This is an optimization exercise on Yosys and OpenROAD, whose aim is small area, not a production implementation. Function was checked by simulation only, so behaviour that the tests miss may differ from the original. Some runs may be left out. An edit can pass the tests and still lose a function that they never use.

==> config.mk <==
export PLATFORM = sky130hd
export DESIGN_NAME = matrix_top
export DESIGN_NICKNAME = matrix_top
export VERILOG_FILES = /design/flow/design.v
export SDC_FILE = /design/flow/constraint.sdc
export NUM_CORES = 4
export LEC_CHECK = 0
export CAP_MARGIN = 20
export CORE_MARGIN = 2
export CORE_UTILIZATION = 40
export SLEW_MARGIN = 20
==> constraint.sdc <==
create_clock -name core_clock -period 10.0 [get_ports {mtxClk}]
set_input_delay 2.0000 -clock core_clock [delete_from_list [all_inputs] [get_ports {mtxClk}]]
set_output_delay 2.0000 -clock core_clock [all_outputs]
set_load 0.01 [all_outputs]
==> design.v <==
`timescale 1ns / 1ns
`timescale 1ns / 1ns
module matrix_register(DataIn, DataOut, Write, Clk, Reset, SyncReset);
parameter WIDTH = 32;  
parameter RESET_VALUE = 0;
input [WIDTH-1:0] DataIn;
input Write;
input Clk;
input Reset;
input SyncReset;
output [WIDTH-1:0] DataOut;
reg    [WIDTH-1:0] DataOut;
always @ (posedge Clk or posedge Reset)
begin
  if(Reset)
    DataOut<= RESET_VALUE;
  else
  if(SyncReset)
    DataOut<= RESET_VALUE;
  else
  if(Write)                          
    DataOut<= DataIn;
end
endmodule    
`timescale 1ns / 1ns
module matrix_registers(DataIn, Address, Rw, Cs, Clk, Reset, DataOut,
                        r_HCSR_HostInvNumber, r_HCSR_FilterOpStatus, r_HCSR_InvOpStatus,
                        r_HCSR_AccessOpStatus, s_RstHostCmd, r_ExecHostCmd,
                        int_o, i_Crc16_error_irq, i_Fltr_match_irq, i_Tx_error_irq, i_Rx_error_irq, i_Host_purge_cmplt_irq, 
                        i_Host_access_cmplt_irq, i_Host_inv_cmplt_irq, i_Host_flt_cmplt_irq, i_Seq_stall_irq, i_Cb_ovf_irq, 
                        i_Fdb_ovf_irq,
                        r_TxRxModer_TxModType, r_TxRxModer_FHSS_E, r_TxRxModer_RxTrExt, r_TxRxModer_RxM,
                        r_TxRxModer_RxModType, r_TxRxModer_ScanMode,
                        r_Data0Len, r_Data1Len, r_PiePWLen, r_RTCalLen, r_TRCalLen, r_DR_Ratio, r_LnkFreq, r_ChanNum,
                        r_LnkTimer1, r_LnkTimer2, r_LnkTimer3, r_LnkTimer4, r_RplyTimer,
                        r_CmdReg, r_CmdPntReg, r_CmdCntReg, r_HndlReg, 
                        r_FltrOpReg_BufferOp, r_FltrOpReg_HostOp, r_FltrOpReg_IntOp, r_FltrOpReg_StickyOp, 
                        r_FltrOpReg_PhraseOp, r_FltrOpReg_LogicOp,
                        r_FltrCntReg, 
                        r_DfltFltrOpReg_BufferOp, r_DfltFltrOpReg_HostOp, r_DfltFltrOpReg_IntOp, r_DfltFltrOpReg_StickyOp,
                        r_PhyCSR_TxCW, r_PwrManReg_Onoff, r_TxRxCtrlReg_Tx_E, r_TxRxCtrlReg_Rx_E,
                        r_BigData, r_BigDataSel, r_Delimiter
                        );
parameter Tp = 1;
input [31:0] DataIn;
input [7:0] Address;
input Rw;
input [3:0] Cs;
input Clk;
input Reset;
output [31:0] DataOut;
reg    [31:0] DataOut;
output [15:0]  r_HCSR_HostInvNumber;
output r_HCSR_FilterOpStatus;
output r_HCSR_InvOpStatus;
output r_HCSR_AccessOpStatus;
input s_RstHostCmd;
output [3:0] r_ExecHostCmd;
output int_o;
input i_Crc16_error_irq;
input i_Fltr_match_irq;
input i_Tx_error_irq;
input i_Rx_error_irq;
input i_Host_purge_cmplt_irq;
input i_Host_access_cmplt_irq;
input i_Host_inv_cmplt_irq;
input i_Host_flt_cmplt_irq;
input i_Seq_stall_irq;
input i_Cb_ovf_irq;
input i_Fdb_ovf_irq;
output [1:0] r_TxRxModer_TxModType;
output r_TxRxModer_FHSS_E;
output r_TxRxModer_RxTrExt;
output [1:0]r_TxRxModer_RxM;
output r_TxRxModer_RxModType;
output r_TxRxModer_ScanMode;
output [15:0] r_Data0Len;
output [15:0] r_Data1Len;
output [15:0] r_PiePWLen;
output [15:0] r_RTCalLen;
output [15:0] r_TRCalLen;
output [12:0] r_DR_Ratio;
output [31:0] r_LnkFreq;
output [7:0] r_ChanNum;
output [15:0] r_LnkTimer1;
output [15:0] r_LnkTimer2;
output [15:0] r_LnkTimer3;
output [15:0] r_LnkTimer4;
output [31:0] r_RplyTimer;
output [31:0] r_CmdReg;
output [31:0] r_CmdPntReg;
output [31:0] r_CmdCntReg;
output [15:0] r_HndlReg;
output r_FltrOpReg_BufferOp;
output r_FltrOpReg_HostOp;
output r_FltrOpReg_IntOp;
output r_FltrOpReg_StickyOp; 
output r_FltrOpReg_PhraseOp;
output [1:0] r_FltrOpReg_LogicOp; 
output [7:0] r_FltrCntReg;  
output r_DfltFltrOpReg_BufferOp;
output r_DfltFltrOpReg_HostOp;
output r_DfltFltrOpReg_IntOp;
output r_DfltFltrOpReg_StickyOp;
output r_PhyCSR_TxCW;
output r_PwrManReg_Onoff;
output r_TxRxCtrlReg_Tx_E;
output r_TxRxCtrlReg_Rx_E;
output [255:0] r_BigData;
input [1:0] r_BigDataSel;
output [15:0] r_Delimiter;
wire [3:0] Write =   Cs  & {4{Rw}};
wire       Read  = (|Cs) &   ~Rw;
wire HCSR_Sel      = (Address == 8'h00       );
wire [3:0] HCSR_Wr;
wire HCSRInvN_Wr;
assign HCSR_Wr[0]       = Write[0]  & HCSR_Sel;
assign HCSR_Wr[1]       = Write[1]  & HCSR_Sel;
assign HCSR_Wr[2]       = Write[2]  & HCSR_Sel;
assign HCSR_Wr[3]       = Write[3]  & HCSR_Sel;
assign HCSRInvN_Wr      = HCSR_Wr[0] & HCSR_Wr[1];
wire [31:0] HCSROut;
matrix_register #(16, 16'h0000)        HCSR_0
  (
   .DataIn    (DataIn[16 - 1:0]),
   .DataOut   (HCSROut[16 - 1:0]),
   .Write     (HCSRInvN_Wr),
   .Clk       (Clk),
   .Reset     (Reset),
   .SyncReset (1'b0)
  );
matrix_register #(3, 3'h0)        HCSR_1
  (
   .DataIn    (DataIn[3 + 15:16]),
   .DataOut   (HCSROut[3 + 15:16]),
   .Write     (HCSR_Wr[2]),
   .Clk       (Clk),
   .Reset     (Reset),
   .SyncReset (1'b0)
  );
matrix_register #(4, 4'h0)        HCSR_2
   (
    .DataIn    (DataIn[4 + 23:24]),
    .DataOut   (HCSROut[4 + 23:24]),
    .Write     (HCSR_Wr[3]),
    .Clk       (Clk),
    .Reset     (Reset),
    .SyncReset (s_RstHostCmd)
   );
assign HCSROut[23:3 + 16] = 0;
assign HCSROut[31:4 + 24] = 0;
assign r_HCSR_HostInvNumber[15:0] = HCSROut[15:0];
assign r_HCSR_FilterOpStatus = HCSROut[16];
assign r_HCSR_InvOpStatus = HCSROut[17];
assign r_HCSR_AccessOpStatus = HCSROut[18];
assign r_ExecHostCmd[3:0] = HCSROut[27:24];
wire INT_MASK_Sel      = (Address == 8'h02       );
wire [1:0] INT_MASK_Wr;
assign INT_MASK_Wr[0]     = Write[0]  & INT_MASK_Sel;
assign INT_MASK_Wr[1]     = Write[1]  & INT_MASK_Sel;
wire [31:0] INT_MASKOut;
matrix_register #(8, 8'h00)  INT_MASK_0
(
.DataIn    (DataIn[8 - 1:0]),  
.DataOut   (INT_MASKOut[8 - 1:0]),
.Write     (INT_MASK_Wr[0]),
.Clk       (Clk),
.Reset     (Reset),
.SyncReset (1'b0)
);
matrix_register #(3, 3'h0)  INT_MASK_1
(
.DataIn    (DataIn[3 + 7:8]),  
.DataOut   (INT_MASKOut[3 + 7:8]),
.Write     (INT_MASK_Wr[1]),
.Clk       (Clk),
.Reset     (Reset),
.SyncReset (1'b0)
);
assign INT_MASKOut[31:3 + 8] = 0;
wire INT_SRC_Sel      = (Address == 8'h01       );
wire [1:0] INT_SRC_Wr;
assign INT_SRC_Wr[0]     = Write[0]  & INT_SRC_Sel;
assign INT_SRC_Wr[1]     = Write[1]  & INT_SRC_Sel;
wire [31:0] INT_SOURCEOut;
reg irq_fdb_ovf;
reg irq_cb_ovf;
reg irq_seq_stall;
reg irq_host_flt_cmplt;
reg irq_host_inv_cmplt;
reg irq_host_access_cmplt;
reg irq_host_purge_cmplt;
reg irq_rx_error;
reg irq_tx_error;
reg irq_fltr_match;
reg irq_crc16_error;
always @ (posedge Clk or posedge Reset)
begin
   if(Reset)
      irq_fdb_ovf <= 1'b0;
   else
   if(i_Fdb_ovf_irq)
      irq_fdb_ovf <= 1'b1;
   else
   if(INT_SRC_Wr[0] & DataIn[0])
      irq_fdb_ovf <= 1'b0;
end
always @ (posedge Clk or posedge Reset)
begin
   if(Reset)
      irq_cb_ovf <= 1'b0;
   else
   if(i_Cb_ovf_irq)
      irq_cb_ovf <= 1'b1;
   else
   if(INT_SRC_Wr[0] & DataIn[1])
      irq_cb_ovf <= 1'b0;
end
always @ (posedge Clk or posedge Reset)
begin
   if(Reset)
      irq_seq_stall <= 1'b0;
   else
   if(i_Seq_stall_irq)
      irq_seq_stall <= 1'b1;
   else
   if(INT_SRC_Wr[0] & DataIn[2])
      irq_seq_stall <= 1'b0;
end
always @ (posedge Clk or posedge Reset)
begin
   if(Reset)
      irq_host_flt_cmplt <= 1'b0;
   else
   if(i_Host_flt_cmplt_irq)
      irq_host_flt_cmplt <= 1'b1;
   else
   if(INT_SRC_Wr[0] & DataIn[3])
      irq_host_flt_cmplt <= 1'b0;
end
always @ (posedge Clk or posedge Reset)
begin
   if(Reset)
      irq_host_inv_cmplt <= 1'b0;
   else
   if(i_Host_inv_cmplt_irq)
      irq_host_inv_cmplt <= 1'b1;
   else
   if(INT_SRC_Wr[0] & DataIn[4])
      irq_host_inv_cmplt <= 1'b0;
end
always @ (posedge Clk or posedge Reset)
begin
   if(Reset)
      irq_host_access_cmplt <= 1'b0;
   else
   if(i_Host_access_cmplt_irq)
      irq_host_access_cmplt <= 1'b1;
   else
   if(INT_SRC_Wr[0] & DataIn[5])
      irq_host_access_cmplt <= 1'b0;
end
always @ (posedge Clk or posedge Reset)
begin
   if(Reset)
      irq_host_purge_cmplt <= 1'b0;
   else
   if(i_Host_purge_cmplt_irq)
      irq_host_purge_cmplt <= 1'b1;
   else
   if(INT_SRC_Wr[0] & DataIn[6])
      irq_host_purge_cmplt <= 1'b0;
end
always @ (posedge Clk or posedge Reset)
begin
   if(Reset)
      irq_rx_error <= 1'b0;
   else
   if(i_Rx_error_irq)
      irq_rx_error <= 1'b1;
   else
   if(INT_SRC_Wr[0] & DataIn[7])
      irq_rx_error <= 1'b0;
end
always @ (posedge Clk or posedge Reset)
begin
   if(Reset)
      irq_tx_error <= 1'b0;
   else
   if(i_Tx_error_irq)
      irq_tx_error <= 1'b1;
   else
   if(INT_SRC_Wr[1] & DataIn[8])
      irq_tx_error <= 1'b0;
end
always @ (posedge Clk or posedge Reset)
begin
   if(Reset)
      irq_fltr_match <= 1'b0;
   else
   if(i_Fltr_match_irq)
      irq_fltr_match <= 1'b1;
   else
   if(INT_SRC_Wr[1] & DataIn[9])
      irq_fltr_match <= 1'b0;
end
always @ (posedge Clk or posedge Reset)
begin
   if(Reset)
      irq_crc16_error <= 1'b0;
   else
   if(i_Crc16_error_irq)
      irq_crc16_error <= 1'b1;
   else
   if(INT_SRC_Wr[1] & DataIn[10])
      irq_crc16_error <= 1'b0;
end
assign int_o = irq_fdb_ovf           & INT_MASKOut[0] | 
               irq_cb_ovf            & INT_MASKOut[1] | 
               irq_seq_stall         & INT_MASKOut[2] | 
               irq_host_flt_cmplt    & INT_MASKOut[3] | 
               irq_host_inv_cmplt    & INT_MASKOut[4] | 
               irq_host_access_cmplt & INT_MASKOut[5] | 
               irq_host_purge_cmplt  & INT_MASKOut[6] |
               irq_rx_error          & INT_MASKOut[7] |  
               irq_tx_error          & INT_MASKOut[8] |
               irq_fltr_match        & INT_MASKOut[9] |
               irq_crc16_error       & INT_MASKOut[10];
assign INT_SOURCEOut = {{(32-3-8){1'b0}}, irq_crc16_error, irq_fltr_match, 
                        irq_tx_error, irq_rx_error, irq_host_purge_cmplt, irq_host_access_cmplt, irq_host_inv_cmplt,
                        irq_host_flt_cmplt, irq_seq_stall, irq_cb_ovf, irq_fdb_ovf};
wire TxRx_Moder_Sel      = (Address == 8'h03       );
wire TxRx_Moder_Wr;
assign TxRx_Moder_Wr     = Write[0]  & TxRx_Moder_Sel;
wire [31:0] TxRx_ModerOut;
matrix_register #(8, 8'h00)  TXRX_MODER
(
.DataIn    (DataIn[8 - 1:0]),  
.DataOut   (TxRx_ModerOut[8 - 1:0]),
.Write     (TxRx_Moder_Wr),
.Clk       (Clk),
.Reset     (Reset),
.SyncReset (1'b0)
);
assign TxRx_ModerOut[31:8] = 0;
assign r_TxRxModer_TxModType[1:0] = TxRx_ModerOut[1:0];
assign r_TxRxModer_FHSS_E = TxRx_ModerOut[2];
assign r_TxRxModer_RxTrExt = TxRx_ModerOut[3];
assign r_TxRxModer_RxM[1:0] = TxRx_ModerOut[5:4];
assign r_TxRxModer_RxModType = TxRx_ModerOut[6];
assign r_TxRxModer_ScanMode = TxRx_ModerOut[7];
wire DATA0LEN_Sel      = (Address == 8'h04       );
wire DATA0LEN16_Wr;
assign DATA0LEN16_Wr      = Write[0]  & Write[1]  & DATA0LEN_Sel;
wire [31:0] DATA0LENOut;
matrix_register #(16, 16'h0000)  DATA0LEN
(
.DataIn    (DataIn[16 - 1:0]),  
.DataOut   (DATA0LENOut[16 - 1:0]),
.Write     (DATA0LEN16_Wr),
.Clk       (Clk),
.Reset     (Reset),
.SyncReset (1'b0)
);
assign DATA0LENOut[31:16] = 0;
assign r_Data0Len[15:0] = DATA0LENOut[15:0];
wire DATA1LEN_Sel      = (Address == 8'h05       );
wire DATA1LEN16_Wr;
assign DATA1LEN16_Wr      = Write[0]  & Write[1]  & DATA1LEN_Sel;
wire [31:0] DATA1LENOut;
matrix_register #(16, 16'h0000)  DATA1LEN
(
.DataIn    (DataIn[16 - 1:0]),  
.DataOut   (DATA1LENOut[16 - 1:0]),
.Write     (DATA1LEN16_Wr),
.Clk       (Clk),
.Reset     (Reset),
.SyncReset (1'b0)
);
assign DATA1LENOut[31:16] = 0;
assign r_Data1Len[15:0] = DATA1LENOut[15:0];
wire PIEPWLEN_Sel      = (Address == 8'h06       );
wire PIEPWLEN16_Wr;
assign PIEPWLEN16_Wr   = Write[0]  & Write[1]  & PIEPWLEN_Sel;
wire [31:0] PIEPWLENOut;
matrix_register #(16, 16'h0000)  PIEPWLEN
(
.DataIn    (DataIn[16 - 1:0]),  
.DataOut   (PIEPWLENOut[16 - 1:0]),
.Write     (PIEPWLEN16_Wr),
.Clk       (Clk),
.Reset     (Reset),
.SyncReset (1'b0)
);
assign PIEPWLENOut[31:16] = 0;
assign r_PiePWLen[15:0] = PIEPWLENOut[15:0];
wire RTCALLEN_Sel      = (Address == 8'h07       );
wire RTCALLEN16_Wr;
assign RTCALLEN16_Wr   = Write[0]  & Write[1]  & RTCALLEN_Sel;
wire [31:0] RTCALLENOut;
matrix_register #(16, 16'h0000)  RTCALLEN
(
.DataIn    (DataIn[16 - 1:0]),  
.DataOut   (RTCALLENOut[16 - 1:0]),
.Write     (RTCALLEN16_Wr),
.Clk       (Clk),
.Reset     (Reset),
.SyncReset (1'b0)
);
assign RTCALLENOut[31:16] = 0;
assign r_RTCalLen[15:0] = RTCALLENOut[15:0];
wire TRCALLEN_Sel      = (Address == 8'h08       );
wire TRCALLEN16_Wr;
assign TRCALLEN16_Wr      = Write[0]  & Write[1]  & TRCALLEN_Sel;
wire [31:0] TRCALLENOut;
matrix_register #(16, 16'h0000)  TRCALLEN
(
.DataIn    (DataIn[16 - 1:0]),  
.DataOut   (TRCALLENOut[16 - 1:0]),
.Write     (TRCALLEN16_Wr),
.Clk       (Clk),
.Reset     (Reset),
.SyncReset (1'b0)
);
assign TRCALLENOut[31:16] = 0;
assign r_TRCalLen[15:0] = TRCALLENOut[15:0];
wire DR_RATIO_Sel      = (Address == 8'h09       );
wire DR_RATIO_Wr;
assign DR_RATIO_Wr     = Write[0] & Write[1] & DR_RATIO_Sel;
wire [31:0] DR_RATIOOut;
matrix_register #(13, 13'h0000)  DR_RATIO
(
.DataIn    (DataIn[13 - 1:0]),  
.DataOut   (DR_RATIOOut[13 - 1:0]),
.Write     (DR_RATIO_Wr),
.Clk       (Clk),
.Reset     (Reset),
.SyncReset (1'b0)
);
assign DR_RATIOOut[31:13] = 0;
assign r_DR_Ratio[12:0] = DR_RATIOOut[12:0];
wire LNKFREQ_Sel      = (Address == 8'h0A       );
wire LNKFREQ32_Wr;
assign LNKFREQ32_Wr   = Write[0] & Write[1] & Write[2] & Write[3] & LNKFREQ_Sel;
wire [31:0] LNKFREQOut;
matrix_register #(32, 32'h00000000)  LNKFREQ
(
.DataIn    (DataIn[32 - 1:0]),  
.DataOut   (LNKFREQOut[32 - 1:0]),
.Write     (LNKFREQ32_Wr),
.Clk       (Clk),
.Reset     (Reset),
.SyncReset (1'b0)
);
assign r_LnkFreq[31:0] = LNKFREQOut[31:0];
wire CHANNUM_Sel      = (Address == 8'h0B       );
wire CHANNUM_Wr;
assign CHANNUM_Wr     = Write[0]  & CHANNUM_Sel;
wire [31:0] CHANNUMOut;
matrix_register #(8, 8'h00)  CHANNUM
(
.DataIn    (DataIn[8 - 1:0]),  
.DataOut   (CHANNUMOut[8 - 1:0]),
.Write     (CHANNUM_Wr),
.Clk       (Clk),
.Reset     (Reset),
.SyncReset (1'b0)
);
assign CHANNUMOut[31:8] = 0;
assign r_ChanNum[7:0] = CHANNUMOut[7:0];
wire LNKTIMER1_Sel      = (Address == 8'h0C       );
wire LNKTIMER116_Wr;
assign LNKTIMER116_Wr   = Write[0]  & Write[1]  & LNKTIMER1_Sel;
wire [31:0] LNKTIMER1Out;
matrix_register #(16, 16'h0000)  LNKTIMER1
(
.DataIn    (DataIn[16 - 1:0]),  
.DataOut   (LNKTIMER1Out[16 - 1:0]),
.Write     (LNKTIMER116_Wr),
.Clk       (Clk),
.Reset     (Reset),
.SyncReset (1'b0)
);
assign LNKTIMER1Out[31:16] = 0;
assign r_LnkTimer1[15:0] = LNKTIMER1Out[15:0];
wire LNKTIMER2_Sel      = (Address == 8'h0D       );
wire LNKTIMER216_Wr;
assign LNKTIMER216_Wr   = Write[0]  & Write[1]  & LNKTIMER2_Sel;
wire [31:0] LNKTIMER2Out;
matrix_register #(16, 16'h0000)  LNKTIMER2
(
.DataIn    (DataIn[16 - 1:0]),  
.DataOut   (LNKTIMER2Out[16 - 1:0]),
.Write     (LNKTIMER216_Wr),
.Clk       (Clk),
.Reset     (Reset),
.SyncReset (1'b0)
);
assign LNKTIMER2Out[31:16] = 0;
assign r_LnkTimer2[15:0] = LNKTIMER2Out[15:0];
wire LNKTIMER3_Sel      = (Address == 8'h0E       );
wire LNKTIMER3_Wr;
assign LNKTIMER3_Wr   = Write[0] & LNKTIMER3_Sel;
wire [31:0] LNKTIMER3Out;
matrix_register #(16, 16'h0000)  LNKTIMER3
(
.DataIn    (DataIn[16 - 1:0]),  
.DataOut   (LNKTIMER3Out[16 - 1:0]),
.Write     (LNKTIMER3_Wr),
.Clk       (Clk),
.Reset     (Reset),
.SyncReset (1'b0)
);
assign LNKTIMER3Out[31:16] = 0;
assign r_LnkTimer3[15:0] = LNKTIMER3Out[15:0];
wire LNKTIMER4_Sel      = (Address == 8'h0F       );
wire LNKTIMER416_Wr;
assign LNKTIMER416_Wr   = Write[0]  & Write[1]  & LNKTIMER4_Sel;
wire [31:0] LNKTIMER4Out;
matrix_register #(16, 16'h0000)  LNKTIMER4
(
.DataIn    (DataIn[16 - 1:0]),  
.DataOut   (LNKTIMER4Out[16 - 1:0]),
.Write     (LNKTIMER416_Wr),
.Clk       (Clk),
.Reset     (Reset),
.SyncReset (1'b0)
);
assign LNKTIMER4Out[31:16] = 0;
assign r_LnkTimer4[15:0] = LNKTIMER4Out[15:0];
wire RPLYTIMER_Sel      = (Address == 8'h10       );
wire RPLYTIMER32_Wr;
assign RPLYTIMER32_Wr   = Write[0] & Write[1] & Write[2] & Write[3] & RPLYTIMER_Sel;
wire [31:0] RPLYTIMEROut;
matrix_register #(32, 32'h00000000)  RPLYTIMER
(
.DataIn    (DataIn[32 - 1:0]),  
.DataOut   (RPLYTIMEROut[32 - 1:0]),
.Write     (RPLYTIMER32_Wr),
.Clk       (Clk),
.Reset     (Reset),
.SyncReset (1'b0)
);
assign r_RplyTimer[31:0] = RPLYTIMEROut[31:0];
wire CMDREG_Sel      = (Address == 8'h11       );
wire CMDREG32_Wr;
assign CMDREG32_Wr   = Write[0] & Write[1] & Write[2] & Write[3] & CMDREG_Sel;
wire [31:0] CMDREGOut;
matrix_register #(32, 32'h00000000)  CMDREG
(
.DataIn    (DataIn[32 - 1:0]),  
.DataOut   (CMDREGOut[32 - 1:0]),
.Write     (CMDREG32_Wr),
.Clk       (Clk),
.Reset     (Reset),
.SyncReset (1'b0)
);
assign r_CmdReg[31:0] = CMDREGOut[31:0];
wire CMDPNTREG_Sel      = (Address == 8'h12       );
wire CMDPNTREG32_Wr;
assign CMDPNTREG32_Wr   = Write[0] & Write[1] & Write[2] & Write[3] & CMDPNTREG_Sel;
wire [31:0] CMDPNTREGOut;
matrix_register #(32, 32'h00000000)  CMDPNTREG
(
.DataIn    (DataIn[32 - 1:0]),  
.DataOut   (CMDPNTREGOut[32 - 1:0]),
.Write     (CMDPNTREG32_Wr),
.Clk       (Clk),
.Reset     (Reset),
.SyncReset (1'b0)
);
assign r_CmdPntReg[31:0] = CMDPNTREGOut[31:0];
wire CMDCNTREG_Sel      = (Address == 8'h13       );
wire CMDCNTREG32_Wr;
assign CMDCNTREG32_Wr   = Write[0] & Write[1] & Write[2] & Write[3] & CMDCNTREG_Sel;
wire [31:0] CMDCNTREGOut;
matrix_register #(32, 32'h00000000)  CMDCNTREG
(
.DataIn    (DataIn[32 - 1:0]),  
.DataOut   (CMDCNTREGOut[32 - 1:0]),
.Write     (CMDCNTREG32_Wr),
.Clk       (Clk),
.Reset     (Reset),
.SyncReset (1'b0)
);
assign r_CmdCntReg[31:0] = CMDCNTREGOut[31:0];
wire HNDLREG_Sel      = (Address == 8'h14       );
wire HNDLREG16_Wr;
assign HNDLREG16_Wr   = Write[0]  & Write[1]  & HNDLREG_Sel;
wire [31:0] HNDLREGOut;
matrix_register #(16, 16'h0000)  HNDLREG
(
.DataIn    (DataIn[16 - 1:0]),  
.DataOut   (HNDLREGOut[16 - 1:0]),
.Write     (HNDLREG16_Wr),
.Clk       (Clk),
.Reset     (Reset),
.SyncReset (1'b0)
);
assign HNDLREGOut[31:16] = 0;
assign r_HndlReg[15:0] = HNDLREGOut[15:0];
wire FLTROPREG_Sel      = (Address == 8'h15       );
wire FLTROPREG_Wr;
assign FLTROPREG_Wr   = Write[0] & FLTROPREG_Sel;
wire [31:0] FLTROPREGOut;
matrix_register #(7, 7'h00)  FLTROPREG
(
.DataIn    (DataIn[7 - 1:0]),  
.DataOut   (FLTROPREGOut[7 - 1:0]),
.Write     (FLTROPREG_Wr),
.Clk       (Clk),
.Reset     (Reset),
.SyncReset (1'b0)
);
assign FLTROPREGOut[31:7] = 0;
assign r_FltrOpReg_BufferOp = FLTROPREGOut[0];
assign r_FltrOpReg_HostOp = FLTROPREGOut[1];
assign r_FltrOpReg_IntOp = FLTROPREGOut[2];
assign r_FltrOpReg_StickyOp = FLTROPREGOut[3]; 
assign r_FltrOpReg_PhraseOp = FLTROPREGOut[4];
assign r_FltrOpReg_LogicOp[1:0] = FLTROPREGOut[6:5];
wire FLTRCNTREG_Sel      = (Address == 8'h16       );
wire FLTRCNTREG_Wr;
assign FLTRCNTREG_Wr   = Write[0] & FLTRCNTREG_Sel;
wire [31:0] FLTRCNTREGOut;
matrix_register #(8, 8'h0)  FLTRCNTREG
(
.DataIn    (DataIn[8 - 1:0]),  
.DataOut   (FLTRCNTREGOut[8 - 1:0]),
.Write     (FLTRCNTREG_Wr),
.Clk       (Clk),
.Reset     (Reset),
.SyncReset (1'b0)
);
assign FLTRCNTREGOut[31:8] = 0;
assign r_FltrCntReg[7:0] = FLTRCNTREGOut[7:0];
wire DFLTFLTROPREG_Sel      = (Address == 8'h17       );
wire DFLTFLTROPREG_Wr;
assign DFLTFLTROPREG_Wr   = Write[0] & DFLTFLTROPREG_Sel;
wire [31:0] DFLTFLTROPREGOut;
matrix_register #(4, 4'h0)  DFLTFLTROPREG
(
.DataIn    (DataIn[4 - 1:0]),  
.DataOut   (DFLTFLTROPREGOut[4 - 1:0]),
.Write     (DFLTFLTROPREG_Wr),
.Clk       (Clk),
.Reset     (Reset),
.SyncReset (1'b0)
);
assign DFLTFLTROPREGOut[31:4] = 0;
assign r_DfltFltrOpReg_BufferOp = FLTRCNTREGOut[0];
assign r_DfltFltrOpReg_HostOp = FLTRCNTREGOut[1];
assign r_DfltFltrOpReg_IntOp = FLTRCNTREGOut[2];
assign r_DfltFltrOpReg_StickyOp = FLTRCNTREGOut[3];
wire CMDATAREG0_Sel      = (Address == 8'h18       );
wire CMDATAREG032_Wr;
assign CMDATAREG032_Wr   = Write[0] & Write[1] & Write[2] & Write[3] & CMDATAREG0_Sel;
wire [31:0] CMDATAREG0Out;
matrix_register #(32, 32'h00000000)  CMDATAREG0
(
.DataIn    (DataIn[32 - 1:0]),  
.DataOut   (CMDATAREG0Out[32 - 1:0]),
.Write     (CMDATAREG032_Wr),
.Clk       (Clk),
.Reset     (Reset),
.SyncReset (1'b0)
);
wire CMDATAREG1_Sel      = (Address == 8'h19       );
wire CMDATAREG132_Wr;
assign CMDATAREG132_Wr   = Write[0] & Write[1] & Write[2] & Write[3] & CMDATAREG1_Sel;
wire [31:0] CMDATAREG1Out;
matrix_register #(32, 32'h00000000)  CMDATAREG1
(
.DataIn    (DataIn[32 - 1:0]),  
.DataOut   (CMDATAREG1Out[32 - 1:0]),
.Write     (CMDATAREG132_Wr),
.Clk       (Clk),
.Reset     (Reset),
.SyncReset (1'b0)
);
wire CMDATAREG2_Sel      = (Address == 8'h1A       );
wire CMDATAREG232_Wr;
assign CMDATAREG232_Wr   = Write[0] & Write[1] & Write[2] & Write[3] & CMDATAREG2_Sel;
wire [31:0] CMDATAREG2Out;
matrix_register #(32, 32'h00000000)  CMDATAREG2
(
.DataIn    (DataIn[32 - 1:0]),  
.DataOut   (CMDATAREG2Out[32 - 1:0]),
.Write     (CMDATAREG232_Wr),
.Clk       (Clk),
.Reset     (Reset),
.SyncReset (1'b0)
);
wire CMDATAREG3_Sel      = (Address == 8'h1B       );
wire CMDATAREG332_Wr;
assign CMDATAREG332_Wr   = Write[0] & Write[1] & Write[2] & Write[3] & CMDATAREG3_Sel;
wire [31:0] CMDATAREG3Out;
matrix_register #(32, 32'h00000000)  CMDATAREG3
(
.DataIn    (DataIn[32 - 1:0]),  
.DataOut   (CMDATAREG3Out[32 - 1:0]),
.Write     (CMDATAREG332_Wr),
.Clk       (Clk),
.Reset     (Reset),
.SyncReset (1'b0)
);
wire CMDATAREG4_Sel      = (Address == 8'h1C       );
wire CMDATAREG432_Wr;
assign CMDATAREG432_Wr   = Write[0] & Write[1] & Write[2] & Write[3] & CMDATAREG4_Sel;
wire [31:0] CMDATAREG4Out;
matrix_register #(32, 32'h00000000)  CMDATAREG4
(
.DataIn    (DataIn[32 - 1:0]),  
.DataOut   (CMDATAREG4Out[32 - 1:0]),
.Write     (CMDATAREG432_Wr),
.Clk       (Clk),
.Reset     (Reset),
.SyncReset (1'b0)
);
wire CMDATAREG5_Sel      = (Address == 8'h1D       );
wire CMDATAREG532_Wr;
assign CMDATAREG532_Wr   = Write[0] & Write[1] & Write[2] & Write[3] & CMDATAREG5_Sel;
wire [31:0] CMDATAREG5Out;
matrix_register #(32, 32'h00000000)  CMDATAREG5
(
.DataIn    (DataIn[32 - 1:0]),  
.DataOut   (CMDATAREG5Out[32 - 1:0]),
.Write     (CMDATAREG532_Wr),
.Clk       (Clk),
.Reset     (Reset),
.SyncReset (1'b0)
);
wire CMDATAREG6_Sel      = (Address == 8'h1E       );
wire CMDATAREG632_Wr;
assign CMDATAREG632_Wr   = Write[0] & Write[1] & Write[2] & Write[3] & CMDATAREG6_Sel;
wire [31:0] CMDATAREG6Out;
matrix_register #(32, 32'h00000000)  CMDATAREG6
(
.DataIn    (DataIn[32 - 1:0]),  
.DataOut   (CMDATAREG6Out[32 - 1:0]),
.Write     (CMDATAREG632_Wr),
.Clk       (Clk),
.Reset     (Reset),
.SyncReset (1'b0)
);
wire CMDATAREG7_Sel      = (Address == 8'h1F       );
wire CMDATAREG732_Wr;
assign CMDATAREG732_Wr   = Write[0] & Write[1] & Write[2] & Write[3] & CMDATAREG7_Sel;
wire [31:0] CMDATAREG7Out;
matrix_register #(32, 32'h00000000)  CMDATAREG7
(
.DataIn    (DataIn[32 - 1:0]),  
.DataOut   (CMDATAREG7Out[32 - 1:0]),
.Write     (CMDATAREG732_Wr),
.Clk       (Clk),
.Reset     (Reset),
.SyncReset (1'b0)
);
wire CMDATAREG8_Sel      = (Address == 8'h20       );
wire CMDATAREG832_Wr;
assign CMDATAREG832_Wr   = Write[0] & Write[1] & Write[2] & Write[3] & CMDATAREG8_Sel;
wire [31:0] CMDATAREG8Out;
matrix_register #(32, 32'h00000000)  CMDATAREG8
(
.DataIn    (DataIn[32 - 1:0]),  
.DataOut   (CMDATAREG8Out[32 - 1:0]),
.Write     (CMDATAREG832_Wr),
.Clk       (Clk),
.Reset     (Reset),
.SyncReset (1'b0)
);
wire CMDATAREG9_Sel      = (Address == 8'h21       );
wire CMDATAREG932_Wr;
assign CMDATAREG932_Wr   = Write[0] & Write[1] & Write[2] & Write[3] & CMDATAREG9_Sel;
wire [31:0] CMDATAREG9Out;
matrix_register #(32, 32'h00000000)  CMDATAREG9
(
.DataIn    (DataIn[32 - 1:0]),  
.DataOut   (CMDATAREG9Out[32 - 1:0]),
.Write     (CMDATAREG932_Wr),
.Clk       (Clk),
.Reset     (Reset),
.SyncReset (1'b0)
);
wire CMDATAREGA_Sel      = (Address == 8'h22       );
wire CMDATAREGA32_Wr;
assign CMDATAREGA32_Wr   = Write[0] & Write[1] & Write[2] & Write[3] & CMDATAREGA_Sel;
wire [31:0] CMDATAREGAOut;
matrix_register #(32, 32'h00000000)  CMDATAREGA
(
.DataIn    (DataIn[32 - 1:0]),  
.DataOut   (CMDATAREGAOut[32 - 1:0]),
.Write     (CMDATAREGA32_Wr),
.Clk       (Clk),
.Reset     (Reset),
.SyncReset (1'b0)
);
wire CLASSIFIEREG0_Sel      = (Address == 8'h23       );
wire CLASSIFIEREG032_Wr;
assign CLASSIFIEREG032_Wr   = Write[0] & Write[1] & Write[2] & Write[3] & CLASSIFIEREG0_Sel;
wire [31:0] CLASSIFIEREG0Out;
matrix_register #(32, 32'h00000000)  CLASSIFIEREG0
(
.DataIn    (DataIn[32 - 1:0]),  
.DataOut   (CLASSIFIEREG0Out[32 - 1:0]),
.Write     (CLASSIFIEREG032_Wr),
.Clk       (Clk),
.Reset     (Reset),
.SyncReset (1'b0)
);
wire CLASSIFIEREG1_Sel      = (Address == 8'h24       );
wire CLASSIFIEREG132_Wr;
assign CLASSIFIEREG132_Wr   = Write[0] & Write[1] & Write[2] & Write[3] & CLASSIFIEREG1_Sel;
wire [31:0] CLASSIFIEREG1Out;
matrix_register #(32, 32'h00000000)  CLASSIFIEREG1
(
.DataIn    (DataIn[32 - 1:0]),  
.DataOut   (CLASSIFIEREG1Out[32 - 1:0]),
.Write     (CLASSIFIEREG132_Wr),
.Clk       (Clk),
.Reset     (Reset),
.SyncReset (1'b0)
);
wire CLASSIFIEREG2_Sel      = (Address == 8'h25       );
wire CLASSIFIEREG232_Wr;
assign CLASSIFIEREG232_Wr   = Write[0] & Write[1] & Write[2] & Write[3] & CLASSIFIEREG2_Sel;
wire [31:0] CLASSIFIEREG2Out;
matrix_register #(32, 32'h00000000)  CLASSIFIEREG2
(
.DataIn    (DataIn[32 - 1:0]),  
.DataOut   (CLASSIFIEREG2Out[32 - 1:0]),
.Write     (CLASSIFIEREG232_Wr),
.Clk       (Clk),
.Reset     (Reset),
.SyncReset (1'b0)
);
wire CLASSIFIEREG3_Sel      = (Address == 8'h26       );
wire CLASSIFIEREG332_Wr;
assign CLASSIFIEREG332_Wr   = Write[0] & Write[1] & Write[2] & Write[3] & CLASSIFIEREG3_Sel;
wire [31:0] CLASSIFIEREG3Out;
matrix_register #(32, 32'h00000000)  CLASSIFIEREG3
(
.DataIn    (DataIn[32 - 1:0]),  
.DataOut   (CLASSIFIEREG3Out[32 - 1:0]),
.Write     (CLASSIFIEREG332_Wr),
.Clk       (Clk),
.Reset     (Reset),
.SyncReset (1'b0)
);
wire CLASSIFIEREG4_Sel      = (Address == 8'h27       );
wire CLASSIFIEREG432_Wr;
assign CLASSIFIEREG432_Wr   = Write[0] & Write[1] & Write[2] & Write[3] & CLASSIFIEREG4_Sel;
wire [31:0] CLASSIFIEREG4Out;
matrix_register #(32, 32'h00000000)  CLASSIFIEREG4
(
.DataIn    (DataIn[32 - 1:0]),  
.DataOut   (CLASSIFIEREG4Out[32 - 1:0]),
.Write     (CLASSIFIEREG432_Wr),
.Clk       (Clk),
.Reset     (Reset),
.SyncReset (1'b0)
);
wire CLASSIFIEREG5_Sel      = (Address == 8'h28       );
wire CLASSIFIEREG532_Wr;
assign CLASSIFIEREG532_Wr   = Write[0] & Write[1] & Write[2] & Write[3] & CLASSIFIEREG5_Sel;
wire [31:0] CLASSIFIEREG5Out;
matrix_register #(32, 32'h00000000)  CLASSIFIEREG5
(
.DataIn    (DataIn[32 - 1:0]),  
.DataOut   (CLASSIFIEREG5Out[32 - 1:0]),
.Write     (CLASSIFIEREG532_Wr),
.Clk       (Clk),
.Reset     (Reset),
.SyncReset (1'b0)
);
wire CLASSIFIEREG6_Sel      = (Address == 8'h29       );
wire CLASSIFIEREG632_Wr;
assign CLASSIFIEREG632_Wr   = Write[0] & Write[1] & Write[2] & Write[3] & CLASSIFIEREG6_Sel;
wire [31:0] CLASSIFIEREG6Out;
matrix_register #(32, 32'h00000000)  CLASSIFIEREG6
(
.DataIn    (DataIn[32 - 1:0]),  
.DataOut   (CLASSIFIEREG6Out[32 - 1:0]),
.Write     (CLASSIFIEREG632_Wr),
.Clk       (Clk),
.Reset     (Reset),
.SyncReset (1'b0)
);
wire CLASSIFIEREG7_Sel      = (Address == 8'h2A       );
wire CLASSIFIEREG732_Wr;
assign CLASSIFIEREG732_Wr   = Write[0] & Write[1] & Write[2] & Write[3] & CLASSIFIEREG7_Sel;
wire [31:0] CLASSIFIEREG7Out;
matrix_register #(32, 32'h00000000)  CLASSIFIEREG7
(
.DataIn    (DataIn[32 - 1:0]),  
.DataOut   (CLASSIFIEREG7Out[32 - 1:0]),
.Write     (CLASSIFIEREG732_Wr),
.Clk       (Clk),
.Reset     (Reset),
.SyncReset (1'b0)
);
wire CLASSIFIEREG8_Sel      = (Address == 8'h2B       );
wire CLASSIFIEREG832_Wr;
assign CLASSIFIEREG832_Wr   = Write[0] & Write[1] & Write[2] & Write[3] & CLASSIFIEREG8_Sel;
wire [31:0] CLASSIFIEREG8Out;
matrix_register #(32, 32'h00000000)  CLASSIFIEREG8
(
.DataIn    (DataIn[32 - 1:0]),  
.DataOut   (CLASSIFIEREG8Out[32 - 1:0]),
.Write     (CLASSIFIEREG832_Wr),
.Clk       (Clk),
.Reset     (Reset),
.SyncReset (1'b0)
);
wire CLASSIFIEREG9_Sel      = (Address == 8'h2C       );
wire CLASSIFIEREG932_Wr;
assign CLASSIFIEREG932_Wr   = Write[0] & Write[1] & Write[2] & Write[3] & CLASSIFIEREG9_Sel;
wire [31:0] CLASSIFIEREG9Out;
matrix_register #(32, 32'h00000000)  CLASSIFIEREG9
(
.DataIn    (DataIn[32 - 1:0]),  
.DataOut   (CLASSIFIEREG9Out[32 - 1:0]),
.Write     (CLASSIFIEREG932_Wr),
.Clk       (Clk),
.Reset     (Reset),
.SyncReset (1'b0)
);
wire CLASSIFIEREGA_Sel      = (Address == 8'h2D       );
wire CLASSIFIEREGA32_Wr;
assign CLASSIFIEREGA32_Wr   = Write[0] & Write[1] & Write[2] & Write[3] & CLASSIFIEREGA_Sel;
wire [31:0] CLASSIFIEREGAOut;
matrix_register #(32, 32'h00000000)  CLASSIFIEREGA
(
.DataIn    (DataIn[32 - 1:0]),  
.DataOut   (CLASSIFIEREGAOut[32 - 1:0]),
.Write     (CLASSIFIEREGA32_Wr),
.Clk       (Clk),
.Reset     (Reset),
.SyncReset (1'b0)
);
assign r_BigData[255:224]  = (r_BigDataSel == 2'b00) ? CMDATAREG0Out[31:0]:
                            ((r_BigDataSel == 2'b01)? CLASSIFIEREG0Out[31:0]:
                            ((r_BigDataSel == 2'b10)? CMDATAREG8Out[31:0]:CLASSIFIEREG8Out[31:0]));
assign r_BigData[223:192] = (r_BigDataSel == 2'b00) ? CMDATAREG1Out[31:0]:
                            ((r_BigDataSel == 2'b01)? CLASSIFIEREG1Out[31:0]:
                            ((r_BigDataSel == 2'b10)? CMDATAREG9Out[31:0]:CLASSIFIEREG9Out[31:0]));
assign r_BigData[191:160] = (r_BigDataSel == 2'b00) ? CMDATAREG2Out[31:0]:
                            ((r_BigDataSel == 2'b01)? CLASSIFIEREG2Out[31:0]:
                            ((r_BigDataSel == 2'b10)? CMDATAREGAOut[31:0]:CLASSIFIEREGAOut[31:0]));
assign r_BigData[159:128] = (r_BigDataSel == 2'b00) ? CMDATAREG3Out[31:0]:
                            ((r_BigDataSel == 2'b01)? CLASSIFIEREG3Out[31:0]: 32'h0);
assign r_BigData[127:96]  = (r_BigDataSel == 2'b00) ? CMDATAREG4Out[31:0]:
                            ((r_BigDataSel == 2'b01)? CLASSIFIEREG4Out[31:0]: 32'h0);
assign r_BigData[95:64]   = (r_BigDataSel == 2'b00) ? CMDATAREG5Out[31:0]:
                            ((r_BigDataSel == 2'b01)? CLASSIFIEREG5Out[31:0]: 32'h0);
assign r_BigData[63:32]   = (r_BigDataSel == 2'b00) ? CMDATAREG6Out[31:0]:
                            ((r_BigDataSel == 2'b01)? CLASSIFIEREG6Out[31:0]: 32'h0);
assign r_BigData[31:0]    = (r_BigDataSel == 2'b00) ? CMDATAREG7Out[31:0]:
                            ((r_BigDataSel == 2'b01)? CLASSIFIEREG7Out[31:0]: 32'h0);
wire PHYCSR_Sel      = (Address == 8'h2E       );
wire PHYCSR_Wr;
assign PHYCSR_Wr     = Write[0]  & PHYCSR_Sel;
wire [31:0] PHYCSROut;
matrix_register #(1, 1'h0)  PHYCSR
(
.DataIn    (DataIn[1 - 1:0]),  
.DataOut   (PHYCSROut[1 - 1:0]),
.Write     (PHYCSR_Wr),
.Clk       (Clk),
.Reset     (Reset),
.SyncReset (1'b0)
);
assign PHYCSROut[31:1] = 0;
assign r_PhyCSR_TxCW = PHYCSROut[0];
wire PWRMANREG_Sel      = (Address == 8'h2F       );
wire PWRMANREG_Wr;
assign PWRMANREG_Wr     = Write[0]  & PWRMANREG_Sel;
wire [31:0] PWRMANREGOut;
matrix_register #(1, 1'h0)  PWRMANREG
(
.DataIn    (DataIn[1 - 1:0]),  
.DataOut   (PWRMANREGOut[1 - 1:0]),
.Write     (PWRMANREG_Wr),
.Clk       (Clk),
.Reset     (Reset),
.SyncReset (1'b0)
);
assign PWRMANREGOut[31:1] = 0;
assign r_PwrManReg_Onoff = PWRMANREGOut[0];
wire TXRXCTRLREG_Sel      = (Address == 8'h30       );
wire TXRXCTRLREG_Wr;
assign TXRXCTRLREG_Wr     = Write[0]  & TXRXCTRLREG_Sel;
wire [31:0] TXRXCTRLREGOut;
matrix_register #(3, 3'h0)  TXRXCTRLREG
(
.DataIn    (DataIn[3 - 1:0]),  
.DataOut   (TXRXCTRLREGOut[3 - 1:0]),
.Write     (TXRXCTRLREG_Wr),
.Clk       (Clk),
.Reset     (Reset),
.SyncReset (1'b0)
);
assign TXRXCTRLREGOut[31:3] = 0;
assign r_TxRxCtrlReg_Tx_E = TXRXCTRLREGOut[0];
assign r_TxRxCtrlReg_Rx_E = TXRXCTRLREGOut[1];
wire DELIMITER_Sel      = (Address == 8'h31       );
wire DELIMITER16_Wr;
assign DELIMITER16_Wr      = Write[0]  & Write[1]  & DELIMITER_Sel;
wire [31:0] DELIMITEROut;
matrix_register #(16, 16'h0000)  DELIMITER
(
.DataIn    (DataIn[16 - 1:0]),  
.DataOut   (DELIMITEROut[16 - 1:0]),
.Write     (DELIMITER16_Wr),
.Clk       (Clk),
.Reset     (Reset),
.SyncReset (1'b0)
);
assign DELIMITEROut[31:16] = 0;
assign r_Delimiter[15:0] = DELIMITEROut[15:0];
always @ (Address or Read or HCSROut or INT_SOURCEOut or INT_MASKOut or TxRx_ModerOut or
          DATA0LENOut or DATA1LENOut or PIEPWLENOut or RTCALLENOut or TRCALLENOut or
          DR_RATIOOut or LNKFREQOut or CHANNUMOut or LNKTIMER1Out or LNKTIMER2Out or
          LNKTIMER3Out or LNKTIMER4Out or RPLYTIMEROut or CMDREGOut or CMDPNTREGOut or
          CMDCNTREGOut or HNDLREGOut or FLTROPREGOut or FLTRCNTREGOut or DFLTFLTROPREGOut or
          CMDATAREG0Out or CMDATAREG1Out or CMDATAREG2Out or CMDATAREG3Out or CMDATAREG4Out or
          CMDATAREG5Out or CMDATAREG6Out or CMDATAREG7Out or CMDATAREG8Out or CMDATAREG9Out or 
          CMDATAREGAOut or CLASSIFIEREG0Out or CLASSIFIEREG1Out or CLASSIFIEREG2Out or
          CLASSIFIEREG3Out or CLASSIFIEREG4Out or CLASSIFIEREG5Out or CLASSIFIEREG6Out or
          CLASSIFIEREG7Out or CLASSIFIEREG8Out or CLASSIFIEREG9Out or CLASSIFIEREGAOut or
          PHYCSROut or PWRMANREGOut or TXRXCTRLREGOut or DELIMITEROut
         )
begin
   if(Read)   
      begin
         case(Address)
            8'h00:  	   DataOut <= HCSROut;
            8'h01:       DataOut <= INT_SOURCEOut;
            8'h02:       DataOut <= INT_MASKOut;
            8'h03:      DataOut <= TxRx_ModerOut;
            8'h04:      DataOut <= DATA0LENOut;
            8'h05:      DataOut <= DATA1LENOut;
            8'h06:      DataOut <= PIEPWLENOut;
            8'h07:      DataOut <= RTCALLENOut;
            8'h08:      DataOut <= TRCALLENOut;
            8'h09:      DataOut <= DR_RATIOOut;
            8'h0A:       DataOut <= LNKFREQOut;
            8'h0B:       DataOut <= CHANNUMOut;
            8'h0C:     DataOut <= LNKTIMER1Out;
            8'h0D:     DataOut <= LNKTIMER2Out;
            8'h0E:     DataOut <= LNKTIMER3Out;
            8'h0F:     DataOut <= LNKTIMER4Out;
            8'h10:     DataOut <= RPLYTIMEROut;
            8'h11:        DataOut <= CMDREGOut;
            8'h12:     DataOut <= CMDPNTREGOut;
            8'h13:     DataOut <= CMDCNTREGOut;
            8'h14:       DataOut <= HNDLREGOut;
            8'h15:     DataOut <= FLTROPREGOut;
            8'h16:    DataOut <= FLTRCNTREGOut;
            8'h17: DataOut <= DFLTFLTROPREGOut;
            8'h18:    DataOut <= CMDATAREG0Out;
            8'h19:    DataOut <= CMDATAREG1Out;
            8'h1A:    DataOut <= CMDATAREG2Out;
            8'h1B:    DataOut <= CMDATAREG3Out;
            8'h1C:    DataOut <= CMDATAREG4Out;
            8'h1D:    DataOut <= CMDATAREG5Out;
            8'h1E:    DataOut <= CMDATAREG6Out;
            8'h1F:    DataOut <= CMDATAREG7Out;
            8'h20:    DataOut <= CMDATAREG8Out;
            8'h21:    DataOut <= CMDATAREG9Out;
            8'h22:    DataOut <= CMDATAREGAOut;
            8'h23: DataOut <= CLASSIFIEREG0Out;
            8'h24: DataOut <= CLASSIFIEREG1Out;
            8'h25: DataOut <= CLASSIFIEREG2Out;
            8'h26: DataOut <= CLASSIFIEREG3Out;
            8'h27: DataOut <= CLASSIFIEREG4Out;
            8'h28: DataOut <= CLASSIFIEREG5Out;
            8'h29: DataOut <= CLASSIFIEREG6Out;
            8'h2A: DataOut <= CLASSIFIEREG7Out;
            8'h2B: DataOut <= CLASSIFIEREG8Out;
            8'h2C: DataOut <= CLASSIFIEREG9Out;
            8'h2D: DataOut <= CLASSIFIEREGAOut;
            8'h2E:        DataOut <= PHYCSROut;
            8'h2F:     DataOut <= PWRMANREGOut;
            8'h30:   DataOut <= TXRXCTRLREGOut;
            8'h31:     DataOut <= DELIMITEROut;
            default:  				          DataOut <= 32'h0;
         endcase
      end
   else
      DataOut <= 32'h0;
end
endmodule
`timescale 1ns / 1ns
module matrix_sequencer(Clk, Reset, SeqState, r_ExecHostCmd, s_RstHostCmd, h_StartHInvRound, h_EndHinvRound
                        );
parameter Tp = 1;
input Clk;
input Reset;
output [4:0] SeqState;
input [3:0] r_ExecHostCmd; 
output s_RstHostCmd;
output h_StartHInvRound;
input h_EndHinvRound;
reg s_RstHostCmd;
parameter [4:0]          
          HST_IDLE     = 5'b00001,
          HST_FILTER   = 5'b00010,
          HST_INV      = 5'b00100,
          HST_REQRN    = 5'b01000,
          HST_ACCESS   = 5'b10000;
reg [4:0] SeqState, next_state;
wire r_ExecHostCmdOn;
assign r_ExecHostCmdOn = (r_ExecHostCmd == 4'b1000)    |
                         (r_ExecHostCmd == 4'b1001) |
                         (r_ExecHostCmd == 4'b1010)    |
                         (r_ExecHostCmd == 4'b1011)     |
                         (r_ExecHostCmd == 4'b1100); 
assign h_StartHInvRound = (SeqState == HST_INV);
always @(posedge Clk or posedge Reset)
begin
   if (Reset)
      s_RstHostCmd <= 1'b0;
   else
      s_RstHostCmd <= r_ExecHostCmdOn;
end
always @(posedge Clk or posedge Reset)
begin
   if(Reset)
      begin
         SeqState <= HST_IDLE; 
      end
   else
      SeqState <= next_state;
end
always @(SeqState or r_ExecHostCmd or h_EndHinvRound)   
begin
   next_state = SeqState;
	case(SeqState)
       HST_IDLE:
          begin
              if (r_ExecHostCmd == 4'b1000)
                  next_state = HST_FILTER;
              else if (r_ExecHostCmd == 4'b1001)
						next_state = HST_INV;
              else if (r_ExecHostCmd == 4'b1010)
                  next_state = HST_IDLE;
              else if (r_ExecHostCmd == 4'b1011)
                  next_state = HST_IDLE;
              else if (r_ExecHostCmd == 4'b1100)
                  next_state = HST_IDLE;
          end
       HST_FILTER:
          begin
          end
       HST_INV:
          begin
              if(h_EndHinvRound)
					begin
                 next_state = HST_IDLE;
					end
          end
       HST_REQRN:
          begin
          end
       HST_ACCESS:
          begin
          end
       default:
          begin
          end
   endcase
end
endmodule
`timescale 1ns / 1ns
module matrix_timer(Clk, Reset, TimerIn, TimerStart, TimedOut);
parameter Tp = 1;
input Clk;
input Reset;
input [15:0] TimerIn;
input TimerStart; 
output TimedOut;
reg [15:0] Timer;
wire TimerCntGT2;
wire TimerCntEQ2;
assign TimerCntGT2 = TimerStart & (Timer > 16'h0002);
assign TimerCntEQ2 = TimerStart & (Timer == 16'h0002);
reg TimerStart_q;
always @(posedge Clk or posedge Reset)
begin
   if(Reset)
      TimerStart_q <= 1'b0;
   else
      TimerStart_q <= TimerStart;
end
wire TimerLoad;
assign TimerLoad = (TimerStart & ~TimerStart_q); 
wire TimerClear;
assign TimerClear = (~TimerStart & TimerStart_q); 
always @(posedge Clk or posedge Reset)
begin
   if(Reset)
      begin
         Timer <= 16'h0000;
      end
   else
   if(TimerLoad)
      begin
         Timer <= TimerIn;
      end
   else
   if(TimerCntGT2)
      begin
         Timer <= Timer - 1;
      end
   else
   if(TimerClear)
      begin
         Timer <= 16'h0000; 
      end
end
assign TimedOut = TimerCntEQ2;
endmodule
`timescale 1ns / 1ns
module matrix_crc16(Clk, Reset, Crc16Preset, Crc16PresetValue, Crc16DataIn, Crc16Enable, Crc16Out, Crc16Error
                   );
parameter Tp = 1;
input Clk;
input Reset;
input Crc16Preset;
input [15:0] Crc16PresetValue;
input Crc16DataIn;
input Crc16Enable;
output [15:0] Crc16Out;
output Crc16Error;
reg  [15:0] Crc16Out;
wire [15:0] next_crc16;
assign next_crc16[0] = Crc16Enable & (Crc16Out[15]^Crc16DataIn);
assign next_crc16[1] = Crc16Out[0];
assign next_crc16[2] = Crc16Out[1];
assign next_crc16[3] = Crc16Out[2];
assign next_crc16[4] = Crc16Out[3];
assign next_crc16[5] = Crc16Out[4]^next_crc16[0];
assign next_crc16[6] = Crc16Out[5];
assign next_crc16[7] = Crc16Out[6];
assign next_crc16[8] = Crc16Out[7];
assign next_crc16[9] = Crc16Out[8];
assign next_crc16[10] = Crc16Out[9];
assign next_crc16[11] = Crc16Out[10];
assign next_crc16[12] = Crc16Out[11]^next_crc16[0];
assign next_crc16[13] = Crc16Out[12];
assign next_crc16[14] = Crc16Out[13];
assign next_crc16[15] = Crc16Out[14];
always @ (posedge Clk or posedge Reset)
begin
  if (Reset)
    Crc16Out <= 32'hffffffff;
  else
  if(Crc16Preset)
    Crc16Out <= Crc16PresetValue;
  else
    Crc16Out <= next_crc16;
end
assign Crc16Error = (Crc16Out[15:0] != 16'h1d0f);   
endmodule
module matrix_crc5(Clk, Reset, Crc5Preset, Crc5PresetValue, Crc5DataIn, Crc5Enable, Crc5Out, Crc5Error
                  );
parameter Tp = 1;
input Clk;
input Reset;
input Crc5Preset;
input [4:0] Crc5PresetValue;
input Crc5DataIn;
input Crc5Enable;
output [4:0] Crc5Out;
output Crc5Error;
reg  [4:0] Crc5Out;
wire [15:0] next_crc5;
assign next_crc5[0] = Crc5Enable & (Crc5Out[4]^Crc5DataIn);
assign next_crc5[1] = Crc5Out[0];
assign next_crc5[2] = Crc5Out[1];
assign next_crc5[3] = Crc5Out[2]^next_crc5[0];
assign next_crc5[4] = Crc5Out[3];
always @ (posedge Clk or posedge Reset)
begin
  if (Reset)
    Crc5Out <= 5'b01001;
  else
  if(Crc5Preset)
    Crc5Out <= Crc5PresetValue;
  else
    Crc5Out <= next_crc5;
end
assign Crc5Error = (Crc5Out[4:0] != 5'b00000);   
endmodule
module matrix_buffered_crc16(Clk, Reset, StartCRC16Tr, c_ShiftDataIn, c_ShiftBitCnt, c_ShiftLoad, BufCrc16Out, BufCrc16Error
                            );
parameter Tp = 1;
input Clk;
input Reset;
input StartCRC16Tr;
input [31:0] c_ShiftDataIn;
input [7:0] c_ShiftBitCnt;
input c_ShiftLoad;
output [15:0] BufCrc16Out;
output BufCrc16Error;
reg [31:0] ShiftDataIn;
reg [7:0] ShiftBitCnt;
reg [15:0] BufCrc16;
reg BufCrc16Error;
wire [15:0] BufCrc16Out;
assign BufCrc16Out[15:0] = BufCrc16[15:0];
wire ShiftBitCntGT0;
wire ShiftBitCntEQ0;
wire ShiftBitCntEQ80;
assign ShiftBitCntGT0 = (ShiftBitCnt > 0);
assign ShiftBitCntEQ0 = (ShiftBitCnt == 0);
assign ShiftBitCntEQ80 = (ShiftBitCnt == 8'h80);
wire [15:0] Crc16Out;
wire Crc16Error;
reg StartCRC16Tr_q;
always @(posedge Clk or posedge Reset)
begin
   if (Reset)
      StartCRC16Tr_q <= 1'h0;
   else
      StartCRC16Tr_q <= StartCRC16Tr;
end
wire InitCrc16Tr;
wire CrcShiftLoad;
wire CrcShiftBitCntGT0;
wire CrcShiftBitCntEQ0;
assign InitCrc16Tr = (StartCRC16Tr & ~StartCRC16Tr_q);
assign CrcShiftLoad = (StartCRC16Tr & c_ShiftLoad);
assign CrcShiftBitCntGT0 = (StartCRC16Tr & ShiftBitCntGT0 & ~ShiftBitCntEQ80);
assign CrcShiftBitCntEQ0 = (StartCRC16Tr & ShiftBitCntEQ0);
always @ (posedge Clk or posedge Reset)
begin
  if (Reset)
     begin
       BufCrc16 <= 32'hffffffff;
       BufCrc16Error <= 1'b0;
       ShiftDataIn <= 32'h00000000;
       ShiftBitCnt <= 8'h80;
     end
  else
  if(InitCrc16Tr)
     begin
       BufCrc16 <= 32'hffffffff;
       BufCrc16Error <= 1'b0;
       ShiftDataIn <= 32'h00000000;
       ShiftBitCnt <= 8'h80; 
     end
  else
  if(CrcShiftLoad)
     begin
        ShiftDataIn <= c_ShiftDataIn;
        ShiftBitCnt <= c_ShiftBitCnt;
     end
  else
  if(CrcShiftBitCntGT0)
     begin
        ShiftDataIn[31:0] <= {ShiftDataIn[30:0], 1'b0};
        ShiftBitCnt <= ShiftBitCnt -1;
     end
  else
  if(CrcShiftBitCntEQ0)
     begin
        BufCrc16 <= Crc16Out;
        BufCrc16Error <= Crc16Error;
        ShiftBitCnt <= 8'h80;
     end
end
wire Crc16Preset;
wire Crc16DataIn;
wire Crc16Enable;
assign Crc16Preset = c_ShiftLoad;
assign Crc16DataIn = ShiftDataIn[31];
assign Crc16Enable = (ShiftBitCntGT0 & ~ShiftBitCntEQ80);
matrix_crc16 mtxcrc161
(
.Clk(Clk),                                .Reset(Reset),                                 .Crc16Preset(Crc16Preset),
.Crc16PresetValue(BufCrc16Out),           .Crc16DataIn(Crc16DataIn),                     .Crc16Enable(Crc16Enable), 
.Crc16Out(Crc16Out),                      .Crc16Error(Crc16Error)
);
endmodule  
module matrix_buffered_crc5(Clk, Reset, StartCRC5Tr, c_ShiftDataIn, c_ShiftBitCnt, c_ShiftLoad, BufCrc5Out, BufCrc5Error
                            );
parameter Tp = 1;
input Clk;
input Reset;
input StartCRC5Tr;
input [31:0] c_ShiftDataIn;
input [7:0] c_ShiftBitCnt;
input c_ShiftLoad;
output [4:0] BufCrc5Out;
output BufCrc5Error;
reg [31:0] ShiftDataIn;
reg [7:0] ShiftBitCnt;
reg [5:0] BufCrc5;
reg BufCrc5Error;
wire [4:0] BufCrc5Out;
assign BufCrc5Out[4:0] = BufCrc5[4:0];
wire ShiftBitCntGT0;
wire ShiftBitCntEQ0;
wire ShiftBitCntEQ80;
assign ShiftBitCntGT0 = (ShiftBitCnt > 0);
assign ShiftBitCntEQ0 = (ShiftBitCnt == 0);
assign ShiftBitCntEQ80 = (ShiftBitCnt == 8'h80);
wire [4:0] Crc5Out;
wire Crc5Error;
reg StartCRC5Tr_q;
always @(posedge Clk or posedge Reset)
begin
   if (Reset)
      StartCRC5Tr_q <= 1'h0;
   else
      StartCRC5Tr_q <= StartCRC5Tr;
end
wire InitCrc5Tr;
wire CrcShiftLoad;
wire CrcShiftBitCntGT0;
wire CrcShiftBitCntEQ0;
assign InitCrc5Tr = (StartCRC5Tr & ~StartCRC5Tr_q);
assign CrcShiftLoad = (StartCRC5Tr & c_ShiftLoad);
assign CrcShiftBitCntGT0 = (StartCRC5Tr & ShiftBitCntGT0 & ~ShiftBitCntEQ80);
assign CrcShiftBitCntEQ0 = (StartCRC5Tr & ShiftBitCntEQ0);
always @ (posedge Clk or posedge Reset)
begin
  if (Reset)
     begin
       BufCrc5 <= 5'b01001;
       BufCrc5Error <= 1'b0;
       ShiftDataIn <= 32'h00000000;
       ShiftBitCnt <= 8'h80;
     end
  else
  if(InitCrc5Tr)
     begin
       BufCrc5 <= 5'b01001;
       BufCrc5Error <= 1'b0;
       ShiftDataIn <= 32'h00000000;
       ShiftBitCnt <= 8'h80; 
     end
  else
  if(CrcShiftLoad)
     begin
        ShiftDataIn <= c_ShiftDataIn;
        ShiftBitCnt <= c_ShiftBitCnt;
     end
  else
  if(CrcShiftBitCntGT0)
     begin
        ShiftDataIn[31:0] <= {ShiftDataIn[30:0], 1'b0};
        ShiftBitCnt <= ShiftBitCnt -1;
     end
  else
  if(CrcShiftBitCntEQ0)
     begin
        BufCrc5 <= Crc5Out;
        BufCrc5Error <= Crc5Error;
        ShiftBitCnt <= 8'h80;
     end
end
wire Crc5Preset;
wire Crc5DataIn;
wire Crc5Enable;
assign Crc5Preset = c_ShiftLoad;
assign Crc5DataIn = ShiftDataIn[31];
assign Crc5Enable = (ShiftBitCntGT0 & ~ShiftBitCntEQ80);
matrix_crc5 mtxcrc51
(
.Clk(Clk),                                .Reset(Reset),                                 .Crc5Preset(Crc5Preset),
.Crc5PresetValue(BufCrc5Out),             .Crc5DataIn(Crc5DataIn),                       .Crc5Enable(Crc5Enable), 
.Crc5Out(Crc5Out),                        .Crc5Error(Crc5Error)
);
endmodule  
`timescale 1ns / 1ns
module matrix_txshiftreg(Clk, Reset, tx_ShiftDataIn, tx_ShiftBitCnt, tx_ShiftLoad, tx_ShiftStart, 
                         tx_ShiftEmpty, tx_ShiftOut, tx_LoadPIE, tx_StartPIE, tx_ShiftNextBitToPIE,
                         tx_FinalShiftLoadErase
                         );
parameter Tp=1;
input Clk;
input Reset;
input [31:0] tx_ShiftDataIn;
input [7:0] tx_ShiftBitCnt;
input tx_ShiftLoad;
input tx_ShiftStart;
output tx_ShiftEmpty;
output tx_ShiftOut;
output tx_LoadPIE;
output tx_StartPIE;
input tx_ShiftNextBitToPIE;
input tx_FinalShiftLoadErase;
reg [31:0] ShiftReg;  
reg [7:0] ShiftBitCnt;
assign tx_StartPIE = tx_ShiftStart;
wire ShiftBitCntEQ1;
assign ShiftBitCntEQ1   = (tx_ShiftStart & (ShiftBitCnt == 8'h01));
assign tx_ShiftEmpty = tx_ShiftStart & ShiftBitCntEQ1 & tx_ShiftNextBitToPIE;
assign tx_LoadPIE = (tx_ShiftLoad | tx_ShiftNextBitToPIE) & ~tx_FinalShiftLoadErase;
always @(posedge Clk or posedge Reset)
begin
   if (Reset)
      begin
         ShiftReg <= 32'h00000000;
         ShiftBitCnt <= 8'h0;
      end
   else
   if(tx_ShiftLoad)
      begin
          ShiftReg <= tx_ShiftDataIn;
          ShiftBitCnt <= tx_ShiftBitCnt;
      end
   else
   if(tx_ShiftNextBitToPIE)
      begin
         ShiftReg[31:0] <= {ShiftReg[30:0], 1'b0};
         ShiftBitCnt[7:0] <= ShiftBitCnt[7:0] - 1'b1;
      end
end
assign tx_ShiftOut = ShiftReg[31];
endmodule
module matrix_rxshiftreg(Clk, Reset, rx_ShiftDataOut, rx_ShiftBitCnt, rx_ShiftLoad,
                         rx_ChainDataReady, rx_ChainOut, rx_CollisionDetected, r_LnkFreq
                         );
parameter Tp=1;
input Clk;
input Reset;
output [31:0] rx_ShiftDataOut;
output [7:0] rx_ShiftBitCnt;
output rx_ShiftLoad;           
input rx_ChainDataReady;
input rx_ChainOut;
input rx_CollisionDetected;
input [31:0] r_LnkFreq;
reg [31:0] TsamplingCnt;
reg [31:0] ShiftReg0, ShiftReg1;
reg [7:0] ShiftBitCnt0, ShiftBitCnt1;
parameter [3:0]                  
          RXSHIFTST_IDLE         = 4'h1,
          RXSHIFTST_FILL0        = 4'h2,
          RXSHIFTST_FILL1        = 4'h4,
          RXSHIFTST_COLLDTCTED   = 4'h8;
reg [3:0] RxShiftState, rxshiftnext_state;
reg rx_ChainDataReady_q;
always @(posedge Clk or posedge Reset)
begin
    if(Reset)
       rx_ChainDataReady_q <= 0;
    else
       rx_ChainDataReady_q <= rx_ChainDataReady;
end
reg prevRxChainOut;
always @(posedge Clk or posedge Reset)
begin
   if(Reset)
      prevRxChainOut <= 0;
   else
      prevRxChainOut <= rx_ChainOut;
end
wire rx_TsampleLoad;
wire TsamplingCntEQ0;
wire TsamplingCntGT0;
wire TsamplingCntOn;
wire rx_Shift0NextBit;
wire rx_Shift1NextBit;
wire AdjustTsampleCnt;
assign rx_TsampleLoad = (rx_ChainDataReady & ~rx_ChainDataReady_q);
assign TsamplingCntEQ0 = (TsamplingCnt == 32'h00000000);
assign TsamplingCntGT0 = (TsamplingCnt > 32'h00000000);
assign TsamplingCntOn = (((RxShiftState == RXSHIFTST_FILL0) | (RxShiftState == RXSHIFTST_FILL1)) & rx_ChainDataReady & TsamplingCntGT0);
assign rx_Shift0NextBit = ((RxShiftState == RXSHIFTST_FILL0) & rx_ChainDataReady & TsamplingCntEQ0);
assign rx_Shift1NextBit = ((RxShiftState == RXSHIFTST_FILL1) & rx_ChainDataReady & TsamplingCntEQ0);
assign AdjustTsampleCnt = (TsamplingCntOn & (prevRxChainOut ^ rx_ChainOut));
always @(posedge Clk or posedge Reset)
begin
   if (Reset)
      begin
         ShiftReg0 <= 32'h00000000;
         ShiftBitCnt0 <= 8'h0;
         ShiftReg1 <= 32'h00000000;
         ShiftBitCnt1 <= 8'h0;
         TsamplingCnt <= 32'h00000000;
      end
   else
   if(rx_TsampleLoad)
      begin
         ShiftReg0 <= 32'h00000000;
         ShiftBitCnt0 <= 8'h0;
         ShiftReg1 <= 32'h00000000;
         ShiftBitCnt1 <= 8'h0;
         TsamplingCnt <= {1'b0, r_LnkFreq[31:1]};
      end
   else
   if(TsamplingCntOn)
      begin
         TsamplingCnt <= TsamplingCnt - 1; 
      end
   else
   if(rx_Shift0NextBit)
      begin
         ShiftReg0[31:0] <= {ShiftReg0[30:0], rx_ChainOut};
         ShiftBitCnt0[7:0] <= ShiftBitCnt0[7:0] + 1'b1;
         TsamplingCnt <= r_LnkFreq;
      end
   else
   if(rx_Shift1NextBit)
      begin
         ShiftReg1[31:0] <= {ShiftReg1[30:0], rx_ChainOut};
         ShiftBitCnt1[7:0] <= ShiftBitCnt1[7:0] + 1'b1;
         TsamplingCnt <= r_LnkFreq;
      end
   else
   if(AdjustTsampleCnt)
      begin
         TsamplingCnt <= {1'b0, r_LnkFreq[31:1]}; 
      end
end
wire ShiftBitCnt0EQ32;
wire ShiftBitCnt0LT32;
wire ShiftBitCnt1EQ32;
wire ShiftBitCnt1LT32;
assign ShiftBitCnt0EQ32 = (ShiftBitCnt0 == 8'h20);
assign ShiftBitCnt0LT32 = (ShiftBitCnt0 < 8'h20);
assign ShiftBitCnt1EQ32 = (ShiftBitCnt1 == 8'h20);
assign ShiftBitCnt1LT32 = (ShiftBitCnt1 < 8'h20);
assign rx_ShiftLoad  = ((RxShiftState == RXSHIFTST_FILL0) & ShiftBitCnt0EQ32)                      | 
                       ((RxShiftState == RXSHIFTST_FILL0) & ShiftBitCnt0LT32 & ~rx_ChainDataReady) |
                       ((RxShiftState == RXSHIFTST_FILL1) & ShiftBitCnt1EQ32)                      |
                       ((RxShiftState == RXSHIFTST_FILL1) & ShiftBitCnt1LT32 & ~rx_ChainDataReady);
always @(posedge Clk or posedge Reset)
begin
   if(Reset)
      begin
         RxShiftState <= RXSHIFTST_IDLE;
      end
   else
      begin
          RxShiftState <= rxshiftnext_state;
      end
end
reg [31:0] rx_ShiftDataOut;
reg [7:0] rx_ShiftBitCnt;
always @(RxShiftState or rx_ChainDataReady or rx_CollisionDetected or ShiftBitCnt0EQ32 or ShiftBitCnt0LT32 or
         ShiftReg0 or ShiftBitCnt0 or ShiftBitCnt1EQ32 or ShiftBitCnt1LT32 or ShiftReg1 or ShiftBitCnt1)  
begin
   rxshiftnext_state = RxShiftState;
   rx_ShiftDataOut = 32'h00000000;
   rx_ShiftBitCnt = 8'h00;
	case(RxShiftState)
	    RXSHIFTST_IDLE:
	       begin
	           if(rx_ChainDataReady)
	              rxshiftnext_state = RXSHIFTST_FILL0;
	           else
	           if(rx_CollisionDetected)
	              rxshiftnext_state = RXSHIFTST_COLLDTCTED;
	       end
	    RXSHIFTST_FILL0:
	       begin
	           if(ShiftBitCnt0EQ32)
	              begin
	                 rx_ShiftDataOut = ShiftReg0;
	                 rx_ShiftBitCnt = ShiftBitCnt0;
	                 rxshiftnext_state = RXSHIFTST_FILL1;
	              end
	           else
	           if(ShiftBitCnt0LT32 & ~rx_ChainDataReady)
	              begin
	                 rx_ShiftDataOut = ShiftReg0;
                    rx_ShiftBitCnt = ShiftBitCnt0;         
	                 rxshiftnext_state = RXSHIFTST_IDLE;
	              end
	           else
	           if(rx_CollisionDetected)
	              begin
	                 rxshiftnext_state = RXSHIFTST_COLLDTCTED;
	              end
	       end
	    RXSHIFTST_FILL1:
	       begin
	           if(ShiftBitCnt1EQ32)
	              begin
	                 rx_ShiftDataOut = ShiftReg1;
	                 rx_ShiftBitCnt = ShiftBitCnt1;	                
                    rxshiftnext_state = RXSHIFTST_FILL0;
                 end
	           else
	           if(ShiftBitCnt1LT32 & ~rx_ChainDataReady)
	              begin
	                 rx_ShiftDataOut = ShiftReg1;
	                 rx_ShiftBitCnt = ShiftBitCnt1;		            
	                 rxshiftnext_state = RXSHIFTST_IDLE;
	              end
	           else
	           if(rx_CollisionDetected)
	              begin
	                 rxshiftnext_state = RXSHIFTST_COLLDTCTED;
	              end
	       end
	    RXSHIFTST_COLLDTCTED:
	       begin
	           if(~rx_CollisionDetected)
	              rxshiftnext_state = RXSHIFTST_IDLE;
	       end
	    default:    
          begin
          end
	endcase
end
endmodule
`timescale 1ns / 1ns
module matrix_pieenc(Clk, Reset, tx_ShiftOut, tx_LoadPIE, tx_StartPIE, tx_ShiftNextBitToPIE, tx_ShiftPIEOut,
                     r_Data0Len, r_Data1Len, r_PiePWLen, r_RTCalLen, r_TRCalLen, r_Delimiter, 
                     p_FrameSyncLoad, p_FrameSyncStart, p_FrameSyncDone, 
                     p_PreambleLoad, p_PreambleStart, p_PreambleDone
                     );
parameter Tp=1;
input Clk;
input Reset;
input tx_ShiftOut;
input tx_LoadPIE;
input tx_StartPIE;
output tx_ShiftNextBitToPIE;
output tx_ShiftPIEOut;
input [15:0] r_Data0Len;  
input [15:0] r_Data1Len;
input [15:0] r_PiePWLen;
input [15:0] r_RTCalLen;
input [15:0] r_TRCalLen;
input [15:0] r_Delimiter;
input p_FrameSyncLoad;
input p_FrameSyncStart;
output p_FrameSyncDone;
input p_PreambleLoad;
input p_PreambleStart;
output p_PreambleDone;
wire tx_ShiftPIEOut1;
wire tx_ShiftPIEOut2;
wire tx_ShiftPIEOut3;
assign tx_ShiftPIEOut = (tx_ShiftPIEOut1 | tx_ShiftPIEOut2 | tx_ShiftPIEOut3);
matrix_txPieEncShiftReg txpieshiftreg1
(
.Clk(Clk),                                .Reset(Reset),                                 .tx_ShiftOut(tx_ShiftOut), 
.tx_LoadPIE(tx_LoadPIE),                  .tx_StartPIE(tx_StartPIE),                     .tx_ShiftNextBitToPIE(tx_ShiftNextBitToPIE), 
.tx_ShiftPIEOut(tx_ShiftPIEOut1),         .r_Data0Len(r_Data0Len),                       .r_Data1Len(r_Data1Len), 
.r_PiePWLen(r_PiePWLen)
);
matrix_txPieEncFrameSync txpieframesync
(
.Clk(Clk),                                .Reset(Reset),                                 .tx_ShiftPIEOut(tx_ShiftPIEOut2), 
.r_Data0Len(r_Data0Len),                  .r_PiePWLen(r_PiePWLen),                       .r_RTCalLen(r_RTCalLen),  
.r_Delimiter(r_Delimiter),                .p_FrameSyncLoad(p_FrameSyncLoad),             .p_FrameSyncStart(p_FrameSyncStart), 
.p_FrameSyncDone(p_FrameSyncDone)
);
matrix_txPieEncPreamble txpiepreamble
(
.Clk(Clk),                                .Reset(Reset),                                 .tx_ShiftPIEOut(tx_ShiftPIEOut3), 
.r_Data0Len(r_Data0Len),                  .r_PiePWLen(r_PiePWLen),                       .r_RTCalLen(r_RTCalLen),  
.r_TRCalLen(r_TRCalLen),                  .r_Delimiter(r_Delimiter),                     .p_PreambleLoad(p_PreambleLoad), 
.p_PreambleStart(p_PreambleStart),        .p_PreambleDone(p_PreambleDone)
);
endmodule
module matrix_txPieEncShiftReg(Clk, Reset, tx_ShiftOut, tx_LoadPIE, tx_StartPIE, tx_ShiftNextBitToPIE, tx_ShiftPIEOut,
                               r_Data0Len, r_Data1Len, r_PiePWLen
                               );
parameter Tp=1;
input Clk;
input Reset;
input tx_ShiftOut;
input tx_LoadPIE;
input tx_StartPIE;
output tx_ShiftNextBitToPIE;
output tx_ShiftPIEOut;
input [15:0] r_Data0Len;  
input [15:0] r_Data1Len;
input [15:0] r_PiePWLen;
reg tx_ShiftPIEOut;
reg [15:0] DataLenCnt;
reg [15:0] PiePWLenCnt;
wire LoadData0LenReg;
wire LoadData1LenReg;
wire PieOneCntOn;
wire PieZeroCntOn;
wire DataLenCntEQ0;
wire DataLenCntGT0;
wire PiePWLenCntEQ0;
wire PiePWLenCntGT0;
wire PiePWLenCntEQ1;
assign DataLenCntEQ0  = (DataLenCnt == 16'h0);
assign DataLenCntGT0  = (DataLenCnt > 16'h0);
assign PiePWLenCntEQ0  = (PiePWLenCnt == 16'h0);
assign PiePWLenCntGT0 = (PiePWLenCnt > 16'h0);
assign PiePWLenCntEQ1 = (PiePWLenCnt == 16'h1);
reg tx_LoadPIE_q;
always @(posedge Clk or posedge Reset)
begin
   if (Reset)
      tx_LoadPIE_q <= 1'h0;
   else
      tx_LoadPIE_q <= tx_LoadPIE;
end
assign LoadData0LenReg  = (tx_StartPIE & tx_LoadPIE_q & ~tx_ShiftOut);
assign LoadData1LenReg  = (tx_StartPIE & tx_LoadPIE_q & tx_ShiftOut);
assign PieOneCntOn  = (tx_StartPIE & DataLenCntGT0);
assign PieZeroCntOn = (tx_StartPIE & DataLenCntEQ0 & PiePWLenCntGT0);
wire DataLenEQ1;
assign DataLenEQ1   = (tx_StartPIE & DataLenCntEQ0 & PiePWLenCntEQ1);
always @(posedge Clk or posedge Reset)
begin
   if (Reset)
      tx_ShiftPIEOut <= 1'b0;
   else
   if(tx_LoadPIE)
      tx_ShiftPIEOut <= 1'b1;
   else
   if(PieZeroCntOn)
      tx_ShiftPIEOut <= 1'b0;
end
always @(posedge Clk or posedge Reset)
begin
   if (Reset)
      begin
         DataLenCnt <= 16'h0;
         PiePWLenCnt <= 16'h0;
      end
   else
   if(LoadData0LenReg)
      begin
          DataLenCnt <= r_Data0Len - 1;
          PiePWLenCnt <= r_PiePWLen;
      end
   else
   if(LoadData1LenReg)
      begin
          DataLenCnt <= r_Data1Len - 1;
          PiePWLenCnt <= r_PiePWLen;
      end
   else
   if(PieOneCntOn)
      begin
         DataLenCnt[15:0] <= DataLenCnt[15:0] - 1'b1;
     end
   else
   if(PieZeroCntOn)
      begin
         PiePWLenCnt[15:0] <= PiePWLenCnt[15:0] - 1'b1;
      end
end
assign tx_ShiftNextBitToPIE = DataLenEQ1;
endmodule
module matrix_txPieEncFrameSync(Clk, Reset, tx_ShiftPIEOut, r_Data0Len, r_PiePWLen, r_RTCalLen,  r_Delimiter, 
                                p_FrameSyncLoad, p_FrameSyncStart, p_FrameSyncDone
                                );
parameter Tp=1;
input Clk;
input Reset;
output tx_ShiftPIEOut;
input [15:0] r_Data0Len;  
input [15:0] r_PiePWLen;
input [15:0] r_RTCalLen;
input [15:0] r_Delimiter;
input p_FrameSyncLoad;
input p_FrameSyncStart;
output p_FrameSyncDone;
reg tx_ShiftPIEOut;
reg [15:0] DelimiterCnt;
reg [15:0] DataLenCnt;
reg [15:0] PiePWLenCnt;
reg [15:0] RTCalLenCnt;
reg [15:0] RTCalPWLenCnt;
wire DelimiterCntOn;
wire Data0OneCntOn;
wire Data0ZeroCntOn;
wire RTCalOneCntOn;
wire RTCalZeroCntOn;
wire DataLenCntEQ0;
wire DataLenCntGT0;
wire PiePWLenCntEQ0;
wire PiePWLenCntGT0;
wire DelimiterCntEQ0;
wire DelimiterCntGT0;
wire RTCalLenCntEQ0;
wire RTCalLenCntGT0;
wire RTCalPWLenCntEQ0;
wire RTCalPWLenCntEQ1;
wire RTCalPWLenCntGT0;
assign DataLenCntEQ0  = (DataLenCnt == 16'h0);
assign DataLenCntGT0  = (DataLenCnt > 16'h0);
assign PiePWLenCntEQ0  = (PiePWLenCnt == 16'h0);
assign PiePWLenCntGT0 = (PiePWLenCnt > 16'h0);
assign DelimiterCntEQ0 = (DelimiterCnt == 16'h0);
assign DelimiterCntGT0 = (DelimiterCnt > 16'h0);
assign RTCalLenCntEQ0  = (RTCalLenCnt == 16'h0);
assign RTCalLenCntGT0  = (RTCalLenCnt > 16'h0);
assign RTCalPWLenCntEQ0= (RTCalPWLenCnt == 16'h0);
assign RTCalPWLenCntEQ1= (RTCalPWLenCnt == 16'h1);
assign RTCalPWLenCntGT0 =(RTCalPWLenCnt > 16'h0);
assign DelimiterCntOn = (p_FrameSyncStart & DelimiterCntGT0);
assign Data0OneCntOn  = (p_FrameSyncStart & DelimiterCntEQ0 & DataLenCntGT0);
assign Data0ZeroCntOn = (p_FrameSyncStart & DelimiterCntEQ0 & DataLenCntEQ0 & PiePWLenCntGT0);
assign RTCalOneCntOn  = (p_FrameSyncStart & DelimiterCntEQ0 & DataLenCntEQ0 & PiePWLenCntEQ0 & RTCalLenCntGT0);
assign RTCalZeroCntOn = (p_FrameSyncStart & DelimiterCntEQ0 & DataLenCntEQ0 & PiePWLenCntEQ0 & RTCalLenCntEQ0 & RTCalPWLenCntGT0);
wire FrameSyncLenEQ1;
assign FrameSyncLenEQ1= (p_FrameSyncStart & DelimiterCntEQ0 & DataLenCntEQ0 & PiePWLenCntEQ0 & RTCalLenCntEQ0 & RTCalPWLenCntEQ1);
always @(posedge Clk or posedge Reset)
begin
	if(Reset)
	   begin
			tx_ShiftPIEOut <= 1'b0;
         DelimiterCnt <= 16'h0;
         DataLenCnt <= 16'h0;
         PiePWLenCnt <= 16'h0;
         RTCalLenCnt <= 16'h0;
         RTCalPWLenCnt <= 16'h0;
     end
	else
   if(p_FrameSyncLoad)
      begin
          DelimiterCnt <= r_Delimiter;
          DataLenCnt <= r_Data0Len;
          PiePWLenCnt <= r_PiePWLen;   
          RTCalLenCnt <= r_RTCalLen;
          RTCalPWLenCnt <= r_PiePWLen;
          tx_ShiftPIEOut <= 1'b0;
      end
   else
   if(DelimiterCntOn)
      begin
         DelimiterCnt[15:0] <= DelimiterCnt[15:0] - 1'b1;
         tx_ShiftPIEOut <= 1'b0;
      end
   else
   if(Data0OneCntOn)
      begin
         DataLenCnt[15:0] <= DataLenCnt[15:0] - 1'b1;
         tx_ShiftPIEOut <= 1'b1;
      end
   else
   if(Data0ZeroCntOn)
      begin
         PiePWLenCnt[15:0] <= PiePWLenCnt[15:0] - 1'b1;
         tx_ShiftPIEOut <= 1'b0;
      end
   else
   if(RTCalOneCntOn)
      begin
         RTCalLenCnt[15:0] <= RTCalLenCnt[15:0] - 1'b1;
         tx_ShiftPIEOut <= 1'b1;
      end
   else
   if(RTCalZeroCntOn)
      begin
         RTCalPWLenCnt[15:0] <= RTCalPWLenCnt[15:0] - 1'b1;
         tx_ShiftPIEOut <= 1'b0;
      end
end
assign p_FrameSyncDone = FrameSyncLenEQ1;
endmodule
module matrix_txPieEncPreamble(Clk, Reset, tx_ShiftPIEOut, r_Data0Len, r_PiePWLen, r_RTCalLen, r_TRCalLen, r_Delimiter, 
                               p_PreambleLoad, p_PreambleStart, p_PreambleDone
                               );
parameter Tp=1;
input Clk;
input Reset;
output tx_ShiftPIEOut;
input [15:0] r_Data0Len;  
input [15:0] r_PiePWLen;
input [15:0] r_RTCalLen;
input [15:0] r_TRCalLen;
input [15:0] r_Delimiter;
input p_PreambleLoad;
input p_PreambleStart;
output p_PreambleDone;
reg tx_ShiftPIEOut;
reg [15:0] DelimiterCnt;
reg [15:0] DataLenCnt;
reg [15:0] PiePWLenCnt;
reg [15:0] RTCalLenCnt;
reg [15:0] RTCalPWLenCnt;
reg [15:0] TRCalLenCnt;
reg [15:0] TRCalPWLenCnt;
wire DataLenCntEQ0;
wire DataLenCntGT0;
wire PiePWLenCntEQ0;
wire PiePWLenCntGT0;
wire DelimiterCntEQ0;
wire DelimiterCntGT0;
wire RTCalLenCntEQ0;
wire RTCalLenCntGT0;
wire RTCalPWLenCntEQ0;
wire RTCalPWLenCntGT0;
wire TRCalLenCntEQ0;
wire TRCalLenCntGT0;
wire TRCalPWLenCntEQ1;
wire TRCalPWLenCntGT0;
wire DelimiterCntOn;
wire Data0OneCntOn;
wire Data0ZeroCntOn;
wire RTCalOneCntOn;
wire RTCalZeroCntOn;
wire TRCalOneCntOn;
wire TRCalZeroCntOn;
assign DataLenCntEQ0  = (DataLenCnt == 16'h0);
assign DataLenCntGT0  = (DataLenCnt > 16'h0);
assign PiePWLenCntEQ0  = (PiePWLenCnt == 16'h0);
assign PiePWLenCntGT0 = (PiePWLenCnt > 16'h0);
assign DelimiterCntEQ0 = (DelimiterCnt == 16'h0);
assign DelimiterCntGT0 = (DelimiterCnt > 16'h0);
assign RTCalLenCntEQ0  = (RTCalLenCnt == 16'h0);
assign RTCalLenCntGT0  = (RTCalLenCnt > 16'h0);
assign RTCalPWLenCntEQ0= (RTCalPWLenCnt == 16'h0);
assign RTCalPWLenCntGT0 =(RTCalPWLenCnt > 16'h0);
assign TRCalLenCntEQ0 = (TRCalLenCnt == 16'h0);
assign TRCalLenCntGT0 = (TRCalLenCnt > 16'h0);
assign TRCalPWLenCntEQ1 = (TRCalPWLenCnt == 16'h1);
assign TRCalPWLenCntGT0 = (TRCalPWLenCnt > 16'h0);
assign DelimiterCntOn = (p_PreambleStart & DelimiterCntGT0);
assign Data0OneCntOn  = (p_PreambleStart & DelimiterCntEQ0 & DataLenCntGT0);
assign Data0ZeroCntOn = (p_PreambleStart & DelimiterCntEQ0 & DataLenCntEQ0 & PiePWLenCntGT0);
assign RTCalOneCntOn  = (p_PreambleStart & DelimiterCntEQ0 & DataLenCntEQ0 & PiePWLenCntEQ0 & RTCalLenCntGT0);
assign RTCalZeroCntOn = (p_PreambleStart & DelimiterCntEQ0 & DataLenCntEQ0 & PiePWLenCntEQ0 & RTCalLenCntEQ0 & RTCalPWLenCntGT0);
assign TRCalOneCntOn  = (p_PreambleStart & DelimiterCntEQ0 & DataLenCntEQ0 & PiePWLenCntEQ0 & RTCalLenCntEQ0 & RTCalPWLenCntEQ0 & 
                         TRCalLenCntGT0);
assign TRCalZeroCntOn = (p_PreambleStart & DelimiterCntEQ0 & DataLenCntEQ0 & PiePWLenCntEQ0 & RTCalLenCntEQ0 & RTCalPWLenCntEQ0 & 
                         TRCalLenCntEQ0 & TRCalPWLenCntGT0);
wire PreambleLenEQ1;
assign PreambleLenEQ1 = (p_PreambleStart & DelimiterCntEQ0 & DataLenCntEQ0 & PiePWLenCntEQ0 & RTCalLenCntEQ0 & RTCalPWLenCntEQ0 & 
                         TRCalLenCntEQ0 & TRCalPWLenCntEQ1);
always @(posedge Clk or posedge Reset)
begin
	if(Reset)
	   begin
			tx_ShiftPIEOut <= 1'b0;
         DelimiterCnt <= 16'h0;
         DataLenCnt <= 16'h0;
         PiePWLenCnt <= 16'h0;
         RTCalLenCnt <= 16'h0;
         RTCalPWLenCnt <= 16'h0;
         TRCalLenCnt <= 16'h0;
         TRCalPWLenCnt <= 16'h0;
     end
	else
   if(p_PreambleLoad)
      begin
          DelimiterCnt <= r_Delimiter;
          DataLenCnt <= r_Data0Len;
          PiePWLenCnt <= r_PiePWLen;   
          RTCalLenCnt <= r_RTCalLen;
          RTCalPWLenCnt <= r_PiePWLen;
          TRCalLenCnt <= r_TRCalLen;
          TRCalPWLenCnt <= r_PiePWLen;
          tx_ShiftPIEOut <= 1'b0;
      end
   else
   if(DelimiterCntOn)
      begin
         DelimiterCnt[15:0] <= DelimiterCnt[15:0] - 1'b1;
         tx_ShiftPIEOut <= 1'b0;
      end
   else
   if(Data0OneCntOn)
      begin
         DataLenCnt[15:0] <= DataLenCnt[15:0] - 1'b1;
         tx_ShiftPIEOut <= 1'b1;
      end
   else
   if(Data0ZeroCntOn)
      begin
         PiePWLenCnt[15:0] <= PiePWLenCnt[15:0] - 1'b1;
         tx_ShiftPIEOut <= 1'b0;
      end
   else
   if(RTCalOneCntOn)
      begin
         RTCalLenCnt[15:0] <= RTCalLenCnt[15:0] - 1'b1;
         tx_ShiftPIEOut <= 1'b1;
      end
   else
   if(RTCalZeroCntOn)
      begin
         RTCalPWLenCnt[15:0] <= RTCalPWLenCnt[15:0] - 1'b1;
         tx_ShiftPIEOut <= 1'b0;
      end
   else
   if(TRCalOneCntOn)
      begin
         TRCalLenCnt[15:0] <= TRCalLenCnt[15:0] - 1'b1;
         tx_ShiftPIEOut <= 1'b1;
      end
   else
   if(TRCalZeroCntOn)
      begin
         TRCalPWLenCnt[15:0] <= TRCalPWLenCnt[15:0] - 1'b1;
         tx_ShiftPIEOut <= 1'b0;
      end
end
assign p_PreambleDone = PreambleLenEQ1;
endmodule
`timescale 1ns / 1ns
module matrix_inventory(Clk, Reset, h_StartHInvRound, h_EndHinvRound, 
                        r_CmdReg, r_CmdPntReg, r_CmdCntReg, r_BigData, r_InvBigDataSel,
                        tx_InvShiftDataIn, tx_InvShiftBitCnt, tx_InvShiftLoad, tx_InvShiftStart, tx_InvShiftEmpty,
                        p_InvFrameSyncLoad, p_InvFrameSyncStart, p_InvFrameSyncDone, 
                        p_InvPreambleLoad, p_InvPreambleStart, p_InvPreambleDone,
                        rx_RN16Received, rx_CollisionDetected, tx_InvStartCRC16Tr, BufCrc16Out, tx_InvFinalShiftLoadErase,
                        r_LnkTimer1, r_LnkTimer2, r_LnkTimer3, r_LnkTimer4,
                        r_DR_Ratio, tx_InvStartCRC5Tr, BufCrc5Out, TagDataType
                        );
parameter Tp = 1;
input Clk;
input Reset;
input h_StartHInvRound;
output h_EndHinvRound;
input [31:0] r_CmdReg;
input [31:0] r_CmdPntReg;
input [31:0] r_CmdCntReg;
input [255:0] r_BigData;
output [1:0] r_InvBigDataSel;
output [31:0] tx_InvShiftDataIn;
output [7:0] tx_InvShiftBitCnt;
output tx_InvShiftLoad;
output tx_InvShiftStart;
input tx_InvShiftEmpty;
output p_InvFrameSyncLoad;
output p_InvFrameSyncStart;
input p_InvFrameSyncDone;
output p_InvPreambleLoad;
output p_InvPreambleStart;
input p_InvPreambleDone;
input rx_RN16Received;
input rx_CollisionDetected;
output tx_InvStartCRC16Tr;
input [15:0] BufCrc16Out;
output tx_InvFinalShiftLoadErase;
input [15:0] r_LnkTimer1;
input [15:0] r_LnkTimer2;
input [15:0] r_LnkTimer3;
input [15:0] r_LnkTimer4;
input [12:0] r_DR_Ratio;
output tx_InvStartCRC5Tr;
input [4:0] BufCrc5Out;
output TagDataType;
wire [1:0] MuxTimer;
wire TimerStart;
wire [15:0] TimerIn;
wire TimedOut;
parameter [1:0]
          MUX_LT_1               = 2'b00,
          MUX_LT_2               = 2'b01,
          MUX_LT_3               = 2'b10,
          MUX_LT_4               = 2'b11;
parameter [23:0]                  
          INVST_IDLE             = 24'h000001,
          INVST_SELECT           = 24'h000002,
          INVST_SELECTIMER       = 24'h000004,
          INVST_QUERY            = 24'h000008, 
          INVST_QUERYSENT        = 24'h000010,
          INVST_RN16RCVDTIMER    = 24'h000020,
          INVST_ACK              = 24'h000040,
          INVST_ACKTIMER         = 24'h000080,
          INVST_T3TIMER          = 24'h000100,
          INVST_T3TIMER2         = 24'h000200, 
          INVST_QUERYREP         = 24'h000400, 
          INVST_QUERYREPSENT     = 24'h000800, 
          INVST_QUERYREPSENTIMER = 24'h001000,
          INVST_PCEPC            = 24'h002000, 
          INVST_PCEPCTIMER       = 24'h004000,
          INVST_PCEPCRCVD        = 24'h008000, 
          INVST_PCEPCRCVDTIMER   = 24'h010000,
          INVST_NAK              = 24'h020000, 
          INVST_NAKSENT          = 24'h040000,
          INVST_COLLISION        = 24'h080000,
          INVST_QUERYADJ         = 24'h100000,
          INVST_QUERYADJSENT     = 24'h200000,
          INVST_QUERYADJSENTIMER = 24'h400000,
          INVST_FAILURE_RCVRY    = 24'h800000;
reg [14:0] InvState, invnext_state;
reg [14:0] PrevInvState;
wire StartSelect;
wire [1:0] SelectDone;
wire StartQuery;
wire [1:0] QueryDone;
wire StartQueryAdjust;
wire StartQueryRep;
wire StartACK;
wire StartNAK;
assign h_EndHinvRound =  (PrevInvState == INVST_QUERYREP) & (InvState == INVST_IDLE);
assign StartSelect = (InvState == INVST_SELECT);
assign StartQuery = (InvState == INVST_QUERY);
assign TimerStart = (InvState == INVST_SELECTIMER) | (InvState == INVST_QUERYSENT);   
assign MuxTimer = (InvState == INVST_SELECTIMER) ? MUX_LT_4:
                  ((InvState == INVST_QUERYSENT) ? MUX_LT_1 : MUX_LT_2);
assign TagDataType = (InvState == INVST_PCEPC | InvState == INVST_PCEPCTIMER) ? 1'b1 : 1'b0;
always @(posedge Clk or posedge Reset)
begin
   if(Reset)
      begin
         InvState <= INVST_IDLE;
         PrevInvState <= INVST_IDLE;
      end
   else
      begin
          PrevInvState <= InvState;
          InvState <= invnext_state;
      end
end
always @(InvState or h_StartHInvRound or SelectDone or TimedOut or QueryDone or rx_RN16Received or 
         rx_CollisionDetected)  
begin
   invnext_state = InvState;
	case(InvState)
       INVST_IDLE:
          begin
              if(h_StartHInvRound)
                 invnext_state = INVST_SELECT;
          end
       INVST_SELECT:
          begin
              if(SelectDone == 2'b10)
                 begin
                    invnext_state = INVST_SELECTIMER;
                 end 
              else
              if(SelectDone == 2'b11)
                 invnext_state = INVST_FAILURE_RCVRY;
          end
       INVST_SELECTIMER:
          begin
              if(TimedOut)
                 begin
                    invnext_state = INVST_QUERY;  
                 end
          end
       INVST_QUERY:
          begin
              if(QueryDone == 2'b10)
                 begin
                    invnext_state = INVST_QUERYSENT;
                 end 
              else
              if(QueryDone == 2'b11)
                 invnext_state = INVST_FAILURE_RCVRY;
          end
       INVST_QUERYSENT:
          begin
              if(rx_RN16Received)
                 begin
                    invnext_state = INVST_RN16RCVDTIMER;
                 end
              else
              if(rx_CollisionDetected)
                 begin
                    invnext_state = INVST_QUERYREP;
                 end
              else
              if(TimedOut)
                 begin
                    invnext_state = INVST_T3TIMER;  
                 end
          end    
       INVST_RN16RCVDTIMER:
          begin
          end
       INVST_ACK:
          begin
          end
       INVST_ACKTIMER:
          begin
          end
       INVST_T3TIMER:
          begin
          end
       INVST_T3TIMER2:
          begin
          end
       INVST_QUERYREP:
          begin
          end
       INVST_QUERYREPSENT:
          begin
          end
       INVST_QUERYREPSENTIMER:
          begin
          end
       INVST_PCEPC:
          begin
          end
       INVST_PCEPCTIMER:
          begin
          end
       INVST_PCEPCRCVD:
          begin
          end
       INVST_PCEPCRCVDTIMER:
          begin
          end
       INVST_NAK:
          begin
          end
       INVST_NAKSENT:
          begin
          end
       INVST_COLLISION:
          begin
          end
       INVST_QUERYADJ:
          begin
          end
       INVST_QUERYADJSENT:
          begin
          end
       INVST_QUERYADJSENTIMER:
          begin
          end
       INVST_FAILURE_RCVRY:
          begin
          end
       default:
          begin
          end
   endcase
end
wire [1:0] r_SelBigDataSel;
wire [31:0] tx_SelShiftDataIn;
wire [7:0] tx_SelShiftBitCnt;
wire tx_SelShiftLoad;
wire tx_SelShiftStart;
wire p_SelFrameSyncLoad;
wire p_SelFrameSyncStart;
wire p_SelPreambleLoad;
wire p_SelPreambleStart;
wire tx_SelFinalShiftLoadErase;
wire [31:0] tx_QueryShiftDataIn;
wire [7:0] tx_QueryShiftBitCnt;
wire tx_QueryShiftLoad;
wire tx_QueryShiftStart;
wire p_QueryFrameSyncLoad;
wire p_QueryFrameSyncStart;
wire p_QueryPreambleLoad;
wire p_QueryPreambleStart;
wire tx_QueryFinalShiftLoadErase;
assign r_InvBigDataSel     = r_SelBigDataSel;     
assign tx_InvShiftDataIn   = tx_SelShiftDataIn   | tx_QueryShiftDataIn;
assign tx_InvShiftBitCnt   = tx_SelShiftBitCnt   | tx_QueryShiftBitCnt;  
assign tx_InvShiftLoad     = tx_SelShiftLoad     | tx_QueryShiftLoad; 
assign tx_InvShiftStart    = tx_SelShiftStart    | tx_QueryShiftStart;
assign p_InvFrameSyncLoad  = p_SelFrameSyncLoad  | p_QueryFrameSyncLoad; 
assign p_InvFrameSyncStart = p_SelFrameSyncStart | p_QueryFrameSyncStart;  
assign p_InvPreambleLoad   = p_SelPreambleLoad   | p_QueryPreambleLoad;
assign p_InvPreambleStart  = p_SelPreambleStart  | p_QueryPreambleStart;
assign tx_InvFinalShiftLoadErase = tx_SelFinalShiftLoadErase | tx_QueryFinalShiftLoadErase;
wire tx_SelStartCRC16Tr;
assign tx_InvStartCRC16Tr = tx_SelStartCRC16Tr;  
matrix_inv_select mtxinvselect1
(
.Clk(Clk),                                .Reset(Reset),                                 .StartSelect(StartSelect), 
.SelectDone(SelectDone),                  .r_CmdReg(r_CmdReg),                           .r_CmdPntReg(r_CmdPntReg), 
.r_CmdCntReg(r_CmdCntReg),                .r_BigData(r_BigData),                         .r_SelBigDataSel(r_SelBigDataSel),
.tx_SelShiftDataIn(tx_SelShiftDataIn),    .tx_SelShiftBitCnt(tx_SelShiftBitCnt),         .tx_SelShiftLoad(tx_SelShiftLoad), 
.tx_SelShiftStart(tx_SelShiftStart),      .tx_SelShiftEmpty(tx_InvShiftEmpty),           .p_SelFrameSyncLoad(p_SelFrameSyncLoad), 
.p_SelFrameSyncStart(p_SelFrameSyncStart),.p_SelFrameSyncDone(p_InvFrameSyncDone),       .p_SelPreambleLoad(p_SelPreambleLoad),
.p_SelPreambleStart(p_SelPreambleStart),  .tx_SelStartCRC16Tr(tx_SelStartCRC16Tr),       .BufCrc16Out(BufCrc16Out),
.tx_SelFinalShiftLoadErase(tx_SelFinalShiftLoadErase)
);
wire tx_QueryStartCRC5Tr;
assign tx_InvStartCRC5Tr = tx_QueryStartCRC5Tr;  
matrix_inv_query mtxinvquery1
(
.Clk(Clk),                                .Reset(Reset),                                 .StartQuery(StartQuery), 
.QueryDone(QueryDone),                    .r_DR_Ratio(r_DR_Ratio),                       .tx_QueryShiftDataIn(tx_QueryShiftDataIn), 
.tx_QueryShiftBitCnt(tx_QueryShiftBitCnt),.tx_QueryShiftLoad(tx_QueryShiftLoad),         .tx_QueryShiftStart(tx_QueryShiftStart), 
.tx_QueryShiftEmpty(tx_InvShiftEmpty),    .p_QueryPreambleLoad(p_QueryPreambleLoad),     .p_QueryPreambleStart(p_QueryPreambleStart), 
.p_QueryPreambleDone(p_InvPreambleDone),  .p_QueryFrameSyncLoad(p_QueryFrameSyncLoad),   .p_QueryFrameSyncStart(p_QueryFrameSyncStart),
.tx_QueryStartCRC5Tr(tx_QueryStartCRC5Tr),.BufCrc5Out(BufCrc5Out),                       .tx_QueryFinalShiftLoadErase(tx_QueryFinalShiftLoadErase)
);
assign TimerIn = (MuxTimer == MUX_LT_1)  ? r_LnkTimer1 :
                 ((MuxTimer == MUX_LT_2) ? r_LnkTimer2 :
                 ((MuxTimer == MUX_LT_3) ? r_LnkTimer3 : r_LnkTimer4));
matrix_timer mtxinvtimer1
(
.Clk(Clk),                                 .Reset(Reset),                                .TimerIn(TimerIn), 
.TimerStart(TimerStart),                   .TimedOut(TimedOut)
);
endmodule
module matrix_inv_select(Clk, Reset, StartSelect, SelectDone, r_CmdReg, r_CmdPntReg, r_CmdCntReg, r_BigData, r_SelBigDataSel,
                         tx_SelShiftDataIn, tx_SelShiftBitCnt, tx_SelShiftLoad, tx_SelShiftStart, tx_SelShiftEmpty,
                         p_SelFrameSyncLoad, p_SelFrameSyncStart, p_SelFrameSyncDone, p_SelPreambleLoad, p_SelPreambleStart,
                         tx_SelStartCRC16Tr, BufCrc16Out, tx_SelFinalShiftLoadErase
                         );
parameter Tp = 1;
input Clk;
input Reset;
input StartSelect;
output [1:0] SelectDone;
input [31:0] r_CmdReg;
input [31:0] r_CmdPntReg;
input [31:0] r_CmdCntReg;
input [255:0] r_BigData;
output [1:0] r_SelBigDataSel;
output [31:0] tx_SelShiftDataIn;
output [7:0] tx_SelShiftBitCnt;
output tx_SelShiftLoad;
output tx_SelShiftStart;
input tx_SelShiftEmpty;
output p_SelFrameSyncLoad;
output p_SelFrameSyncStart;
input p_SelFrameSyncDone;
output p_SelPreambleLoad;
output p_SelPreambleStart;
output tx_SelStartCRC16Tr;
input [15:0] BufCrc16Out;
output tx_SelFinalShiftLoadErase;
reg [31:0] tx_SelShiftDataIn;  
reg [7:0] tx_SelShiftBitCnt;
parameter [8:0]                   
          SELECTST_IDLE          = 9'h001,
          SELECTST_TXFRAMESYNC   = 9'h002,     
          SELECTST_TXCMDREG      = 9'h004,   
          SELECTST_TXPOINTER     = 9'h008,
          SELECTST_TXLENGTH      = 9'h010,
          SELECTST_TXMASK        = 9'h020,
          SELECTST_TXTRUNC       = 9'h040,
          SELECTST_TXCRC16       = 9'h080,
          SELECTST_FAILURE_RCVRY = 9'h100;
reg [7:0] SelectState, selnext_state;
reg p_SelFrameSyncStart_q;
always @(posedge Clk or posedge Reset)
begin
    if(Reset)
        p_SelFrameSyncStart_q <= 0;
    else
       p_SelFrameSyncStart_q <= p_SelFrameSyncStart;
end
assign tx_SelShiftStart = (SelectState == SELECTST_TXCMDREG)  | 
                          (SelectState == SELECTST_TXPOINTER) | 
                          (SelectState == SELECTST_TXLENGTH)  | 
                          (SelectState == SELECTST_TXMASK)    | 
                          (SelectState == SELECTST_TXTRUNC)   |
                          (SelectState == SELECTST_TXCRC16); 
wire tx_SelStartCRC16Tr;
assign tx_SelStartCRC16Tr = (SelectState == SELECTST_TXFRAMESYNC) | tx_SelShiftStart;
wire tx_SelFinalShiftLoadErase;
assign tx_SelFinalShiftLoadErase = (SelectState == SELECTST_TXCRC16 & tx_SelShiftEmpty);
assign tx_SelShiftLoad = (tx_SelShiftEmpty | p_SelFrameSyncDone);       
assign p_SelFrameSyncStart = (SelectState == SELECTST_TXFRAMESYNC);
assign p_SelFrameSyncLoad = (p_SelFrameSyncStart & (p_SelFrameSyncStart_q == 0));
assign p_SelPreambleLoad = 1'b0;
assign p_SelPreambleStart = 1'b0;
wire [4:0] hCmd;
wire [3:0] SelCmdCode;
assign hCmd = r_CmdReg[4:0];
assign SelCmdCode = r_CmdReg[31:28];
wire [7:0] EBVCnt;
assign EBVCnt[7:0] = (r_CmdPntReg[31] == 1) ? 8'h20:
                     ((r_CmdPntReg[23] == 1)? 8'h18:
                     ((r_CmdPntReg[15] == 1)? 8'h10: 8'h08));
wire [31:0] EBVCmdPnt;
assign EBVCmdPnt[31:0] = (r_CmdPntReg[31] == 1) ? r_CmdPntReg[31:0]:
                         ((r_CmdPntReg[23] == 1)? {r_CmdPntReg[23:0], 8'h00}:
                         ((r_CmdPntReg[15] == 1)? {r_CmdPntReg[15:0], 16'h0000}: {r_CmdPntReg[7:0], 24'h000000}));
assign r_SelBigDataSel = (SelectState == SELECTST_TXPOINTER & tx_SelShiftEmpty)? 2'b00: 2'b00;
reg [255:0] MaskReg;
reg [7:0] MaskLength;
wire MaskLengthEQ0;
wire MaskLengthGT0;
wire MaskLengthGT32;
assign MaskLengthEQ0 = (MaskLength == 8'h0);
assign MaskLengthGT0 = (MaskLength > 8'h0);
assign MaskLengthGT32 = (MaskLength > 8'h20);
always @(posedge Clk or posedge Reset)
begin
    if(Reset)
       begin
          MaskReg <= 256'h0;
          MaskLength <= 8'h00;
       end
    else
    if(SelectState == SELECTST_TXPOINTER & tx_SelShiftEmpty)
       begin
          MaskReg <= r_BigData;
          MaskLength[7:0] <= r_CmdCntReg[7:0];
       end
    else
    if(SelectState == SELECTST_TXLENGTH & tx_SelShiftEmpty)
       begin
          MaskReg[255:0] <= {MaskReg[223:0], 32'h00000000};
          if(MaskLengthGT32)
             MaskLength <= MaskLength - 8'h20;
         else
             MaskLength <= 8'h00;
       end
    else
    if(SelectState == SELECTST_TXMASK & tx_SelShiftEmpty & MaskLengthGT32)
       begin
           MaskReg[255:0] <= {MaskReg[223:0], 32'h00000000};
           MaskLength <= MaskLength - 8'h20;
       end
    else
    if(SelectState == SELECTST_TXMASK & tx_SelShiftEmpty & ~MaskLengthGT32 & MaskLengthGT0)
       begin
           MaskReg[255:0] <= {MaskReg[223:0], 32'h00000000};
           MaskLength <= 8'h00;
       end
end
wire [1:0] SelectDone;
assign SelectDone = (SelectState == SELECTST_TXCRC16 & tx_SelShiftEmpty) ? 2'b10:
                    ((SelectState == SELECTST_FAILURE_RCVRY) ? 2'b11 : 
                    ((SelectState == SELECTST_IDLE) ? 2'b00 : 2'b01));
always @(posedge Clk or posedge Reset)
begin
   if(Reset)
      begin
         SelectState <= SELECTST_IDLE;
      end
   else
      begin
          SelectState <= selnext_state;
      end
end
always @(SelectState or StartSelect or p_SelFrameSyncDone or tx_SelShiftEmpty or hCmd or SelCmdCode or r_CmdReg or EBVCmdPnt or
	      EBVCnt or r_CmdCntReg or MaskReg or MaskLengthGT32 or MaskLength or MaskLengthGT0 or MaskLengthEQ0 or BufCrc16Out)  
begin
   selnext_state = SelectState;
   tx_SelShiftDataIn = 32'h00000000;
   tx_SelShiftBitCnt = 8'h00;
	case(SelectState)
       SELECTST_IDLE:
          begin
              if(StartSelect) 
                 begin
                    if(hCmd != 5'b00101 | SelCmdCode != 4'b1010)
                       begin
                         selnext_state = SELECTST_FAILURE_RCVRY;
                       end
                    else
                       begin
                          selnext_state = SELECTST_TXFRAMESYNC;
                       end
                end
          end
       SELECTST_TXFRAMESYNC:
          begin
              if(p_SelFrameSyncDone) 
                 begin
                    tx_SelShiftDataIn = {r_CmdReg[31:20], 20'h00000};
                    tx_SelShiftBitCnt = 8'h0c;
                    selnext_state = SELECTST_TXCMDREG;
                end
          end
       SELECTST_TXCMDREG:
          begin
              if(tx_SelShiftEmpty)
                 begin
                    tx_SelShiftDataIn = EBVCmdPnt;
                    tx_SelShiftBitCnt = EBVCnt;
                    selnext_state = SELECTST_TXPOINTER;     
                 end
          end
       SELECTST_TXPOINTER:
          begin
              if(tx_SelShiftEmpty)
                 begin
                    tx_SelShiftDataIn = {r_CmdCntReg[7:0], 24'h000000};
                    tx_SelShiftBitCnt = 8'h08;
                    selnext_state = SELECTST_TXLENGTH;     
                 end
          end          
       SELECTST_TXLENGTH:
          begin
              if(tx_SelShiftEmpty)
                 begin
                    tx_SelShiftDataIn[31:0] = MaskReg[255:224];
                    if(MaskLengthGT32)
                       begin
                          tx_SelShiftBitCnt = 8'h20;
                       end
                    else
                       begin
                          tx_SelShiftBitCnt = MaskLength;
                       end
                    selnext_state = SELECTST_TXMASK;     
                 end
          end             
       SELECTST_TXMASK:
          begin
              if(tx_SelShiftEmpty & MaskLengthGT32)
                 begin
                     tx_SelShiftDataIn = MaskReg[255:224];
                     tx_SelShiftBitCnt = 8'h20;
                 end
              else
              if(tx_SelShiftEmpty & ~MaskLengthGT32 & MaskLengthGT0)
                 begin
                     tx_SelShiftDataIn = MaskReg[255:224];
                     tx_SelShiftBitCnt = MaskLength;
                 end
              else
              if(tx_SelShiftEmpty & MaskLengthEQ0)
                 begin
                    tx_SelShiftDataIn = {r_CmdReg[19], 31'h00000000};
                    tx_SelShiftBitCnt = 8'h01;
                    selnext_state = SELECTST_TXTRUNC;
                 end
          end
       SELECTST_TXTRUNC:
          begin
              if(tx_SelShiftEmpty)
                 begin
                    tx_SelShiftDataIn[31:16] = ~BufCrc16Out[15:0];
                    tx_SelShiftBitCnt = 8'h10;
                    selnext_state = SELECTST_TXCRC16;     
                 end
          end          
       SELECTST_TXCRC16:
          begin
              if(tx_SelShiftEmpty)
                 begin
                    tx_SelShiftDataIn = 32'h00000000;
                    tx_SelShiftBitCnt = 8'h00;
                    selnext_state = SELECTST_IDLE;     
                 end
          end 
       SELECTST_FAILURE_RCVRY:
          begin
          end            
       default:    
          begin
          end
   endcase
end
endmodule
module matrix_inv_query(Clk, Reset, StartQuery, QueryDone, r_DR_Ratio, tx_QueryShiftDataIn, tx_QueryShiftBitCnt, 
                        tx_QueryShiftLoad, tx_QueryShiftStart, tx_QueryShiftEmpty,
                        p_QueryPreambleLoad, p_QueryPreambleStart, p_QueryPreambleDone, p_QueryFrameSyncLoad, p_QueryFrameSyncStart,
                        tx_QueryStartCRC5Tr, BufCrc5Out, tx_QueryFinalShiftLoadErase
                        );
parameter Tp = 1;
input Clk;
input Reset;
input StartQuery;
output [1:0] QueryDone;
input [12:0] r_DR_Ratio;
output [31:0] tx_QueryShiftDataIn;
output [7:0] tx_QueryShiftBitCnt;
output tx_QueryShiftLoad;
output tx_QueryShiftStart;
input tx_QueryShiftEmpty;
output p_QueryPreambleLoad; 
output p_QueryPreambleStart;
input p_QueryPreambleDone;
output p_QueryFrameSyncLoad;
output p_QueryFrameSyncStart;
output tx_QueryStartCRC5Tr;
input [4:0] BufCrc5Out;
output tx_QueryFinalShiftLoadErase;
reg [31:0] tx_QueryShiftDataIn;  
reg [7:0] tx_QueryShiftBitCnt;
parameter [4:0]                   
          QUERYST_IDLE           = 5'h01,
          QUERYST_TXPREAMBLE     = 5'h02,     
          QUERYST_TXDRREG        = 5'h04,   
          QUERYST_TXCRC5         = 5'h08,
          QUERYST_FAILURE_RCVRY  = 5'h10;
reg [7:0] QueryState, querynext_state;
reg p_QueryPreambleStart_q;
always @(posedge Clk or posedge Reset)
begin
    if(Reset)
       p_QueryPreambleStart_q <= 0;
    else
       p_QueryPreambleStart_q <= p_QueryPreambleStart;
end
assign tx_QueryShiftStart = (QueryState == QUERYST_TXDRREG)  | 
                            (QueryState == QUERYST_TXCRC5); 
wire tx_QueryStartCRC5Tr;
assign tx_QueryStartCRC5Tr = (QueryState == QUERYST_TXPREAMBLE) | tx_QueryShiftStart;
wire tx_QueryFinalShiftLoadErase;
assign tx_QueryFinalShiftLoadErase = (QueryState == QUERYST_TXCRC5 & tx_QueryShiftEmpty);
assign tx_QueryShiftLoad = (tx_QueryShiftEmpty | p_QueryPreambleDone);       
assign p_QueryPreambleStart = (QueryState ==  QUERYST_TXPREAMBLE);
assign p_QueryPreambleLoad = (p_QueryPreambleStart & (p_QueryPreambleStart_q == 0));
assign p_QueryFrameSyncLoad = 1'b0;
assign p_QueryFrameSyncStart = 1'b0;
wire [1:0] QueryDone;
assign QueryDone =  (QueryState == QUERYST_TXCRC5 & tx_QueryShiftEmpty) ? 2'b10:
                    ((QueryState == QUERYST_FAILURE_RCVRY) ? 2'b11 : 
                    ((QueryState == QUERYST_IDLE) ? 2'b00 : 2'b01));
always @(posedge Clk or posedge Reset)
begin
   if(Reset)
      begin
         QueryState <= QUERYST_IDLE;
      end
   else
      begin
          QueryState <= querynext_state;
      end
end
always @(QueryState or StartQuery or p_QueryPreambleDone or tx_QueryShiftEmpty or BufCrc5Out)  
begin
   querynext_state = QueryState;
   tx_QueryShiftDataIn = 32'h00000000;
   tx_QueryShiftBitCnt = 8'h00;
	case(QueryState)
       QUERYST_IDLE:
          begin
              if(StartQuery)
                 querynext_state = QUERYST_TXPREAMBLE;
          end
       QUERYST_TXPREAMBLE:
          begin
              if(p_QueryPreambleDone) 
                 begin
                    tx_QueryShiftDataIn = {4'b1000, r_DR_Ratio[12:0], 15'h0000};
                    tx_QueryShiftBitCnt = 8'h11;
                    querynext_state =  QUERYST_TXDRREG;
                end
          end
       QUERYST_TXDRREG:
          begin
              if(tx_QueryShiftEmpty)
                 begin
                    tx_QueryShiftDataIn[31:27] = BufCrc5Out[4:0];
                    tx_QueryShiftBitCnt = 8'h05;
                    querynext_state =  QUERYST_TXCRC5;  
                 end
          end
       QUERYST_TXCRC5:
          begin
              if(tx_QueryShiftEmpty)
                 begin
                    tx_QueryShiftDataIn = 32'h00000000;
                    tx_QueryShiftBitCnt = 8'h00;
                    querynext_state = QUERYST_IDLE;     
                 end
          end 
       QUERYST_FAILURE_RCVRY:
          begin
          end            
       default:    
          begin
          end
   endcase
end
endmodule
`timescale 1ns / 1ns
module matrix_top(mtxDataIn, mtxAddress, mtxRw, mtxCs, mtxClk, mtxReset, mtxDataOut,
                  irq_reg, SeqState, tx_ShiftPIEOut,
                  int_o
                  );
parameter Tp = 1;
input [31:0] mtxDataIn;
input [7:0] mtxAddress;
input mtxRw;
input [3:0] mtxCs;
input mtxClk;
input mtxReset;
output [31:0] mtxDataOut;
wire [15:0] r_HCSR_HostInvNumber;
wire r_HCSR_FilterOpStatus;
wire r_HCSR_InvOpStatus;
wire r_HCSR_AccessOpStatus;
wire i_Crc16_error_irq;
wire i_Fltr_match_irq;
wire i_Tx_error_irq;
wire i_Rx_error_irq;
wire i_Host_purge_cmplt_irq;
wire i_Host_access_cmplt_irq;
wire i_Host_inv_cmplt_irq;
wire i_Host_flt_cmplt_irq;
wire i_Seq_stall_irq;
wire i_Cb_ovf_irq;
wire i_Fdb_ovf_irq;
wire s_RstHostCmd;
input [31:0] irq_reg;
assign i_Crc16_error_irq = irq_reg[10];
assign i_Fltr_match_irq = irq_reg[9];
assign i_Tx_error_irq = irq_reg[8];
assign i_Rx_error_irq = irq_reg[7];
assign i_Host_purge_cmplt_irq = irq_reg[6];
assign i_Host_access_cmplt_irq = irq_reg[5];
assign i_Host_inv_cmplt_irq = irq_reg[4];
assign i_Host_flt_cmplt_irq = irq_reg[3];
assign i_Seq_stall_irq = irq_reg[2];
assign i_Cb_ovf_irq = irq_reg[1];
assign i_Fdb_ovf_irq = irq_reg[0];
output [4:0] SeqState;
output tx_ShiftPIEOut;
wire [3:0] r_ExecHostCmd;
output int_o;
wire [1:0] r_TxRxModer_TxModType;
wire r_TxRxModer_FHSS_E;
wire r_TxRxModer_RxTrExt;
wire [1:0]r_TxRxModer_RxM;
wire r_TxRxModer_RxModType;
wire r_TxRxModer_ScanMode;
wire [15:0] r_Data0Len;
wire [15:0] r_Data1Len;
wire [15:0] r_PiePWLen;
wire [15:0] r_RTCalLen;
wire [15:0] r_TRCalLen;
wire [12:0] r_DR_Ratio;
wire [31:0] r_LnkFreq;
wire [7:0] r_ChanNum;
wire [15:0] r_LnkTimer1;
wire [15:0] r_LnkTimer2;
wire [15:0] r_LnkTimer3;
wire [15:0] r_LnkTimer4;
wire [31:0] r_RplyTimer;
wire [31:0] r_CmdReg;
wire [31:0] r_CmdPntReg;
wire [31:0] r_CmdCntReg;
wire [15:0] r_HndlReg;
wire r_FltrOpReg_BufferOp;
wire r_FltrOpReg_HostOp;
wire r_FltrOpReg_IntOp;
wire r_FltrOpReg_StickyOp; 
wire r_FltrOpReg_PhraseOp;
wire [1:0] r_FltrOpReg_LogicOp; 
wire [7:0] r_FltrCntReg;
wire r_DfltFltrOpReg_BufferOp;
wire r_DfltFltrOpReg_HostOp;
wire r_DfltFltrOpReg_IntOp;
wire r_DfltFltrOpReg_StickyOp;
wire r_PhyCSR_TxCW;
wire r_PwrManReg_Onoff;
wire r_TxRxCtrlReg_Tx_E;
wire r_TxRxCtrlReg_Rx_E;
wire [255:0] r_BigData;
wire [1:0] r_BigDataSel;
wire [15:0] r_Delimiter;
matrix_registers mtxreg1
(
.DataIn(mtxDataIn),                      .Address(mtxAddress),                           .Rw(mtxRw), 
.Cs(mtxCs),                              .Clk(mtxClk),                                   .Reset(mtxReset), 
.DataOut(mtxDataOut),                    .r_HCSR_HostInvNumber(r_HCSR_HostInvNumber),    .r_HCSR_FilterOpStatus(r_HCSR_FilterOpStatus),
.r_HCSR_InvOpStatus(r_HCSR_InvOpStatus), .r_HCSR_AccessOpStatus(r_HCSR_AccessOpStatus),  .s_RstHostCmd(s_RstHostCmd),
.r_ExecHostCmd(r_ExecHostCmd),
.int_o(int_o),                           
.i_Crc16_error_irq(i_Crc16_error_irq),   .i_Fltr_match_irq(i_Fltr_match_irq),            .i_Tx_error_irq(i_Tx_error_irq),         
.i_Rx_error_irq(i_Rx_error_irq),         .i_Host_purge_cmplt_irq(i_Host_purge_cmplt_irq),.i_Host_access_cmplt_irq(i_Host_access_cmplt_irq),
.i_Host_inv_cmplt_irq(i_Host_inv_cmplt_irq),.i_Host_flt_cmplt_irq(i_Host_flt_cmplt_irq), .i_Seq_stall_irq(i_Seq_stall_irq),
.i_Cb_ovf_irq(i_Cb_ovf_irq),              .i_Fdb_ovf_irq(i_Fdb_ovf_irq),
.r_TxRxModer_TxModType(r_TxRxModer_TxModType),.r_TxRxModer_FHSS_E(r_TxRxModer_FHSS_E),   .r_TxRxModer_RxTrExt(r_TxRxModer_RxTrExt),
.r_TxRxModer_RxM(r_TxRxModer_RxM),        .r_TxRxModer_RxModType(r_TxRxModer_RxModType), .r_TxRxModer_ScanMode(r_TxRxModer_ScanMode),
.r_Data0Len(r_Data0Len),                  .r_Data1Len(r_Data1Len),                       .r_PiePWLen(r_PiePWLen), 
.r_RTCalLen(r_RTCalLen),                  .r_TRCalLen(r_TRCalLen),                       .r_DR_Ratio(r_DR_Ratio), 
.r_LnkFreq(r_LnkFreq),                    .r_ChanNum(r_ChanNum),                         .r_LnkTimer1(r_LnkTimer1), 
.r_LnkTimer2(r_LnkTimer2),                .r_LnkTimer3(r_LnkTimer3),                     .r_LnkTimer4(r_LnkTimer4), 
.r_RplyTimer(r_RplyTimer), 
.r_CmdReg(r_CmdReg),                      .r_CmdPntReg(r_CmdPntReg),                     .r_CmdCntReg(r_CmdCntReg), 
.r_HndlReg(),                             .r_FltrOpReg_BufferOp(),                       .r_FltrOpReg_HostOp(), 
.r_FltrOpReg_IntOp(r_FltrOpReg_IntOp),    .r_FltrOpReg_StickyOp(r_FltrOpReg_StickyOp),   .r_FltrOpReg_PhraseOp(r_FltrOpReg_PhraseOp), 
.r_FltrOpReg_LogicOp(r_FltrOpReg_LogicOp),.r_FltrCntReg(r_FltrCntReg),                   .r_DfltFltrOpReg_BufferOp(r_DfltFltrOpReg_BufferOp), 
.r_DfltFltrOpReg_HostOp(r_DfltFltrOpReg_HostOp),.r_DfltFltrOpReg_IntOp(r_DfltFltrOpReg_IntOp),.r_DfltFltrOpReg_StickyOp(r_DfltFltrOpReg_StickyOp),
.r_PhyCSR_TxCW(r_PhyCSR_TxCW),            .r_PwrManReg_Onoff(r_PwrManReg_Onoff),         .r_TxRxCtrlReg_Tx_E(r_TxRxCtrlReg_Tx_E), 
.r_TxRxCtrlReg_Rx_E(r_TxRxCtrlReg_Rx_E),  .r_BigData(r_BigData),                         .r_BigDataSel(r_BigDataSel),
.r_Delimiter(r_Delimiter)
);
wire h_StartHInvRound;
wire h_EndHinvRound;
matrix_sequencer mtxseq1
(
.Clk(mtxClk),                             .Reset(mtxReset),                              .SeqState(SeqState),
.r_ExecHostCmd(r_ExecHostCmd),            .s_RstHostCmd(s_RstHostCmd),                   .h_StartHInvRound(h_StartHInvRound), 
.h_EndHinvRound(h_EndHinvRound)
);
wire [1:0] r_InvBigDataSel;
wire [31:0] tx_InvShiftDataIn;
wire [7:0] tx_InvShiftBitCnt;
wire tx_InvShiftLoad;
wire tx_InvShiftStart;
wire p_InvFrameSyncLoad; 
wire p_InvFrameSyncStart;
wire p_InvPreambleLoad; 
wire p_InvPreambleStart;
wire rx_RN16Received; 
wire rx_CollisionDetected;
assign rx_RN16Received = 1'b0;
assign rx_CollisionDetected = 1'b0;
wire tx_ShiftEmpty;
wire p_FrameSyncDone;
wire p_PreambleDone;
wire tx_InvFinalShiftLoadErase;
assign r_BigDataSel = r_InvBigDataSel;  
wire tx_InvStartCRC16Tr;
wire [15:0] BufCrc16Out;
wire tx_InvStartCRC5Tr;
wire [4:0] BufCrc5Out;
wire TagDataType;
matrix_inventory mtxinv1
(
.Clk(mtxClk),                             .Reset(mtxReset),                              .h_StartHInvRound(h_StartHInvRound), 
.h_EndHinvRound(h_EndHinvRound),          .r_CmdReg(r_CmdReg),                           .r_CmdPntReg(r_CmdPntReg), 
.r_CmdCntReg(r_CmdCntReg),                .r_BigData(r_BigData),                         .r_InvBigDataSel(r_InvBigDataSel),
.tx_InvShiftDataIn(tx_InvShiftDataIn),    .tx_InvShiftBitCnt(tx_InvShiftBitCnt),         .tx_InvShiftLoad(tx_InvShiftLoad), 
.tx_InvShiftStart(tx_InvShiftStart),      .tx_InvShiftEmpty(tx_ShiftEmpty),              .p_InvFrameSyncLoad(p_InvFrameSyncLoad), 
.p_InvFrameSyncStart(p_InvFrameSyncStart),.p_InvFrameSyncDone(p_FrameSyncDone),          .p_InvPreambleLoad(p_InvPreambleLoad), 
.p_InvPreambleStart(p_InvPreambleStart),  .p_InvPreambleDone(p_PreambleDone),            .rx_RN16Received(rx_RN16Received), 
.rx_CollisionDetected(rx_CollisionDetected),.tx_InvStartCRC16Tr(tx_InvStartCRC16Tr),     .BufCrc16Out(BufCrc16Out),
.tx_InvFinalShiftLoadErase(tx_InvFinalShiftLoadErase), .r_LnkTimer1(r_LnkTimer1),        .r_LnkTimer2(r_LnkTimer2), 
.r_LnkTimer3(r_LnkTimer3),                .r_LnkTimer4(r_LnkTimer4),                     .r_DR_Ratio(r_DR_Ratio),
.tx_InvStartCRC5Tr(tx_InvStartCRC5Tr),    .BufCrc5Out(BufCrc5Out),                       .TagDataType(TagDataType)
);
wire [31:0] tx_ShiftDataIn;
wire [7:0] tx_ShiftBitCnt;
wire tx_ShiftLoad;
wire tx_ShiftStart;
wire tx_ShiftOut;
wire tx_ShiftPIEOut;
wire tx_FinalShiftLoadErase;
assign tx_ShiftDataIn = tx_InvShiftDataIn;  
assign tx_ShiftBitCnt = tx_InvShiftBitCnt;
assign tx_ShiftLoad = tx_InvShiftLoad;
assign tx_ShiftStart = tx_InvShiftStart;
assign tx_FinalShiftLoadErase = tx_InvFinalShiftLoadErase;
wire tx_LoadPIE;
wire tx_StartPIE;
wire tx_ShiftNextBitToPIE;
wire p_FrameSyncLoad;
wire p_FrameSyncStart;
wire p_PreambleLoad;
wire p_PreambleStart; 
matrix_txshiftreg mtxtxshiftreg1
(
.Clk(mtxClk),                             .Reset(mtxReset),                              .tx_ShiftDataIn(tx_ShiftDataIn), 
.tx_ShiftBitCnt(tx_ShiftBitCnt),          .tx_ShiftLoad(tx_ShiftLoad),                   .tx_ShiftStart(tx_ShiftStart), 
.tx_ShiftEmpty(tx_ShiftEmpty),            .tx_ShiftOut(tx_ShiftOut),                     .tx_LoadPIE(tx_LoadPIE),
.tx_StartPIE(tx_StartPIE),                .tx_ShiftNextBitToPIE(tx_ShiftNextBitToPIE),   .tx_FinalShiftLoadErase(tx_FinalShiftLoadErase)
);
assign p_FrameSyncLoad  = p_InvFrameSyncLoad;   
assign p_FrameSyncStart = p_InvFrameSyncStart;
assign p_PreambleLoad   = p_InvPreambleLoad;
assign p_PreambleStart  = p_InvPreambleStart; 
matrix_pieenc mtxpieenc1
(
.Clk(mtxClk),                             .Reset(mtxReset),                              .tx_ShiftOut(tx_ShiftOut), 
.tx_LoadPIE(tx_LoadPIE),                  .tx_StartPIE(tx_StartPIE),                     .tx_ShiftNextBitToPIE(tx_ShiftNextBitToPIE), 
.tx_ShiftPIEOut(tx_ShiftPIEOut),          .r_Data0Len(r_Data0Len),                       .r_Data1Len(r_Data1Len), 
.r_PiePWLen(r_PiePWLen),                  .r_RTCalLen(r_RTCalLen),                       .r_TRCalLen(r_TRCalLen), 
.r_Delimiter(r_Delimiter),                .p_FrameSyncLoad(p_FrameSyncLoad),             .p_FrameSyncStart(p_FrameSyncStart), 
.p_FrameSyncDone(p_FrameSyncDone),        .p_PreambleLoad(p_PreambleLoad),               .p_PreambleStart(p_PreambleStart), 
.p_PreambleDone(p_PreambleDone)
);
wire StartCRC16Tr;
wire BufCrc16Error;
assign StartCRC16Tr = tx_InvStartCRC16Tr;  
matrix_buffered_crc16 mtxbufcrc161
(
.Clk(mtxClk),                            .Reset(mtxReset),                              .StartCRC16Tr(StartCRC16Tr), 
.c_ShiftDataIn(tx_ShiftDataIn),          .c_ShiftBitCnt(tx_ShiftBitCnt),                .c_ShiftLoad(tx_ShiftLoad), 
.BufCrc16Out(BufCrc16Out),               .BufCrc16Error(BufCrc16Error)
);
wire StartCRC5Tr;
wire BufCrc5Error;
assign StartCRC5Tr = tx_InvStartCRC5Tr;  
matrix_buffered_crc5 mtxbufcrc51
(
.Clk(mtxClk),                            .Reset(mtxReset),                              .StartCRC5Tr(StartCRC5Tr),
.c_ShiftDataIn(tx_ShiftDataIn),          .c_ShiftBitCnt(tx_ShiftBitCnt),                .c_ShiftLoad(tx_ShiftLoad), 
.BufCrc5Out(BufCrc5Out),                 .BufCrc5Error(BufCrc5Error) 
);
endmodule
==> run.sh <==
#!/bin/bash
# synth_recipe.tcl (not shown) runs the flow's synth.tcl, then flattens the netlist and writes it again
# the make line also repeats each setting of config.mk as NAME=value (left out here)
make -C /OpenROAD-flow-scripts/flow DESIGN_CONFIG=/design/flow/config.mk WORK_HOME=/design/flow/orfs CLKGATE_MAP_FILE= SYNTH_SCRIPT=/design/flow/synth_recipe.tcl finish
Fig. 1: run 1, ports around the boundary
Pins as bars across the die edge, other pins in grey.
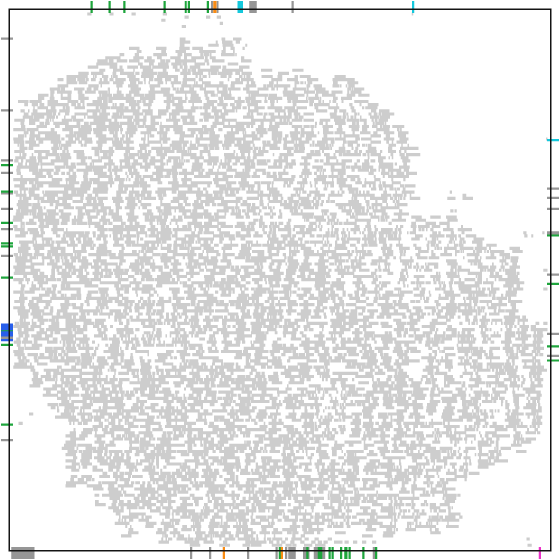
port	colour	pins	direction	edge
mtxDataOut	green	32	output	12 south, 9 west, 7 north, 4 east
SeqState	cyan	5	output	4 north, 1 east
mtxCs	orange	4	input	2 south, 2 north
mtxAddress	blue	8	input	west
mtxReset	magenta	1	input	south
die width: 470 um
Die Ht: 470 um
Buffers on Ports: 94

Fig. 2: run 1, metal 2
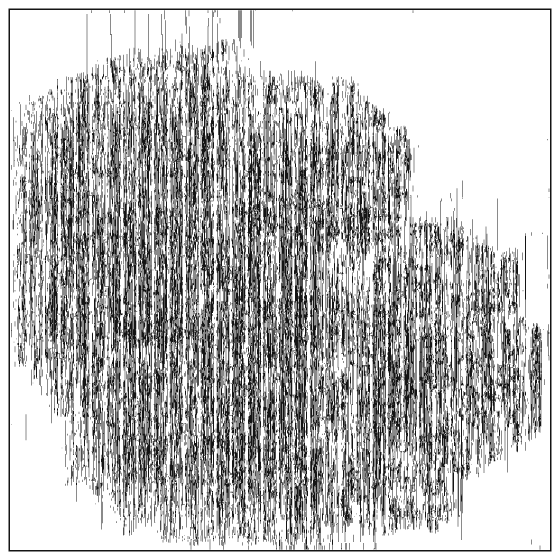
wire length on this layer	148 mm
main direction	vertical

Fig. 3: run 1, CTS result over the die
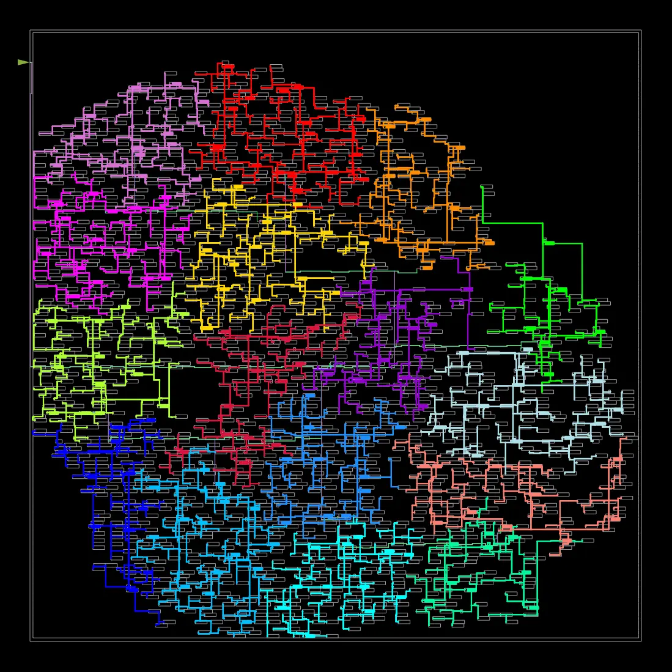
Clock Sinks: 1835
CTS Root Buffer Type: clkbuf_16
num sequential: 1835

-- run 1: how the worst min path moves through the flow --
stage	from	to
global placement	mtxbufcrc161.mtxcrc161.Crc16Out[0]	mtxbufcrc161.mtxcrc161.Crc16Out[1]
global route	mtxbufcrc161.mtxcrc161.Crc16Out[7]	mtxbufcrc161.mtxcrc161.Crc16Out[8]
floorplan	mtxbufcrc161.mtxcrc161.Crc16Out[12]	mtxbufcrc161.mtxcrc161.Crc16Out[13]
finish	mtxbufcrc161.mtxcrc161.Crc16Out[3]	mtxbufcrc161.mtxcrc161.Crc16Out[4]
detailed placement	mtxbufcrc161.mtxcrc161.Crc16Out[3]	mtxbufcrc161.mtxcrc161.Crc16Out[4]
CTS	mtxbufcrc161.mtxcrc161.Crc16Out[3]	mtxbufcrc161.mtxcrc161.Crc16Out[4]
-- run 1: cells by family after synthesis --
kind of cell               after synthesis  share of synthesized area
DFF                                   1835                      0.529
and+or+nand+nor                       1827                      0.103
AOI/OAI and AO/OA                     1738                      0.138
muxes                                 1426                      0.181
buffers and inverters                  707                     0.0312
xor gates and xnor gates               138                     0.0139
adders and majority gates               26                    0.00375
other                                    1                  0.0000432
==> key figures, run 1 <==
Global routing
  – Vias in the first global route: 66200
  – Met1 GRT Util: 0.388
  – Global Route Usage Sum: 0.294
  – Most Crowded Layer GR: met2
  – Global routing usage on met3: 0.0687

Logic synthesis
  – Leading area contributor after synthesis: dfrtp_1
  – Most common library cells after synthesis: 1793 x dfrtp_1, 1146 x mux2_2, 654 x nand2_1
  – Top_reg_cell synth: dfrtp_1
  – Cells after Synth: 7698
  – FFs w/ async S/R, synth: 1.00
  – YS warnings: 22
  – Post-synth EDFFs: 0

Timing
  – Worst Max-Slew Pin Slew: 1.30 ns
  – FMAX: 111 MHz
  – Slew Limit Fails: 0
  – RSZ-0062 raised after global routing: no
  – Setup ws final: between 1 and 1.5 ns

Critical path
  – Worst Setup Start Kind: input port
  – Reg2reg path depth: 8
  – CP cell instances: clkdlybuf4s50_1 > nand2b_1 > nor2_1 > or4b_2 > or4_1 > o21ai_4 > buf_4 > a41oi_1 > clkdlybuf4s50_1
  – Worst path max stage delay: 0.92 ns
  – Most frequent CP cell: clkdlybuf4s50_1
  – Worst EP arrival: roughly 7.0 ns

Final layout
  – Share of cells above drive strength 1: 0.245
  – Area of the multi-input gates: 38800 sq um
  – Fill count: about 20000
  – Non-filler instance count after layout: 10600
  – # nets final: 7691
  – Logic inverters: 89
  – Reg with most FFs: mtxinv1.mtxinvselect1.MaskReg
  – Register area: 46000 sq um
  – #MultiIn Comb: between 5000 and 6000

Outcome
  – Outcome: timing/DRC/antenna clean

Worst hold path
  – HP Class: flop to flop
  – Hold path depth: 2

Placement
  – Placed insts: 10200
  – Post-DP HPWL: between 200 and 250 mm
  – Routability congestion estimate: around 0.94

Clock tree
  – Worst skew pair latency: 0.89 ns

Route
  – Post-Route WL: 331 mm
  – Routed wire per std cell: roughly 31 um
  – Post-route ant nets: 0
  – DR WL met2: between 100 and 150 mm

Floorplan
  – Die ar.: 221000 sq um
  – Tap Cells: 2854
  – Io pins: ~120
## Run 2: files that changed since run 1, shown whole
==> design.v <==
`timescale 1ns / 1ns
`timescale 1ns / 1ns
module matrix_register(DataIn, DataOut, Write, Clk, Reset, Valid);
parameter WIDTH = 32;
input  [WIDTH-1:0] DataIn;
input              Write;
input              Clk;
input              Reset;
output [WIDTH-1:0] DataOut;
output             Valid;
reg    [WIDTH-1:0] DataOut;
reg                Valid;
always @ (posedge Clk)
begin
  if(Write)
    DataOut <= DataIn;
end
always @ (posedge Clk or posedge Reset)
begin
  if(Reset)
    Valid <= 1'b0;
  else
  if(Write)
    Valid <= 1'b1;
end
endmodule
module matrix_rregister(DataIn, DataOut, Write, Clk, Reset);
parameter WIDTH = 32;
input  [WIDTH-1:0] DataIn;
input              Write;
input              Clk;
input              Reset;
output [WIDTH-1:0] DataOut;
reg    [WIDTH-1:0] DataOut;
always @ (posedge Clk or posedge Reset)
begin
  if(Reset)
    DataOut <= {WIDTH{1'b0}};
  else
  if(Write)
    DataOut <= DataIn;
end
endmodule
`timescale 1ns / 1ns
module matrix_registers(DataIn, Address, Rw, Cs, Clk, Reset, DataOut, irq, int_o,
                        s_RstHostCmd, r_ExecHostCmd,
                        r_Data0Len, v_Data0Len, r_Data1Len, v_Data1Len, r_PiePWLen, v_PiePWLen,
                        r_RTCalLen, v_RTCalLen, r_TRCalLen, v_TRCalLen, r_Delimiter, v_Delimiter,
                        r_DR_Ratio, v_DR_Ratio, r_LnkTimer4, v_LnkTimer4,
                        r_CmdReg, v_CmdReg, r_CmdPntReg, v_CmdPntReg, r_CmdCntReg, v_CmdCntReg,
                        r_CmdData, v_CmdData
                        );
input  [31:0] DataIn;
input  [7:0]  Address;
input         Rw;
input  [3:0]  Cs;
input         Clk;
input         Reset;
output [31:0] DataOut;
input  [10:0] irq;
output        int_o;
input         s_RstHostCmd;
output [3:0]  r_ExecHostCmd;
output [15:0] r_Data0Len;   output v_Data0Len;
output [15:0] r_Data1Len;   output v_Data1Len;
output [15:0] r_PiePWLen;   output v_PiePWLen;
output [15:0] r_RTCalLen;   output v_RTCalLen;
output [15:0] r_TRCalLen;   output v_TRCalLen;
output [15:0] r_Delimiter;  output v_Delimiter;
output [12:0] r_DR_Ratio;   output v_DR_Ratio;
output [15:0] r_LnkTimer4;  output v_LnkTimer4;
output [31:0] r_CmdReg;     output v_CmdReg;
output [31:0] r_CmdPntReg;  output v_CmdPntReg;
output [7:0]  r_CmdCntReg;  output v_CmdCntReg;
output [255:0] r_CmdData;    
output [7:0]  v_CmdData;     
wire [3:0] Write = Cs & {4{Rw}};
wire       Read  = (|Cs) & ~Rw;
wire       W01   = Write[0] & Write[1];
wire       W0123 = W01 & Write[2] & Write[3];
wire [63:0] sel;
genvar g;
generate
  for (g = 0; g < 64; g = g + 1) begin : dec
    assign sel[g] = (Address == g);
  end
endgenerate
wire [15:0] hcsr0;  wire v_hcsr0;
wire [2:0]  hcsr1;
reg  [3:0]  hcsr2;
matrix_register  #(16) HCSR_0 (.DataIn(DataIn[15:0]),  .DataOut(hcsr0), .Write(W01 & sel[0]),      .Clk(Clk), .Reset(Reset), .Valid(v_hcsr0));
matrix_rregister #(3)  HCSR_1 (.DataIn(DataIn[18:16]), .DataOut(hcsr1), .Write(Write[2] & sel[0]), .Clk(Clk), .Reset(Reset));
always @ (posedge Clk or posedge Reset)
begin
  if(Reset)
    hcsr2 <= 4'h0;
  else
  if(s_RstHostCmd)
    hcsr2 <= 4'h0;
  else
  if(Write[3] & sel[0])
    hcsr2 <= DataIn[27:24];
end
assign r_ExecHostCmd = hcsr2;
wire [7:0] imsk0;
wire [2:0] imsk1;
matrix_rregister #(8) INT_MASK_0 (.DataIn(DataIn[7:0]),  .DataOut(imsk0), .Write(Write[0] & sel[2]), .Clk(Clk), .Reset(Reset));
matrix_rregister #(3) INT_MASK_1 (.DataIn(DataIn[10:8]), .DataOut(imsk1), .Write(Write[1] & sel[2]), .Clk(Clk), .Reset(Reset));
wire [10:0] imsk = {imsk1, imsk0};
reg [10:0] isrc;
wire [10:0] isrc_clr = {{3{Write[1] & sel[1]}}, {8{Write[0] & sel[1]}}} & DataIn[10:0];
integer i;
always @ (posedge Clk or posedge Reset)
begin
  if(Reset)
    isrc <= 11'h0;
  else
    for (i = 0; i < 11; i = i + 1)
      if(irq[i])
        isrc[i] <= 1'b1;
      else
      if(isrc_clr[i])
        isrc[i] <= 1'b0;
end
assign int_o = |(isrc & imsk);
wire [7:0] TXRX_MODER_d; wire TXRX_MODER_v;
matrix_register #(8) TXRX_MODER (.DataIn(DataIn[7:0]), .DataOut(TXRX_MODER_d), .Write(Write[0] & sel[3]), .Clk(Clk), .Reset(Reset), .Valid(TXRX_MODER_v));
wire [15:0] DATA0LEN_d; wire DATA0LEN_v;
matrix_register #(16) DATA0LEN (.DataIn(DataIn[15:0]), .DataOut(DATA0LEN_d), .Write(W01 & sel[4]), .Clk(Clk), .Reset(Reset), .Valid(DATA0LEN_v));
wire [15:0] DATA1LEN_d; wire DATA1LEN_v;
matrix_register #(16) DATA1LEN (.DataIn(DataIn[15:0]), .DataOut(DATA1LEN_d), .Write(W01 & sel[5]), .Clk(Clk), .Reset(Reset), .Valid(DATA1LEN_v));
wire [15:0] PIEPWLEN_d; wire PIEPWLEN_v;
matrix_register #(16) PIEPWLEN (.DataIn(DataIn[15:0]), .DataOut(PIEPWLEN_d), .Write(W01 & sel[6]), .Clk(Clk), .Reset(Reset), .Valid(PIEPWLEN_v));
wire [15:0] RTCALLEN_d; wire RTCALLEN_v;
matrix_register #(16) RTCALLEN (.DataIn(DataIn[15:0]), .DataOut(RTCALLEN_d), .Write(W01 & sel[7]), .Clk(Clk), .Reset(Reset), .Valid(RTCALLEN_v));
wire [15:0] TRCALLEN_d; wire TRCALLEN_v;
matrix_register #(16) TRCALLEN (.DataIn(DataIn[15:0]), .DataOut(TRCALLEN_d), .Write(W01 & sel[8]), .Clk(Clk), .Reset(Reset), .Valid(TRCALLEN_v));
wire [12:0] DR_RATIO_d; wire DR_RATIO_v;
matrix_register #(13) DR_RATIO (.DataIn(DataIn[12:0]), .DataOut(DR_RATIO_d), .Write(W01 & sel[9]), .Clk(Clk), .Reset(Reset), .Valid(DR_RATIO_v));
wire [31:0] LNKFREQ_d; wire LNKFREQ_v;
matrix_register #(32) LNKFREQ (.DataIn(DataIn[31:0]), .DataOut(LNKFREQ_d), .Write(W0123 & sel[10]), .Clk(Clk), .Reset(Reset), .Valid(LNKFREQ_v));
wire [7:0] CHANNUM_d; wire CHANNUM_v;
matrix_register #(8) CHANNUM (.DataIn(DataIn[7:0]), .DataOut(CHANNUM_d), .Write(Write[0] & sel[11]), .Clk(Clk), .Reset(Reset), .Valid(CHANNUM_v));
wire [15:0] LNKTIMER1_d; wire LNKTIMER1_v;
matrix_register #(16) LNKTIMER1 (.DataIn(DataIn[15:0]), .DataOut(LNKTIMER1_d), .Write(W01 & sel[12]), .Clk(Clk), .Reset(Reset), .Valid(LNKTIMER1_v));
wire [15:0] LNKTIMER2_d; wire LNKTIMER2_v;
matrix_register #(16) LNKTIMER2 (.DataIn(DataIn[15:0]), .DataOut(LNKTIMER2_d), .Write(W01 & sel[13]), .Clk(Clk), .Reset(Reset), .Valid(LNKTIMER2_v));
wire [15:0] LNKTIMER3_d; wire LNKTIMER3_v;
matrix_register #(16) LNKTIMER3 (.DataIn(DataIn[15:0]), .DataOut(LNKTIMER3_d), .Write(Write[0] & sel[14]), .Clk(Clk), .Reset(Reset), .Valid(LNKTIMER3_v));
wire [15:0] LNKTIMER4_d; wire LNKTIMER4_v;
matrix_register #(16) LNKTIMER4 (.DataIn(DataIn[15:0]), .DataOut(LNKTIMER4_d), .Write(W01 & sel[15]), .Clk(Clk), .Reset(Reset), .Valid(LNKTIMER4_v));
wire [31:0] RPLYTIMER_d; wire RPLYTIMER_v;
matrix_register #(32) RPLYTIMER (.DataIn(DataIn[31:0]), .DataOut(RPLYTIMER_d), .Write(W0123 & sel[16]), .Clk(Clk), .Reset(Reset), .Valid(RPLYTIMER_v));
wire [31:0] CMDREG_d; wire CMDREG_v;
matrix_register #(32) CMDREG (.DataIn(DataIn[31:0]), .DataOut(CMDREG_d), .Write(W0123 & sel[17]), .Clk(Clk), .Reset(Reset), .Valid(CMDREG_v));
wire [31:0] CMDPNTREG_d; wire CMDPNTREG_v;
matrix_register #(32) CMDPNTREG (.DataIn(DataIn[31:0]), .DataOut(CMDPNTREG_d), .Write(W0123 & sel[18]), .Clk(Clk), .Reset(Reset), .Valid(CMDPNTREG_v));
wire [31:0] CMDCNTREG_d; wire CMDCNTREG_v;
matrix_register #(32) CMDCNTREG (.DataIn(DataIn[31:0]), .DataOut(CMDCNTREG_d), .Write(W0123 & sel[19]), .Clk(Clk), .Reset(Reset), .Valid(CMDCNTREG_v));
wire [15:0] HNDLREG_d; wire HNDLREG_v;
matrix_register #(16) HNDLREG (.DataIn(DataIn[15:0]), .DataOut(HNDLREG_d), .Write(W01 & sel[20]), .Clk(Clk), .Reset(Reset), .Valid(HNDLREG_v));
wire [7:0] FLTRCNTREG_d; wire FLTRCNTREG_v;
matrix_register #(8) FLTRCNTREG (.DataIn(DataIn[7:0]), .DataOut(FLTRCNTREG_d), .Write(Write[0] & sel[22]), .Clk(Clk), .Reset(Reset), .Valid(FLTRCNTREG_v));
wire [15:0] DELIMITER_d; wire DELIMITER_v;
matrix_register #(16) DELIMITER (.DataIn(DataIn[15:0]), .DataOut(DELIMITER_d), .Write(W01 & sel[49]), .Clk(Clk), .Reset(Reset), .Valid(DELIMITER_v));
wire [6:0] fltrop;
wire [3:0] dfltfltrop;
wire       phycsr, pwrman;
wire [2:0] txrxctrl;
matrix_rregister #(7) FLTROPREG     (.DataIn(DataIn[6:0]), .DataOut(fltrop),     .Write(Write[0] & sel[21]), .Clk(Clk), .Reset(Reset));
matrix_rregister #(4) DFLTFLTROPREG (.DataIn(DataIn[3:0]), .DataOut(dfltfltrop), .Write(Write[0] & sel[23]), .Clk(Clk), .Reset(Reset));
matrix_rregister #(1) PHYCSR        (.DataIn(DataIn[0]),   .DataOut(phycsr),     .Write(Write[0] & sel[46]), .Clk(Clk), .Reset(Reset));
matrix_rregister #(1) PWRMANREG     (.DataIn(DataIn[0]),   .DataOut(pwrman),     .Write(Write[0] & sel[47]), .Clk(Clk), .Reset(Reset));
matrix_rregister #(3) TXRXCTRLREG   (.DataIn(DataIn[2:0]), .DataOut(txrxctrl),   .Write(Write[0] & sel[48]), .Clk(Clk), .Reset(Reset));
wire [32*11-1:0] cmdata_d;  wire [10:0] cmdata_v;
wire [32*11-1:0] class_d;   wire [10:0] class_v;
generate
  for (g = 0; g < 11; g = g + 1) begin : big
    matrix_register #(32) CMDATAREG (.DataIn(DataIn), .DataOut(cmdata_d[32*g +: 32]), .Write(W0123 & sel[24 + g]),
                                     .Clk(Clk), .Reset(Reset), .Valid(cmdata_v[g]));
    matrix_register #(32) CLASSIFIEREG (.DataIn(DataIn), .DataOut(class_d[32*g +: 32]), .Write(W0123 & sel[35 + g]),
                                        .Clk(Clk), .Reset(Reset), .Valid(class_v[g]));
  end
endgenerate
wire [31:0] rd_vreg =
    ({32{Read & sel[0]  & v_hcsr0}}       & {16'h0, hcsr0})
  | ({32{Read & sel[3]  & TXRX_MODER_v}}  & {24'h0, TXRX_MODER_d})
  | ({32{Read & sel[4]  & DATA0LEN_v}}    & {16'h0, DATA0LEN_d})
  | ({32{Read & sel[5]  & DATA1LEN_v}}    & {16'h0, DATA1LEN_d})
  | ({32{Read & sel[6]  & PIEPWLEN_v}}    & {16'h0, PIEPWLEN_d})
  | ({32{Read & sel[7]  & RTCALLEN_v}}    & {16'h0, RTCALLEN_d})
  | ({32{Read & sel[8]  & TRCALLEN_v}}    & {16'h0, TRCALLEN_d})
  | ({32{Read & sel[9]  & DR_RATIO_v}}    & {19'h0, DR_RATIO_d})
  | ({32{Read & sel[10] & LNKFREQ_v}}     & LNKFREQ_d)
  | ({32{Read & sel[11] & CHANNUM_v}}     & {24'h0, CHANNUM_d})
  | ({32{Read & sel[12] & LNKTIMER1_v}}   & {16'h0, LNKTIMER1_d})
  | ({32{Read & sel[13] & LNKTIMER2_v}}   & {16'h0, LNKTIMER2_d})
  | ({32{Read & sel[14] & LNKTIMER3_v}}   & {16'h0, LNKTIMER3_d})
  | ({32{Read & sel[15] & LNKTIMER4_v}}   & {16'h0, LNKTIMER4_d})
  | ({32{Read & sel[16] & RPLYTIMER_v}}   & RPLYTIMER_d)
  | ({32{Read & sel[17] & CMDREG_v}}      & CMDREG_d)
  | ({32{Read & sel[18] & CMDPNTREG_v}}   & CMDPNTREG_d)
  | ({32{Read & sel[19] & CMDCNTREG_v}}   & CMDCNTREG_d)
  | ({32{Read & sel[20] & HNDLREG_v}}     & {16'h0, HNDLREG_d})
  | ({32{Read & sel[22] & FLTRCNTREG_v}}  & {24'h0, FLTRCNTREG_d})
  | ({32{Read & sel[49] & DELIMITER_v}}   & {16'h0, DELIMITER_d});
wire [31:0] rd_rreg =
    ({32{Read & sel[0]}}  & {4'h0, hcsr2, 5'h0, hcsr1, 16'h0})
  | ({32{Read & sel[1]}}  & {21'h0, isrc})
  | ({32{Read & sel[2]}}  & {21'h0, imsk})
  | ({32{Read & sel[21]}} & {25'h0, fltrop})
  | ({32{Read & sel[23]}} & {28'h0, dfltfltrop})
  | ({32{Read & sel[46]}} & {31'h0, phycsr})
  | ({32{Read & sel[47]}} & {31'h0, pwrman})
  | ({32{Read & sel[48]}} & {29'h0, txrxctrl});
reg [31:0] rd_big;
always @*
begin
  rd_big = 32'h0;
  for (i = 0; i < 11; i = i + 1)
    rd_big = rd_big | ({32{Read & sel[24 + i] & cmdata_v[i]}} & cmdata_d[32*i +: 32])
                    | ({32{Read & sel[35 + i] & class_v[i]}}  & class_d[32*i +: 32]);
end
assign DataOut = rd_vreg | rd_rreg | rd_big;
assign r_Data0Len  = DATA0LEN_d;   assign v_Data0Len  = DATA0LEN_v;
assign r_Data1Len  = DATA1LEN_d;   assign v_Data1Len  = DATA1LEN_v;
assign r_PiePWLen  = PIEPWLEN_d;   assign v_PiePWLen  = PIEPWLEN_v;
assign r_RTCalLen  = RTCALLEN_d;   assign v_RTCalLen  = RTCALLEN_v;
assign r_TRCalLen  = TRCALLEN_d;   assign v_TRCalLen  = TRCALLEN_v;
assign r_Delimiter = DELIMITER_d;  assign v_Delimiter = DELIMITER_v;
assign r_DR_Ratio  = DR_RATIO_d;   assign v_DR_Ratio  = DR_RATIO_v;
assign r_LnkTimer4 = LNKTIMER4_d;  assign v_LnkTimer4 = LNKTIMER4_v;
assign r_CmdReg    = CMDREG_d;     assign v_CmdReg    = CMDREG_v;
assign r_CmdPntReg = CMDPNTREG_d;  assign v_CmdPntReg = CMDPNTREG_v;
assign r_CmdCntReg = CMDCNTREG_d[7:0]; assign v_CmdCntReg = CMDCNTREG_v;
generate
  for (g = 0; g < 8; g = g + 1) begin : cmdout
    assign r_CmdData[255 - 32*g -: 32] = cmdata_d[32*g +: 32];
    assign v_CmdData[g] = cmdata_v[g];
  end
endgenerate
endmodule
`timescale 1ns / 1ns
module matrix_sequencer(Clk, Reset, SeqState, r_ExecHostCmd, s_RstHostCmd, h_Inv);
input        Clk;
input        Reset;
output [4:0] SeqState;
input  [3:0] r_ExecHostCmd;
output       s_RstHostCmd;
output       h_Inv;
reg s_RstHostCmd;
reg st_filter;
reg st_inv;
wire st_idle = ~(st_filter | st_inv);
wire r_ExecHostCmdOn = (r_ExecHostCmd == 4'b1000)    |
                       (r_ExecHostCmd == 4'b1001) |
                       (r_ExecHostCmd == 4'b1010)    |
                       (r_ExecHostCmd == 4'b1011)     |
                       (r_ExecHostCmd == 4'b1100);
always @(posedge Clk or posedge Reset)
begin
   if (Reset)
      begin
         s_RstHostCmd <= 1'b0;
         st_filter <= 1'b0;
         st_inv <= 1'b0;
      end
   else
      begin
         s_RstHostCmd <= r_ExecHostCmdOn;
         if (st_idle & (r_ExecHostCmd == 4'b1000))
            st_filter <= 1'b1;
         if (st_idle & (r_ExecHostCmd == 4'b1001))
            st_inv <= 1'b1;
      end
end
assign SeqState = {2'b00, st_inv, st_filter, st_idle};
assign h_Inv = st_inv;
endmodule
`timescale 1ns / 1ns
module matrix_inventory(Clk, Reset, h_Inv, tx_ShiftPIEOut,
                        r_Data0Len, v_Data0Len, r_Data1Len, v_Data1Len, r_PiePWLen, v_PiePWLen,
                        r_RTCalLen, v_RTCalLen, r_TRCalLen, v_TRCalLen, r_Delimiter, v_Delimiter,
                        r_DR_Ratio, v_DR_Ratio, r_LnkTimer4, v_LnkTimer4,
                        r_CmdReg, v_CmdReg, r_CmdPntReg, v_CmdPntReg, r_CmdCntReg, v_CmdCntReg,
                        r_CmdData, v_CmdData
                        );
input         Clk;
input         Reset;
input         h_Inv;
output        tx_ShiftPIEOut;
input [15:0]  r_Data0Len;   input v_Data0Len;
input [15:0]  r_Data1Len;   input v_Data1Len;
input [15:0]  r_PiePWLen;   input v_PiePWLen;
input [15:0]  r_RTCalLen;   input v_RTCalLen;
input [15:0]  r_TRCalLen;   input v_TRCalLen;
input [15:0]  r_Delimiter;  input v_Delimiter;
input [12:0]  r_DR_Ratio;   input v_DR_Ratio;
input [15:0]  r_LnkTimer4;  input v_LnkTimer4;
input [31:0]  r_CmdReg;     input v_CmdReg;
input [31:0]  r_CmdPntReg;  input v_CmdPntReg;
input [7:0]   r_CmdCntReg;  input v_CmdCntReg;
input [255:0] r_CmdData;    input [7:0] v_CmdData;
localparam [3:0] S_IDLE    = 4'd0,    
                 S_W1      = 4'd1,    
                 S_FSLOAD  = 4'd2,    
                 S_RUN     = 4'd3,    
                 S_SYMLOAD = 4'd4,    
                 S_TLOAD   = 4'd5,    
                 S_TIMER   = 4'd6,    
                 S_Q       = 4'd7,    
                 S_PRELOAD = 4'd8,    
                 S_DEAD    = 4'd9;    
localparam [1:0] M_FS = 2'd0, M_PRE = 2'd1, M_SYM = 2'd2;
localparam [2:0] SG_CMD = 3'd0, SG_PNT = 3'd1, SG_CNT = 3'd2, SG_MASK = 3'd3,
                 SG_TRUNC = 3'd4, SG_CRC16 = 3'd5, SG_QW = 3'd6, SG_CRC5 = 3'd7;
reg [3:0]  st;
reg        pie;
reg [1:0]  mode;
reg [2:0]  ph;       
reg [15:0] cnt;
reg [2:0]  seg;
reg [2:0]  k;        
reg [7:0]  j;        
reg [15:0] crc;
assign tx_ShiftPIEOut = pie;
wire [15:0] eD0  = r_Data0Len  & {16{v_Data0Len}};
wire [15:0] eD1  = r_Data1Len  & {16{v_Data1Len}};
wire [15:0] eP   = r_PiePWLen  & {16{v_PiePWLen}};
wire [15:0] eR   = r_RTCalLen  & {16{v_RTCalLen}};
wire [15:0] eT   = r_TRCalLen  & {16{v_TRCalLen}};
wire [15:0] eDLM = r_Delimiter & {16{v_Delimiter}};
wire [12:0] eDR  = r_DR_Ratio  & {13{v_DR_Ratio}};
wire [15:0] eLT4 = r_LnkTimer4 & {16{v_LnkTimer4}};
wire [31:0] eCMD = r_CmdReg    & {32{v_CmdReg}};
wire [31:0] ePNT = r_CmdPntReg & {32{v_CmdPntReg}};
wire [7:0]  eCNT = r_CmdCntReg & {8{v_CmdCntReg}};
wire [6:0] nzl = {|eP, |eT, |eP, |eR, |eP, |eD0, |eDLM};
wire [2:0] last = (mode == M_FS) ? 3'd4 : ((mode == M_PRE) ? 3'd6 : 3'd2);
wire       start = (ph == 3'd7);
wire       cnz = (|cnt) & ~start;
reg [2:0] nxt;
reg       nfound;
integer q;
always @*
begin
   nfound = 1'b0;
   nxt = 3'd0;
   for (q = 6; q >= 0; q = q - 1)
      if ((start | (q > ph)) & (q <= last) & nzl[q])
         begin
            nxt = q;
            nfound = 1'b1;
         end
end
wire [2:0] act   = cnz ? ph : nxt;
wire       found = cnz | nfound;
wire [2:0] mh = eCNT[7:5];
wire [4:0] ml = eCNT[4:0];
wire       cnt0 = (eCNT == 8'h00);
wire [7:0] mend = cnt0 ? 8'h20 : ((mh != k) ? 8'h00 : {3'b000, 5'd0 - ml});
wire       mlast = (mh == k) | (({1'b0, mh} == ({1'b0, k} + 4'd1)) & (ml == 5'd0));
wire       mbit = r_CmdData[{~k, j[4:0]}] & v_CmdData[k] & (j[7:5] == 3'b000);
wire [16:0] qword = {4'b1000, eDR};
function [4:0] crc5f;
   input [16:0] d;
   integer n;
   reg [4:0] c;
   reg f;
   begin
      c = 5'b01001;
      for (n = 16; n >= 0; n = n - 1)
         begin
            f = c[4] ^ d[n];
            c = {c[3:0], 1'b0} ^ {1'b0, f, 2'b00, f};
         end
      crc5f = c;
   end
endfunction
wire [4:0] crc5 = crc5f(qword);
reg b;
reg empty;
always @*
begin
   case (seg)
      SG_CMD, SG_TRUNC: b = eCMD[j[4:0]];
      SG_PNT:           b = ePNT[j[4:0]];
      SG_CNT:           b = eCNT[j[2:0]];
      SG_MASK:          b = mbit;
      SG_CRC16:         b = ~crc[j[3:0]];
      SG_QW:            b = qword[j[4:0]];
      default:          b = crc5[j[2:0]];
   endcase
   case (seg)
      SG_CMD:   empty = (j[4:0] == 5'd20);
      SG_MASK:  empty = (j == mend);
      SG_TRUNC: empty = 1'b1;
      default:  empty = (j == 8'h00);
   endcase
end
wire [4:0] ebvtop = ePNT[31] ? 5'd31 : (ePNT[23] ? 5'd23 : (ePNT[15] ? 5'd15 : 5'd7));
wire dur2  = (b ? (eD1 == 16'd1) : (eD0 == 16'd1)) & (eP == 16'd1);
wire n1    = (seg == SG_TRUNC) | ((seg == SG_MASK) & (j == 8'd31) & empty);
wire incl  = (seg <= SG_TRUNC) & ~((seg == SG_MASK) & cnt0) & ~(n1 & dur2);
wire fb    = crc[15] ^ b;
wire [15:0] crc_upd = {crc[14:0], 1'b0} ^ ({16{fb}} & 16'h1021);
reg [15:0] plen;
always @*
begin
   case (nxt)
      3'd0:    plen = eDLM;
      3'd1:    plen = eD0;
      3'd3:    plen = eR;
      3'd5:    plen = eT;
      default: plen = eP;
   endcase
end
reg [15:0] cur;
always @*
begin
   if (((st == S_RUN) & cnz) | (st == S_TIMER))
      cur = cnt;
   else
   if (st == S_SYMLOAD)
      cur = b ? eD1 : eD0;
   else
   if (st == S_TLOAD)
      cur = eLT4;
   else
      cur = plen;
end
wire [15:0] dec = cur - 16'd1;
wire        cur1 = (cur == 16'd1);
wire        done = found & (act == last) & cur1;
wire cmd_ok = (eCMD[4:0] == 5'b00101) & (eCMD[31:28] == 4'b1010);
always @(posedge Clk or posedge Reset)
begin
   if (Reset)
      begin
         st  <= S_IDLE;
         pie <= 1'b0;
      end
   else
      case (st)
         S_IDLE:    if (h_Inv) st <= S_W1;
         S_W1:      st <= cmd_ok ? S_FSLOAD : S_DEAD;
         S_FSLOAD:  begin st <= S_RUN; pie <= 1'b0; end
         S_PRELOAD: begin st <= S_RUN; pie <= 1'b0; end
         S_SYMLOAD: st <= S_RUN;
         S_TLOAD:   st <= (eLT4[15:1] == 15'd0) ? S_DEAD : S_TIMER;
         S_TIMER:   if (cur1) st <= S_Q;
         S_Q:       st <= S_PRELOAD;
         S_RUN:
            if (found)
               begin
                  if (done)
                     begin
                        if ((mode == M_SYM) & empty & (seg == SG_CRC16))
                           begin
                              pie <= 1'b0;
                              st <= S_TLOAD;
                           end
                        else
                        if ((mode == M_SYM) & empty & (seg == SG_CRC5))
                           begin
                              pie <= 1'b0;
                              st <= S_DEAD;
                           end
                        else
                           begin
                              pie <= 1'b1;
                              st <= S_SYMLOAD;
                           end
                     end
                  else
                     pie <= act[0];
               end
         default: ;
      endcase
end
always @(posedge Clk)
begin
   case (st)
      S_FSLOAD:
         begin
            mode <= M_FS;
            ph <= 3'd7;
            crc <= 16'hffff;
         end
      S_PRELOAD:
         begin
            mode <= M_PRE;
            ph <= 3'd7;
         end
      S_SYMLOAD:
         begin
            cnt <= dec;
            ph <= 3'd1;
         end
      S_TLOAD, S_TIMER:
         cnt <= dec;
      S_RUN:
         if (found)
            begin
               if (~done)
                  begin
                     ph <= act;
                     cnt <= dec;
                  end
               else
               if (mode == M_FS)
                  begin
                     mode <= M_SYM;
                     seg <= SG_CMD;
                     j <= 8'd31;
                  end
               else
               if (mode == M_PRE)
                  begin
                     mode <= M_SYM;
                     seg <= SG_QW;
                     j <= 8'd16;
                  end
               else
                  begin
                     if (incl)
                        crc <= crc_upd;
                     if (~empty)
                        j <= j - 8'd1;
                     else
                        case (seg)
                           SG_CMD:   begin seg <= SG_PNT;   j <= {3'b000, ebvtop}; end
                           SG_PNT:   begin seg <= SG_CNT;   j <= 8'd7; end
                           SG_CNT:   begin seg <= SG_MASK;  j <= 8'd31; k <= 3'd0; end
                           SG_MASK:
                              if (mlast)
                                 begin seg <= SG_TRUNC; j <= 8'd19; end
                              else
                                 begin j <= 8'd31; k <= k + 3'd1; end
                           SG_TRUNC: begin seg <= SG_CRC16; j <= 8'd15; end
                           SG_QW:    begin seg <= SG_CRC5;  j <= 8'd4; end
                           default: ;
                        endcase
                  end
            end
      default: ;
   endcase
end
endmodule
`timescale 1ns / 1ns
module matrix_top(mtxDataIn, mtxAddress, mtxRw, mtxCs, mtxClk, mtxReset, mtxDataOut,
                  irq_reg, SeqState, tx_ShiftPIEOut,
                  int_o
                  );
input  [31:0] mtxDataIn;
input  [7:0]  mtxAddress;
input         mtxRw;
input  [3:0]  mtxCs;
input         mtxClk;
input         mtxReset;
output [31:0] mtxDataOut;
input  [31:0] irq_reg;
output [4:0]  SeqState;
output        tx_ShiftPIEOut;
output        int_o;
wire [3:0]   r_ExecHostCmd;
wire         s_RstHostCmd;
wire         h_Inv;
wire [15:0]  r_Data0Len, r_Data1Len, r_PiePWLen, r_RTCalLen, r_TRCalLen, r_Delimiter, r_LnkTimer4;
wire         v_Data0Len, v_Data1Len, v_PiePWLen, v_RTCalLen, v_TRCalLen, v_Delimiter, v_LnkTimer4;
wire [12:0]  r_DR_Ratio;
wire         v_DR_Ratio;
wire [31:0]  r_CmdReg, r_CmdPntReg;
wire         v_CmdReg, v_CmdPntReg;
wire [7:0]   r_CmdCntReg;
wire         v_CmdCntReg;
wire [255:0] r_CmdData;
wire [7:0]   v_CmdData;
matrix_registers mtxreg1
(
.DataIn(mtxDataIn), .Address(mtxAddress), .Rw(mtxRw), .Cs(mtxCs), .Clk(mtxClk), .Reset(mtxReset),
.DataOut(mtxDataOut), .irq(irq_reg[10:0]), .int_o(int_o),
.s_RstHostCmd(s_RstHostCmd), .r_ExecHostCmd(r_ExecHostCmd),
.r_Data0Len(r_Data0Len), .v_Data0Len(v_Data0Len), .r_Data1Len(r_Data1Len), .v_Data1Len(v_Data1Len),
.r_PiePWLen(r_PiePWLen), .v_PiePWLen(v_PiePWLen), .r_RTCalLen(r_RTCalLen), .v_RTCalLen(v_RTCalLen),
.r_TRCalLen(r_TRCalLen), .v_TRCalLen(v_TRCalLen), .r_Delimiter(r_Delimiter), .v_Delimiter(v_Delimiter),
.r_DR_Ratio(r_DR_Ratio), .v_DR_Ratio(v_DR_Ratio), .r_LnkTimer4(r_LnkTimer4), .v_LnkTimer4(v_LnkTimer4),
.r_CmdReg(r_CmdReg), .v_CmdReg(v_CmdReg), .r_CmdPntReg(r_CmdPntReg), .v_CmdPntReg(v_CmdPntReg),
.r_CmdCntReg(r_CmdCntReg), .v_CmdCntReg(v_CmdCntReg), .r_CmdData(r_CmdData), .v_CmdData(v_CmdData)
);
matrix_sequencer mtxseq1
(
.Clk(mtxClk), .Reset(mtxReset), .SeqState(SeqState), .r_ExecHostCmd(r_ExecHostCmd),
.s_RstHostCmd(s_RstHostCmd), .h_Inv(h_Inv)
);
matrix_inventory mtxinv1
(
.Clk(mtxClk), .Reset(mtxReset), .h_Inv(h_Inv), .tx_ShiftPIEOut(tx_ShiftPIEOut),
.r_Data0Len(r_Data0Len), .v_Data0Len(v_Data0Len), .r_Data1Len(r_Data1Len), .v_Data1Len(v_Data1Len),
.r_PiePWLen(r_PiePWLen), .v_PiePWLen(v_PiePWLen), .r_RTCalLen(r_RTCalLen), .v_RTCalLen(v_RTCalLen),
.r_TRCalLen(r_TRCalLen), .v_TRCalLen(v_TRCalLen), .r_Delimiter(r_Delimiter), .v_Delimiter(v_Delimiter),
.r_DR_Ratio(r_DR_Ratio), .v_DR_Ratio(v_DR_Ratio), .r_LnkTimer4(r_LnkTimer4), .v_LnkTimer4(v_LnkTimer4),
.r_CmdReg(r_CmdReg), .v_CmdReg(v_CmdReg), .r_CmdPntReg(r_CmdPntReg), .v_CmdPntReg(v_CmdPntReg),
.r_CmdCntReg(r_CmdCntReg), .v_CmdCntReg(v_CmdCntReg), .r_CmdData(r_CmdData), .v_CmdData(v_CmdData)
);
endmodule
Fig. 4: run 2, ports around the boundary
Pins as bars across the die edge, other pins in grey.
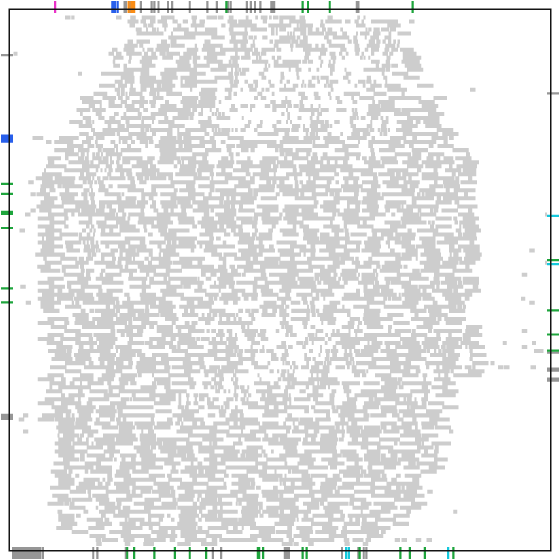
port	colour	pins	direction	edge
mtxReset	magenta	1	input	north
SeqState	cyan	5	output	3 south, 2 east
mtxDataOut	green	32	output	16 south, 7 west, 5 north, 4 east
mtxCs	orange	4	input	north
mtxAddress	blue	8	input	4 west, 4 north
all pins by edge	54 south, 37 north, 15 west, 12 east

Fig. 5: run 2, CTS result over the die
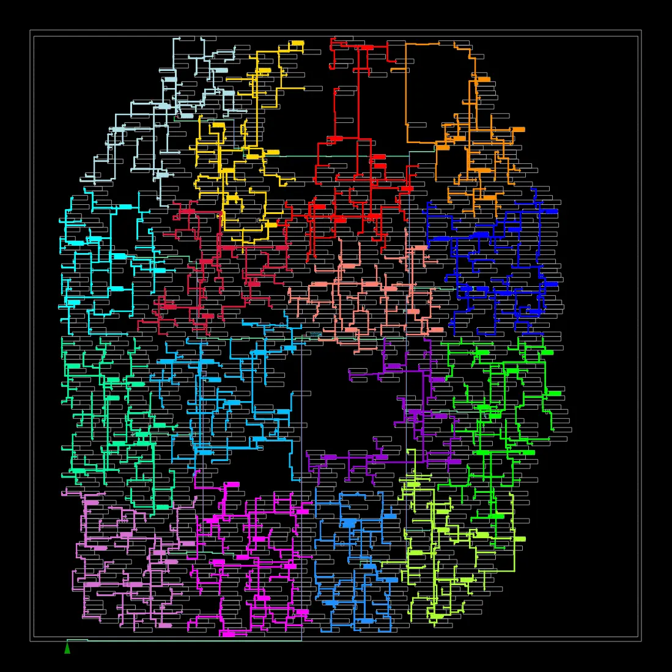
Clock Sinks: 1240
H-tree Lvls: 4

==> run 2 against run 1 <==
Net effect:
- still clean on timing, DRC and antenna
- sequential cell count decreased by 595
- die area decreased by 40%
- design area decreased by 39%
- worst hold slack improved by 0.0031 ns
- maximum frequency increased by 1.8%
- largest cell class unchanged
==> key figures, run 2 <==
Logic synthesis
  – Top_reg_cell synth: edfxtp_1
  – Mux share of post-synthesis cell area: 0.0419 (-0.139)
  – Synth Area in Compound Gates: 0.142 (+0.00431)
  – Most common library cells after synthesis: 1144 x edfxtp_1, 249 x a22oi_1, 190 x clkbuf_1
  – Largest family of logic cells by synthesized area: compound AO/OA/AOI/OAI gates
  – FFs w/ async S/R, synth: 0.0774 (-0.923)
  – Leading area contributor after synthesis: edfxtp_1
  – YS warnings: 12 (-45%)
  – Synth Area in Adders: 0.00192 (-0.00183)
  – Cells after Synth: 3451 (-55%)

Final layout
  – #MultiIn Comb: 1937 (-62%)
  – Non-filler instance count after layout: 5414 (-49%)
  – Fill count: 11300 (-44%)
  – Area of the multi-input gates: 14700 sq um (-62%)
  – Logic inverters: 32 (-64%)
  – Share of cells above drive strength 1: 0.154 (-0.0902)
  – Num sequential: 1240 (-32%)
  – Register area: 36800 sq um (-20%)
  – # nets final: 3653 (-53%)

Critical path
  – Most frequent CP cell: clkdlybuf4s50_1
  – Worst EP arrival: 6.84 ns (-0.16 ns)
  – CP cell instances: clkdlybuf4s50_1 > o41ai_2 > buf_4 > nor2_1 > and3_2 > a222oi_1 > o2111ai_1 > or4_1 > clkdlybuf4s50_1
  – Worst path max stage delay: 1.08 ns (+0.16 ns)

Timing
  – Final min period: 8.84 ns
  – Setup ws final: 1.16 ns (+0.159 ns)
  – RSZ-0062 raised after global routing: no
  – Slew Limit Fails: 0 (unchanged)
  – Worst Max-Slew Pin Slew: 1.25 ns (-0.0457 ns)

Placement
  – Buffers on Ports: 94 (unchanged)
  – Routability congestion estimate: 0.988 (+4.7%)
  – Post-DP HPWL: 141 mm (-35%)
  – Placed insts: 5176 (-49%)

Route
  – Routed wire per std cell: 40.7 um (+30%)
  – Post-Route WL: 220 mm (-33%)
  – Post-route ant nets: 0 (unchanged)
  – Post-route DRC: 0
  – DR WL met2: 93.7 mm (-37%)

Global routing
  – Most Crowded Layer GR: met2
  – Met1 GRT Util: 0.437 (+0.0491)
  – Global Route Usage Sum: 0.326 (+0.0321)
  – Initial antenna violation count: 12
  – Global routing usage on met3: 0.0989 (+0.0301)
  – Vias in the first global route: 35400 (-46%)

Floorplan
  – Io pins: 118 (unchanged)
  – Die ar.: 134000 sq um (-40%)
  – Tap Cells: 1742 (-39%)
  – Die width: 365 um (-22%)

Worst hold path
  – HP Class: flop to flop

Clock tree
  – CTS Root Buffer Type: clkbuf_16
  – Worst skew pair latency: 0.78 ns (-0.11 ns)

Outcome
  – Outcome: timing/DRC/antenna clean
-- run 2: cell types whose count changed after synthesis, moves of 160 or more --
cell      previous run  this run
a22oi_1            436       249
clkbuf_1           524       190
dfrtp_1           1793        96
edfxtp_1             0      1144
mux2_2            1146        52
mux2i_1            280        38
nand2_1            654       149
nor2_1             303       143
o21ai_0            468        61
-- run 2: path summary, 6_finish.rpt --
kind,to,startpoint,cells past startpoint,slack (ns)
max,mtxDataOut[0],mtxCs[0],9,1.16
min,mtxreg1.big[0].CLASSIFIEREG.Valid,mtxreg1.big[0].CLASSIFIEREG.Valid,1,0.46
max reg2reg,mtxinv1.crc[9],mtxinv1.seg[1],16,2.60
min reg2reg,mtxreg1.big[0].CLASSIFIEREG.Valid,mtxreg1.big[0].CLASSIFIEREG.Valid,1,0.46
max in group asynchronous,mtxreg1.TXRX_MODER.Valid,mtxReset,3,7.03
min in group asynchronous,mtxreg1.isrc[7],mtxReset,2,1.76
## Run 3: files that changed since run 2, shown whole
==> design.v <==
`timescale 1ns / 1ns
`timescale 1ns / 1ns
module matrix_register(DataIn, DataOut, Write, Clk, Reset, Valid);
parameter WIDTH = 32;
input  [WIDTH-1:0] DataIn;
input              Write;
input              Clk;
input              Reset;
output [WIDTH-1:0] DataOut;
output             Valid;
reg    [WIDTH-1:0] DataOut;
reg                Valid;
always @ (posedge Clk)
begin
  if(Write)
    DataOut <= DataIn;
end
always @ (posedge Clk or posedge Reset)
begin
  if(Reset)
    Valid <= 1'b0;
  else
  if(Write)
    Valid <= 1'b1;
end
endmodule
module matrix_rregister(DataIn, DataOut, Write, Clk, Reset);
parameter WIDTH = 32;
input  [WIDTH-1:0] DataIn;
input              Write;
input              Clk;
input              Reset;
output [WIDTH-1:0] DataOut;
reg    [WIDTH-1:0] DataOut;
always @ (posedge Clk or posedge Reset)
begin
  if(Reset)
    DataOut <= {WIDTH{1'b0}};
  else
  if(Write)
    DataOut <= DataIn;
end
endmodule
`timescale 1ns / 1ns
module matrix_registers(DataIn, Address, Rw, Cs, Clk, Reset, DataOut, irq, int_o,
                        s_RstHostCmd, r_ExecHostCmd,
                        r_Data0Len, v_Data0Len, r_Data1Len, v_Data1Len, r_PiePWLen, v_PiePWLen,
                        r_RTCalLen, v_RTCalLen, r_TRCalLen, v_TRCalLen, r_Delimiter, v_Delimiter,
                        r_DR_Ratio, v_DR_Ratio, r_LnkTimer4, v_LnkTimer4,
                        r_CmdReg, v_CmdReg, r_CmdPntReg, v_CmdPntReg, r_CmdCntReg, v_CmdCntReg,
                        r_CmdData, v_CmdData, r_Raw, r_ShWr
                        );
input  [31:0] DataIn;
input  [7:0]  Address;
input         Rw;
input  [3:0]  Cs;
input         Clk;
input         Reset;
output [31:0] DataOut;
input  [10:0] irq;
output        int_o;
input         s_RstHostCmd;
output [3:0]  r_ExecHostCmd;
output [15:0] r_Data0Len;   output v_Data0Len;
output [15:0] r_Data1Len;   output v_Data1Len;
output [15:0] r_PiePWLen;   output v_PiePWLen;
output [15:0] r_RTCalLen;   output v_RTCalLen;
output [15:0] r_TRCalLen;   output v_TRCalLen;
output [15:0] r_Delimiter;  output v_Delimiter;
output [12:0] r_DR_Ratio;   output v_DR_Ratio;
output [15:0] r_LnkTimer4;  output v_LnkTimer4;
output [31:0] r_CmdReg;     output v_CmdReg;
output [31:0] r_CmdPntReg;  output v_CmdPntReg;
output [7:0]  r_CmdCntReg;  output v_CmdCntReg;
output [255:0] r_CmdData;    
output [7:0]  v_CmdData;     
output [31:0] r_Raw;         
output [15:0] r_ShWr;        
wire [3:0] Write = Cs & {4{Rw}};
wire       Read  = (|Cs) & ~Rw;
wire       W01   = Write[0] & Write[1];
wire       W0123 = W01 & Write[2] & Write[3];
wire [63:0] sel;
genvar g;
generate
  for (g = 0; g < 64; g = g + 1) begin : dec
    assign sel[g] = (Address == g);
  end
endgenerate
wire [15:0] hcsr0;  wire v_hcsr0;
wire [2:0]  hcsr1;
reg  [3:0]  hcsr2;
matrix_register  #(16) HCSR_0 (.DataIn(DataIn[15:0]),  .DataOut(hcsr0), .Write(W01 & sel[0]),      .Clk(Clk), .Reset(Reset), .Valid(v_hcsr0));
matrix_rregister #(3)  HCSR_1 (.DataIn(DataIn[18:16]), .DataOut(hcsr1), .Write(Write[2] & sel[0]), .Clk(Clk), .Reset(Reset));
always @ (posedge Clk or posedge Reset)
begin
  if(Reset)
    hcsr2 <= 4'h0;
  else
  if(s_RstHostCmd)
    hcsr2 <= 4'h0;
  else
  if(Write[3] & sel[0])
    hcsr2 <= DataIn[27:24];
end
assign r_ExecHostCmd = hcsr2;
wire [7:0] imsk0;
wire [2:0] imsk1;
matrix_rregister #(8) INT_MASK_0 (.DataIn(DataIn[7:0]),  .DataOut(imsk0), .Write(Write[0] & sel[2]), .Clk(Clk), .Reset(Reset));
matrix_rregister #(3) INT_MASK_1 (.DataIn(DataIn[10:8]), .DataOut(imsk1), .Write(Write[1] & sel[2]), .Clk(Clk), .Reset(Reset));
wire [10:0] imsk = {imsk1, imsk0};
reg [10:0] isrc;
wire [10:0] isrc_clr = {{3{Write[1] & sel[1]}}, {8{Write[0] & sel[1]}}} & DataIn[10:0];
integer i;
always @ (posedge Clk or posedge Reset)
begin
  if(Reset)
    isrc <= 11'h0;
  else
    for (i = 0; i < 11; i = i + 1)
      if(irq[i])
        isrc[i] <= 1'b1;
      else
      if(isrc_clr[i])
        isrc[i] <= 1'b0;
end
assign int_o = |(isrc & imsk);
wire [7:0] TXRX_MODER_d; wire TXRX_MODER_v;
matrix_register #(8) TXRX_MODER (.DataIn(DataIn[7:0]), .DataOut(TXRX_MODER_d), .Write(Write[0] & sel[3]), .Clk(Clk), .Reset(Reset), .Valid(TXRX_MODER_v));
wire [15:0] DATA0LEN_d; wire DATA0LEN_v;
matrix_register #(16) DATA0LEN (.DataIn(DataIn[15:0]), .DataOut(DATA0LEN_d), .Write(W01 & sel[4]), .Clk(Clk), .Reset(Reset), .Valid(DATA0LEN_v));
wire [15:0] DATA1LEN_d; wire DATA1LEN_v;
matrix_register #(16) DATA1LEN (.DataIn(DataIn[15:0]), .DataOut(DATA1LEN_d), .Write(W01 & sel[5]), .Clk(Clk), .Reset(Reset), .Valid(DATA1LEN_v));
wire [15:0] PIEPWLEN_d; wire PIEPWLEN_v;
matrix_register #(16) PIEPWLEN (.DataIn(DataIn[15:0]), .DataOut(PIEPWLEN_d), .Write(W01 & sel[6]), .Clk(Clk), .Reset(Reset), .Valid(PIEPWLEN_v));
wire [15:0] RTCALLEN_d; wire RTCALLEN_v;
matrix_register #(16) RTCALLEN (.DataIn(DataIn[15:0]), .DataOut(RTCALLEN_d), .Write(W01 & sel[7]), .Clk(Clk), .Reset(Reset), .Valid(RTCALLEN_v));
wire [15:0] TRCALLEN_d; wire TRCALLEN_v;
matrix_register #(16) TRCALLEN (.DataIn(DataIn[15:0]), .DataOut(TRCALLEN_d), .Write(W01 & sel[8]), .Clk(Clk), .Reset(Reset), .Valid(TRCALLEN_v));
wire [12:0] DR_RATIO_d; wire DR_RATIO_v;
matrix_register #(13) DR_RATIO (.DataIn(DataIn[12:0]), .DataOut(DR_RATIO_d), .Write(W01 & sel[9]), .Clk(Clk), .Reset(Reset), .Valid(DR_RATIO_v));
wire [31:0] LNKFREQ_d; wire LNKFREQ_v;
matrix_register #(32) LNKFREQ (.DataIn(DataIn[31:0]), .DataOut(LNKFREQ_d), .Write(W0123 & sel[10]), .Clk(Clk), .Reset(Reset), .Valid(LNKFREQ_v));
wire [7:0] CHANNUM_d; wire CHANNUM_v;
matrix_register #(8) CHANNUM (.DataIn(DataIn[7:0]), .DataOut(CHANNUM_d), .Write(Write[0] & sel[11]), .Clk(Clk), .Reset(Reset), .Valid(CHANNUM_v));
wire [15:0] LNKTIMER1_d; wire LNKTIMER1_v;
matrix_register #(16) LNKTIMER1 (.DataIn(DataIn[15:0]), .DataOut(LNKTIMER1_d), .Write(W01 & sel[12]), .Clk(Clk), .Reset(Reset), .Valid(LNKTIMER1_v));
wire [15:0] LNKTIMER2_d; wire LNKTIMER2_v;
matrix_register #(16) LNKTIMER2 (.DataIn(DataIn[15:0]), .DataOut(LNKTIMER2_d), .Write(W01 & sel[13]), .Clk(Clk), .Reset(Reset), .Valid(LNKTIMER2_v));
wire [15:0] LNKTIMER3_d; wire LNKTIMER3_v;
matrix_register #(16) LNKTIMER3 (.DataIn(DataIn[15:0]), .DataOut(LNKTIMER3_d), .Write(Write[0] & sel[14]), .Clk(Clk), .Reset(Reset), .Valid(LNKTIMER3_v));
wire [15:0] LNKTIMER4_d; wire LNKTIMER4_v;
matrix_register #(16) LNKTIMER4 (.DataIn(DataIn[15:0]), .DataOut(LNKTIMER4_d), .Write(W01 & sel[15]), .Clk(Clk), .Reset(Reset), .Valid(LNKTIMER4_v));
wire [31:0] RPLYTIMER_d; wire RPLYTIMER_v;
matrix_register #(32) RPLYTIMER (.DataIn(DataIn[31:0]), .DataOut(RPLYTIMER_d), .Write(W0123 & sel[16]), .Clk(Clk), .Reset(Reset), .Valid(RPLYTIMER_v));
wire [31:0] CMDREG_d; wire CMDREG_v;
matrix_register #(32) CMDREG (.DataIn(DataIn[31:0]), .DataOut(CMDREG_d), .Write(W0123 & sel[17]), .Clk(Clk), .Reset(Reset), .Valid(CMDREG_v));
wire [31:0] CMDPNTREG_d; wire CMDPNTREG_v;
matrix_register #(32) CMDPNTREG (.DataIn(DataIn[31:0]), .DataOut(CMDPNTREG_d), .Write(W0123 & sel[18]), .Clk(Clk), .Reset(Reset), .Valid(CMDPNTREG_v));
wire [31:0] CMDCNTREG_d; wire CMDCNTREG_v;
matrix_register #(32) CMDCNTREG (.DataIn(DataIn[31:0]), .DataOut(CMDCNTREG_d), .Write(W0123 & sel[19]), .Clk(Clk), .Reset(Reset), .Valid(CMDCNTREG_v));
wire [15:0] HNDLREG_d; wire HNDLREG_v;
matrix_register #(16) HNDLREG (.DataIn(DataIn[15:0]), .DataOut(HNDLREG_d), .Write(W01 & sel[20]), .Clk(Clk), .Reset(Reset), .Valid(HNDLREG_v));
wire [7:0] FLTRCNTREG_d; wire FLTRCNTREG_v;
matrix_register #(8) FLTRCNTREG (.DataIn(DataIn[7:0]), .DataOut(FLTRCNTREG_d), .Write(Write[0] & sel[22]), .Clk(Clk), .Reset(Reset), .Valid(FLTRCNTREG_v));
wire [15:0] DELIMITER_d; wire DELIMITER_v;
matrix_register #(16) DELIMITER (.DataIn(DataIn[15:0]), .DataOut(DELIMITER_d), .Write(W01 & sel[49]), .Clk(Clk), .Reset(Reset), .Valid(DELIMITER_v));
wire [6:0] fltrop;
wire [3:0] dfltfltrop;
wire       phycsr, pwrman;
wire [2:0] txrxctrl;
matrix_rregister #(7) FLTROPREG     (.DataIn(DataIn[6:0]), .DataOut(fltrop),     .Write(Write[0] & sel[21]), .Clk(Clk), .Reset(Reset));
matrix_rregister #(4) DFLTFLTROPREG (.DataIn(DataIn[3:0]), .DataOut(dfltfltrop), .Write(Write[0] & sel[23]), .Clk(Clk), .Reset(Reset));
matrix_rregister #(1) PHYCSR        (.DataIn(DataIn[0]),   .DataOut(phycsr),     .Write(Write[0] & sel[46]), .Clk(Clk), .Reset(Reset));
matrix_rregister #(1) PWRMANREG     (.DataIn(DataIn[0]),   .DataOut(pwrman),     .Write(Write[0] & sel[47]), .Clk(Clk), .Reset(Reset));
matrix_rregister #(3) TXRXCTRLREG   (.DataIn(DataIn[2:0]), .DataOut(txrxctrl),   .Write(Write[0] & sel[48]), .Clk(Clk), .Reset(Reset));
wire [32*11-1:0] cmdata_d;  wire [10:0] cmdata_v;
wire [32*11-1:0] class_d;   wire [10:0] class_v;
generate
  for (g = 0; g < 11; g = g + 1) begin : big
    matrix_register #(32) CMDATAREG (.DataIn(DataIn), .DataOut(cmdata_d[32*g +: 32]), .Write(W0123 & sel[24 + g]),
                                     .Clk(Clk), .Reset(Reset), .Valid(cmdata_v[g]));
    matrix_register #(32) CLASSIFIEREG (.DataIn(DataIn), .DataOut(class_d[32*g +: 32]), .Write(W0123 & sel[35 + g]),
                                        .Clk(Clk), .Reset(Reset), .Valid(class_v[g]));
  end
endgenerate
wire [31:0] rd_vreg =
    ({32{sel[0]  & v_hcsr0}}       & {16'h0, hcsr0})
  | ({32{sel[3]  & TXRX_MODER_v}}  & {24'h0, TXRX_MODER_d})
  | ({32{sel[4]  & DATA0LEN_v}}    & {16'h0, DATA0LEN_d})
  | ({32{sel[5]  & DATA1LEN_v}}    & {16'h0, DATA1LEN_d})
  | ({32{sel[6]  & PIEPWLEN_v}}    & {16'h0, PIEPWLEN_d})
  | ({32{sel[7]  & RTCALLEN_v}}    & {16'h0, RTCALLEN_d})
  | ({32{sel[8]  & TRCALLEN_v}}    & {16'h0, TRCALLEN_d})
  | ({32{sel[9]  & DR_RATIO_v}}    & {19'h0, DR_RATIO_d})
  | ({32{sel[10] & LNKFREQ_v}}     & LNKFREQ_d)
  | ({32{sel[11] & CHANNUM_v}}     & {24'h0, CHANNUM_d})
  | ({32{sel[12] & LNKTIMER1_v}}   & {16'h0, LNKTIMER1_d})
  | ({32{sel[13] & LNKTIMER2_v}}   & {16'h0, LNKTIMER2_d})
  | ({32{sel[14] & LNKTIMER3_v}}   & {16'h0, LNKTIMER3_d})
  | ({32{sel[15] & LNKTIMER4_v}}   & {16'h0, LNKTIMER4_d})
  | ({32{sel[16] & RPLYTIMER_v}}   & RPLYTIMER_d)
  | ({32{sel[17] & CMDREG_v}}      & CMDREG_d)
  | ({32{sel[18] & CMDPNTREG_v}}   & CMDPNTREG_d)
  | ({32{sel[19] & CMDCNTREG_v}}   & CMDCNTREG_d)
  | ({32{sel[20] & HNDLREG_v}}     & {16'h0, HNDLREG_d})
  | ({32{sel[22] & FLTRCNTREG_v}}  & {24'h0, FLTRCNTREG_d})
  | ({32{sel[49] & DELIMITER_v}}   & {16'h0, DELIMITER_d});
wire [31:0] rd_rreg =
    ({32{sel[0]}}  & {4'h0, hcsr2, 5'h0, hcsr1, 16'h0})
  | ({32{sel[1]}}  & {21'h0, isrc})
  | ({32{sel[2]}}  & {21'h0, imsk})
  | ({32{sel[21]}} & {25'h0, fltrop})
  | ({32{sel[23]}} & {28'h0, dfltfltrop})
  | ({32{sel[46]}} & {31'h0, phycsr})
  | ({32{sel[47]}} & {31'h0, pwrman})
  | ({32{sel[48]}} & {29'h0, txrxctrl});
reg [31:0] rd_big;
always @*
begin
  rd_big = 32'h0;
  for (i = 0; i < 11; i = i + 1)
    rd_big = rd_big | ({32{sel[24 + i] & cmdata_v[i]}} & cmdata_d[32*i +: 32])
                    | ({32{sel[35 + i] & class_v[i]}}  & class_d[32*i +: 32]);
end
assign r_Raw = rd_vreg | rd_rreg | rd_big;
assign DataOut = {32{Read}} & r_Raw;
assign r_Data0Len  = DATA0LEN_d;   assign v_Data0Len  = DATA0LEN_v;
assign r_Data1Len  = DATA1LEN_d;   assign v_Data1Len  = DATA1LEN_v;
assign r_PiePWLen  = PIEPWLEN_d;   assign v_PiePWLen  = PIEPWLEN_v;
assign r_RTCalLen  = RTCALLEN_d;   assign v_RTCalLen  = RTCALLEN_v;
assign r_TRCalLen  = TRCALLEN_d;   assign v_TRCalLen  = TRCALLEN_v;
assign r_Delimiter = DELIMITER_d;  assign v_Delimiter = DELIMITER_v;
assign r_DR_Ratio  = DR_RATIO_d;   assign v_DR_Ratio  = DR_RATIO_v;
assign r_LnkTimer4 = LNKTIMER4_d;  assign v_LnkTimer4 = LNKTIMER4_v;
assign r_CmdReg    = CMDREG_d;     assign v_CmdReg    = CMDREG_v;
assign r_CmdPntReg = CMDPNTREG_d;  assign v_CmdPntReg = CMDPNTREG_v;
assign r_CmdCntReg = CMDCNTREG_d[7:0]; assign v_CmdCntReg = CMDCNTREG_v;
assign r_ShWr = {{8{W0123}} & sel[31:24], W01 & sel[9], W0123 & sel[18], W0123 & sel[17],
                 W01 & sel[8], W01 & sel[7], W01 & sel[6], W01 & sel[4], W01 & sel[49]};
generate
  for (g = 0; g < 8; g = g + 1) begin : cmdout
    assign r_CmdData[255 - 32*g -: 32] = cmdata_d[32*g +: 32];
    assign v_CmdData[g] = cmdata_v[g];
  end
endgenerate
endmodule
`timescale 1ns / 1ns
module matrix_sequencer(Clk, Reset, SeqState, r_ExecHostCmd, s_RstHostCmd, h_Inv);
input        Clk;
input        Reset;
output [4:0] SeqState;
input  [3:0] r_ExecHostCmd;
output       s_RstHostCmd;
output       h_Inv;
reg s_RstHostCmd;
reg st_filter;
reg st_inv;
wire st_idle = ~(st_filter | st_inv);
wire r_ExecHostCmdOn = (r_ExecHostCmd == 4'b1000)    |
                       (r_ExecHostCmd == 4'b1001) |
                       (r_ExecHostCmd == 4'b1010)    |
                       (r_ExecHostCmd == 4'b1011)     |
                       (r_ExecHostCmd == 4'b1100);
always @(posedge Clk or posedge Reset)
begin
   if (Reset)
      begin
         s_RstHostCmd <= 1'b0;
         st_filter <= 1'b0;
         st_inv <= 1'b0;
      end
   else
      begin
         s_RstHostCmd <= r_ExecHostCmdOn;
         if (st_idle & (r_ExecHostCmd == 4'b1000))
            st_filter <= 1'b1;
         if (st_idle & (r_ExecHostCmd == 4'b1001))
            st_inv <= 1'b1;
      end
end
assign SeqState = {2'b00, st_inv, st_filter, st_idle};
assign h_Inv = st_inv;
endmodule
`timescale 1ns / 1ns
module matrix_inventory(Clk, Reset, h_Inv, tx_ShiftPIEOut,
                        r_Data0Len, v_Data0Len, r_Data1Len, v_Data1Len, r_PiePWLen, v_PiePWLen,
                        r_RTCalLen, v_RTCalLen, r_TRCalLen, v_TRCalLen, r_Delimiter, v_Delimiter,
                        r_DR_Ratio, v_DR_Ratio, r_LnkTimer4, v_LnkTimer4,
                        r_CmdReg, v_CmdReg, r_CmdPntReg, v_CmdPntReg, r_CmdCntReg, v_CmdCntReg,
                        r_CmdData, v_CmdData, r_Raw, r_ShWr
                        );
input         Clk;
input         Reset;
input         h_Inv;
output        tx_ShiftPIEOut;
input [15:0]  r_Data0Len;   input v_Data0Len;
input [15:0]  r_Data1Len;   input v_Data1Len;
input [15:0]  r_PiePWLen;   input v_PiePWLen;
input [15:0]  r_RTCalLen;   input v_RTCalLen;
input [15:0]  r_TRCalLen;   input v_TRCalLen;
input [15:0]  r_Delimiter;  input v_Delimiter;
input [12:0]  r_DR_Ratio;   input v_DR_Ratio;
input [15:0]  r_LnkTimer4;  input v_LnkTimer4;
input [31:0]  r_CmdReg;     input v_CmdReg;
input [31:0]  r_CmdPntReg;  input v_CmdPntReg;
input [7:0]   r_CmdCntReg;  input v_CmdCntReg;
input [255:0] r_CmdData;    input [7:0] v_CmdData;
input [31:0]  r_Raw;         
input [15:0]  r_ShWr;        
localparam [3:0] S_IDLE    = 4'd0,    
                 S_W1      = 4'd1,    
                 S_FSLOAD  = 4'd2,    
                 S_RUN     = 4'd3,    
                 S_SYMLOAD = 4'd4,    
                 S_TLOAD   = 4'd5,    
                 S_TIMER   = 4'd6,    
                 S_Q       = 4'd7,    
                 S_PRELOAD = 4'd8,    
                 S_DEAD    = 4'd9;    
localparam [1:0] M_FS = 2'd0, M_PRE = 2'd1, M_SYM = 2'd2;
localparam [2:0] SG_CMD = 3'd0, SG_PNT = 3'd1, SG_CNT = 3'd2, SG_MASK = 3'd3,
                 SG_TRUNC = 3'd4, SG_CRC16 = 3'd5, SG_QW = 3'd6, SG_CRC5 = 3'd7;
reg [3:0]  st;
reg        pie;
reg [1:0]  mode;
reg [2:0]  ph;       
reg [15:0] cnt;
reg [2:0]  seg;
reg [2:0]  k;        
reg [7:0]  j;        
reg [15:0] crc;
assign tx_ShiftPIEOut = pie;
localparam [3:0] SH_DLM = 4'd0, SH_D0 = 4'd1, SH_P = 4'd2, SH_R = 4'd3, SH_T = 4'd4,
                 SH_CMD = 4'd5, SH_PNT = 4'd6, SH_DR = 4'd7;    
reg [31:0] sh_val;
reg [3:0]  sh_id;
reg        sh_v;
wire [15:0] sh = {16{sh_v}} & (16'h0001 << sh_id);
wire        nzS = |sh_val[15:0];
reg [7:0] ml;        
reg       dur2f;     
wire nzD0  = sh[SH_D0]  ? nzS : (v_Data0Len  & (|r_Data0Len));
wire nzP   = sh[SH_P]   ? nzS : (v_PiePWLen  & (|r_PiePWLen));
wire nzR   = sh[SH_R]   ? nzS : (v_RTCalLen  & (|r_RTCalLen));
wire nzT   = sh[SH_T]   ? nzS : (v_TRCalLen  & (|r_TRCalLen));
wire nzDLM = sh[SH_DLM] ? nzS : (v_Delimiter & (|r_Delimiter));
wire eq1D0 = v_Data0Len  & (r_Data0Len == 16'd1);
wire eq1D1 = v_Data1Len  & (r_Data1Len == 16'd1);
wire eq1P  = v_PiePWLen  & (r_PiePWLen == 16'd1);
wire [7:0] eCNT = r_CmdCntReg & {8{v_CmdCntReg}};
wire [6:0] nzl = {nzP, nzT, nzP, nzR, nzP, nzD0, nzDLM};
wire [2:0] last = (mode == M_FS) ? 3'd4 : ((mode == M_PRE) ? 3'd6 : 3'd2);
wire       start = (ph == 3'd7);
wire       cnz = (|cnt) & ~start;
reg [2:0] nxt;
reg       nfound;
integer q;
always @*
begin
   nfound = 1'b0;
   nxt = 3'd0;
   for (q = 6; q >= 0; q = q - 1)
      if ((start | (q > ph)) & (q <= last) & nzl[q])
         begin
            nxt = q;
            nfound = 1'b1;
         end
end
wire [2:0] act   = cnz ? ph : nxt;
wire       found = cnz | nfound;
wire [2:0] mh = ml[7:5];
wire [4:0] mlo = ml[4:0];
wire       ml0 = (ml == 8'h00);
wire [7:0] mend = ml0 ? 8'h20 : ((mh != k) ? 8'h00 : {3'b000, 5'd0 - mlo});
wire       mlast = (mh == k) | (({1'b0, mh} == ({1'b0, k} + 4'd1)) & (mlo == 5'd0));
wire sg_cmd  = (seg == SG_CMD) | (seg == SG_TRUNC);
wire sg_pnt  = (seg == SG_PNT);
wire sg_mask = (seg == SG_MASK);
wire sg_qw   = (seg == SG_QW);
wire sg_crc  = (seg == SG_CRC16) | (seg == SG_CRC5);
wire [7:0] kdec = 8'h01 << k;
wire sh_mask = |(sh[15:8] & kdec);
reg [31:0] wsrc;
integer m;
always @*
begin
   wsrc = ({32{sg_cmd & v_CmdReg & ~sh[SH_CMD]}} & r_CmdReg)
        | ({32{sg_pnt & v_CmdPntReg & ~sh[SH_PNT]}} & r_CmdPntReg)
        | ({32{seg == SG_CNT}} & {24'h0, ml})
        | ({32{sg_qw}} & {15'h0, 1'b1, 3'b000, r_DR_Ratio & {13{v_DR_Ratio & ~sh[SH_DR]}}})
        | ({32{(sg_cmd & sh[SH_CMD]) | (sg_pnt & sh[SH_PNT]) | (sg_mask & sh_mask)}} & sh_val)
        | ({32{sg_qw & sh[SH_DR]}} & {19'h0, sh_val[12:0]})
        | ({32{sg_crc}} & {16'h0, crc ^ {16{seg == SG_CRC16}}});
   for (m = 0; m < 8; m = m + 1)
      wsrc = wsrc | ({32{sg_mask & kdec[m] & v_CmdData[m] & ~sh[8 + m]}} & r_CmdData[255 - 32*m -: 32]);
end
wire b = wsrc[j[4:0]] & (j[7:5] == 3'b000);
reg empty;
always @*
begin
   case (seg)
      SG_CMD:   empty = (j[4:0] == 5'd20);
      SG_MASK:  empty = (j == mend);
      SG_TRUNC: empty = 1'b1;
      default:  empty = (j == 8'h00);
   endcase
end
wire [4:0] ebvtop = (v_CmdPntReg & r_CmdPntReg[31]) ? 5'd31 :
                    ((v_CmdPntReg & r_CmdPntReg[23]) ? 5'd23 :
                    ((v_CmdPntReg & r_CmdPntReg[15]) ? 5'd15 : 5'd7));
wire n1    = (seg == SG_TRUNC) | (sg_mask & (j == 8'd31) & empty);
wire incl  = (seg <= SG_TRUNC) & ~(sg_mask & ml0) & ~(n1 & dur2f);
wire fb    = b ^ (sg_qw ? crc[4] : crc[15]);
wire [15:0] crc_upd = {crc[14:0], 1'b0} ^ {3'b000, fb & ~sg_qw, 6'h00, fb & ~sg_qw, 1'b0, fb & sg_qw, 2'b00, fb};
wire run_len = (st == S_RUN) & ~cnz;
wire selDLM = run_len & (nxt == 3'd0);
wire selD0  = run_len & (nxt == 3'd1);
wire selR   = run_len & (nxt == 3'd3);
wire selT   = run_len & (nxt == 3'd5);
wire selP   = run_len & ~nxt[0] & (nxt != 3'd0);
wire selS   = (selDLM & sh[SH_DLM]) | (selD0 & sh[SH_D0]) | (selR & sh[SH_R]) | (selT & sh[SH_T]) | (selP & sh[SH_P]);
wire [15:0] cur = ({16{((st == S_RUN) & cnz) | (st == S_TIMER)}} & cnt)
                | ({16{v_Data0Len  & (((st == S_SYMLOAD) & ~b) | (selD0 & ~sh[SH_D0]))}} & r_Data0Len)
                | ({16{v_Data1Len  & (st == S_SYMLOAD) & b}} & r_Data1Len)
                | ({16{v_LnkTimer4 & (st == S_TLOAD)}} & r_LnkTimer4)
                | ({16{v_Delimiter & selDLM & ~sh[SH_DLM]}} & r_Delimiter)
                | ({16{v_RTCalLen  & selR & ~sh[SH_R]}} & r_RTCalLen)
                | ({16{v_TRCalLen  & selT & ~sh[SH_T]}} & r_TRCalLen)
                | ({16{v_PiePWLen  & selP & ~sh[SH_P]}} & r_PiePWLen)
                | ({16{selS}} & sh_val[15:0]);
wire [15:0] dec = cur - 16'd1;
wire        cur1 = (cur == 16'd1);
wire        done = found & (act == last) & cur1;
wire cmd_ok = v_CmdReg & (r_CmdReg[4:0] == 5'b00101) & (r_CmdReg[31:28] == 4'b1010);
wire lt4_lt2 = ~v_LnkTimer4 | (r_LnkTimer4[15:1] == 15'd0);
wire in_sym  = (mode == M_SYM) & ((st == S_RUN) | (st == S_SYMLOAD));
wire nb      = (st == S_RUN) & done & (mode == M_SYM);
wire lastnb  = nb & empty;
wire fsdone  = (st == S_RUN) & done & (mode == M_FS);
wire predone = (st == S_RUN) & done & (mode == M_PRE);
wire fs_win  = (st == S_FSLOAD) | (st == S_PRELOAD) | ((st == S_RUN) & (mode != M_SYM) & ~done);
wire pre_win = (st == S_PRELOAD) | ((st == S_RUN) & (mode == M_PRE) & ~done);
wire p_read  = (st == S_RUN) & (mode == M_SYM) & (ph == 3'd1) & ~cnz;    
wire sym_win = (st == S_SYMLOAD) | ((st == S_RUN) & (mode == M_SYM) & (ph == 3'd1) & cnz);
wire ptr_end = lastnb & sg_pnt;
wire [7:0] kfrom = ~(kdec - 8'h01);                             
wire [7:0] mask_win = ({8{ptr_end | (in_sym & (seg == SG_CNT))}}
                    | ({8{in_sym & sg_mask & ~(lastnb & mlast)}} & kfrom))
                    & ~({8{lastnb & sg_mask}} & kdec);
wire [15:0] win;
assign win[SH_DLM] = fs_win;
assign win[SH_D0]  = fs_win;
assign win[SH_P]   = fs_win | sym_win;
assign win[SH_R]   = fs_win;
assign win[SH_T]   = pre_win;
assign win[SH_CMD] = fsdone | (in_sym & sg_cmd & ~lastnb) | (lastnb & sg_mask & mlast);
assign win[SH_PNT] = (lastnb & (seg == SG_CMD)) | (in_sym & sg_pnt & ~lastnb);
assign win[SH_DR]  = predone | (in_sym & sg_qw & ~lastnb);
assign win[15:8]   = mask_win;
wire sh_done = fsdone | predone | (p_read & sh[SH_P]) | (lastnb & ~sg_mask & (seg != SG_CNT)) |
               (lastnb & sg_mask & (sh_mask | mlast));
wire [15:0] sh_hit = r_ShWr & win;
wire sh_take = (~sh_v | sh_done) & (|sh_hit);
reg  [3:0] sh_enc;
integer e;
always @*
begin
   sh_enc = 4'd0;
   for (e = 0; e < 16; e = e + 1)
      if (r_ShWr[e])
         sh_enc = e;
end
always @(posedge Clk or posedge Reset)
begin
   if (Reset)
      sh_v <= 1'b0;
   else
   if (sh_take)
      sh_v <= 1'b1;
   else
   if (sh_done)
      sh_v <= 1'b0;
end
always @(posedge Clk)
begin
   if (sh_take)
      begin
         sh_val <= r_Raw;
         sh_id <= sh_enc;
      end
end
always @(posedge Clk or posedge Reset)
begin
   if (Reset)
      begin
         st  <= S_IDLE;
         pie <= 1'b0;
      end
   else
      case (st)
         S_IDLE:    if (h_Inv) st <= S_W1;
         S_W1:      st <= cmd_ok ? S_FSLOAD : S_DEAD;
         S_FSLOAD:  begin st <= S_RUN; pie <= 1'b0; end
         S_PRELOAD: begin st <= S_RUN; pie <= 1'b0; end
         S_SYMLOAD: st <= S_RUN;
         S_TLOAD:   st <= lt4_lt2 ? S_DEAD : S_TIMER;
         S_TIMER:   if (cur1) st <= S_Q;
         S_Q:       st <= S_PRELOAD;
         S_RUN:
            if (found)
               begin
                  if (done)
                     begin
                        if ((mode == M_SYM) & empty & (seg == SG_CRC16))
                           begin
                              pie <= 1'b0;
                              st <= S_TLOAD;
                           end
                        else
                        if ((mode == M_SYM) & empty & (seg == SG_CRC5))
                           begin
                              pie <= 1'b0;
                              st <= S_DEAD;
                           end
                        else
                           begin
                              pie <= 1'b1;
                              st <= S_SYMLOAD;
                           end
                     end
                  else
                     pie <= act[0];
               end
         default: ;
      endcase
end
always @(posedge Clk)
begin
   case (st)
      S_FSLOAD:
         begin
            mode <= M_FS;
            ph <= 3'd7;
            crc <= 16'hffff;
         end
      S_PRELOAD:
         begin
            mode <= M_PRE;
            ph <= 3'd7;
            crc[4:0] <= 5'b01001;
         end
      S_SYMLOAD:
         begin
            cnt <= dec;
            ph <= 3'd1;
            dur2f <= (b ? eq1D1 : eq1D0) & eq1P;
         end
      S_TLOAD, S_TIMER:
         cnt <= dec;
      S_RUN:
         if (found)
            begin
               if (~done)
                  begin
                     ph <= act;
                     cnt <= dec;
                  end
               else
               if (mode == M_FS)
                  begin
                     mode <= M_SYM;
                     seg <= SG_CMD;
                     j <= 8'd31;
                  end
               else
               if (mode == M_PRE)
                  begin
                     mode <= M_SYM;
                     seg <= SG_QW;
                     j <= 8'd16;
                  end
               else
                  begin
                     if (incl | sg_qw)
                        crc <= crc_upd;
                     if (~empty)
                        j <= j - 8'd1;
                     else
                        case (seg)
                           SG_CMD:   begin seg <= SG_PNT;   j <= {3'b000, ebvtop}; end
                           SG_PNT:   begin seg <= SG_CNT;   j <= 8'd7; ml <= eCNT; end
                           SG_CNT:   begin seg <= SG_MASK;  j <= 8'd31; k <= 3'd0; end
                           SG_MASK:
                              if (mlast)
                                 begin seg <= SG_TRUNC; j <= 8'd19; end
                              else
                                 begin j <= 8'd31; k <= k + 3'd1; end
                           SG_TRUNC: begin seg <= SG_CRC16; j <= 8'd15; end
                           SG_QW:    begin seg <= SG_CRC5;  j <= 8'd4; end
                           default: ;
                        endcase
                  end
            end
      default: ;
   endcase
end
endmodule
`timescale 1ns / 1ns
module matrix_top(mtxDataIn, mtxAddress, mtxRw, mtxCs, mtxClk, mtxReset, mtxDataOut,
                  irq_reg, SeqState, tx_ShiftPIEOut,
                  int_o
                  );
input  [31:0] mtxDataIn;
input  [7:0]  mtxAddress;
input         mtxRw;
input  [3:0]  mtxCs;
input         mtxClk;
input         mtxReset;
output [31:0] mtxDataOut;
input  [31:0] irq_reg;
output [4:0]  SeqState;
output        tx_ShiftPIEOut;
output        int_o;
wire [3:0]   r_ExecHostCmd;
wire         s_RstHostCmd;
wire         h_Inv;
wire [15:0]  r_Data0Len, r_Data1Len, r_PiePWLen, r_RTCalLen, r_TRCalLen, r_Delimiter, r_LnkTimer4;
wire         v_Data0Len, v_Data1Len, v_PiePWLen, v_RTCalLen, v_TRCalLen, v_Delimiter, v_LnkTimer4;
wire [12:0]  r_DR_Ratio;
wire         v_DR_Ratio;
wire [31:0]  r_CmdReg, r_CmdPntReg;
wire         v_CmdReg, v_CmdPntReg;
wire [7:0]   r_CmdCntReg;
wire         v_CmdCntReg;
wire [255:0] r_CmdData;
wire [7:0]   v_CmdData;
wire [31:0]  r_Raw;
wire [15:0]  r_ShWr;
matrix_registers mtxreg1
(
.DataIn(mtxDataIn), .Address(mtxAddress), .Rw(mtxRw), .Cs(mtxCs), .Clk(mtxClk), .Reset(mtxReset),
.DataOut(mtxDataOut), .irq(irq_reg[10:0]), .int_o(int_o),
.s_RstHostCmd(s_RstHostCmd), .r_ExecHostCmd(r_ExecHostCmd),
.r_Data0Len(r_Data0Len), .v_Data0Len(v_Data0Len), .r_Data1Len(r_Data1Len), .v_Data1Len(v_Data1Len),
.r_PiePWLen(r_PiePWLen), .v_PiePWLen(v_PiePWLen), .r_RTCalLen(r_RTCalLen), .v_RTCalLen(v_RTCalLen),
.r_TRCalLen(r_TRCalLen), .v_TRCalLen(v_TRCalLen), .r_Delimiter(r_Delimiter), .v_Delimiter(v_Delimiter),
.r_DR_Ratio(r_DR_Ratio), .v_DR_Ratio(v_DR_Ratio), .r_LnkTimer4(r_LnkTimer4), .v_LnkTimer4(v_LnkTimer4),
.r_CmdReg(r_CmdReg), .v_CmdReg(v_CmdReg), .r_CmdPntReg(r_CmdPntReg), .v_CmdPntReg(v_CmdPntReg),
.r_CmdCntReg(r_CmdCntReg), .v_CmdCntReg(v_CmdCntReg), .r_CmdData(r_CmdData), .v_CmdData(v_CmdData),
.r_Raw(r_Raw), .r_ShWr(r_ShWr)
);
matrix_sequencer mtxseq1
(
.Clk(mtxClk), .Reset(mtxReset), .SeqState(SeqState), .r_ExecHostCmd(r_ExecHostCmd),
.s_RstHostCmd(s_RstHostCmd), .h_Inv(h_Inv)
);
matrix_inventory mtxinv1
(
.Clk(mtxClk), .Reset(mtxReset), .h_Inv(h_Inv), .tx_ShiftPIEOut(tx_ShiftPIEOut),
.r_Data0Len(r_Data0Len), .v_Data0Len(v_Data0Len), .r_Data1Len(r_Data1Len), .v_Data1Len(v_Data1Len),
.r_PiePWLen(r_PiePWLen), .v_PiePWLen(v_PiePWLen), .r_RTCalLen(r_RTCalLen), .v_RTCalLen(v_RTCalLen),
.r_TRCalLen(r_TRCalLen), .v_TRCalLen(v_TRCalLen), .r_Delimiter(r_Delimiter), .v_Delimiter(v_Delimiter),
.r_DR_Ratio(r_DR_Ratio), .v_DR_Ratio(v_DR_Ratio), .r_LnkTimer4(r_LnkTimer4), .v_LnkTimer4(v_LnkTimer4),
.r_CmdReg(r_CmdReg), .v_CmdReg(v_CmdReg), .r_CmdPntReg(r_CmdPntReg), .v_CmdPntReg(v_CmdPntReg),
.r_CmdCntReg(r_CmdCntReg), .v_CmdCntReg(v_CmdCntReg), .r_CmdData(r_CmdData), .v_CmdData(v_CmdData),
.r_Raw(r_Raw), .r_ShWr(r_ShWr)
);
endmodule
==> config.mk <==
export PLATFORM = sky130hd
export DESIGN_NAME = matrix_top
export DESIGN_NICKNAME = matrix_top
export VERILOG_FILES = /design/flow/design.v
export SDC_FILE = /design/flow/constraint.sdc
export NUM_CORES = 4
export LEC_CHECK = 0
export CAP_MARGIN = 20
export CORE_MARGIN = 2
export CORE_UTILIZATION = 40
export CTS_BUF_LIST = sky130_fd_sc_hd__clkbuf_8
export CTS_CLUSTER_DIAMETER = 40
export CTS_CLUSTER_SIZE = 16
export SLEW_MARGIN = 20
Fig. 6: run 3, clock distribution
The bar under the picture is 100 um long.
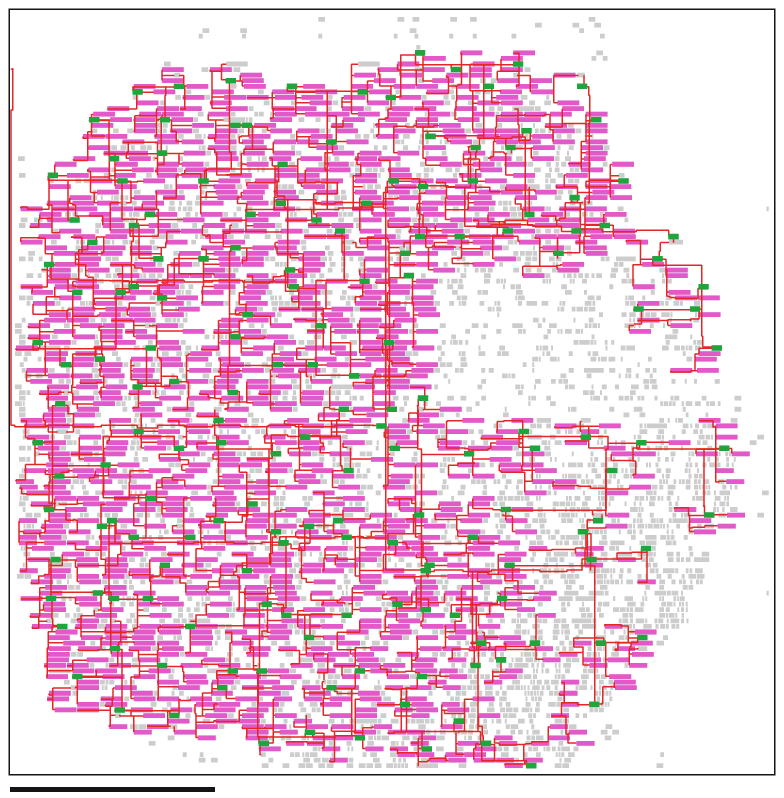
[clock drivers] green | count: 172
[flip-flops] magenta | count: 1286
[clock wires] red | length: 15800 um
routed clock nets	173

Fig. 7: run 3, CTS result over the die
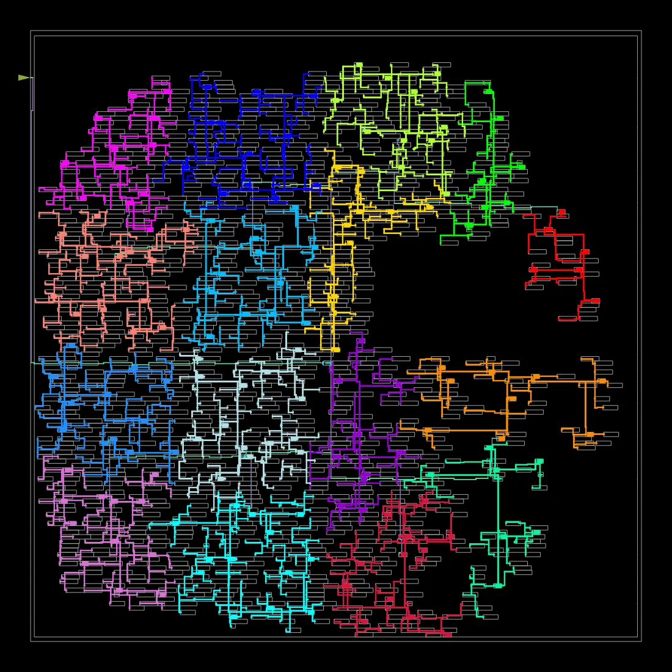
Clock Sinks: 1286
CTS Root Buffer Type: clkbuf_8
num sequential: 1286

==> run 3 against run 2 <==
Net effect:
- still clean on timing, DRC and antenna
- synthesized area up 4.3%
- sequential share of layout area down 0.22 points
- first-iteration DRC count up 20%
- worst hold slack better by 0.0063 ns
- largest cell class unchanged
- highest routed layer unchanged
==> key figures, run 3 <==
Critical path
  – Reg2reg path depth: 18 (+2)
  – Reg-to-reg endpoint: mtxinv1.sh_val[19]
  – Worst r2r src: mtxinv1.seg[0]
  – Setup slack, reg-to-reg: 1.15 ns (-1.45 ns)
  – Worst path max stage delay: 1.03 ns (-0.05 ns)
  – CP Depth: 11 (+2)
  – Worst setup path endpoint: mtxDataOut[3]
  – Most frequent CP cell: clkdlybuf4s50_1
  – Worst Setup SP: mtxAddress[1]

Route
  – Total vias in the final route: 42200
  – Post-Route WL: 257 mm (+17%)
  – DR WL met2: 107 mm (+14%)
  – Routed wire per std cell: 43.9 um (+8.0%)
  – Post-route ant nets: 0 (unchanged)
  – Post-route DRC: 0 (unchanged)

Logic synthesis
  – Top_reg_cell synth: edfxtp_1
  – FFs w/ async S/R, synth: 0.0754 (-0.00199)
  – Cells after Synth: 3743 (+8.5%)
  – Leading area contributor after synthesis: edfxtp_1
  – YS warnings: 12 (unchanged)

Final layout
  – Fill count: 11800 (+4.9%)
  – Share of cells above drive strength 1: 0.169 (+0.0142)
  – Area of the multi-input gates: 15500 sq um (+5.3%)
  – Register area: 38100 sq um (+3.7%)
  – Non-filler instance count after layout: 5856 (+8.2%)

Clock tree
  – Worst skew pair latency: 0.97 ns (+0.19 ns)
  – H-tree Lvls: 4 (unchanged)

Worst hold path
  – Hold Startpoint: mtxreg1.FLTRCNTREG.Valid
  – Hold path depth: 1 (unchanged)
  – HP Class: flop to flop
  – Hold EP: mtxreg1.FLTRCNTREG.Valid

Timing
  – Worst Max-Slew Pin Slew: 1.33 ns (+0.0802 ns)
  – RSZ-0062 raised after global routing: no
  – Slew Limit Fails: 0 (unchanged)
  – Final min period: 8.95 ns (+0.117 ns)
  – Tcrit/Tclk final: 0.895

Floorplan
  – Io pins: 118 (unchanged)
  – Die width: 373 um (+2.1%)
  – Die ar.: 139000 sq um (+4.3%)

Placement
  – Placed insts: 5521 (+6.7%)
  – Routability congestion estimate: 1.01 (+2.7%)
  – Post-DP HPWL: 156 mm (+10%)
  – Buffers on Ports: 94 (unchanged)

Outcome
  – Outcome: timing/DRC/antenna clean

Global routing
  – Initial antenna violation count: 17 (+5)
[run 3: layout make-up]
| cell class | count | share of cell area |
|---|---|---|
| Multi-Input combinational cell | 2164 | 0.249 |
| Inverter | 42 | 0.00262 |
| Sequential cell | 1286 | 0.614 |
| Clock buffer | 180 | 0.0399 |
| Tap cell | 1781 | 0.0359 |
| Antenna cell | 13 | 0.000524 |
| Timing Repair Buffer | 248 | 0.0346 |
| Clock inverter | 142 | 0.0237 |
[run 3: logic make-up after synthesis]
family	after synthesis	synth area share
AOI/OAI and AO/OA	1089	0.162
xor gates and xnor gates	47	0.00755
adders and majority gates	14	0.00321
buffers and inverters	294	0.0243
DFF	1286	0.699
muxes	46	0.00920
other	1	0.0000688
and+or+nand+nor	966	0.0947
[run 3: layer usage]
layer,track usage,vias up
met3,0.141,944
met5,0,-
met1,0.462,21300
li1,-,15800
met4,0.222,12
met2,0.514,4119
[run 3: stage by stage]
stage / setup slack, ns / hold slack [ns]
after floorplan: 2.39 / 0.430
after global placement: 1.37 / 0.442
after detailed placement: 1.27 / 0.444
after CTS: 1.26 / 0.463
after global routing: 0.910 / 0.472
final: 1.05 / 0.463
==> inputs of run 4 (changes only) <==
--- a/config.mk
+++ b/config.mk
@@ -9,6 +9,3 @@
 export CORE_MARGIN = 2
 export CORE_UTILIZATION = 40
-export CTS_BUF_LIST = sky130_fd_sc_hd__clkbuf_8
-export CTS_CLUSTER_DIAMETER = 40
-export CTS_CLUSTER_SIZE = 16
 export SLEW_MARGIN = 20
Fig. 8: run 4, clock distribution
The bar under the picture is 100 um long.
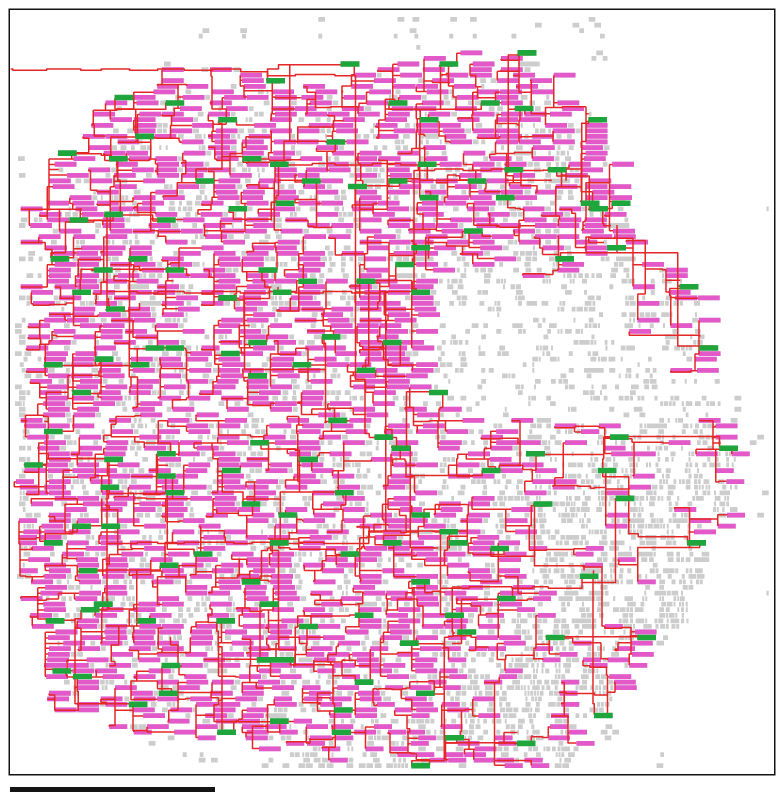
[clock wires] red | length: 15500 um
[flip-flops] magenta | count: 1286
[clock drivers] green | count: 140
routed clock nets	141

Fig. 9: run 4, ports around the boundary
Pins as bars across the die edge, other pins in grey.
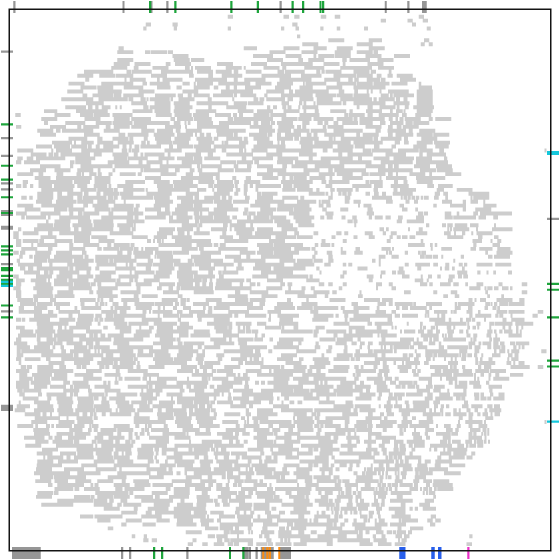
port	colour	pins	direction	edge
mtxAddress	blue	8	input	south
SeqState	cyan	5	output	3 east, 2 west
mtxReset	magenta	1	input	south
mtxDataOut	green	32	output	15 west, 8 north, 5 east, 4 south
mtxCs	orange	4	input	south

==> run 4 against run 3 <==
Net effect:
- maximum frequency is 0.34% higher
- die area unchanged
- clock skew shrank 0.058 ns
- worst hold slack worse by 0.0034 ns
- critical path depth stayed put
- first-iteration DRC count rose by 0.51%
- synthesized cell count stayed put
- sequential share of layout area down 0.63 points
- highest routed layer unchanged
==> key figures, run 4 <==
Logic synthesis
  – YS warnings: 12 (unchanged)
  – Leading area contributor after synthesis: edfxtp_1
  – FFs w/ async S/R, synth: 0.0754 (unchanged)
  – Top_reg_cell synth: edfxtp_1
  – Synth top area share: 0.655
  – Cells after Synth: 3743 (unchanged)

Global routing
  – Initial antenna violation count: 13 (-4)
  – Met1 GRT Util: 0.465 (+0.00269)
  – Most Crowded Layer GR: met2
  – Global routing usage on met3: 0.136 (-0.00410)
  – GR Layer Usage met2: 0.519 (+0.00488)

Worst hold path
  – Hold EP: mtxreg1.CHANNUM.Valid
  – HP Class: flop to flop
  – Hold path depth: 1 (unchanged)
  – Hold Startpoint: mtxreg1.CHANNUM.Valid

Route
  – Post-route DRC: 0 (unchanged)
  – Total vias in the final route: 42100 (-0.18%)
  – Post-Route WL: 258 mm (+0.32%)
  – DR WL met2: 108 mm (+0.83%)
  – Routed wire per std cell: 44.5 um (+1.4%)

Floorplan
  – Io pins: 118 (unchanged)
  – Die width: 373 um (unchanged)
  – Initial Util: 0.403

Placement
  – Buffers on Ports: 94 (unchanged)
  – Routability congestion estimate: 1.01 (unchanged)
  – Placed insts: 5521 (unchanged)

Outcome
  – Outcome: timing/DRC/antenna clean

Final layout
  – Share of cells above drive strength 1: 0.147 (-0.0219)
  – Fill count: 11700 (-1.2%)

Timing
  – RSZ-0062 raised after global routing: no
  – Slew Limit Fails: 0 (unchanged)
  – Tcrit/Tclk final: 0.892 (-0.00304)
  – Final min period: 8.92 ns (-0.0304 ns)
  – Worst Max-Slew Pin Slew: 1.30 ns (-0.0300 ns)

Critical path
  – Worst r2r src: mtxinv1.seg[0]
  – Worst Setup SP: mtxAddress[2]
  – Worst setup path endpoint: mtxDataOut[10]
  – Setup slack, reg-to-reg: 1.18 ns (+0.03 ns)
  – CP Depth: 11 (unchanged)

Clock tree
  – Clock Sinks: 1286 (unchanged)
  – Worst skew pair latency: 0.83 ns (-0.14 ns)
  – H-tree Lvls: 4 (unchanged)
-- run 4: cell count changes in the layout (fill, tap and decap cells not counted), sizes merged --
cell      previous run  this run
buf                163       164
bufinv              15         9
clkbuf             180       178
clkinv              49        62
clkinvlp            19         7
diode               13        12
inv                101        46
-- run 4: per-stage QoR --
step	instance area (sq um)	utilization	hold WS [ns]	worst slack (ns)
final	62800	0.464	0.460	1.08
after global routing	62800	0.464	0.469	0.908
after CTS	62700	0.464	0.461	1.26
after detailed placement	58100	0.430	0.444	1.27
after global placement	58100	0.429	0.442	1.37
after floorplan	54500	-	0.430	2.39
-- run 4: cells by family after synthesis --
logic type                 synth area share
AOI/OAI and AO/OA                     0.162
xor gates and xnor gates            0.00755
adders and majority gates           0.00321
buffers and inverters                0.0243
DFF                                   0.699
muxes                               0.00920
other                             0.0000688
and+or+nand+nor                      0.0947
-- run 4: layout make-up --
cell class,count,area (sq um),share of cell area
flip-flops and latches,1286,38100,0.607
multi-input cells,2164,15500,0.246
clock buffers,178,3720,0.0592
well taps,1781,2230,0.0355
repair buffers,249,2150,0.0343
clock inverters,82,881,0.0140
inverters,42,163,0.00259
diodes,12,30.0,0.000478
==> inputs of run 5 (changes only) <==
==> flow/run.sh (new file) <==
#!/bin/bash
# Layout flow: the standard flow (standard.sh) unchanged, except that Yosys maps the
# combinational logic with ABC's default script instead of ORFS's delay-oriented script
# (the clock is 10 ns, so the delay-oriented mapping only adds area).  Flip-flop mapping,
# register names, flattening and renaming are those of the standard synthesis.
set -euo pipefail
HERE=$(pwd)

# synthesis script: ORFS's synth.tcl with the ABC call reduced to the library arguments
sed -e 's#^  log_cmd abc {\*}$abc_args$#  log_cmd abc {*}$lib_args {*}$lib_dont_use_args#' \
    "$FLOW_HOME/scripts/synth.tcl" > "$HERE/flow_synth_core.tcl"
grep -q 'log_cmd abc {\*}$lib_args {\*}$lib_dont_use_args' "$HERE/flow_synth_core.tcl"
sed -e "s#source \$::env(SCRIPTS_DIR)/synth.tcl#source $HERE/flow_synth_core.tcl#" \
    synth_recipe.tcl > "$HERE/flow_synth.tcl"
grep -q "flow_synth_core.tcl" "$HERE/flow_synth.tcl"

# the standard flow with that synthesis script
sed -e "s#SYNTH_SCRIPT=[^ ]*#SYNTH_SCRIPT=$HERE/flow_synth.tcl#" standard.sh > "$HERE/flow_standard.sh"
grep -q "SYNTH_SCRIPT=$HERE/flow_synth.tcl" "$HERE/flow_standard.sh"

bash "$HERE/flow_standard.sh" > "$HERE/flow_make.log" 2>&1
==> standard.sh (new file) <==
#!/bin/bash
# synth_recipe.tcl (not shown) runs the flow's synth.tcl, then flattens the netlist and writes it again
# the make line also repeats each setting of config.mk as NAME=value (left out here)
make -C /OpenROAD-flow-scripts/flow DESIGN_CONFIG=/design/flow/config.mk WORK_HOME=/design/flow/orfs CLKGATE_MAP_FILE= SYNTH_SCRIPT=/design/flow/synth_recipe.tcl "${@:-finish}"
removed: run.sh
Fig. 10: run 5, layout detail
The bar under the picture is 10 um long. Region (161, 89) to (201, 129) um. Cells in grey, sequential cells in the stronger grey; small squares are vias.
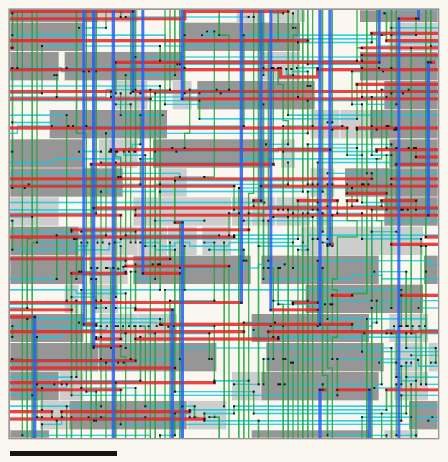
layer	colour
metal 4	blue
metal 3	red
metal 2	green
metal 1	cyan
netlist names of flops here include	mtxreg1.big.CLASSIFIEREG.DataOut (10), mtxreg1.big.CMDATAREG.DataOut (9)
sequential cells in the window	23
most frequent	edfxtp_1 (23), a222oi_1 (7), buf_4 (6)
cells with their middle in the window	57

Fig. 11: run 5, clock distribution
The bar under the picture is 100 um long.
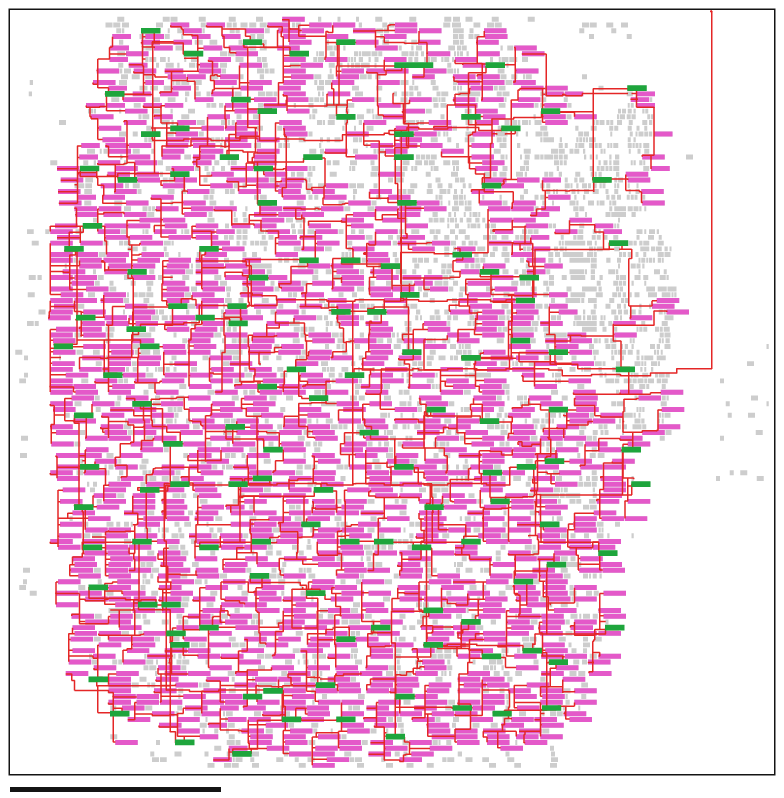
[flip-flops] magenta | count: 1286
[clock drivers] green | count: 132
[clock wires] red | length: 15100 um
routed clock nets	133
clk_skew: 0.0346 ns

==> run 5 against run 4 <==
Net effect:
- still clean
- critical path type is now flop to flop
- die area down 5.9%
- core utilization up 0.80 points
- global-route usage down 2.6 points
- maximum frequency down 2.5%
- synthesized area down 5.9%
- sequential cell count unchanged
- highest routed layer unchanged
==> key figures, run 5 <==
Placement
  – Area post-placement: 55800 sq um (-4.0%)
  – Pre-CTS setup slack: 1.31 ns (+0.0452 ns)
  – Placed insts: 5099 (-7.6%)
  – Routability congestion estimate: 0.963 (-5.1%)

Final layout
  – Largest class: registers
  – Register area: 38100 sq um (unchanged)
  – Non-clock buffer area fraction after layout: 0.0370 (+0.00267)
  – Final Util: 0.472 (+0.00801)
  – Plain + repair buffers: 258 (+3.6%)
  – Layout clock area frac: 0.0709 (-0.00237)
  – Num sequential: 1286 (unchanged)
  – Diode count: 5 (-7)
  – Share of cells above drive strength 1: 0.120 (-0.0271)
  – Sequential share of cell area: 0.634 (+0.0269)
  – Multi-input gate share of total cell area: 0.220 (-0.0262)
  – Clock buffer count: 181 (+1.7%)

Outcome
  – Outcome: timing/DRC/antenna clean

Timing
  – Setup ws final: 0.853 ns (-0.225 ns)
  – Slew Limit Fails: 0 (unchanged)
  – Hold_ws: 0.469 ns (+0.00905 ns)
  – Tcrit/Tclk final: 0.915 (+0.0225)
  – RSZ-0062 raised after global routing: no

Floorplan
  – Die width: 362 um (-3.0%)
  – Tap Cells: 1662 (-6.7%)

Worst hold path
  – Hold path depth: 1 (unchanged)
  – Hold EP: mtxreg1.HCSR_0.Valid
  – Hold Startpoint: mtxreg1.HCSR_0.Valid

Global routing
  – Global routing usage on met3: 0.104 (-0.0324)
  – Most Crowded Layer GR: met2
  – Met1 GRT Util: 0.434 (-0.0314)
  – GR Layer Usage met2: 0.499 (-0.0202)

Route
  – Post-route DRC: 0 (unchanged)
  – Total vias in the final route: 39200 (-6.8%)
  – Post-Route WL: 225 mm (-13%)
  – Routed wire per std cell: 42.0 um (-5.6%)

Critical path
  – Worst r2r src: mtxinv1.seg[2]
  – Worst Setup SP: mtxinv1.seg[2]
  – Setup slack, reg-to-reg: 0.85 ns (-0.33 ns)

Logic synthesis
  – Leading area contributor after synthesis: edfxtp_1

Clock tree
  – Worst skew pair latency: 0.79 ns (-0.04 ns)
  – H-tree Lvls: 4 (unchanged)
  – Clock Sinks: 1286 (unchanged)
[run 5: cells by family after synthesis]
family | Yosys count | share of synthesized area
compound gates | 848 | 0.140
xor+xnor | 44 | 0.00751
fa+ha+maj | 14 | 0.00342
buf+inv | 49 | 0.00395
flops | 1286 | 0.743
mux | 35 | 0.00756
other cells | 1 | 0.0000731
simple gates | 907 | 0.0940
[run 5: worst max path at each step]
stage                              end  slack (ns)  cells past startpoint
finish              mtxinv1.sh_val[22]        0.85                     30
global route        mtxinv1.sh_val[23]        0.57                     29
CTS                 mtxinv1.sh_val[20]        1.24                     29
detailed placement  mtxinv1.sh_val[27]        1.31                     29
global placement         mtxDataOut[3]        1.30                      8
floorplan             mtxinv1.sh_id[0]        0.72                     21
--- run 6: outline of the changes from run 5 ---
design.v: 669 -> 1662 lines; modules unchanged: 0
  matrix_rd_aoi3: new, 5 lines
  matrix_rd_aoi2: new, 5 lines
  matrix_rd_nand4: new, 5 lines
  matrix_rd_nand3: new, 5 lines
  matrix_rd_nand2: new, 5 lines
  matrix_top: edited, 60 -> 1634 lines
  removed: matrix_register, matrix_rregister, matrix_registers, matrix_sequencer, matrix_inventory
==> module matrix_rd_nand3 as of run 6 <==
module matrix_rd_nand3(a, b, c, y);
input a, b, c;
output y;
assign y = ~(a & b & c);
endmodule
==> module matrix_rd_nand2 as of run 6 <==
module matrix_rd_nand2(a, b, y);
input a, b;
output y;
assign y = ~(a & b);
endmodule
==> module matrix_rd_nand4 as of run 6 <==
module matrix_rd_nand4(a, b, c, d, y);
input a, b, c, d;
output y;
assign y = ~(a & b & c & d);
endmodule
==> module matrix_rd_aoi2 as of run 6 <==
module matrix_rd_aoi2(s0, a0, s1, a1, yn);
input s0, a0, s1, a1;
output yn;
assign yn = ~((s0 & a0) | (s1 & a1));
endmodule
==> module matrix_rd_aoi3 as of run 6 <==
module matrix_rd_aoi3(s0, a0, s1, a1, s2, a2, yn);
input s0, a0, s1, a1, s2, a2;
output yn;
assign yn = ~((s0 & a0) | (s1 & a1) | (s2 & a2));
endmodule
==> run.sh (new file) <==
#!/bin/bash
# synth_recipe.tcl (not shown) runs the flow's synth.tcl, then flattens the netlist and writes it again
# the make line also repeats each setting of config.mk as NAME=value (left out here)
make -C /OpenROAD-flow-scripts/flow DESIGN_CONFIG=/design/flow/config.mk WORK_HOME=/design/flow/orfs CLKGATE_MAP_FILE= SYNTH_SCRIPT=/design/flow/synth_recipe.tcl finish
--- a/config.mk
+++ b/config.mk
@@ -10,2 +10,3 @@
 export CORE_UTILIZATION = 40
 export SLEW_MARGIN = 20
+export SYNTH_HIERARCHICAL = 1
removed: flow/run.sh
removed: standard.sh
Fig. 12: run 6, clock distribution
The bar under the picture is 100 um long.
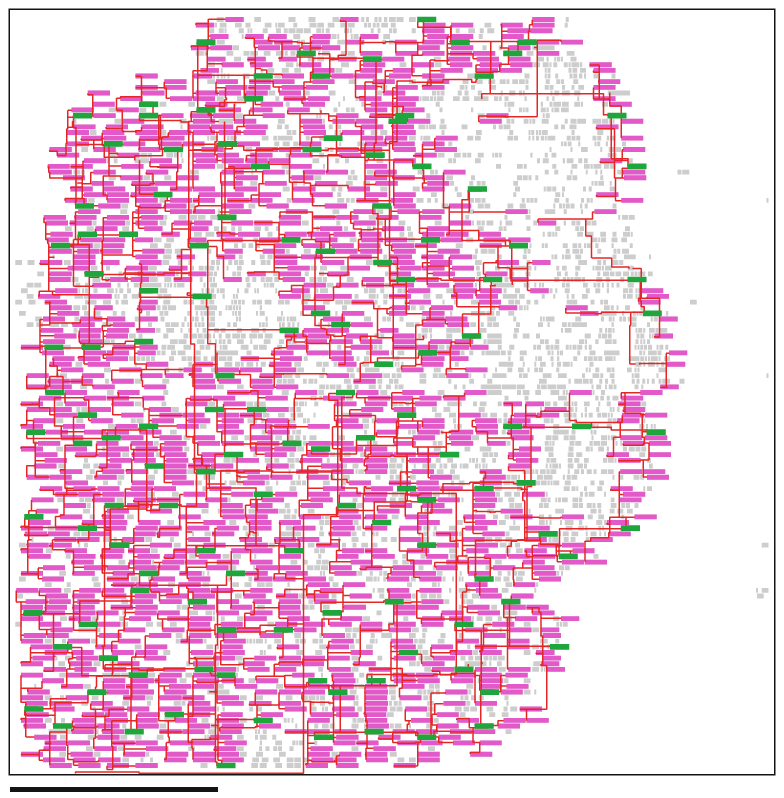
[clock wires] red | length: 14800 um
[flip-flops] magenta | count: 1286
[clock drivers] green | count: 132
routed clock nets	133
worst skew pair latency: 0.80 ns

Fig. 13: run 6, layout detail
The bar under the picture is 10 um long. Region (164, 90) to (204, 130) um. Cells in grey, sequential cells in the stronger grey; small squares are vias.
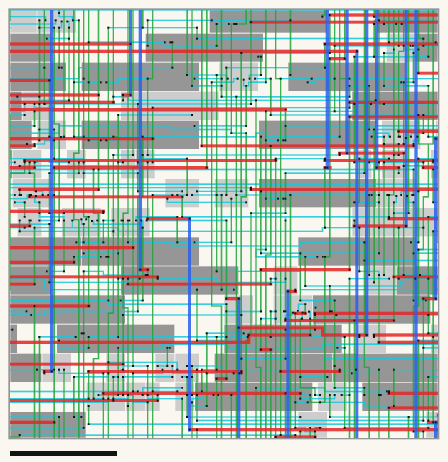
layer	colour
metal 3	red
metal 2	green
metal 1	cyan
metal 4	blue
netlist names of flops here include	big.CMDATAREG_q (13), sh_val (3), CMDPNTREG_q (2)
sequential cells in the window	22
most frequent	edfxtp_1 (22), a222oi_1 (8), a22oi_1 (7)
cells with their middle in the window	58

==> run 6 against run 5 <==
Net effect:
- still clean on timing, DRC and antenna
- clock skew is 0.0027 ns lower
- non-clock buffer count is 11 lower
- cell count is 3.9% higher
- register-to-register slack better by 0.90 ns
- critical path depth is 20 lower
- count of clock-buffer cells in the layout is 15 lower
- synthesized area is 3.2% higher
- design area is 1.7% higher
- die area is 3.1% higher
- highest routed layer unchanged
==> key figures, run 6 <==
Final layout
  – Register area: 38100 sq um (unchanged)
  – Multi-input gate share of total cell area: 0.234 (+0.0134)
  – Largest class: registers
  – Final Util: 0.466 (-0.00620)
  – Diode count: 2 (-3)
  – Sequential share of cell area: 0.623 (-0.0108)
  – Clock buffer count: 166 (-8.3%)

Worst hold path
  – Hold path depth: 1 (unchanged)
  – Hold EP: big[8].CLASSIFIEREG_vq
  – Hold Startpoint: big[8].CLASSIFIEREG_vq

Timing
  – RSZ-0062 raised after global routing: no
  – Clk_skew: 0.0319 ns (-0.00266 ns)
  – Tcrit/Tclk final: 0.893 (-0.0219)

Logic synthesis
  – Simple-Gate Fraction of Synth Area: 0.0975 (+0.00355)
  – Synth Area in Adders: 0.00331 (-0.000105)
  – Mux share of post-synthesis cell area: 0.0110 (+0.00348)
  – Xor and xnor area share after synthesis: 0.00778 (+0.000266)

Route
  – Post-route DRC: 0 (unchanged)
  – Routed wire per std cell: 36.0 um (-14%)
  – Post-Route WL: 200 mm (-11%)
  – Total vias in the final route: 38100 (-2.9%)

Floorplan
  – Tap Cells: 1755 (+5.6%)
  – Die width: 368 um (+1.6%)

Placement
  – Routability congestion estimate: 0.981 (+2.0%)
  – Area post-placement: 56900 sq um (+1.8%)
  – Placed insts: 5312 (+4.2%)

Critical path
  – Setup slack, reg-to-reg: 1.75 ns (+0.90 ns)
  – Worst setup path endpoint: mtxDataOut[12]
  – Worst Setup SP: mtxAddress[0]

Clock tree
  – H-tree Lvls: 4 (unchanged)

Outcome
  – Outcome: timing/DRC/antenna clean
==> run 6: cell count changes after synthesis, moves of 43 or more <==
| cell | before | now |
|---|---|---|
| nor2_1 | 95 | 175 |
| a222oi_1 | 339 | 408 |
| a22oi_1 | 154 | 85 |
| clkbuf_1 | 0 | 59 |
| or2_0 | 49 | 0 |
| or2_2 | 0 | 48 |
| and2_0 | 51 | 4 |
| clkinv_1 | 44 | 1 |
==> run 6: Yosys stat by module, one instance, submodules excluded <==
module | cell area (sq um) | times used
matrix_rd_aoi2 | 12.5 | 2
matrix_rd_aoi3 | 10.0 | 374
matrix_rd_nand2 | 3.75 | 24
matrix_rd_nand3 | 5.00 | 1
matrix_rd_nand4 | 6.26 | 87
matrix_top | 48500 | 1
==> run 6: routing by layer <==
layer | vias to the layer above | wire [um] | global-route usage | part of all wire
li1 | 15300 | - | - | -
met1 | 19200 | 77000 | 0.402 | 0.38
met2 | 3049 | 85300 | 0.418 | 0.43
met3 | 450 | 28700 | 0.0926 | 0.14
met4 | 16 | 9070 | 0.117 | 0.045
met5 | - | 107 | 0 | 0.00053
==> inputs of run 7 (changes only) <==
==> flow/run.sh (new file) <==
#!/bin/bash
# Layout flow: the standard flow (standard.sh) unchanged, except that Yosys maps the
# combinational logic with ABC's default script instead of ORFS's delay-oriented script
# (the clock is 10 ns, so the delay-oriented mapping only adds area).  Flip-flop mapping,
# register names, flattening and renaming are those of the standard synthesis.
set -euo pipefail
HERE=$(pwd)

# synthesis script: ORFS's synth.tcl with the ABC call reduced to the library arguments
sed -e 's#^  log_cmd abc {\*}$abc_args$#  log_cmd abc {*}$lib_args {*}$lib_dont_use_args#' \
    "$FLOW_HOME/scripts/synth.tcl" > "$HERE/flow_synth_core.tcl"
grep -q 'log_cmd abc {\*}$lib_args {\*}$lib_dont_use_args' "$HERE/flow_synth_core.tcl"
sed -e "s#source \$::env(SCRIPTS_DIR)/synth.tcl#source $HERE/flow_synth_core.tcl#" \
    synth_recipe.tcl > "$HERE/flow_synth.tcl"
grep -q "flow_synth_core.tcl" "$HERE/flow_synth.tcl"

# the standard flow with that synthesis script
sed -e "s#SYNTH_SCRIPT=[^ ]*#SYNTH_SCRIPT=$HERE/flow_synth.tcl#" standard.sh > "$HERE/flow_standard.sh"
grep -q "SYNTH_SCRIPT=$HERE/flow_synth.tcl" "$HERE/flow_standard.sh"

bash "$HERE/flow_standard.sh" > "$HERE/flow_make.log" 2>&1
==> standard.sh (new file) <==
#!/bin/bash
# synth_recipe.tcl (not shown) runs the flow's synth.tcl, then flattens the netlist and writes it again
# the make line also repeats each setting of config.mk as NAME=value (left out here)
make -C /OpenROAD-flow-scripts/flow DESIGN_CONFIG=/design/flow/config.mk WORK_HOME=/design/flow/orfs CLKGATE_MAP_FILE= SYNTH_SCRIPT=/design/flow/synth_recipe.tcl "${@:-finish}"
--- a/config.mk
+++ b/config.mk
@@ -9,4 +9,7 @@
 export CORE_MARGIN = 2
 export CORE_UTILIZATION = 40
+export CTS_BUF_LIST = sky130_fd_sc_hd__clkbuf_8
+export CTS_CLUSTER_DIAMETER = 40
+export CTS_CLUSTER_SIZE = 16
 export SLEW_MARGIN = 20
 export SYNTH_HIERARCHICAL = 1
removed: run.sh
Fig. 14: run 7, clock distribution
The bar under the picture is 100 um long.
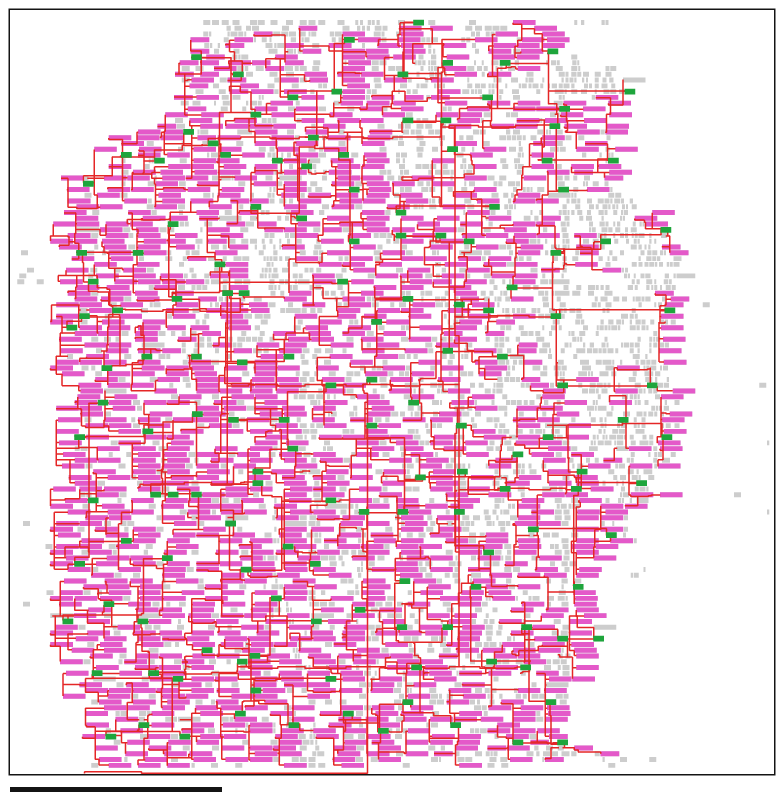
[flip-flops] magenta | count: 1286
[clock wires] red | length: 15000 um
[clock drivers] green | count: 150
routed clock nets	151
clk_skew: 0.0565 ns
worst skew pair latency: 0.92 ns

Fig. 15: run 7, layout detail
The bar under the picture is 10 um long. Region (160, 88) to (200, 128) um. Cells in grey, sequential cells in the stronger grey; small squares are vias.
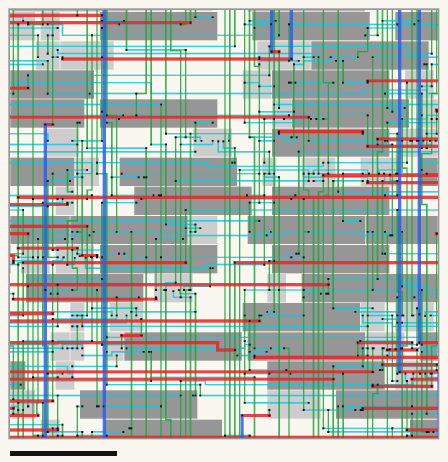
layer	colour
metal 2	green
metal 1	cyan
metal 3	red
metal 4	blue
netlist names of flops here include	big.CMDATAREG_q (12), CMDREG_q (4), RPLYTIMER_q (4)
sequential cells in the window	28
cells with their middle in the window	63
most frequent	edfxtp_1 (28), a222oi_1 (8)

==> run 7 against run 6 <==
Net effect:
- design area shrank 4.0%
- clock skew increased by 0.025 ns
- non-clock buffer count unchanged
- critical endpoint is now sh_val[6]
- critical path depth increased by 26
- via count is 4.4% lower
- first-iteration DRC count grew 1.1%
- highest routed layer unchanged
- global-route usage down 0.50 points
- cell count decreased by 5.3%
- critical path type is now flop to flop
- sequential share of layout area is 2.6 points higher
==> key figures, run 7 <==
Critical path
  – Setup slack, reg-to-reg: 0.81 ns (-0.94 ns)
  – Worst Setup SP: k[0]
  – CP required: 10.57 ns
  – Worst setup path endpoint: sh_val[6]
  – CP Capture Type: flop
  – Reg-to-reg endpoint: sh_val[6]

Floorplan
  – Die width: 361 um (-1.9%)
  – Io pins: 118
  – Core Area: 126000 sq um

Timing
  – RSZ-0062 raised after global routing: no
  – Tcrit/Tclk final: 0.919 (+0.0260)
  – Setup ws final: about 0.8 ns

Logic synthesis
  – Mux share of post-synthesis cell area: 0.00803 (-0.00301)
  – Simple-Gate Fraction of Synth Area: 0.0877 (-0.00979)
  – Mean Syn Cell Area: 16.6 sq um
  – Xor and xnor area share after synthesis: 0.00567 (-0.00211)
  – Synth Area in Adders: 0.00344 (+0.000128)
  – Top-count cell post-synth: edfxtp_1
  – Largest family of logic cells by synthesized area: compound AO/OA/AOI/OAI gates
  – Synth Area in Compound Gates: 0.143

Route
  – Met1 wire length: 71.8 mm (-6.7%)
  – DR WL met2: 81.4 mm (-4.6%)
  – Post-route DRC: 0 (unchanged)
  – Total vias in the final route: 36400 (-4.4%)
  – Iter 0 DRT Violations: 8070
  – DR WL met3: 26.3 mm (-8.2%)
  – Routed wire per std cell: 36.1 um (about the same)
  – Top sig layer: met5
  – Post-Route WL: 190 mm (-5.2%)

Clock tree
  – H-tree Lvls: 4 (unchanged)
  – Clock Pin Slew Worst Setup and Hold Paths: 0.08 ns

Outcome
  – Outcome: timing/DRC/antenna clean

Worst hold path
  – Hold path depth: 1 (unchanged)
  – Hold Startpoint: big[0].CLASSIFIEREG_vq
  – Hold EP: big[0].CLASSIFIEREG_vq

Placement
  – Placed insts: 4968 (-6.5%)
  – Routability congestion estimate: 1.01 (+3.2%)

Global routing
  – GR Layer Usage met2: 0.415 (-0.00298)
  – Global routing usage on met3: 0.0806 (-0.0120)
  – Met1 GRT Util: 0.393 (-0.00965)
  – Most Crowded Layer GR: met2
  – Global Route Usage Sum: 0.284

Final layout
  – Register area: 38100 sq um (unchanged)
  – Top flop regs: big.CLASSIFIEREG_q (352), big.CMDATAREG_q (352)
[run 7: worst max-delay path: cells and delay by family (launching register included)]
kind / cells / cell delay, ns
AOI/OAI and AO/OA: 12 / 2.90
and+or+nand+nor: 11 / 2.77
buffers and inverters: 11 / 2.20
DFF: 1 / 0.48
adders and majority gates: 2 / 0.48
[run 7: area by class of cell]
cell class              count  share of cell area
well taps                1650              0.0352
inverters                  43             0.00279
flip-flops and latches   1286               0.649
clock inverters           120              0.0226
repair buffers            247              0.0353
diodes                     13            0.000554
multi-input cells        1744               0.217
clock buffers             158              0.0370
[run 7: per-module statistics from Yosys (local to each module, per instance)]
module / area, sq um / copies in the design / flops+latches / cells inside
matrix_rd_aoi2: 7.51 / 2 / 0 / 1
matrix_rd_nand2: 3.75 / 24 / 0 / 1
matrix_rd_nand3: 5.00 / 1 / 0 / 1
matrix_top: 46500 / 1 / 1286 / 2589
matrix_rd_nand4: 6.26 / 87 / 0 / 1
matrix_rd_aoi3: 10.0 / 374 / 0 / 1
[run 7: stage by stage]
step           area [sq um]   util
5_1_grt               58700  0.466
4_1_cts               58600  0.465
3_5_place_dp          55100  0.437
3_3_place_gp          55100  0.437
2_1_floorplan         51000      -
6_report              58700  0.466
==> inputs of run 8 (changes only) <==
--- a/config.mk
+++ b/config.mk
@@ -6,10 +6,10 @@
 export NUM_CORES = 4
 export LEC_CHECK = 0
-export CAP_MARGIN = 20
+export CAP_MARGIN = 10
 export CORE_MARGIN = 2
 export CORE_UTILIZATION = 40
 export CTS_BUF_LIST = sky130_fd_sc_hd__clkbuf_8
 export CTS_CLUSTER_DIAMETER = 40
-export CTS_CLUSTER_SIZE = 16
-export SLEW_MARGIN = 20
+export CTS_CLUSTER_SIZE = 20
+export SLEW_MARGIN = 10
 export SYNTH_HIERARCHICAL = 1
Fig. 16: run 8, clock distribution
The bar under the picture is 100 um long.
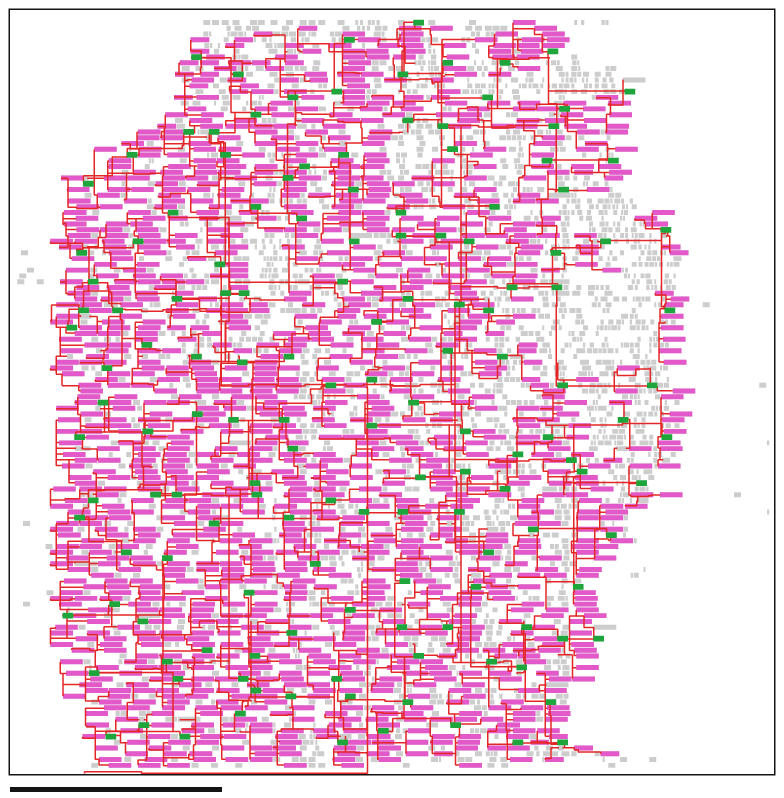
[flip-flops] magenta | count: 1286
[clock drivers] green | count: 147
[clock wires] red | length: 14900 um
routed clock nets	148
clk_skew: 0.0593 ns

Fig. 17: run 8, metal 2
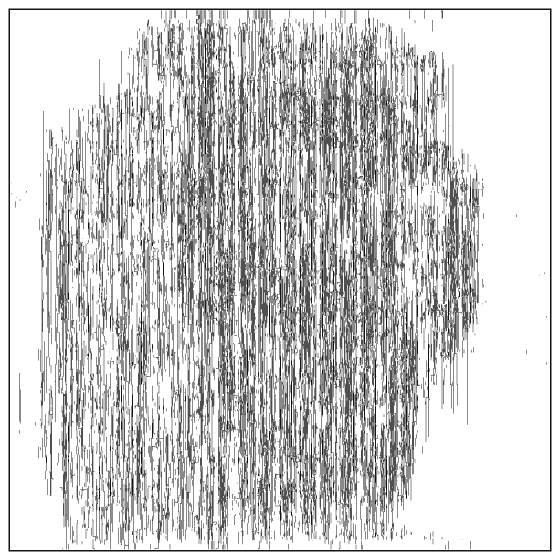
nets with wire on the layer	3116
wire length on this layer	81.8 mm
longest straight run	125 um

==> run 8 against run 7 <==
Net effect:
- largest cell class unchanged
- via count up 0.31%
- sequential share of layout area up 0.23 points
- sequential cell count unchanged
- critical path depth unchanged
==> key figures, run 8 <==
Timing
  – RSZ-0062 raised after global routing: no
  – Setup ws final: 0.707 ns (-0.105 ns)

Route
  – DR WL met2: 81.8 mm (+0.50%)
  – Top sig layer: met5
  – Iter 0 DRT Violations: 7796 (-3.4%)
  – Total vias in the final route: 36500 (+0.31%)
  – DR WL met3: 27.0 mm (+2.4%)
  – Post-Route WL: 189 mm (-0.17%)
  – Routed wire per std cell: 36.1 um (about the same)
  – Met1 wire length: 71.0 mm (-1.2%)

Logic synthesis
  – Largest family of logic cells by synthesized area: compound AO/OA/AOI/OAI gates
  – Top-count cell post-synth: edfxtp_1
  – Synth Area in Compound Gates: 0.143 (unchanged)
  – Mean Syn Cell Area: 16.6 sq um (unchanged)
  – Simple-Gate Fraction of Synth Area: 0.0877 (unchanged)
  – Mux share of post-synthesis cell area: 0.00803 (unchanged)

Final layout
  – #MultiIn Comb: 1744 (unchanged)
  – Final Instance Area: 58500 sq um (-0.36%)
  – Clock buffer count: 154 (-2.5%)
  – Largest class: registers
  – Sequential share of cell area: 0.652 (+0.00235)
  – Plain + repair buffers: 245 (-0.81%)
  – Logic inverters: 43 (unchanged)
  – Non-clock buffer area fraction after layout: 0.0349 (-0.000386)
  – Register area: 38100 sq um (unchanged)
  – Num sequential: 1286 (unchanged)

Floorplan
  – Tap Cells: 1650 (unchanged)
  – Io pins: 118 (unchanged)
  – Core Area: 126000 sq um (unchanged)

Critical path
  – CP required: 10.57 ns (about the same)
  – Worst setup path endpoint: sh_val[6]
  – Worst Setup SP: k[0]
  – Reg-to-reg endpoint: sh_val[6]
  – CP Capture Type: flop

Worst hold path
  – Hold path depth: 1 (unchanged)
  – Hold EP: big[6].CLASSIFIEREG_vq

Clock tree
  – Worst skew pair latency: 0.92 ns (about the same)
  – Clock Pin Slew Worst Setup and Hold Paths: 0.08 ns (about the same)
  – H-tree Lvls: 4 (unchanged)

Placement
  – Routability congestion estimate: 1.01 (unchanged)

Outcome
  – Outcome: timing/DRC/antenna clean
-- run 8: cell counts after synthesis --
No cell type changed its count.
-- run 8: Yosys stat by module, one instance, submodules excluded --
module | times used | flops+latches | area (sq um) | cells
matrix_rd_nand3 | 1 | 0 | 5.00 | 1
matrix_rd_aoi2 | 2 | 0 | 7.51 | 1
matrix_rd_nand2 | 24 | 0 | 3.75 | 1
matrix_rd_aoi3 | 374 | 0 | 10.0 | 1
matrix_rd_nand4 | 87 | 0 | 6.26 | 1
matrix_top | 1 | 1286 | 46500 | 2589
-- run 8: metal layers --
metal | global-route usage | up-vias
met1 | 0.390 | 18400
met3 | 0.0816 | 492
met4 | 0.129 | 12
li1 | - | 14500
met2 | 0.416 | 3045
met5 | 0 | -
-- run 8: worst max-delay path: cells and delay by family (launching register included) --
family / cells / cell delay [ns]
and+or+nand+nor: 11 / 2.81
adders and majority gates: 2 / 0.48
buffers and inverters: 11 / 2.23
DFF: 1 / 0.48
AOI/OAI and AO/OA: 12 / 2.93
--- run 9: outline of the changes from run 8 ---
design.v: 1662 -> 2036 lines; modules unchanged: 5
  matrix_top: edited, 1634 -> 2008 lines
--- a/config.mk
+++ b/config.mk
@@ -6,10 +6,11 @@
 export NUM_CORES = 4
 export LEC_CHECK = 0
-export CAP_MARGIN = 10
+export CAP_MARGIN = 20
 export CORE_MARGIN = 2
-export CORE_UTILIZATION = 40
+export CORE_UTILIZATION = 45
 export CTS_BUF_LIST = sky130_fd_sc_hd__clkbuf_8
 export CTS_CLUSTER_DIAMETER = 40
-export CTS_CLUSTER_SIZE = 20
-export SLEW_MARGIN = 10
+export CTS_CLUSTER_SIZE = 16
+export PLACE_DENSITY = 0.7
+export SLEW_MARGIN = 20
 export SYNTH_HIERARCHICAL = 1
Fig. 18: run 9, CTS result over the die
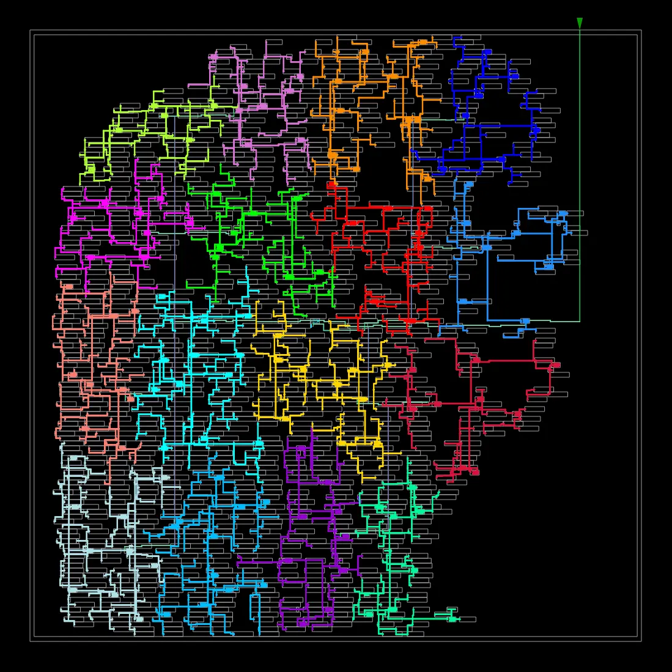
CTS Buf Count: 142

Fig. 19: run 9, layout detail
The bar under the picture is 10 um long. Region (150, 82) to (190, 122) um. Cells in grey, sequential cells in the stronger grey; small squares are vias.
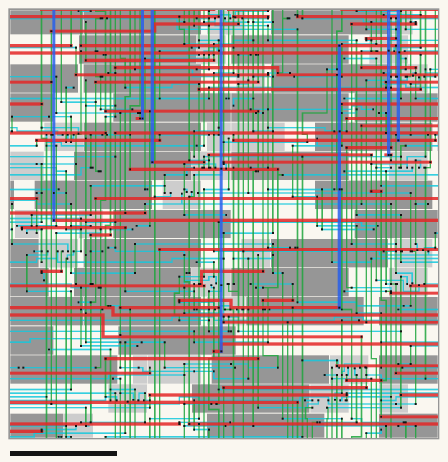
layer	colour
metal 3	red
metal 1	cyan
metal 2	green
metal 4	blue
most frequent	edfxtp_1 (34), a222oi_1 (15)
sequential cells in the window	34
netlist names of flops here include	big.CMDATAREG_q (22), CMDCNTREG_q (4), CMDPNTREG_q (3)
cells with their middle in the window	62

==> run 9 against run 8 <==
Net effect:
- still clean on timing, DRC and antenna
- die area down 11%
- global-route usage increased by 1.7 points
- synthesized area decreased by 0.29%
- register-to-register slack worse by 0.18 ns
- non-clock buffer count is 45 lower
- setup slack worse by 0.18 ns
- count of clock-buffer cells in the layout down 8
- worst hold slack lost 0.00067 ns
- clock skew shrank 0.0071 ns
- sequential cell count unchanged
- cell count shrank 5.1%
- wire length shrank 6.2%
- highest routed layer unchanged
==> key figures, run 9 <==
Outcome
  – Outcome: timing/DRC/antenna clean

Placement
  – Post-DP HPWL: approximately 110 mm
  – Routability congestion estimate: 0.998 (-1.5%)

Timing
  – Setup ws final: 0.526 ns (-0.181 ns)
  – RSZ-0062 raised after global routing: no
  – Clk_skew: 0.0522 ns (-0.00711 ns)

Critical path
  – CP required: 10.54 ns (-0.03 ns)
  – Critical path buffers and inverters: 6 (-5)
  – Reg-to-reg endpoint: sh_val[27]
  – Worst Setup SP: k[2]
  – CP Depth: 31 (-14%)
  – Worst setup path endpoint: sh_val[27]
  – Largest delay share family, worst path: compound AO/OA/AOI/OAI gates

Clock tree
  – Clock Pin Slew Worst Setup and Hold Paths: 0.08 ns (about the same)
  – H-tree Lvls: 4 (unchanged)
  – Worst skew pair latency: 0.90 ns (-0.02 ns)

Route
  – Iter 0 DRT Violations: 8732 (+12%)
  – Post-Route WL: 178 mm (-6.2%)
  – DR WL met3: 29.4 mm (+9.1%)
  – Top sig layer: met5
  – DR WL met2: 77.4 mm (-5.4%)
  – Routed wire per std cell: 35.6 um (-1.2%)

Floorplan
  – Io pins: 118 (unchanged)
  – Core Area: 112000 sq um (-11%)

Logic synthesis
  – Top-count cell post-synth: edfxtp_1
  – Mean Syn Cell Area: 16.9 sq um (+1.8%)

Final layout
  – Top flop regs: big.CLASSIFIEREG_q (352), big.CMDATAREG_q (352)

Worst hold path
  – Hold path depth: 1 (unchanged)
  – Hold EP: big[8].CLASSIFIEREG_vq

Global routing
  – Most Crowded Layer GR: met2
  – GR Layer Usage met2: 0.442 (+0.0260)
-- run 9: cell count changes after synthesis, sizes merged, moves of 13 or more --
| cell | previous run | this run |
|---|---|---|
| a22oi | 41 | 28 |
| nand2 | 174 | 155 |
| o21ai | 53 | 33 |
| a22o | 26 | 3 |
| a221o | 21 | 0 |
| a21oi | 55 | 33 |
| o31ai | 27 | 9 |
| nand4 | 113 | 153 |
| a221oi | 31 | 16 |
| xor2 | 10 | 26 |
| a222oi | 444 | 507 |
| and3 | 101 | 85 |
| nor2 | 97 | 84 |
| a211o | 16 | 1 |
-- run 9: cells by family after synthesis --
logic type,count (synthesis),share of synthesized area
other cells,1,0.0000738
simple gates,825,0.0900
mux,41,0.00934
xor+xnor,53,0.00914
fa+ha+maj,14,0.00345
compound gates,744,0.133
buf+inv,50,0.00406
flops,1286,0.751
-- run 9: cell type report --
class | count | area, sq um
antenna | 8 | 20.0
clock buffer | 146 | 2010
clock inverter | 118 | 1270
fill | 9064 | 54300
inverter | 45 | 171
multi-input combinational | 1679 | 12700
sequential | 1286 | 38100
tap | 1500 | 1880
timing repair buffer | 200 | 1750

==> screenshots <==
Clock distribution.
The bar under the picture is 100 um long.
Plate I
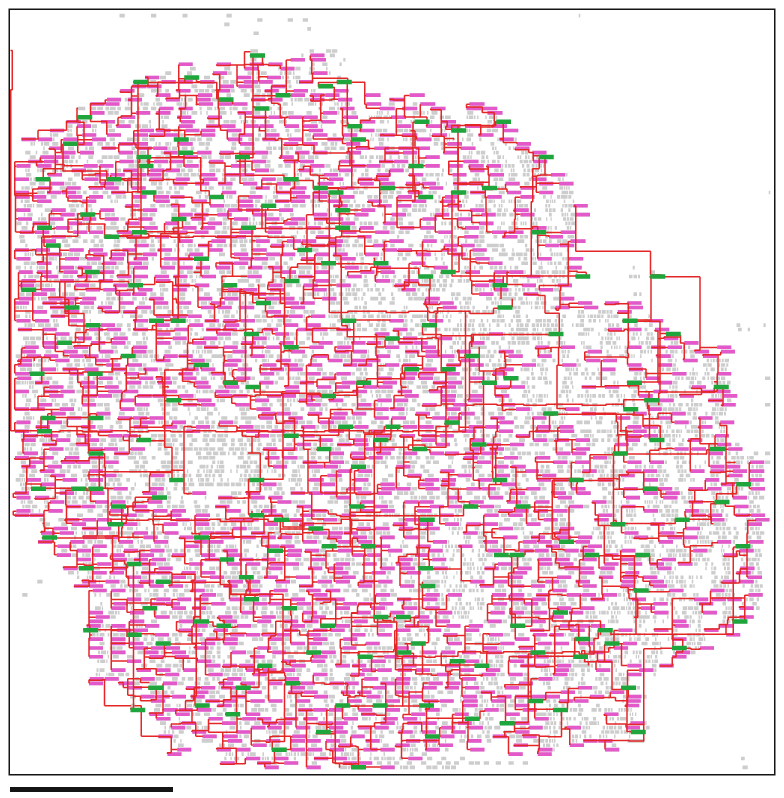
Plate II
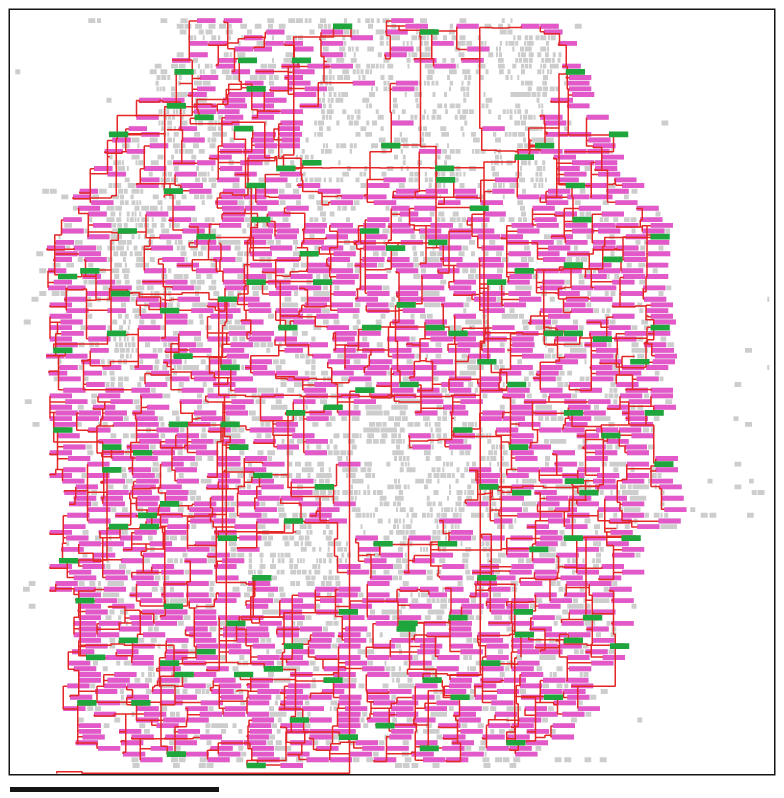
Plate III
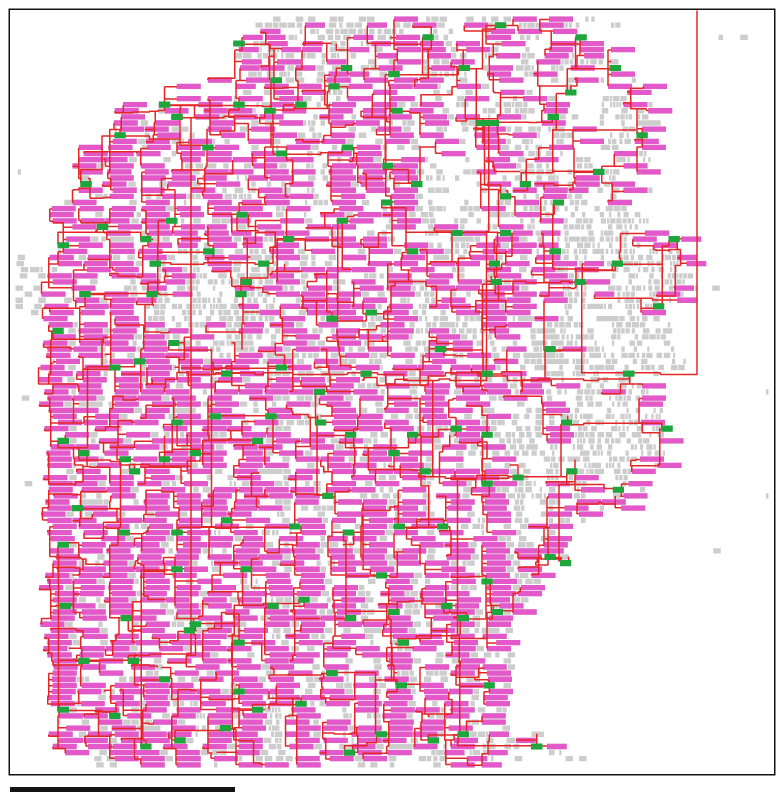
Of these, largest die: Plate I
Of these, smallest die: Plate III
| from | picture |
|---|---|
| run 9 | Plate III |
| run 2 | Plate II |
| run 1 | Plate I |

Key to Plate III:
[flip-flops] magenta | count: 1286
[clock drivers] green | count: 142
[clock wires] red | length: 13800 um
routed clock nets	143

[re-timing with driven ports]
How much do the figures lean on ideal ports? The routed layouts below were timed once more, with nothing changed but the port constraints.
Step 1 (the two cells are an assumption about what drives the block):
set clk [get_ports {mtxClk}]
set_driving_cell -lib_cell sky130_fd_sc_hd__clkbuf_16 $clk
set_driving_cell -lib_cell sky130_fd_sc_hd__buf_2 [delete_from_list [all_inputs] $clk]
Step 2, shift: input delay + t, output delay - t, t = (earliest + latest rising clock arrival at the registers) / 2. This alone moves slack from input paths to output paths.
Slacks: ideal / step 1 / step 2; pairs: ideal / step 1.
| run | t, ns | setup WS [ns] | worst setup path at the end | worst register clock-pin slew, ns |
|---|---|---|---|---|
| run 1 | 0.934 | 1.005 / 0.899 / 0.899 | input to output | 0.07 / 0.07 |
| run 2 | 0.835 | 1.164 / 1.135 / 1.135 | input to output | 0.07 / 0.07 |
| run 3 | 0.982 | 1.047 / 1.011 / 1.011 | input to output | 0.10 / 0.10 |
| run 4 | 0.879 | 1.077 / 1.049 / 1.049 | input to output | 0.07 / 0.07 |
| run 5 | 0.856 | 0.853 / 0.853 / 0.853 | register to register | 0.07 / 0.07 |
| run 6 | 0.853 | 1.072 / 0.991 / 0.991 | input to output | 0.07 / 0.07 |
| run 7 | 0.960 | 0.812 / 0.812 / 0.812 | register to register | 0.10 / 0.10 |
| run 8 | 0.962 | 0.707 / 0.707 / 0.707 | register to register | 0.12 / 0.12 |
| run 9 | 0.936 | 0.526 / 0.526 / 0.526 | register to register | 0.11 / 0.11 |
After both steps setup and hold are still met in every run listed. The setup slack of run 1, which loses most, moves by -0.106 ns with the drivers and by -0.106 ns with both steps.
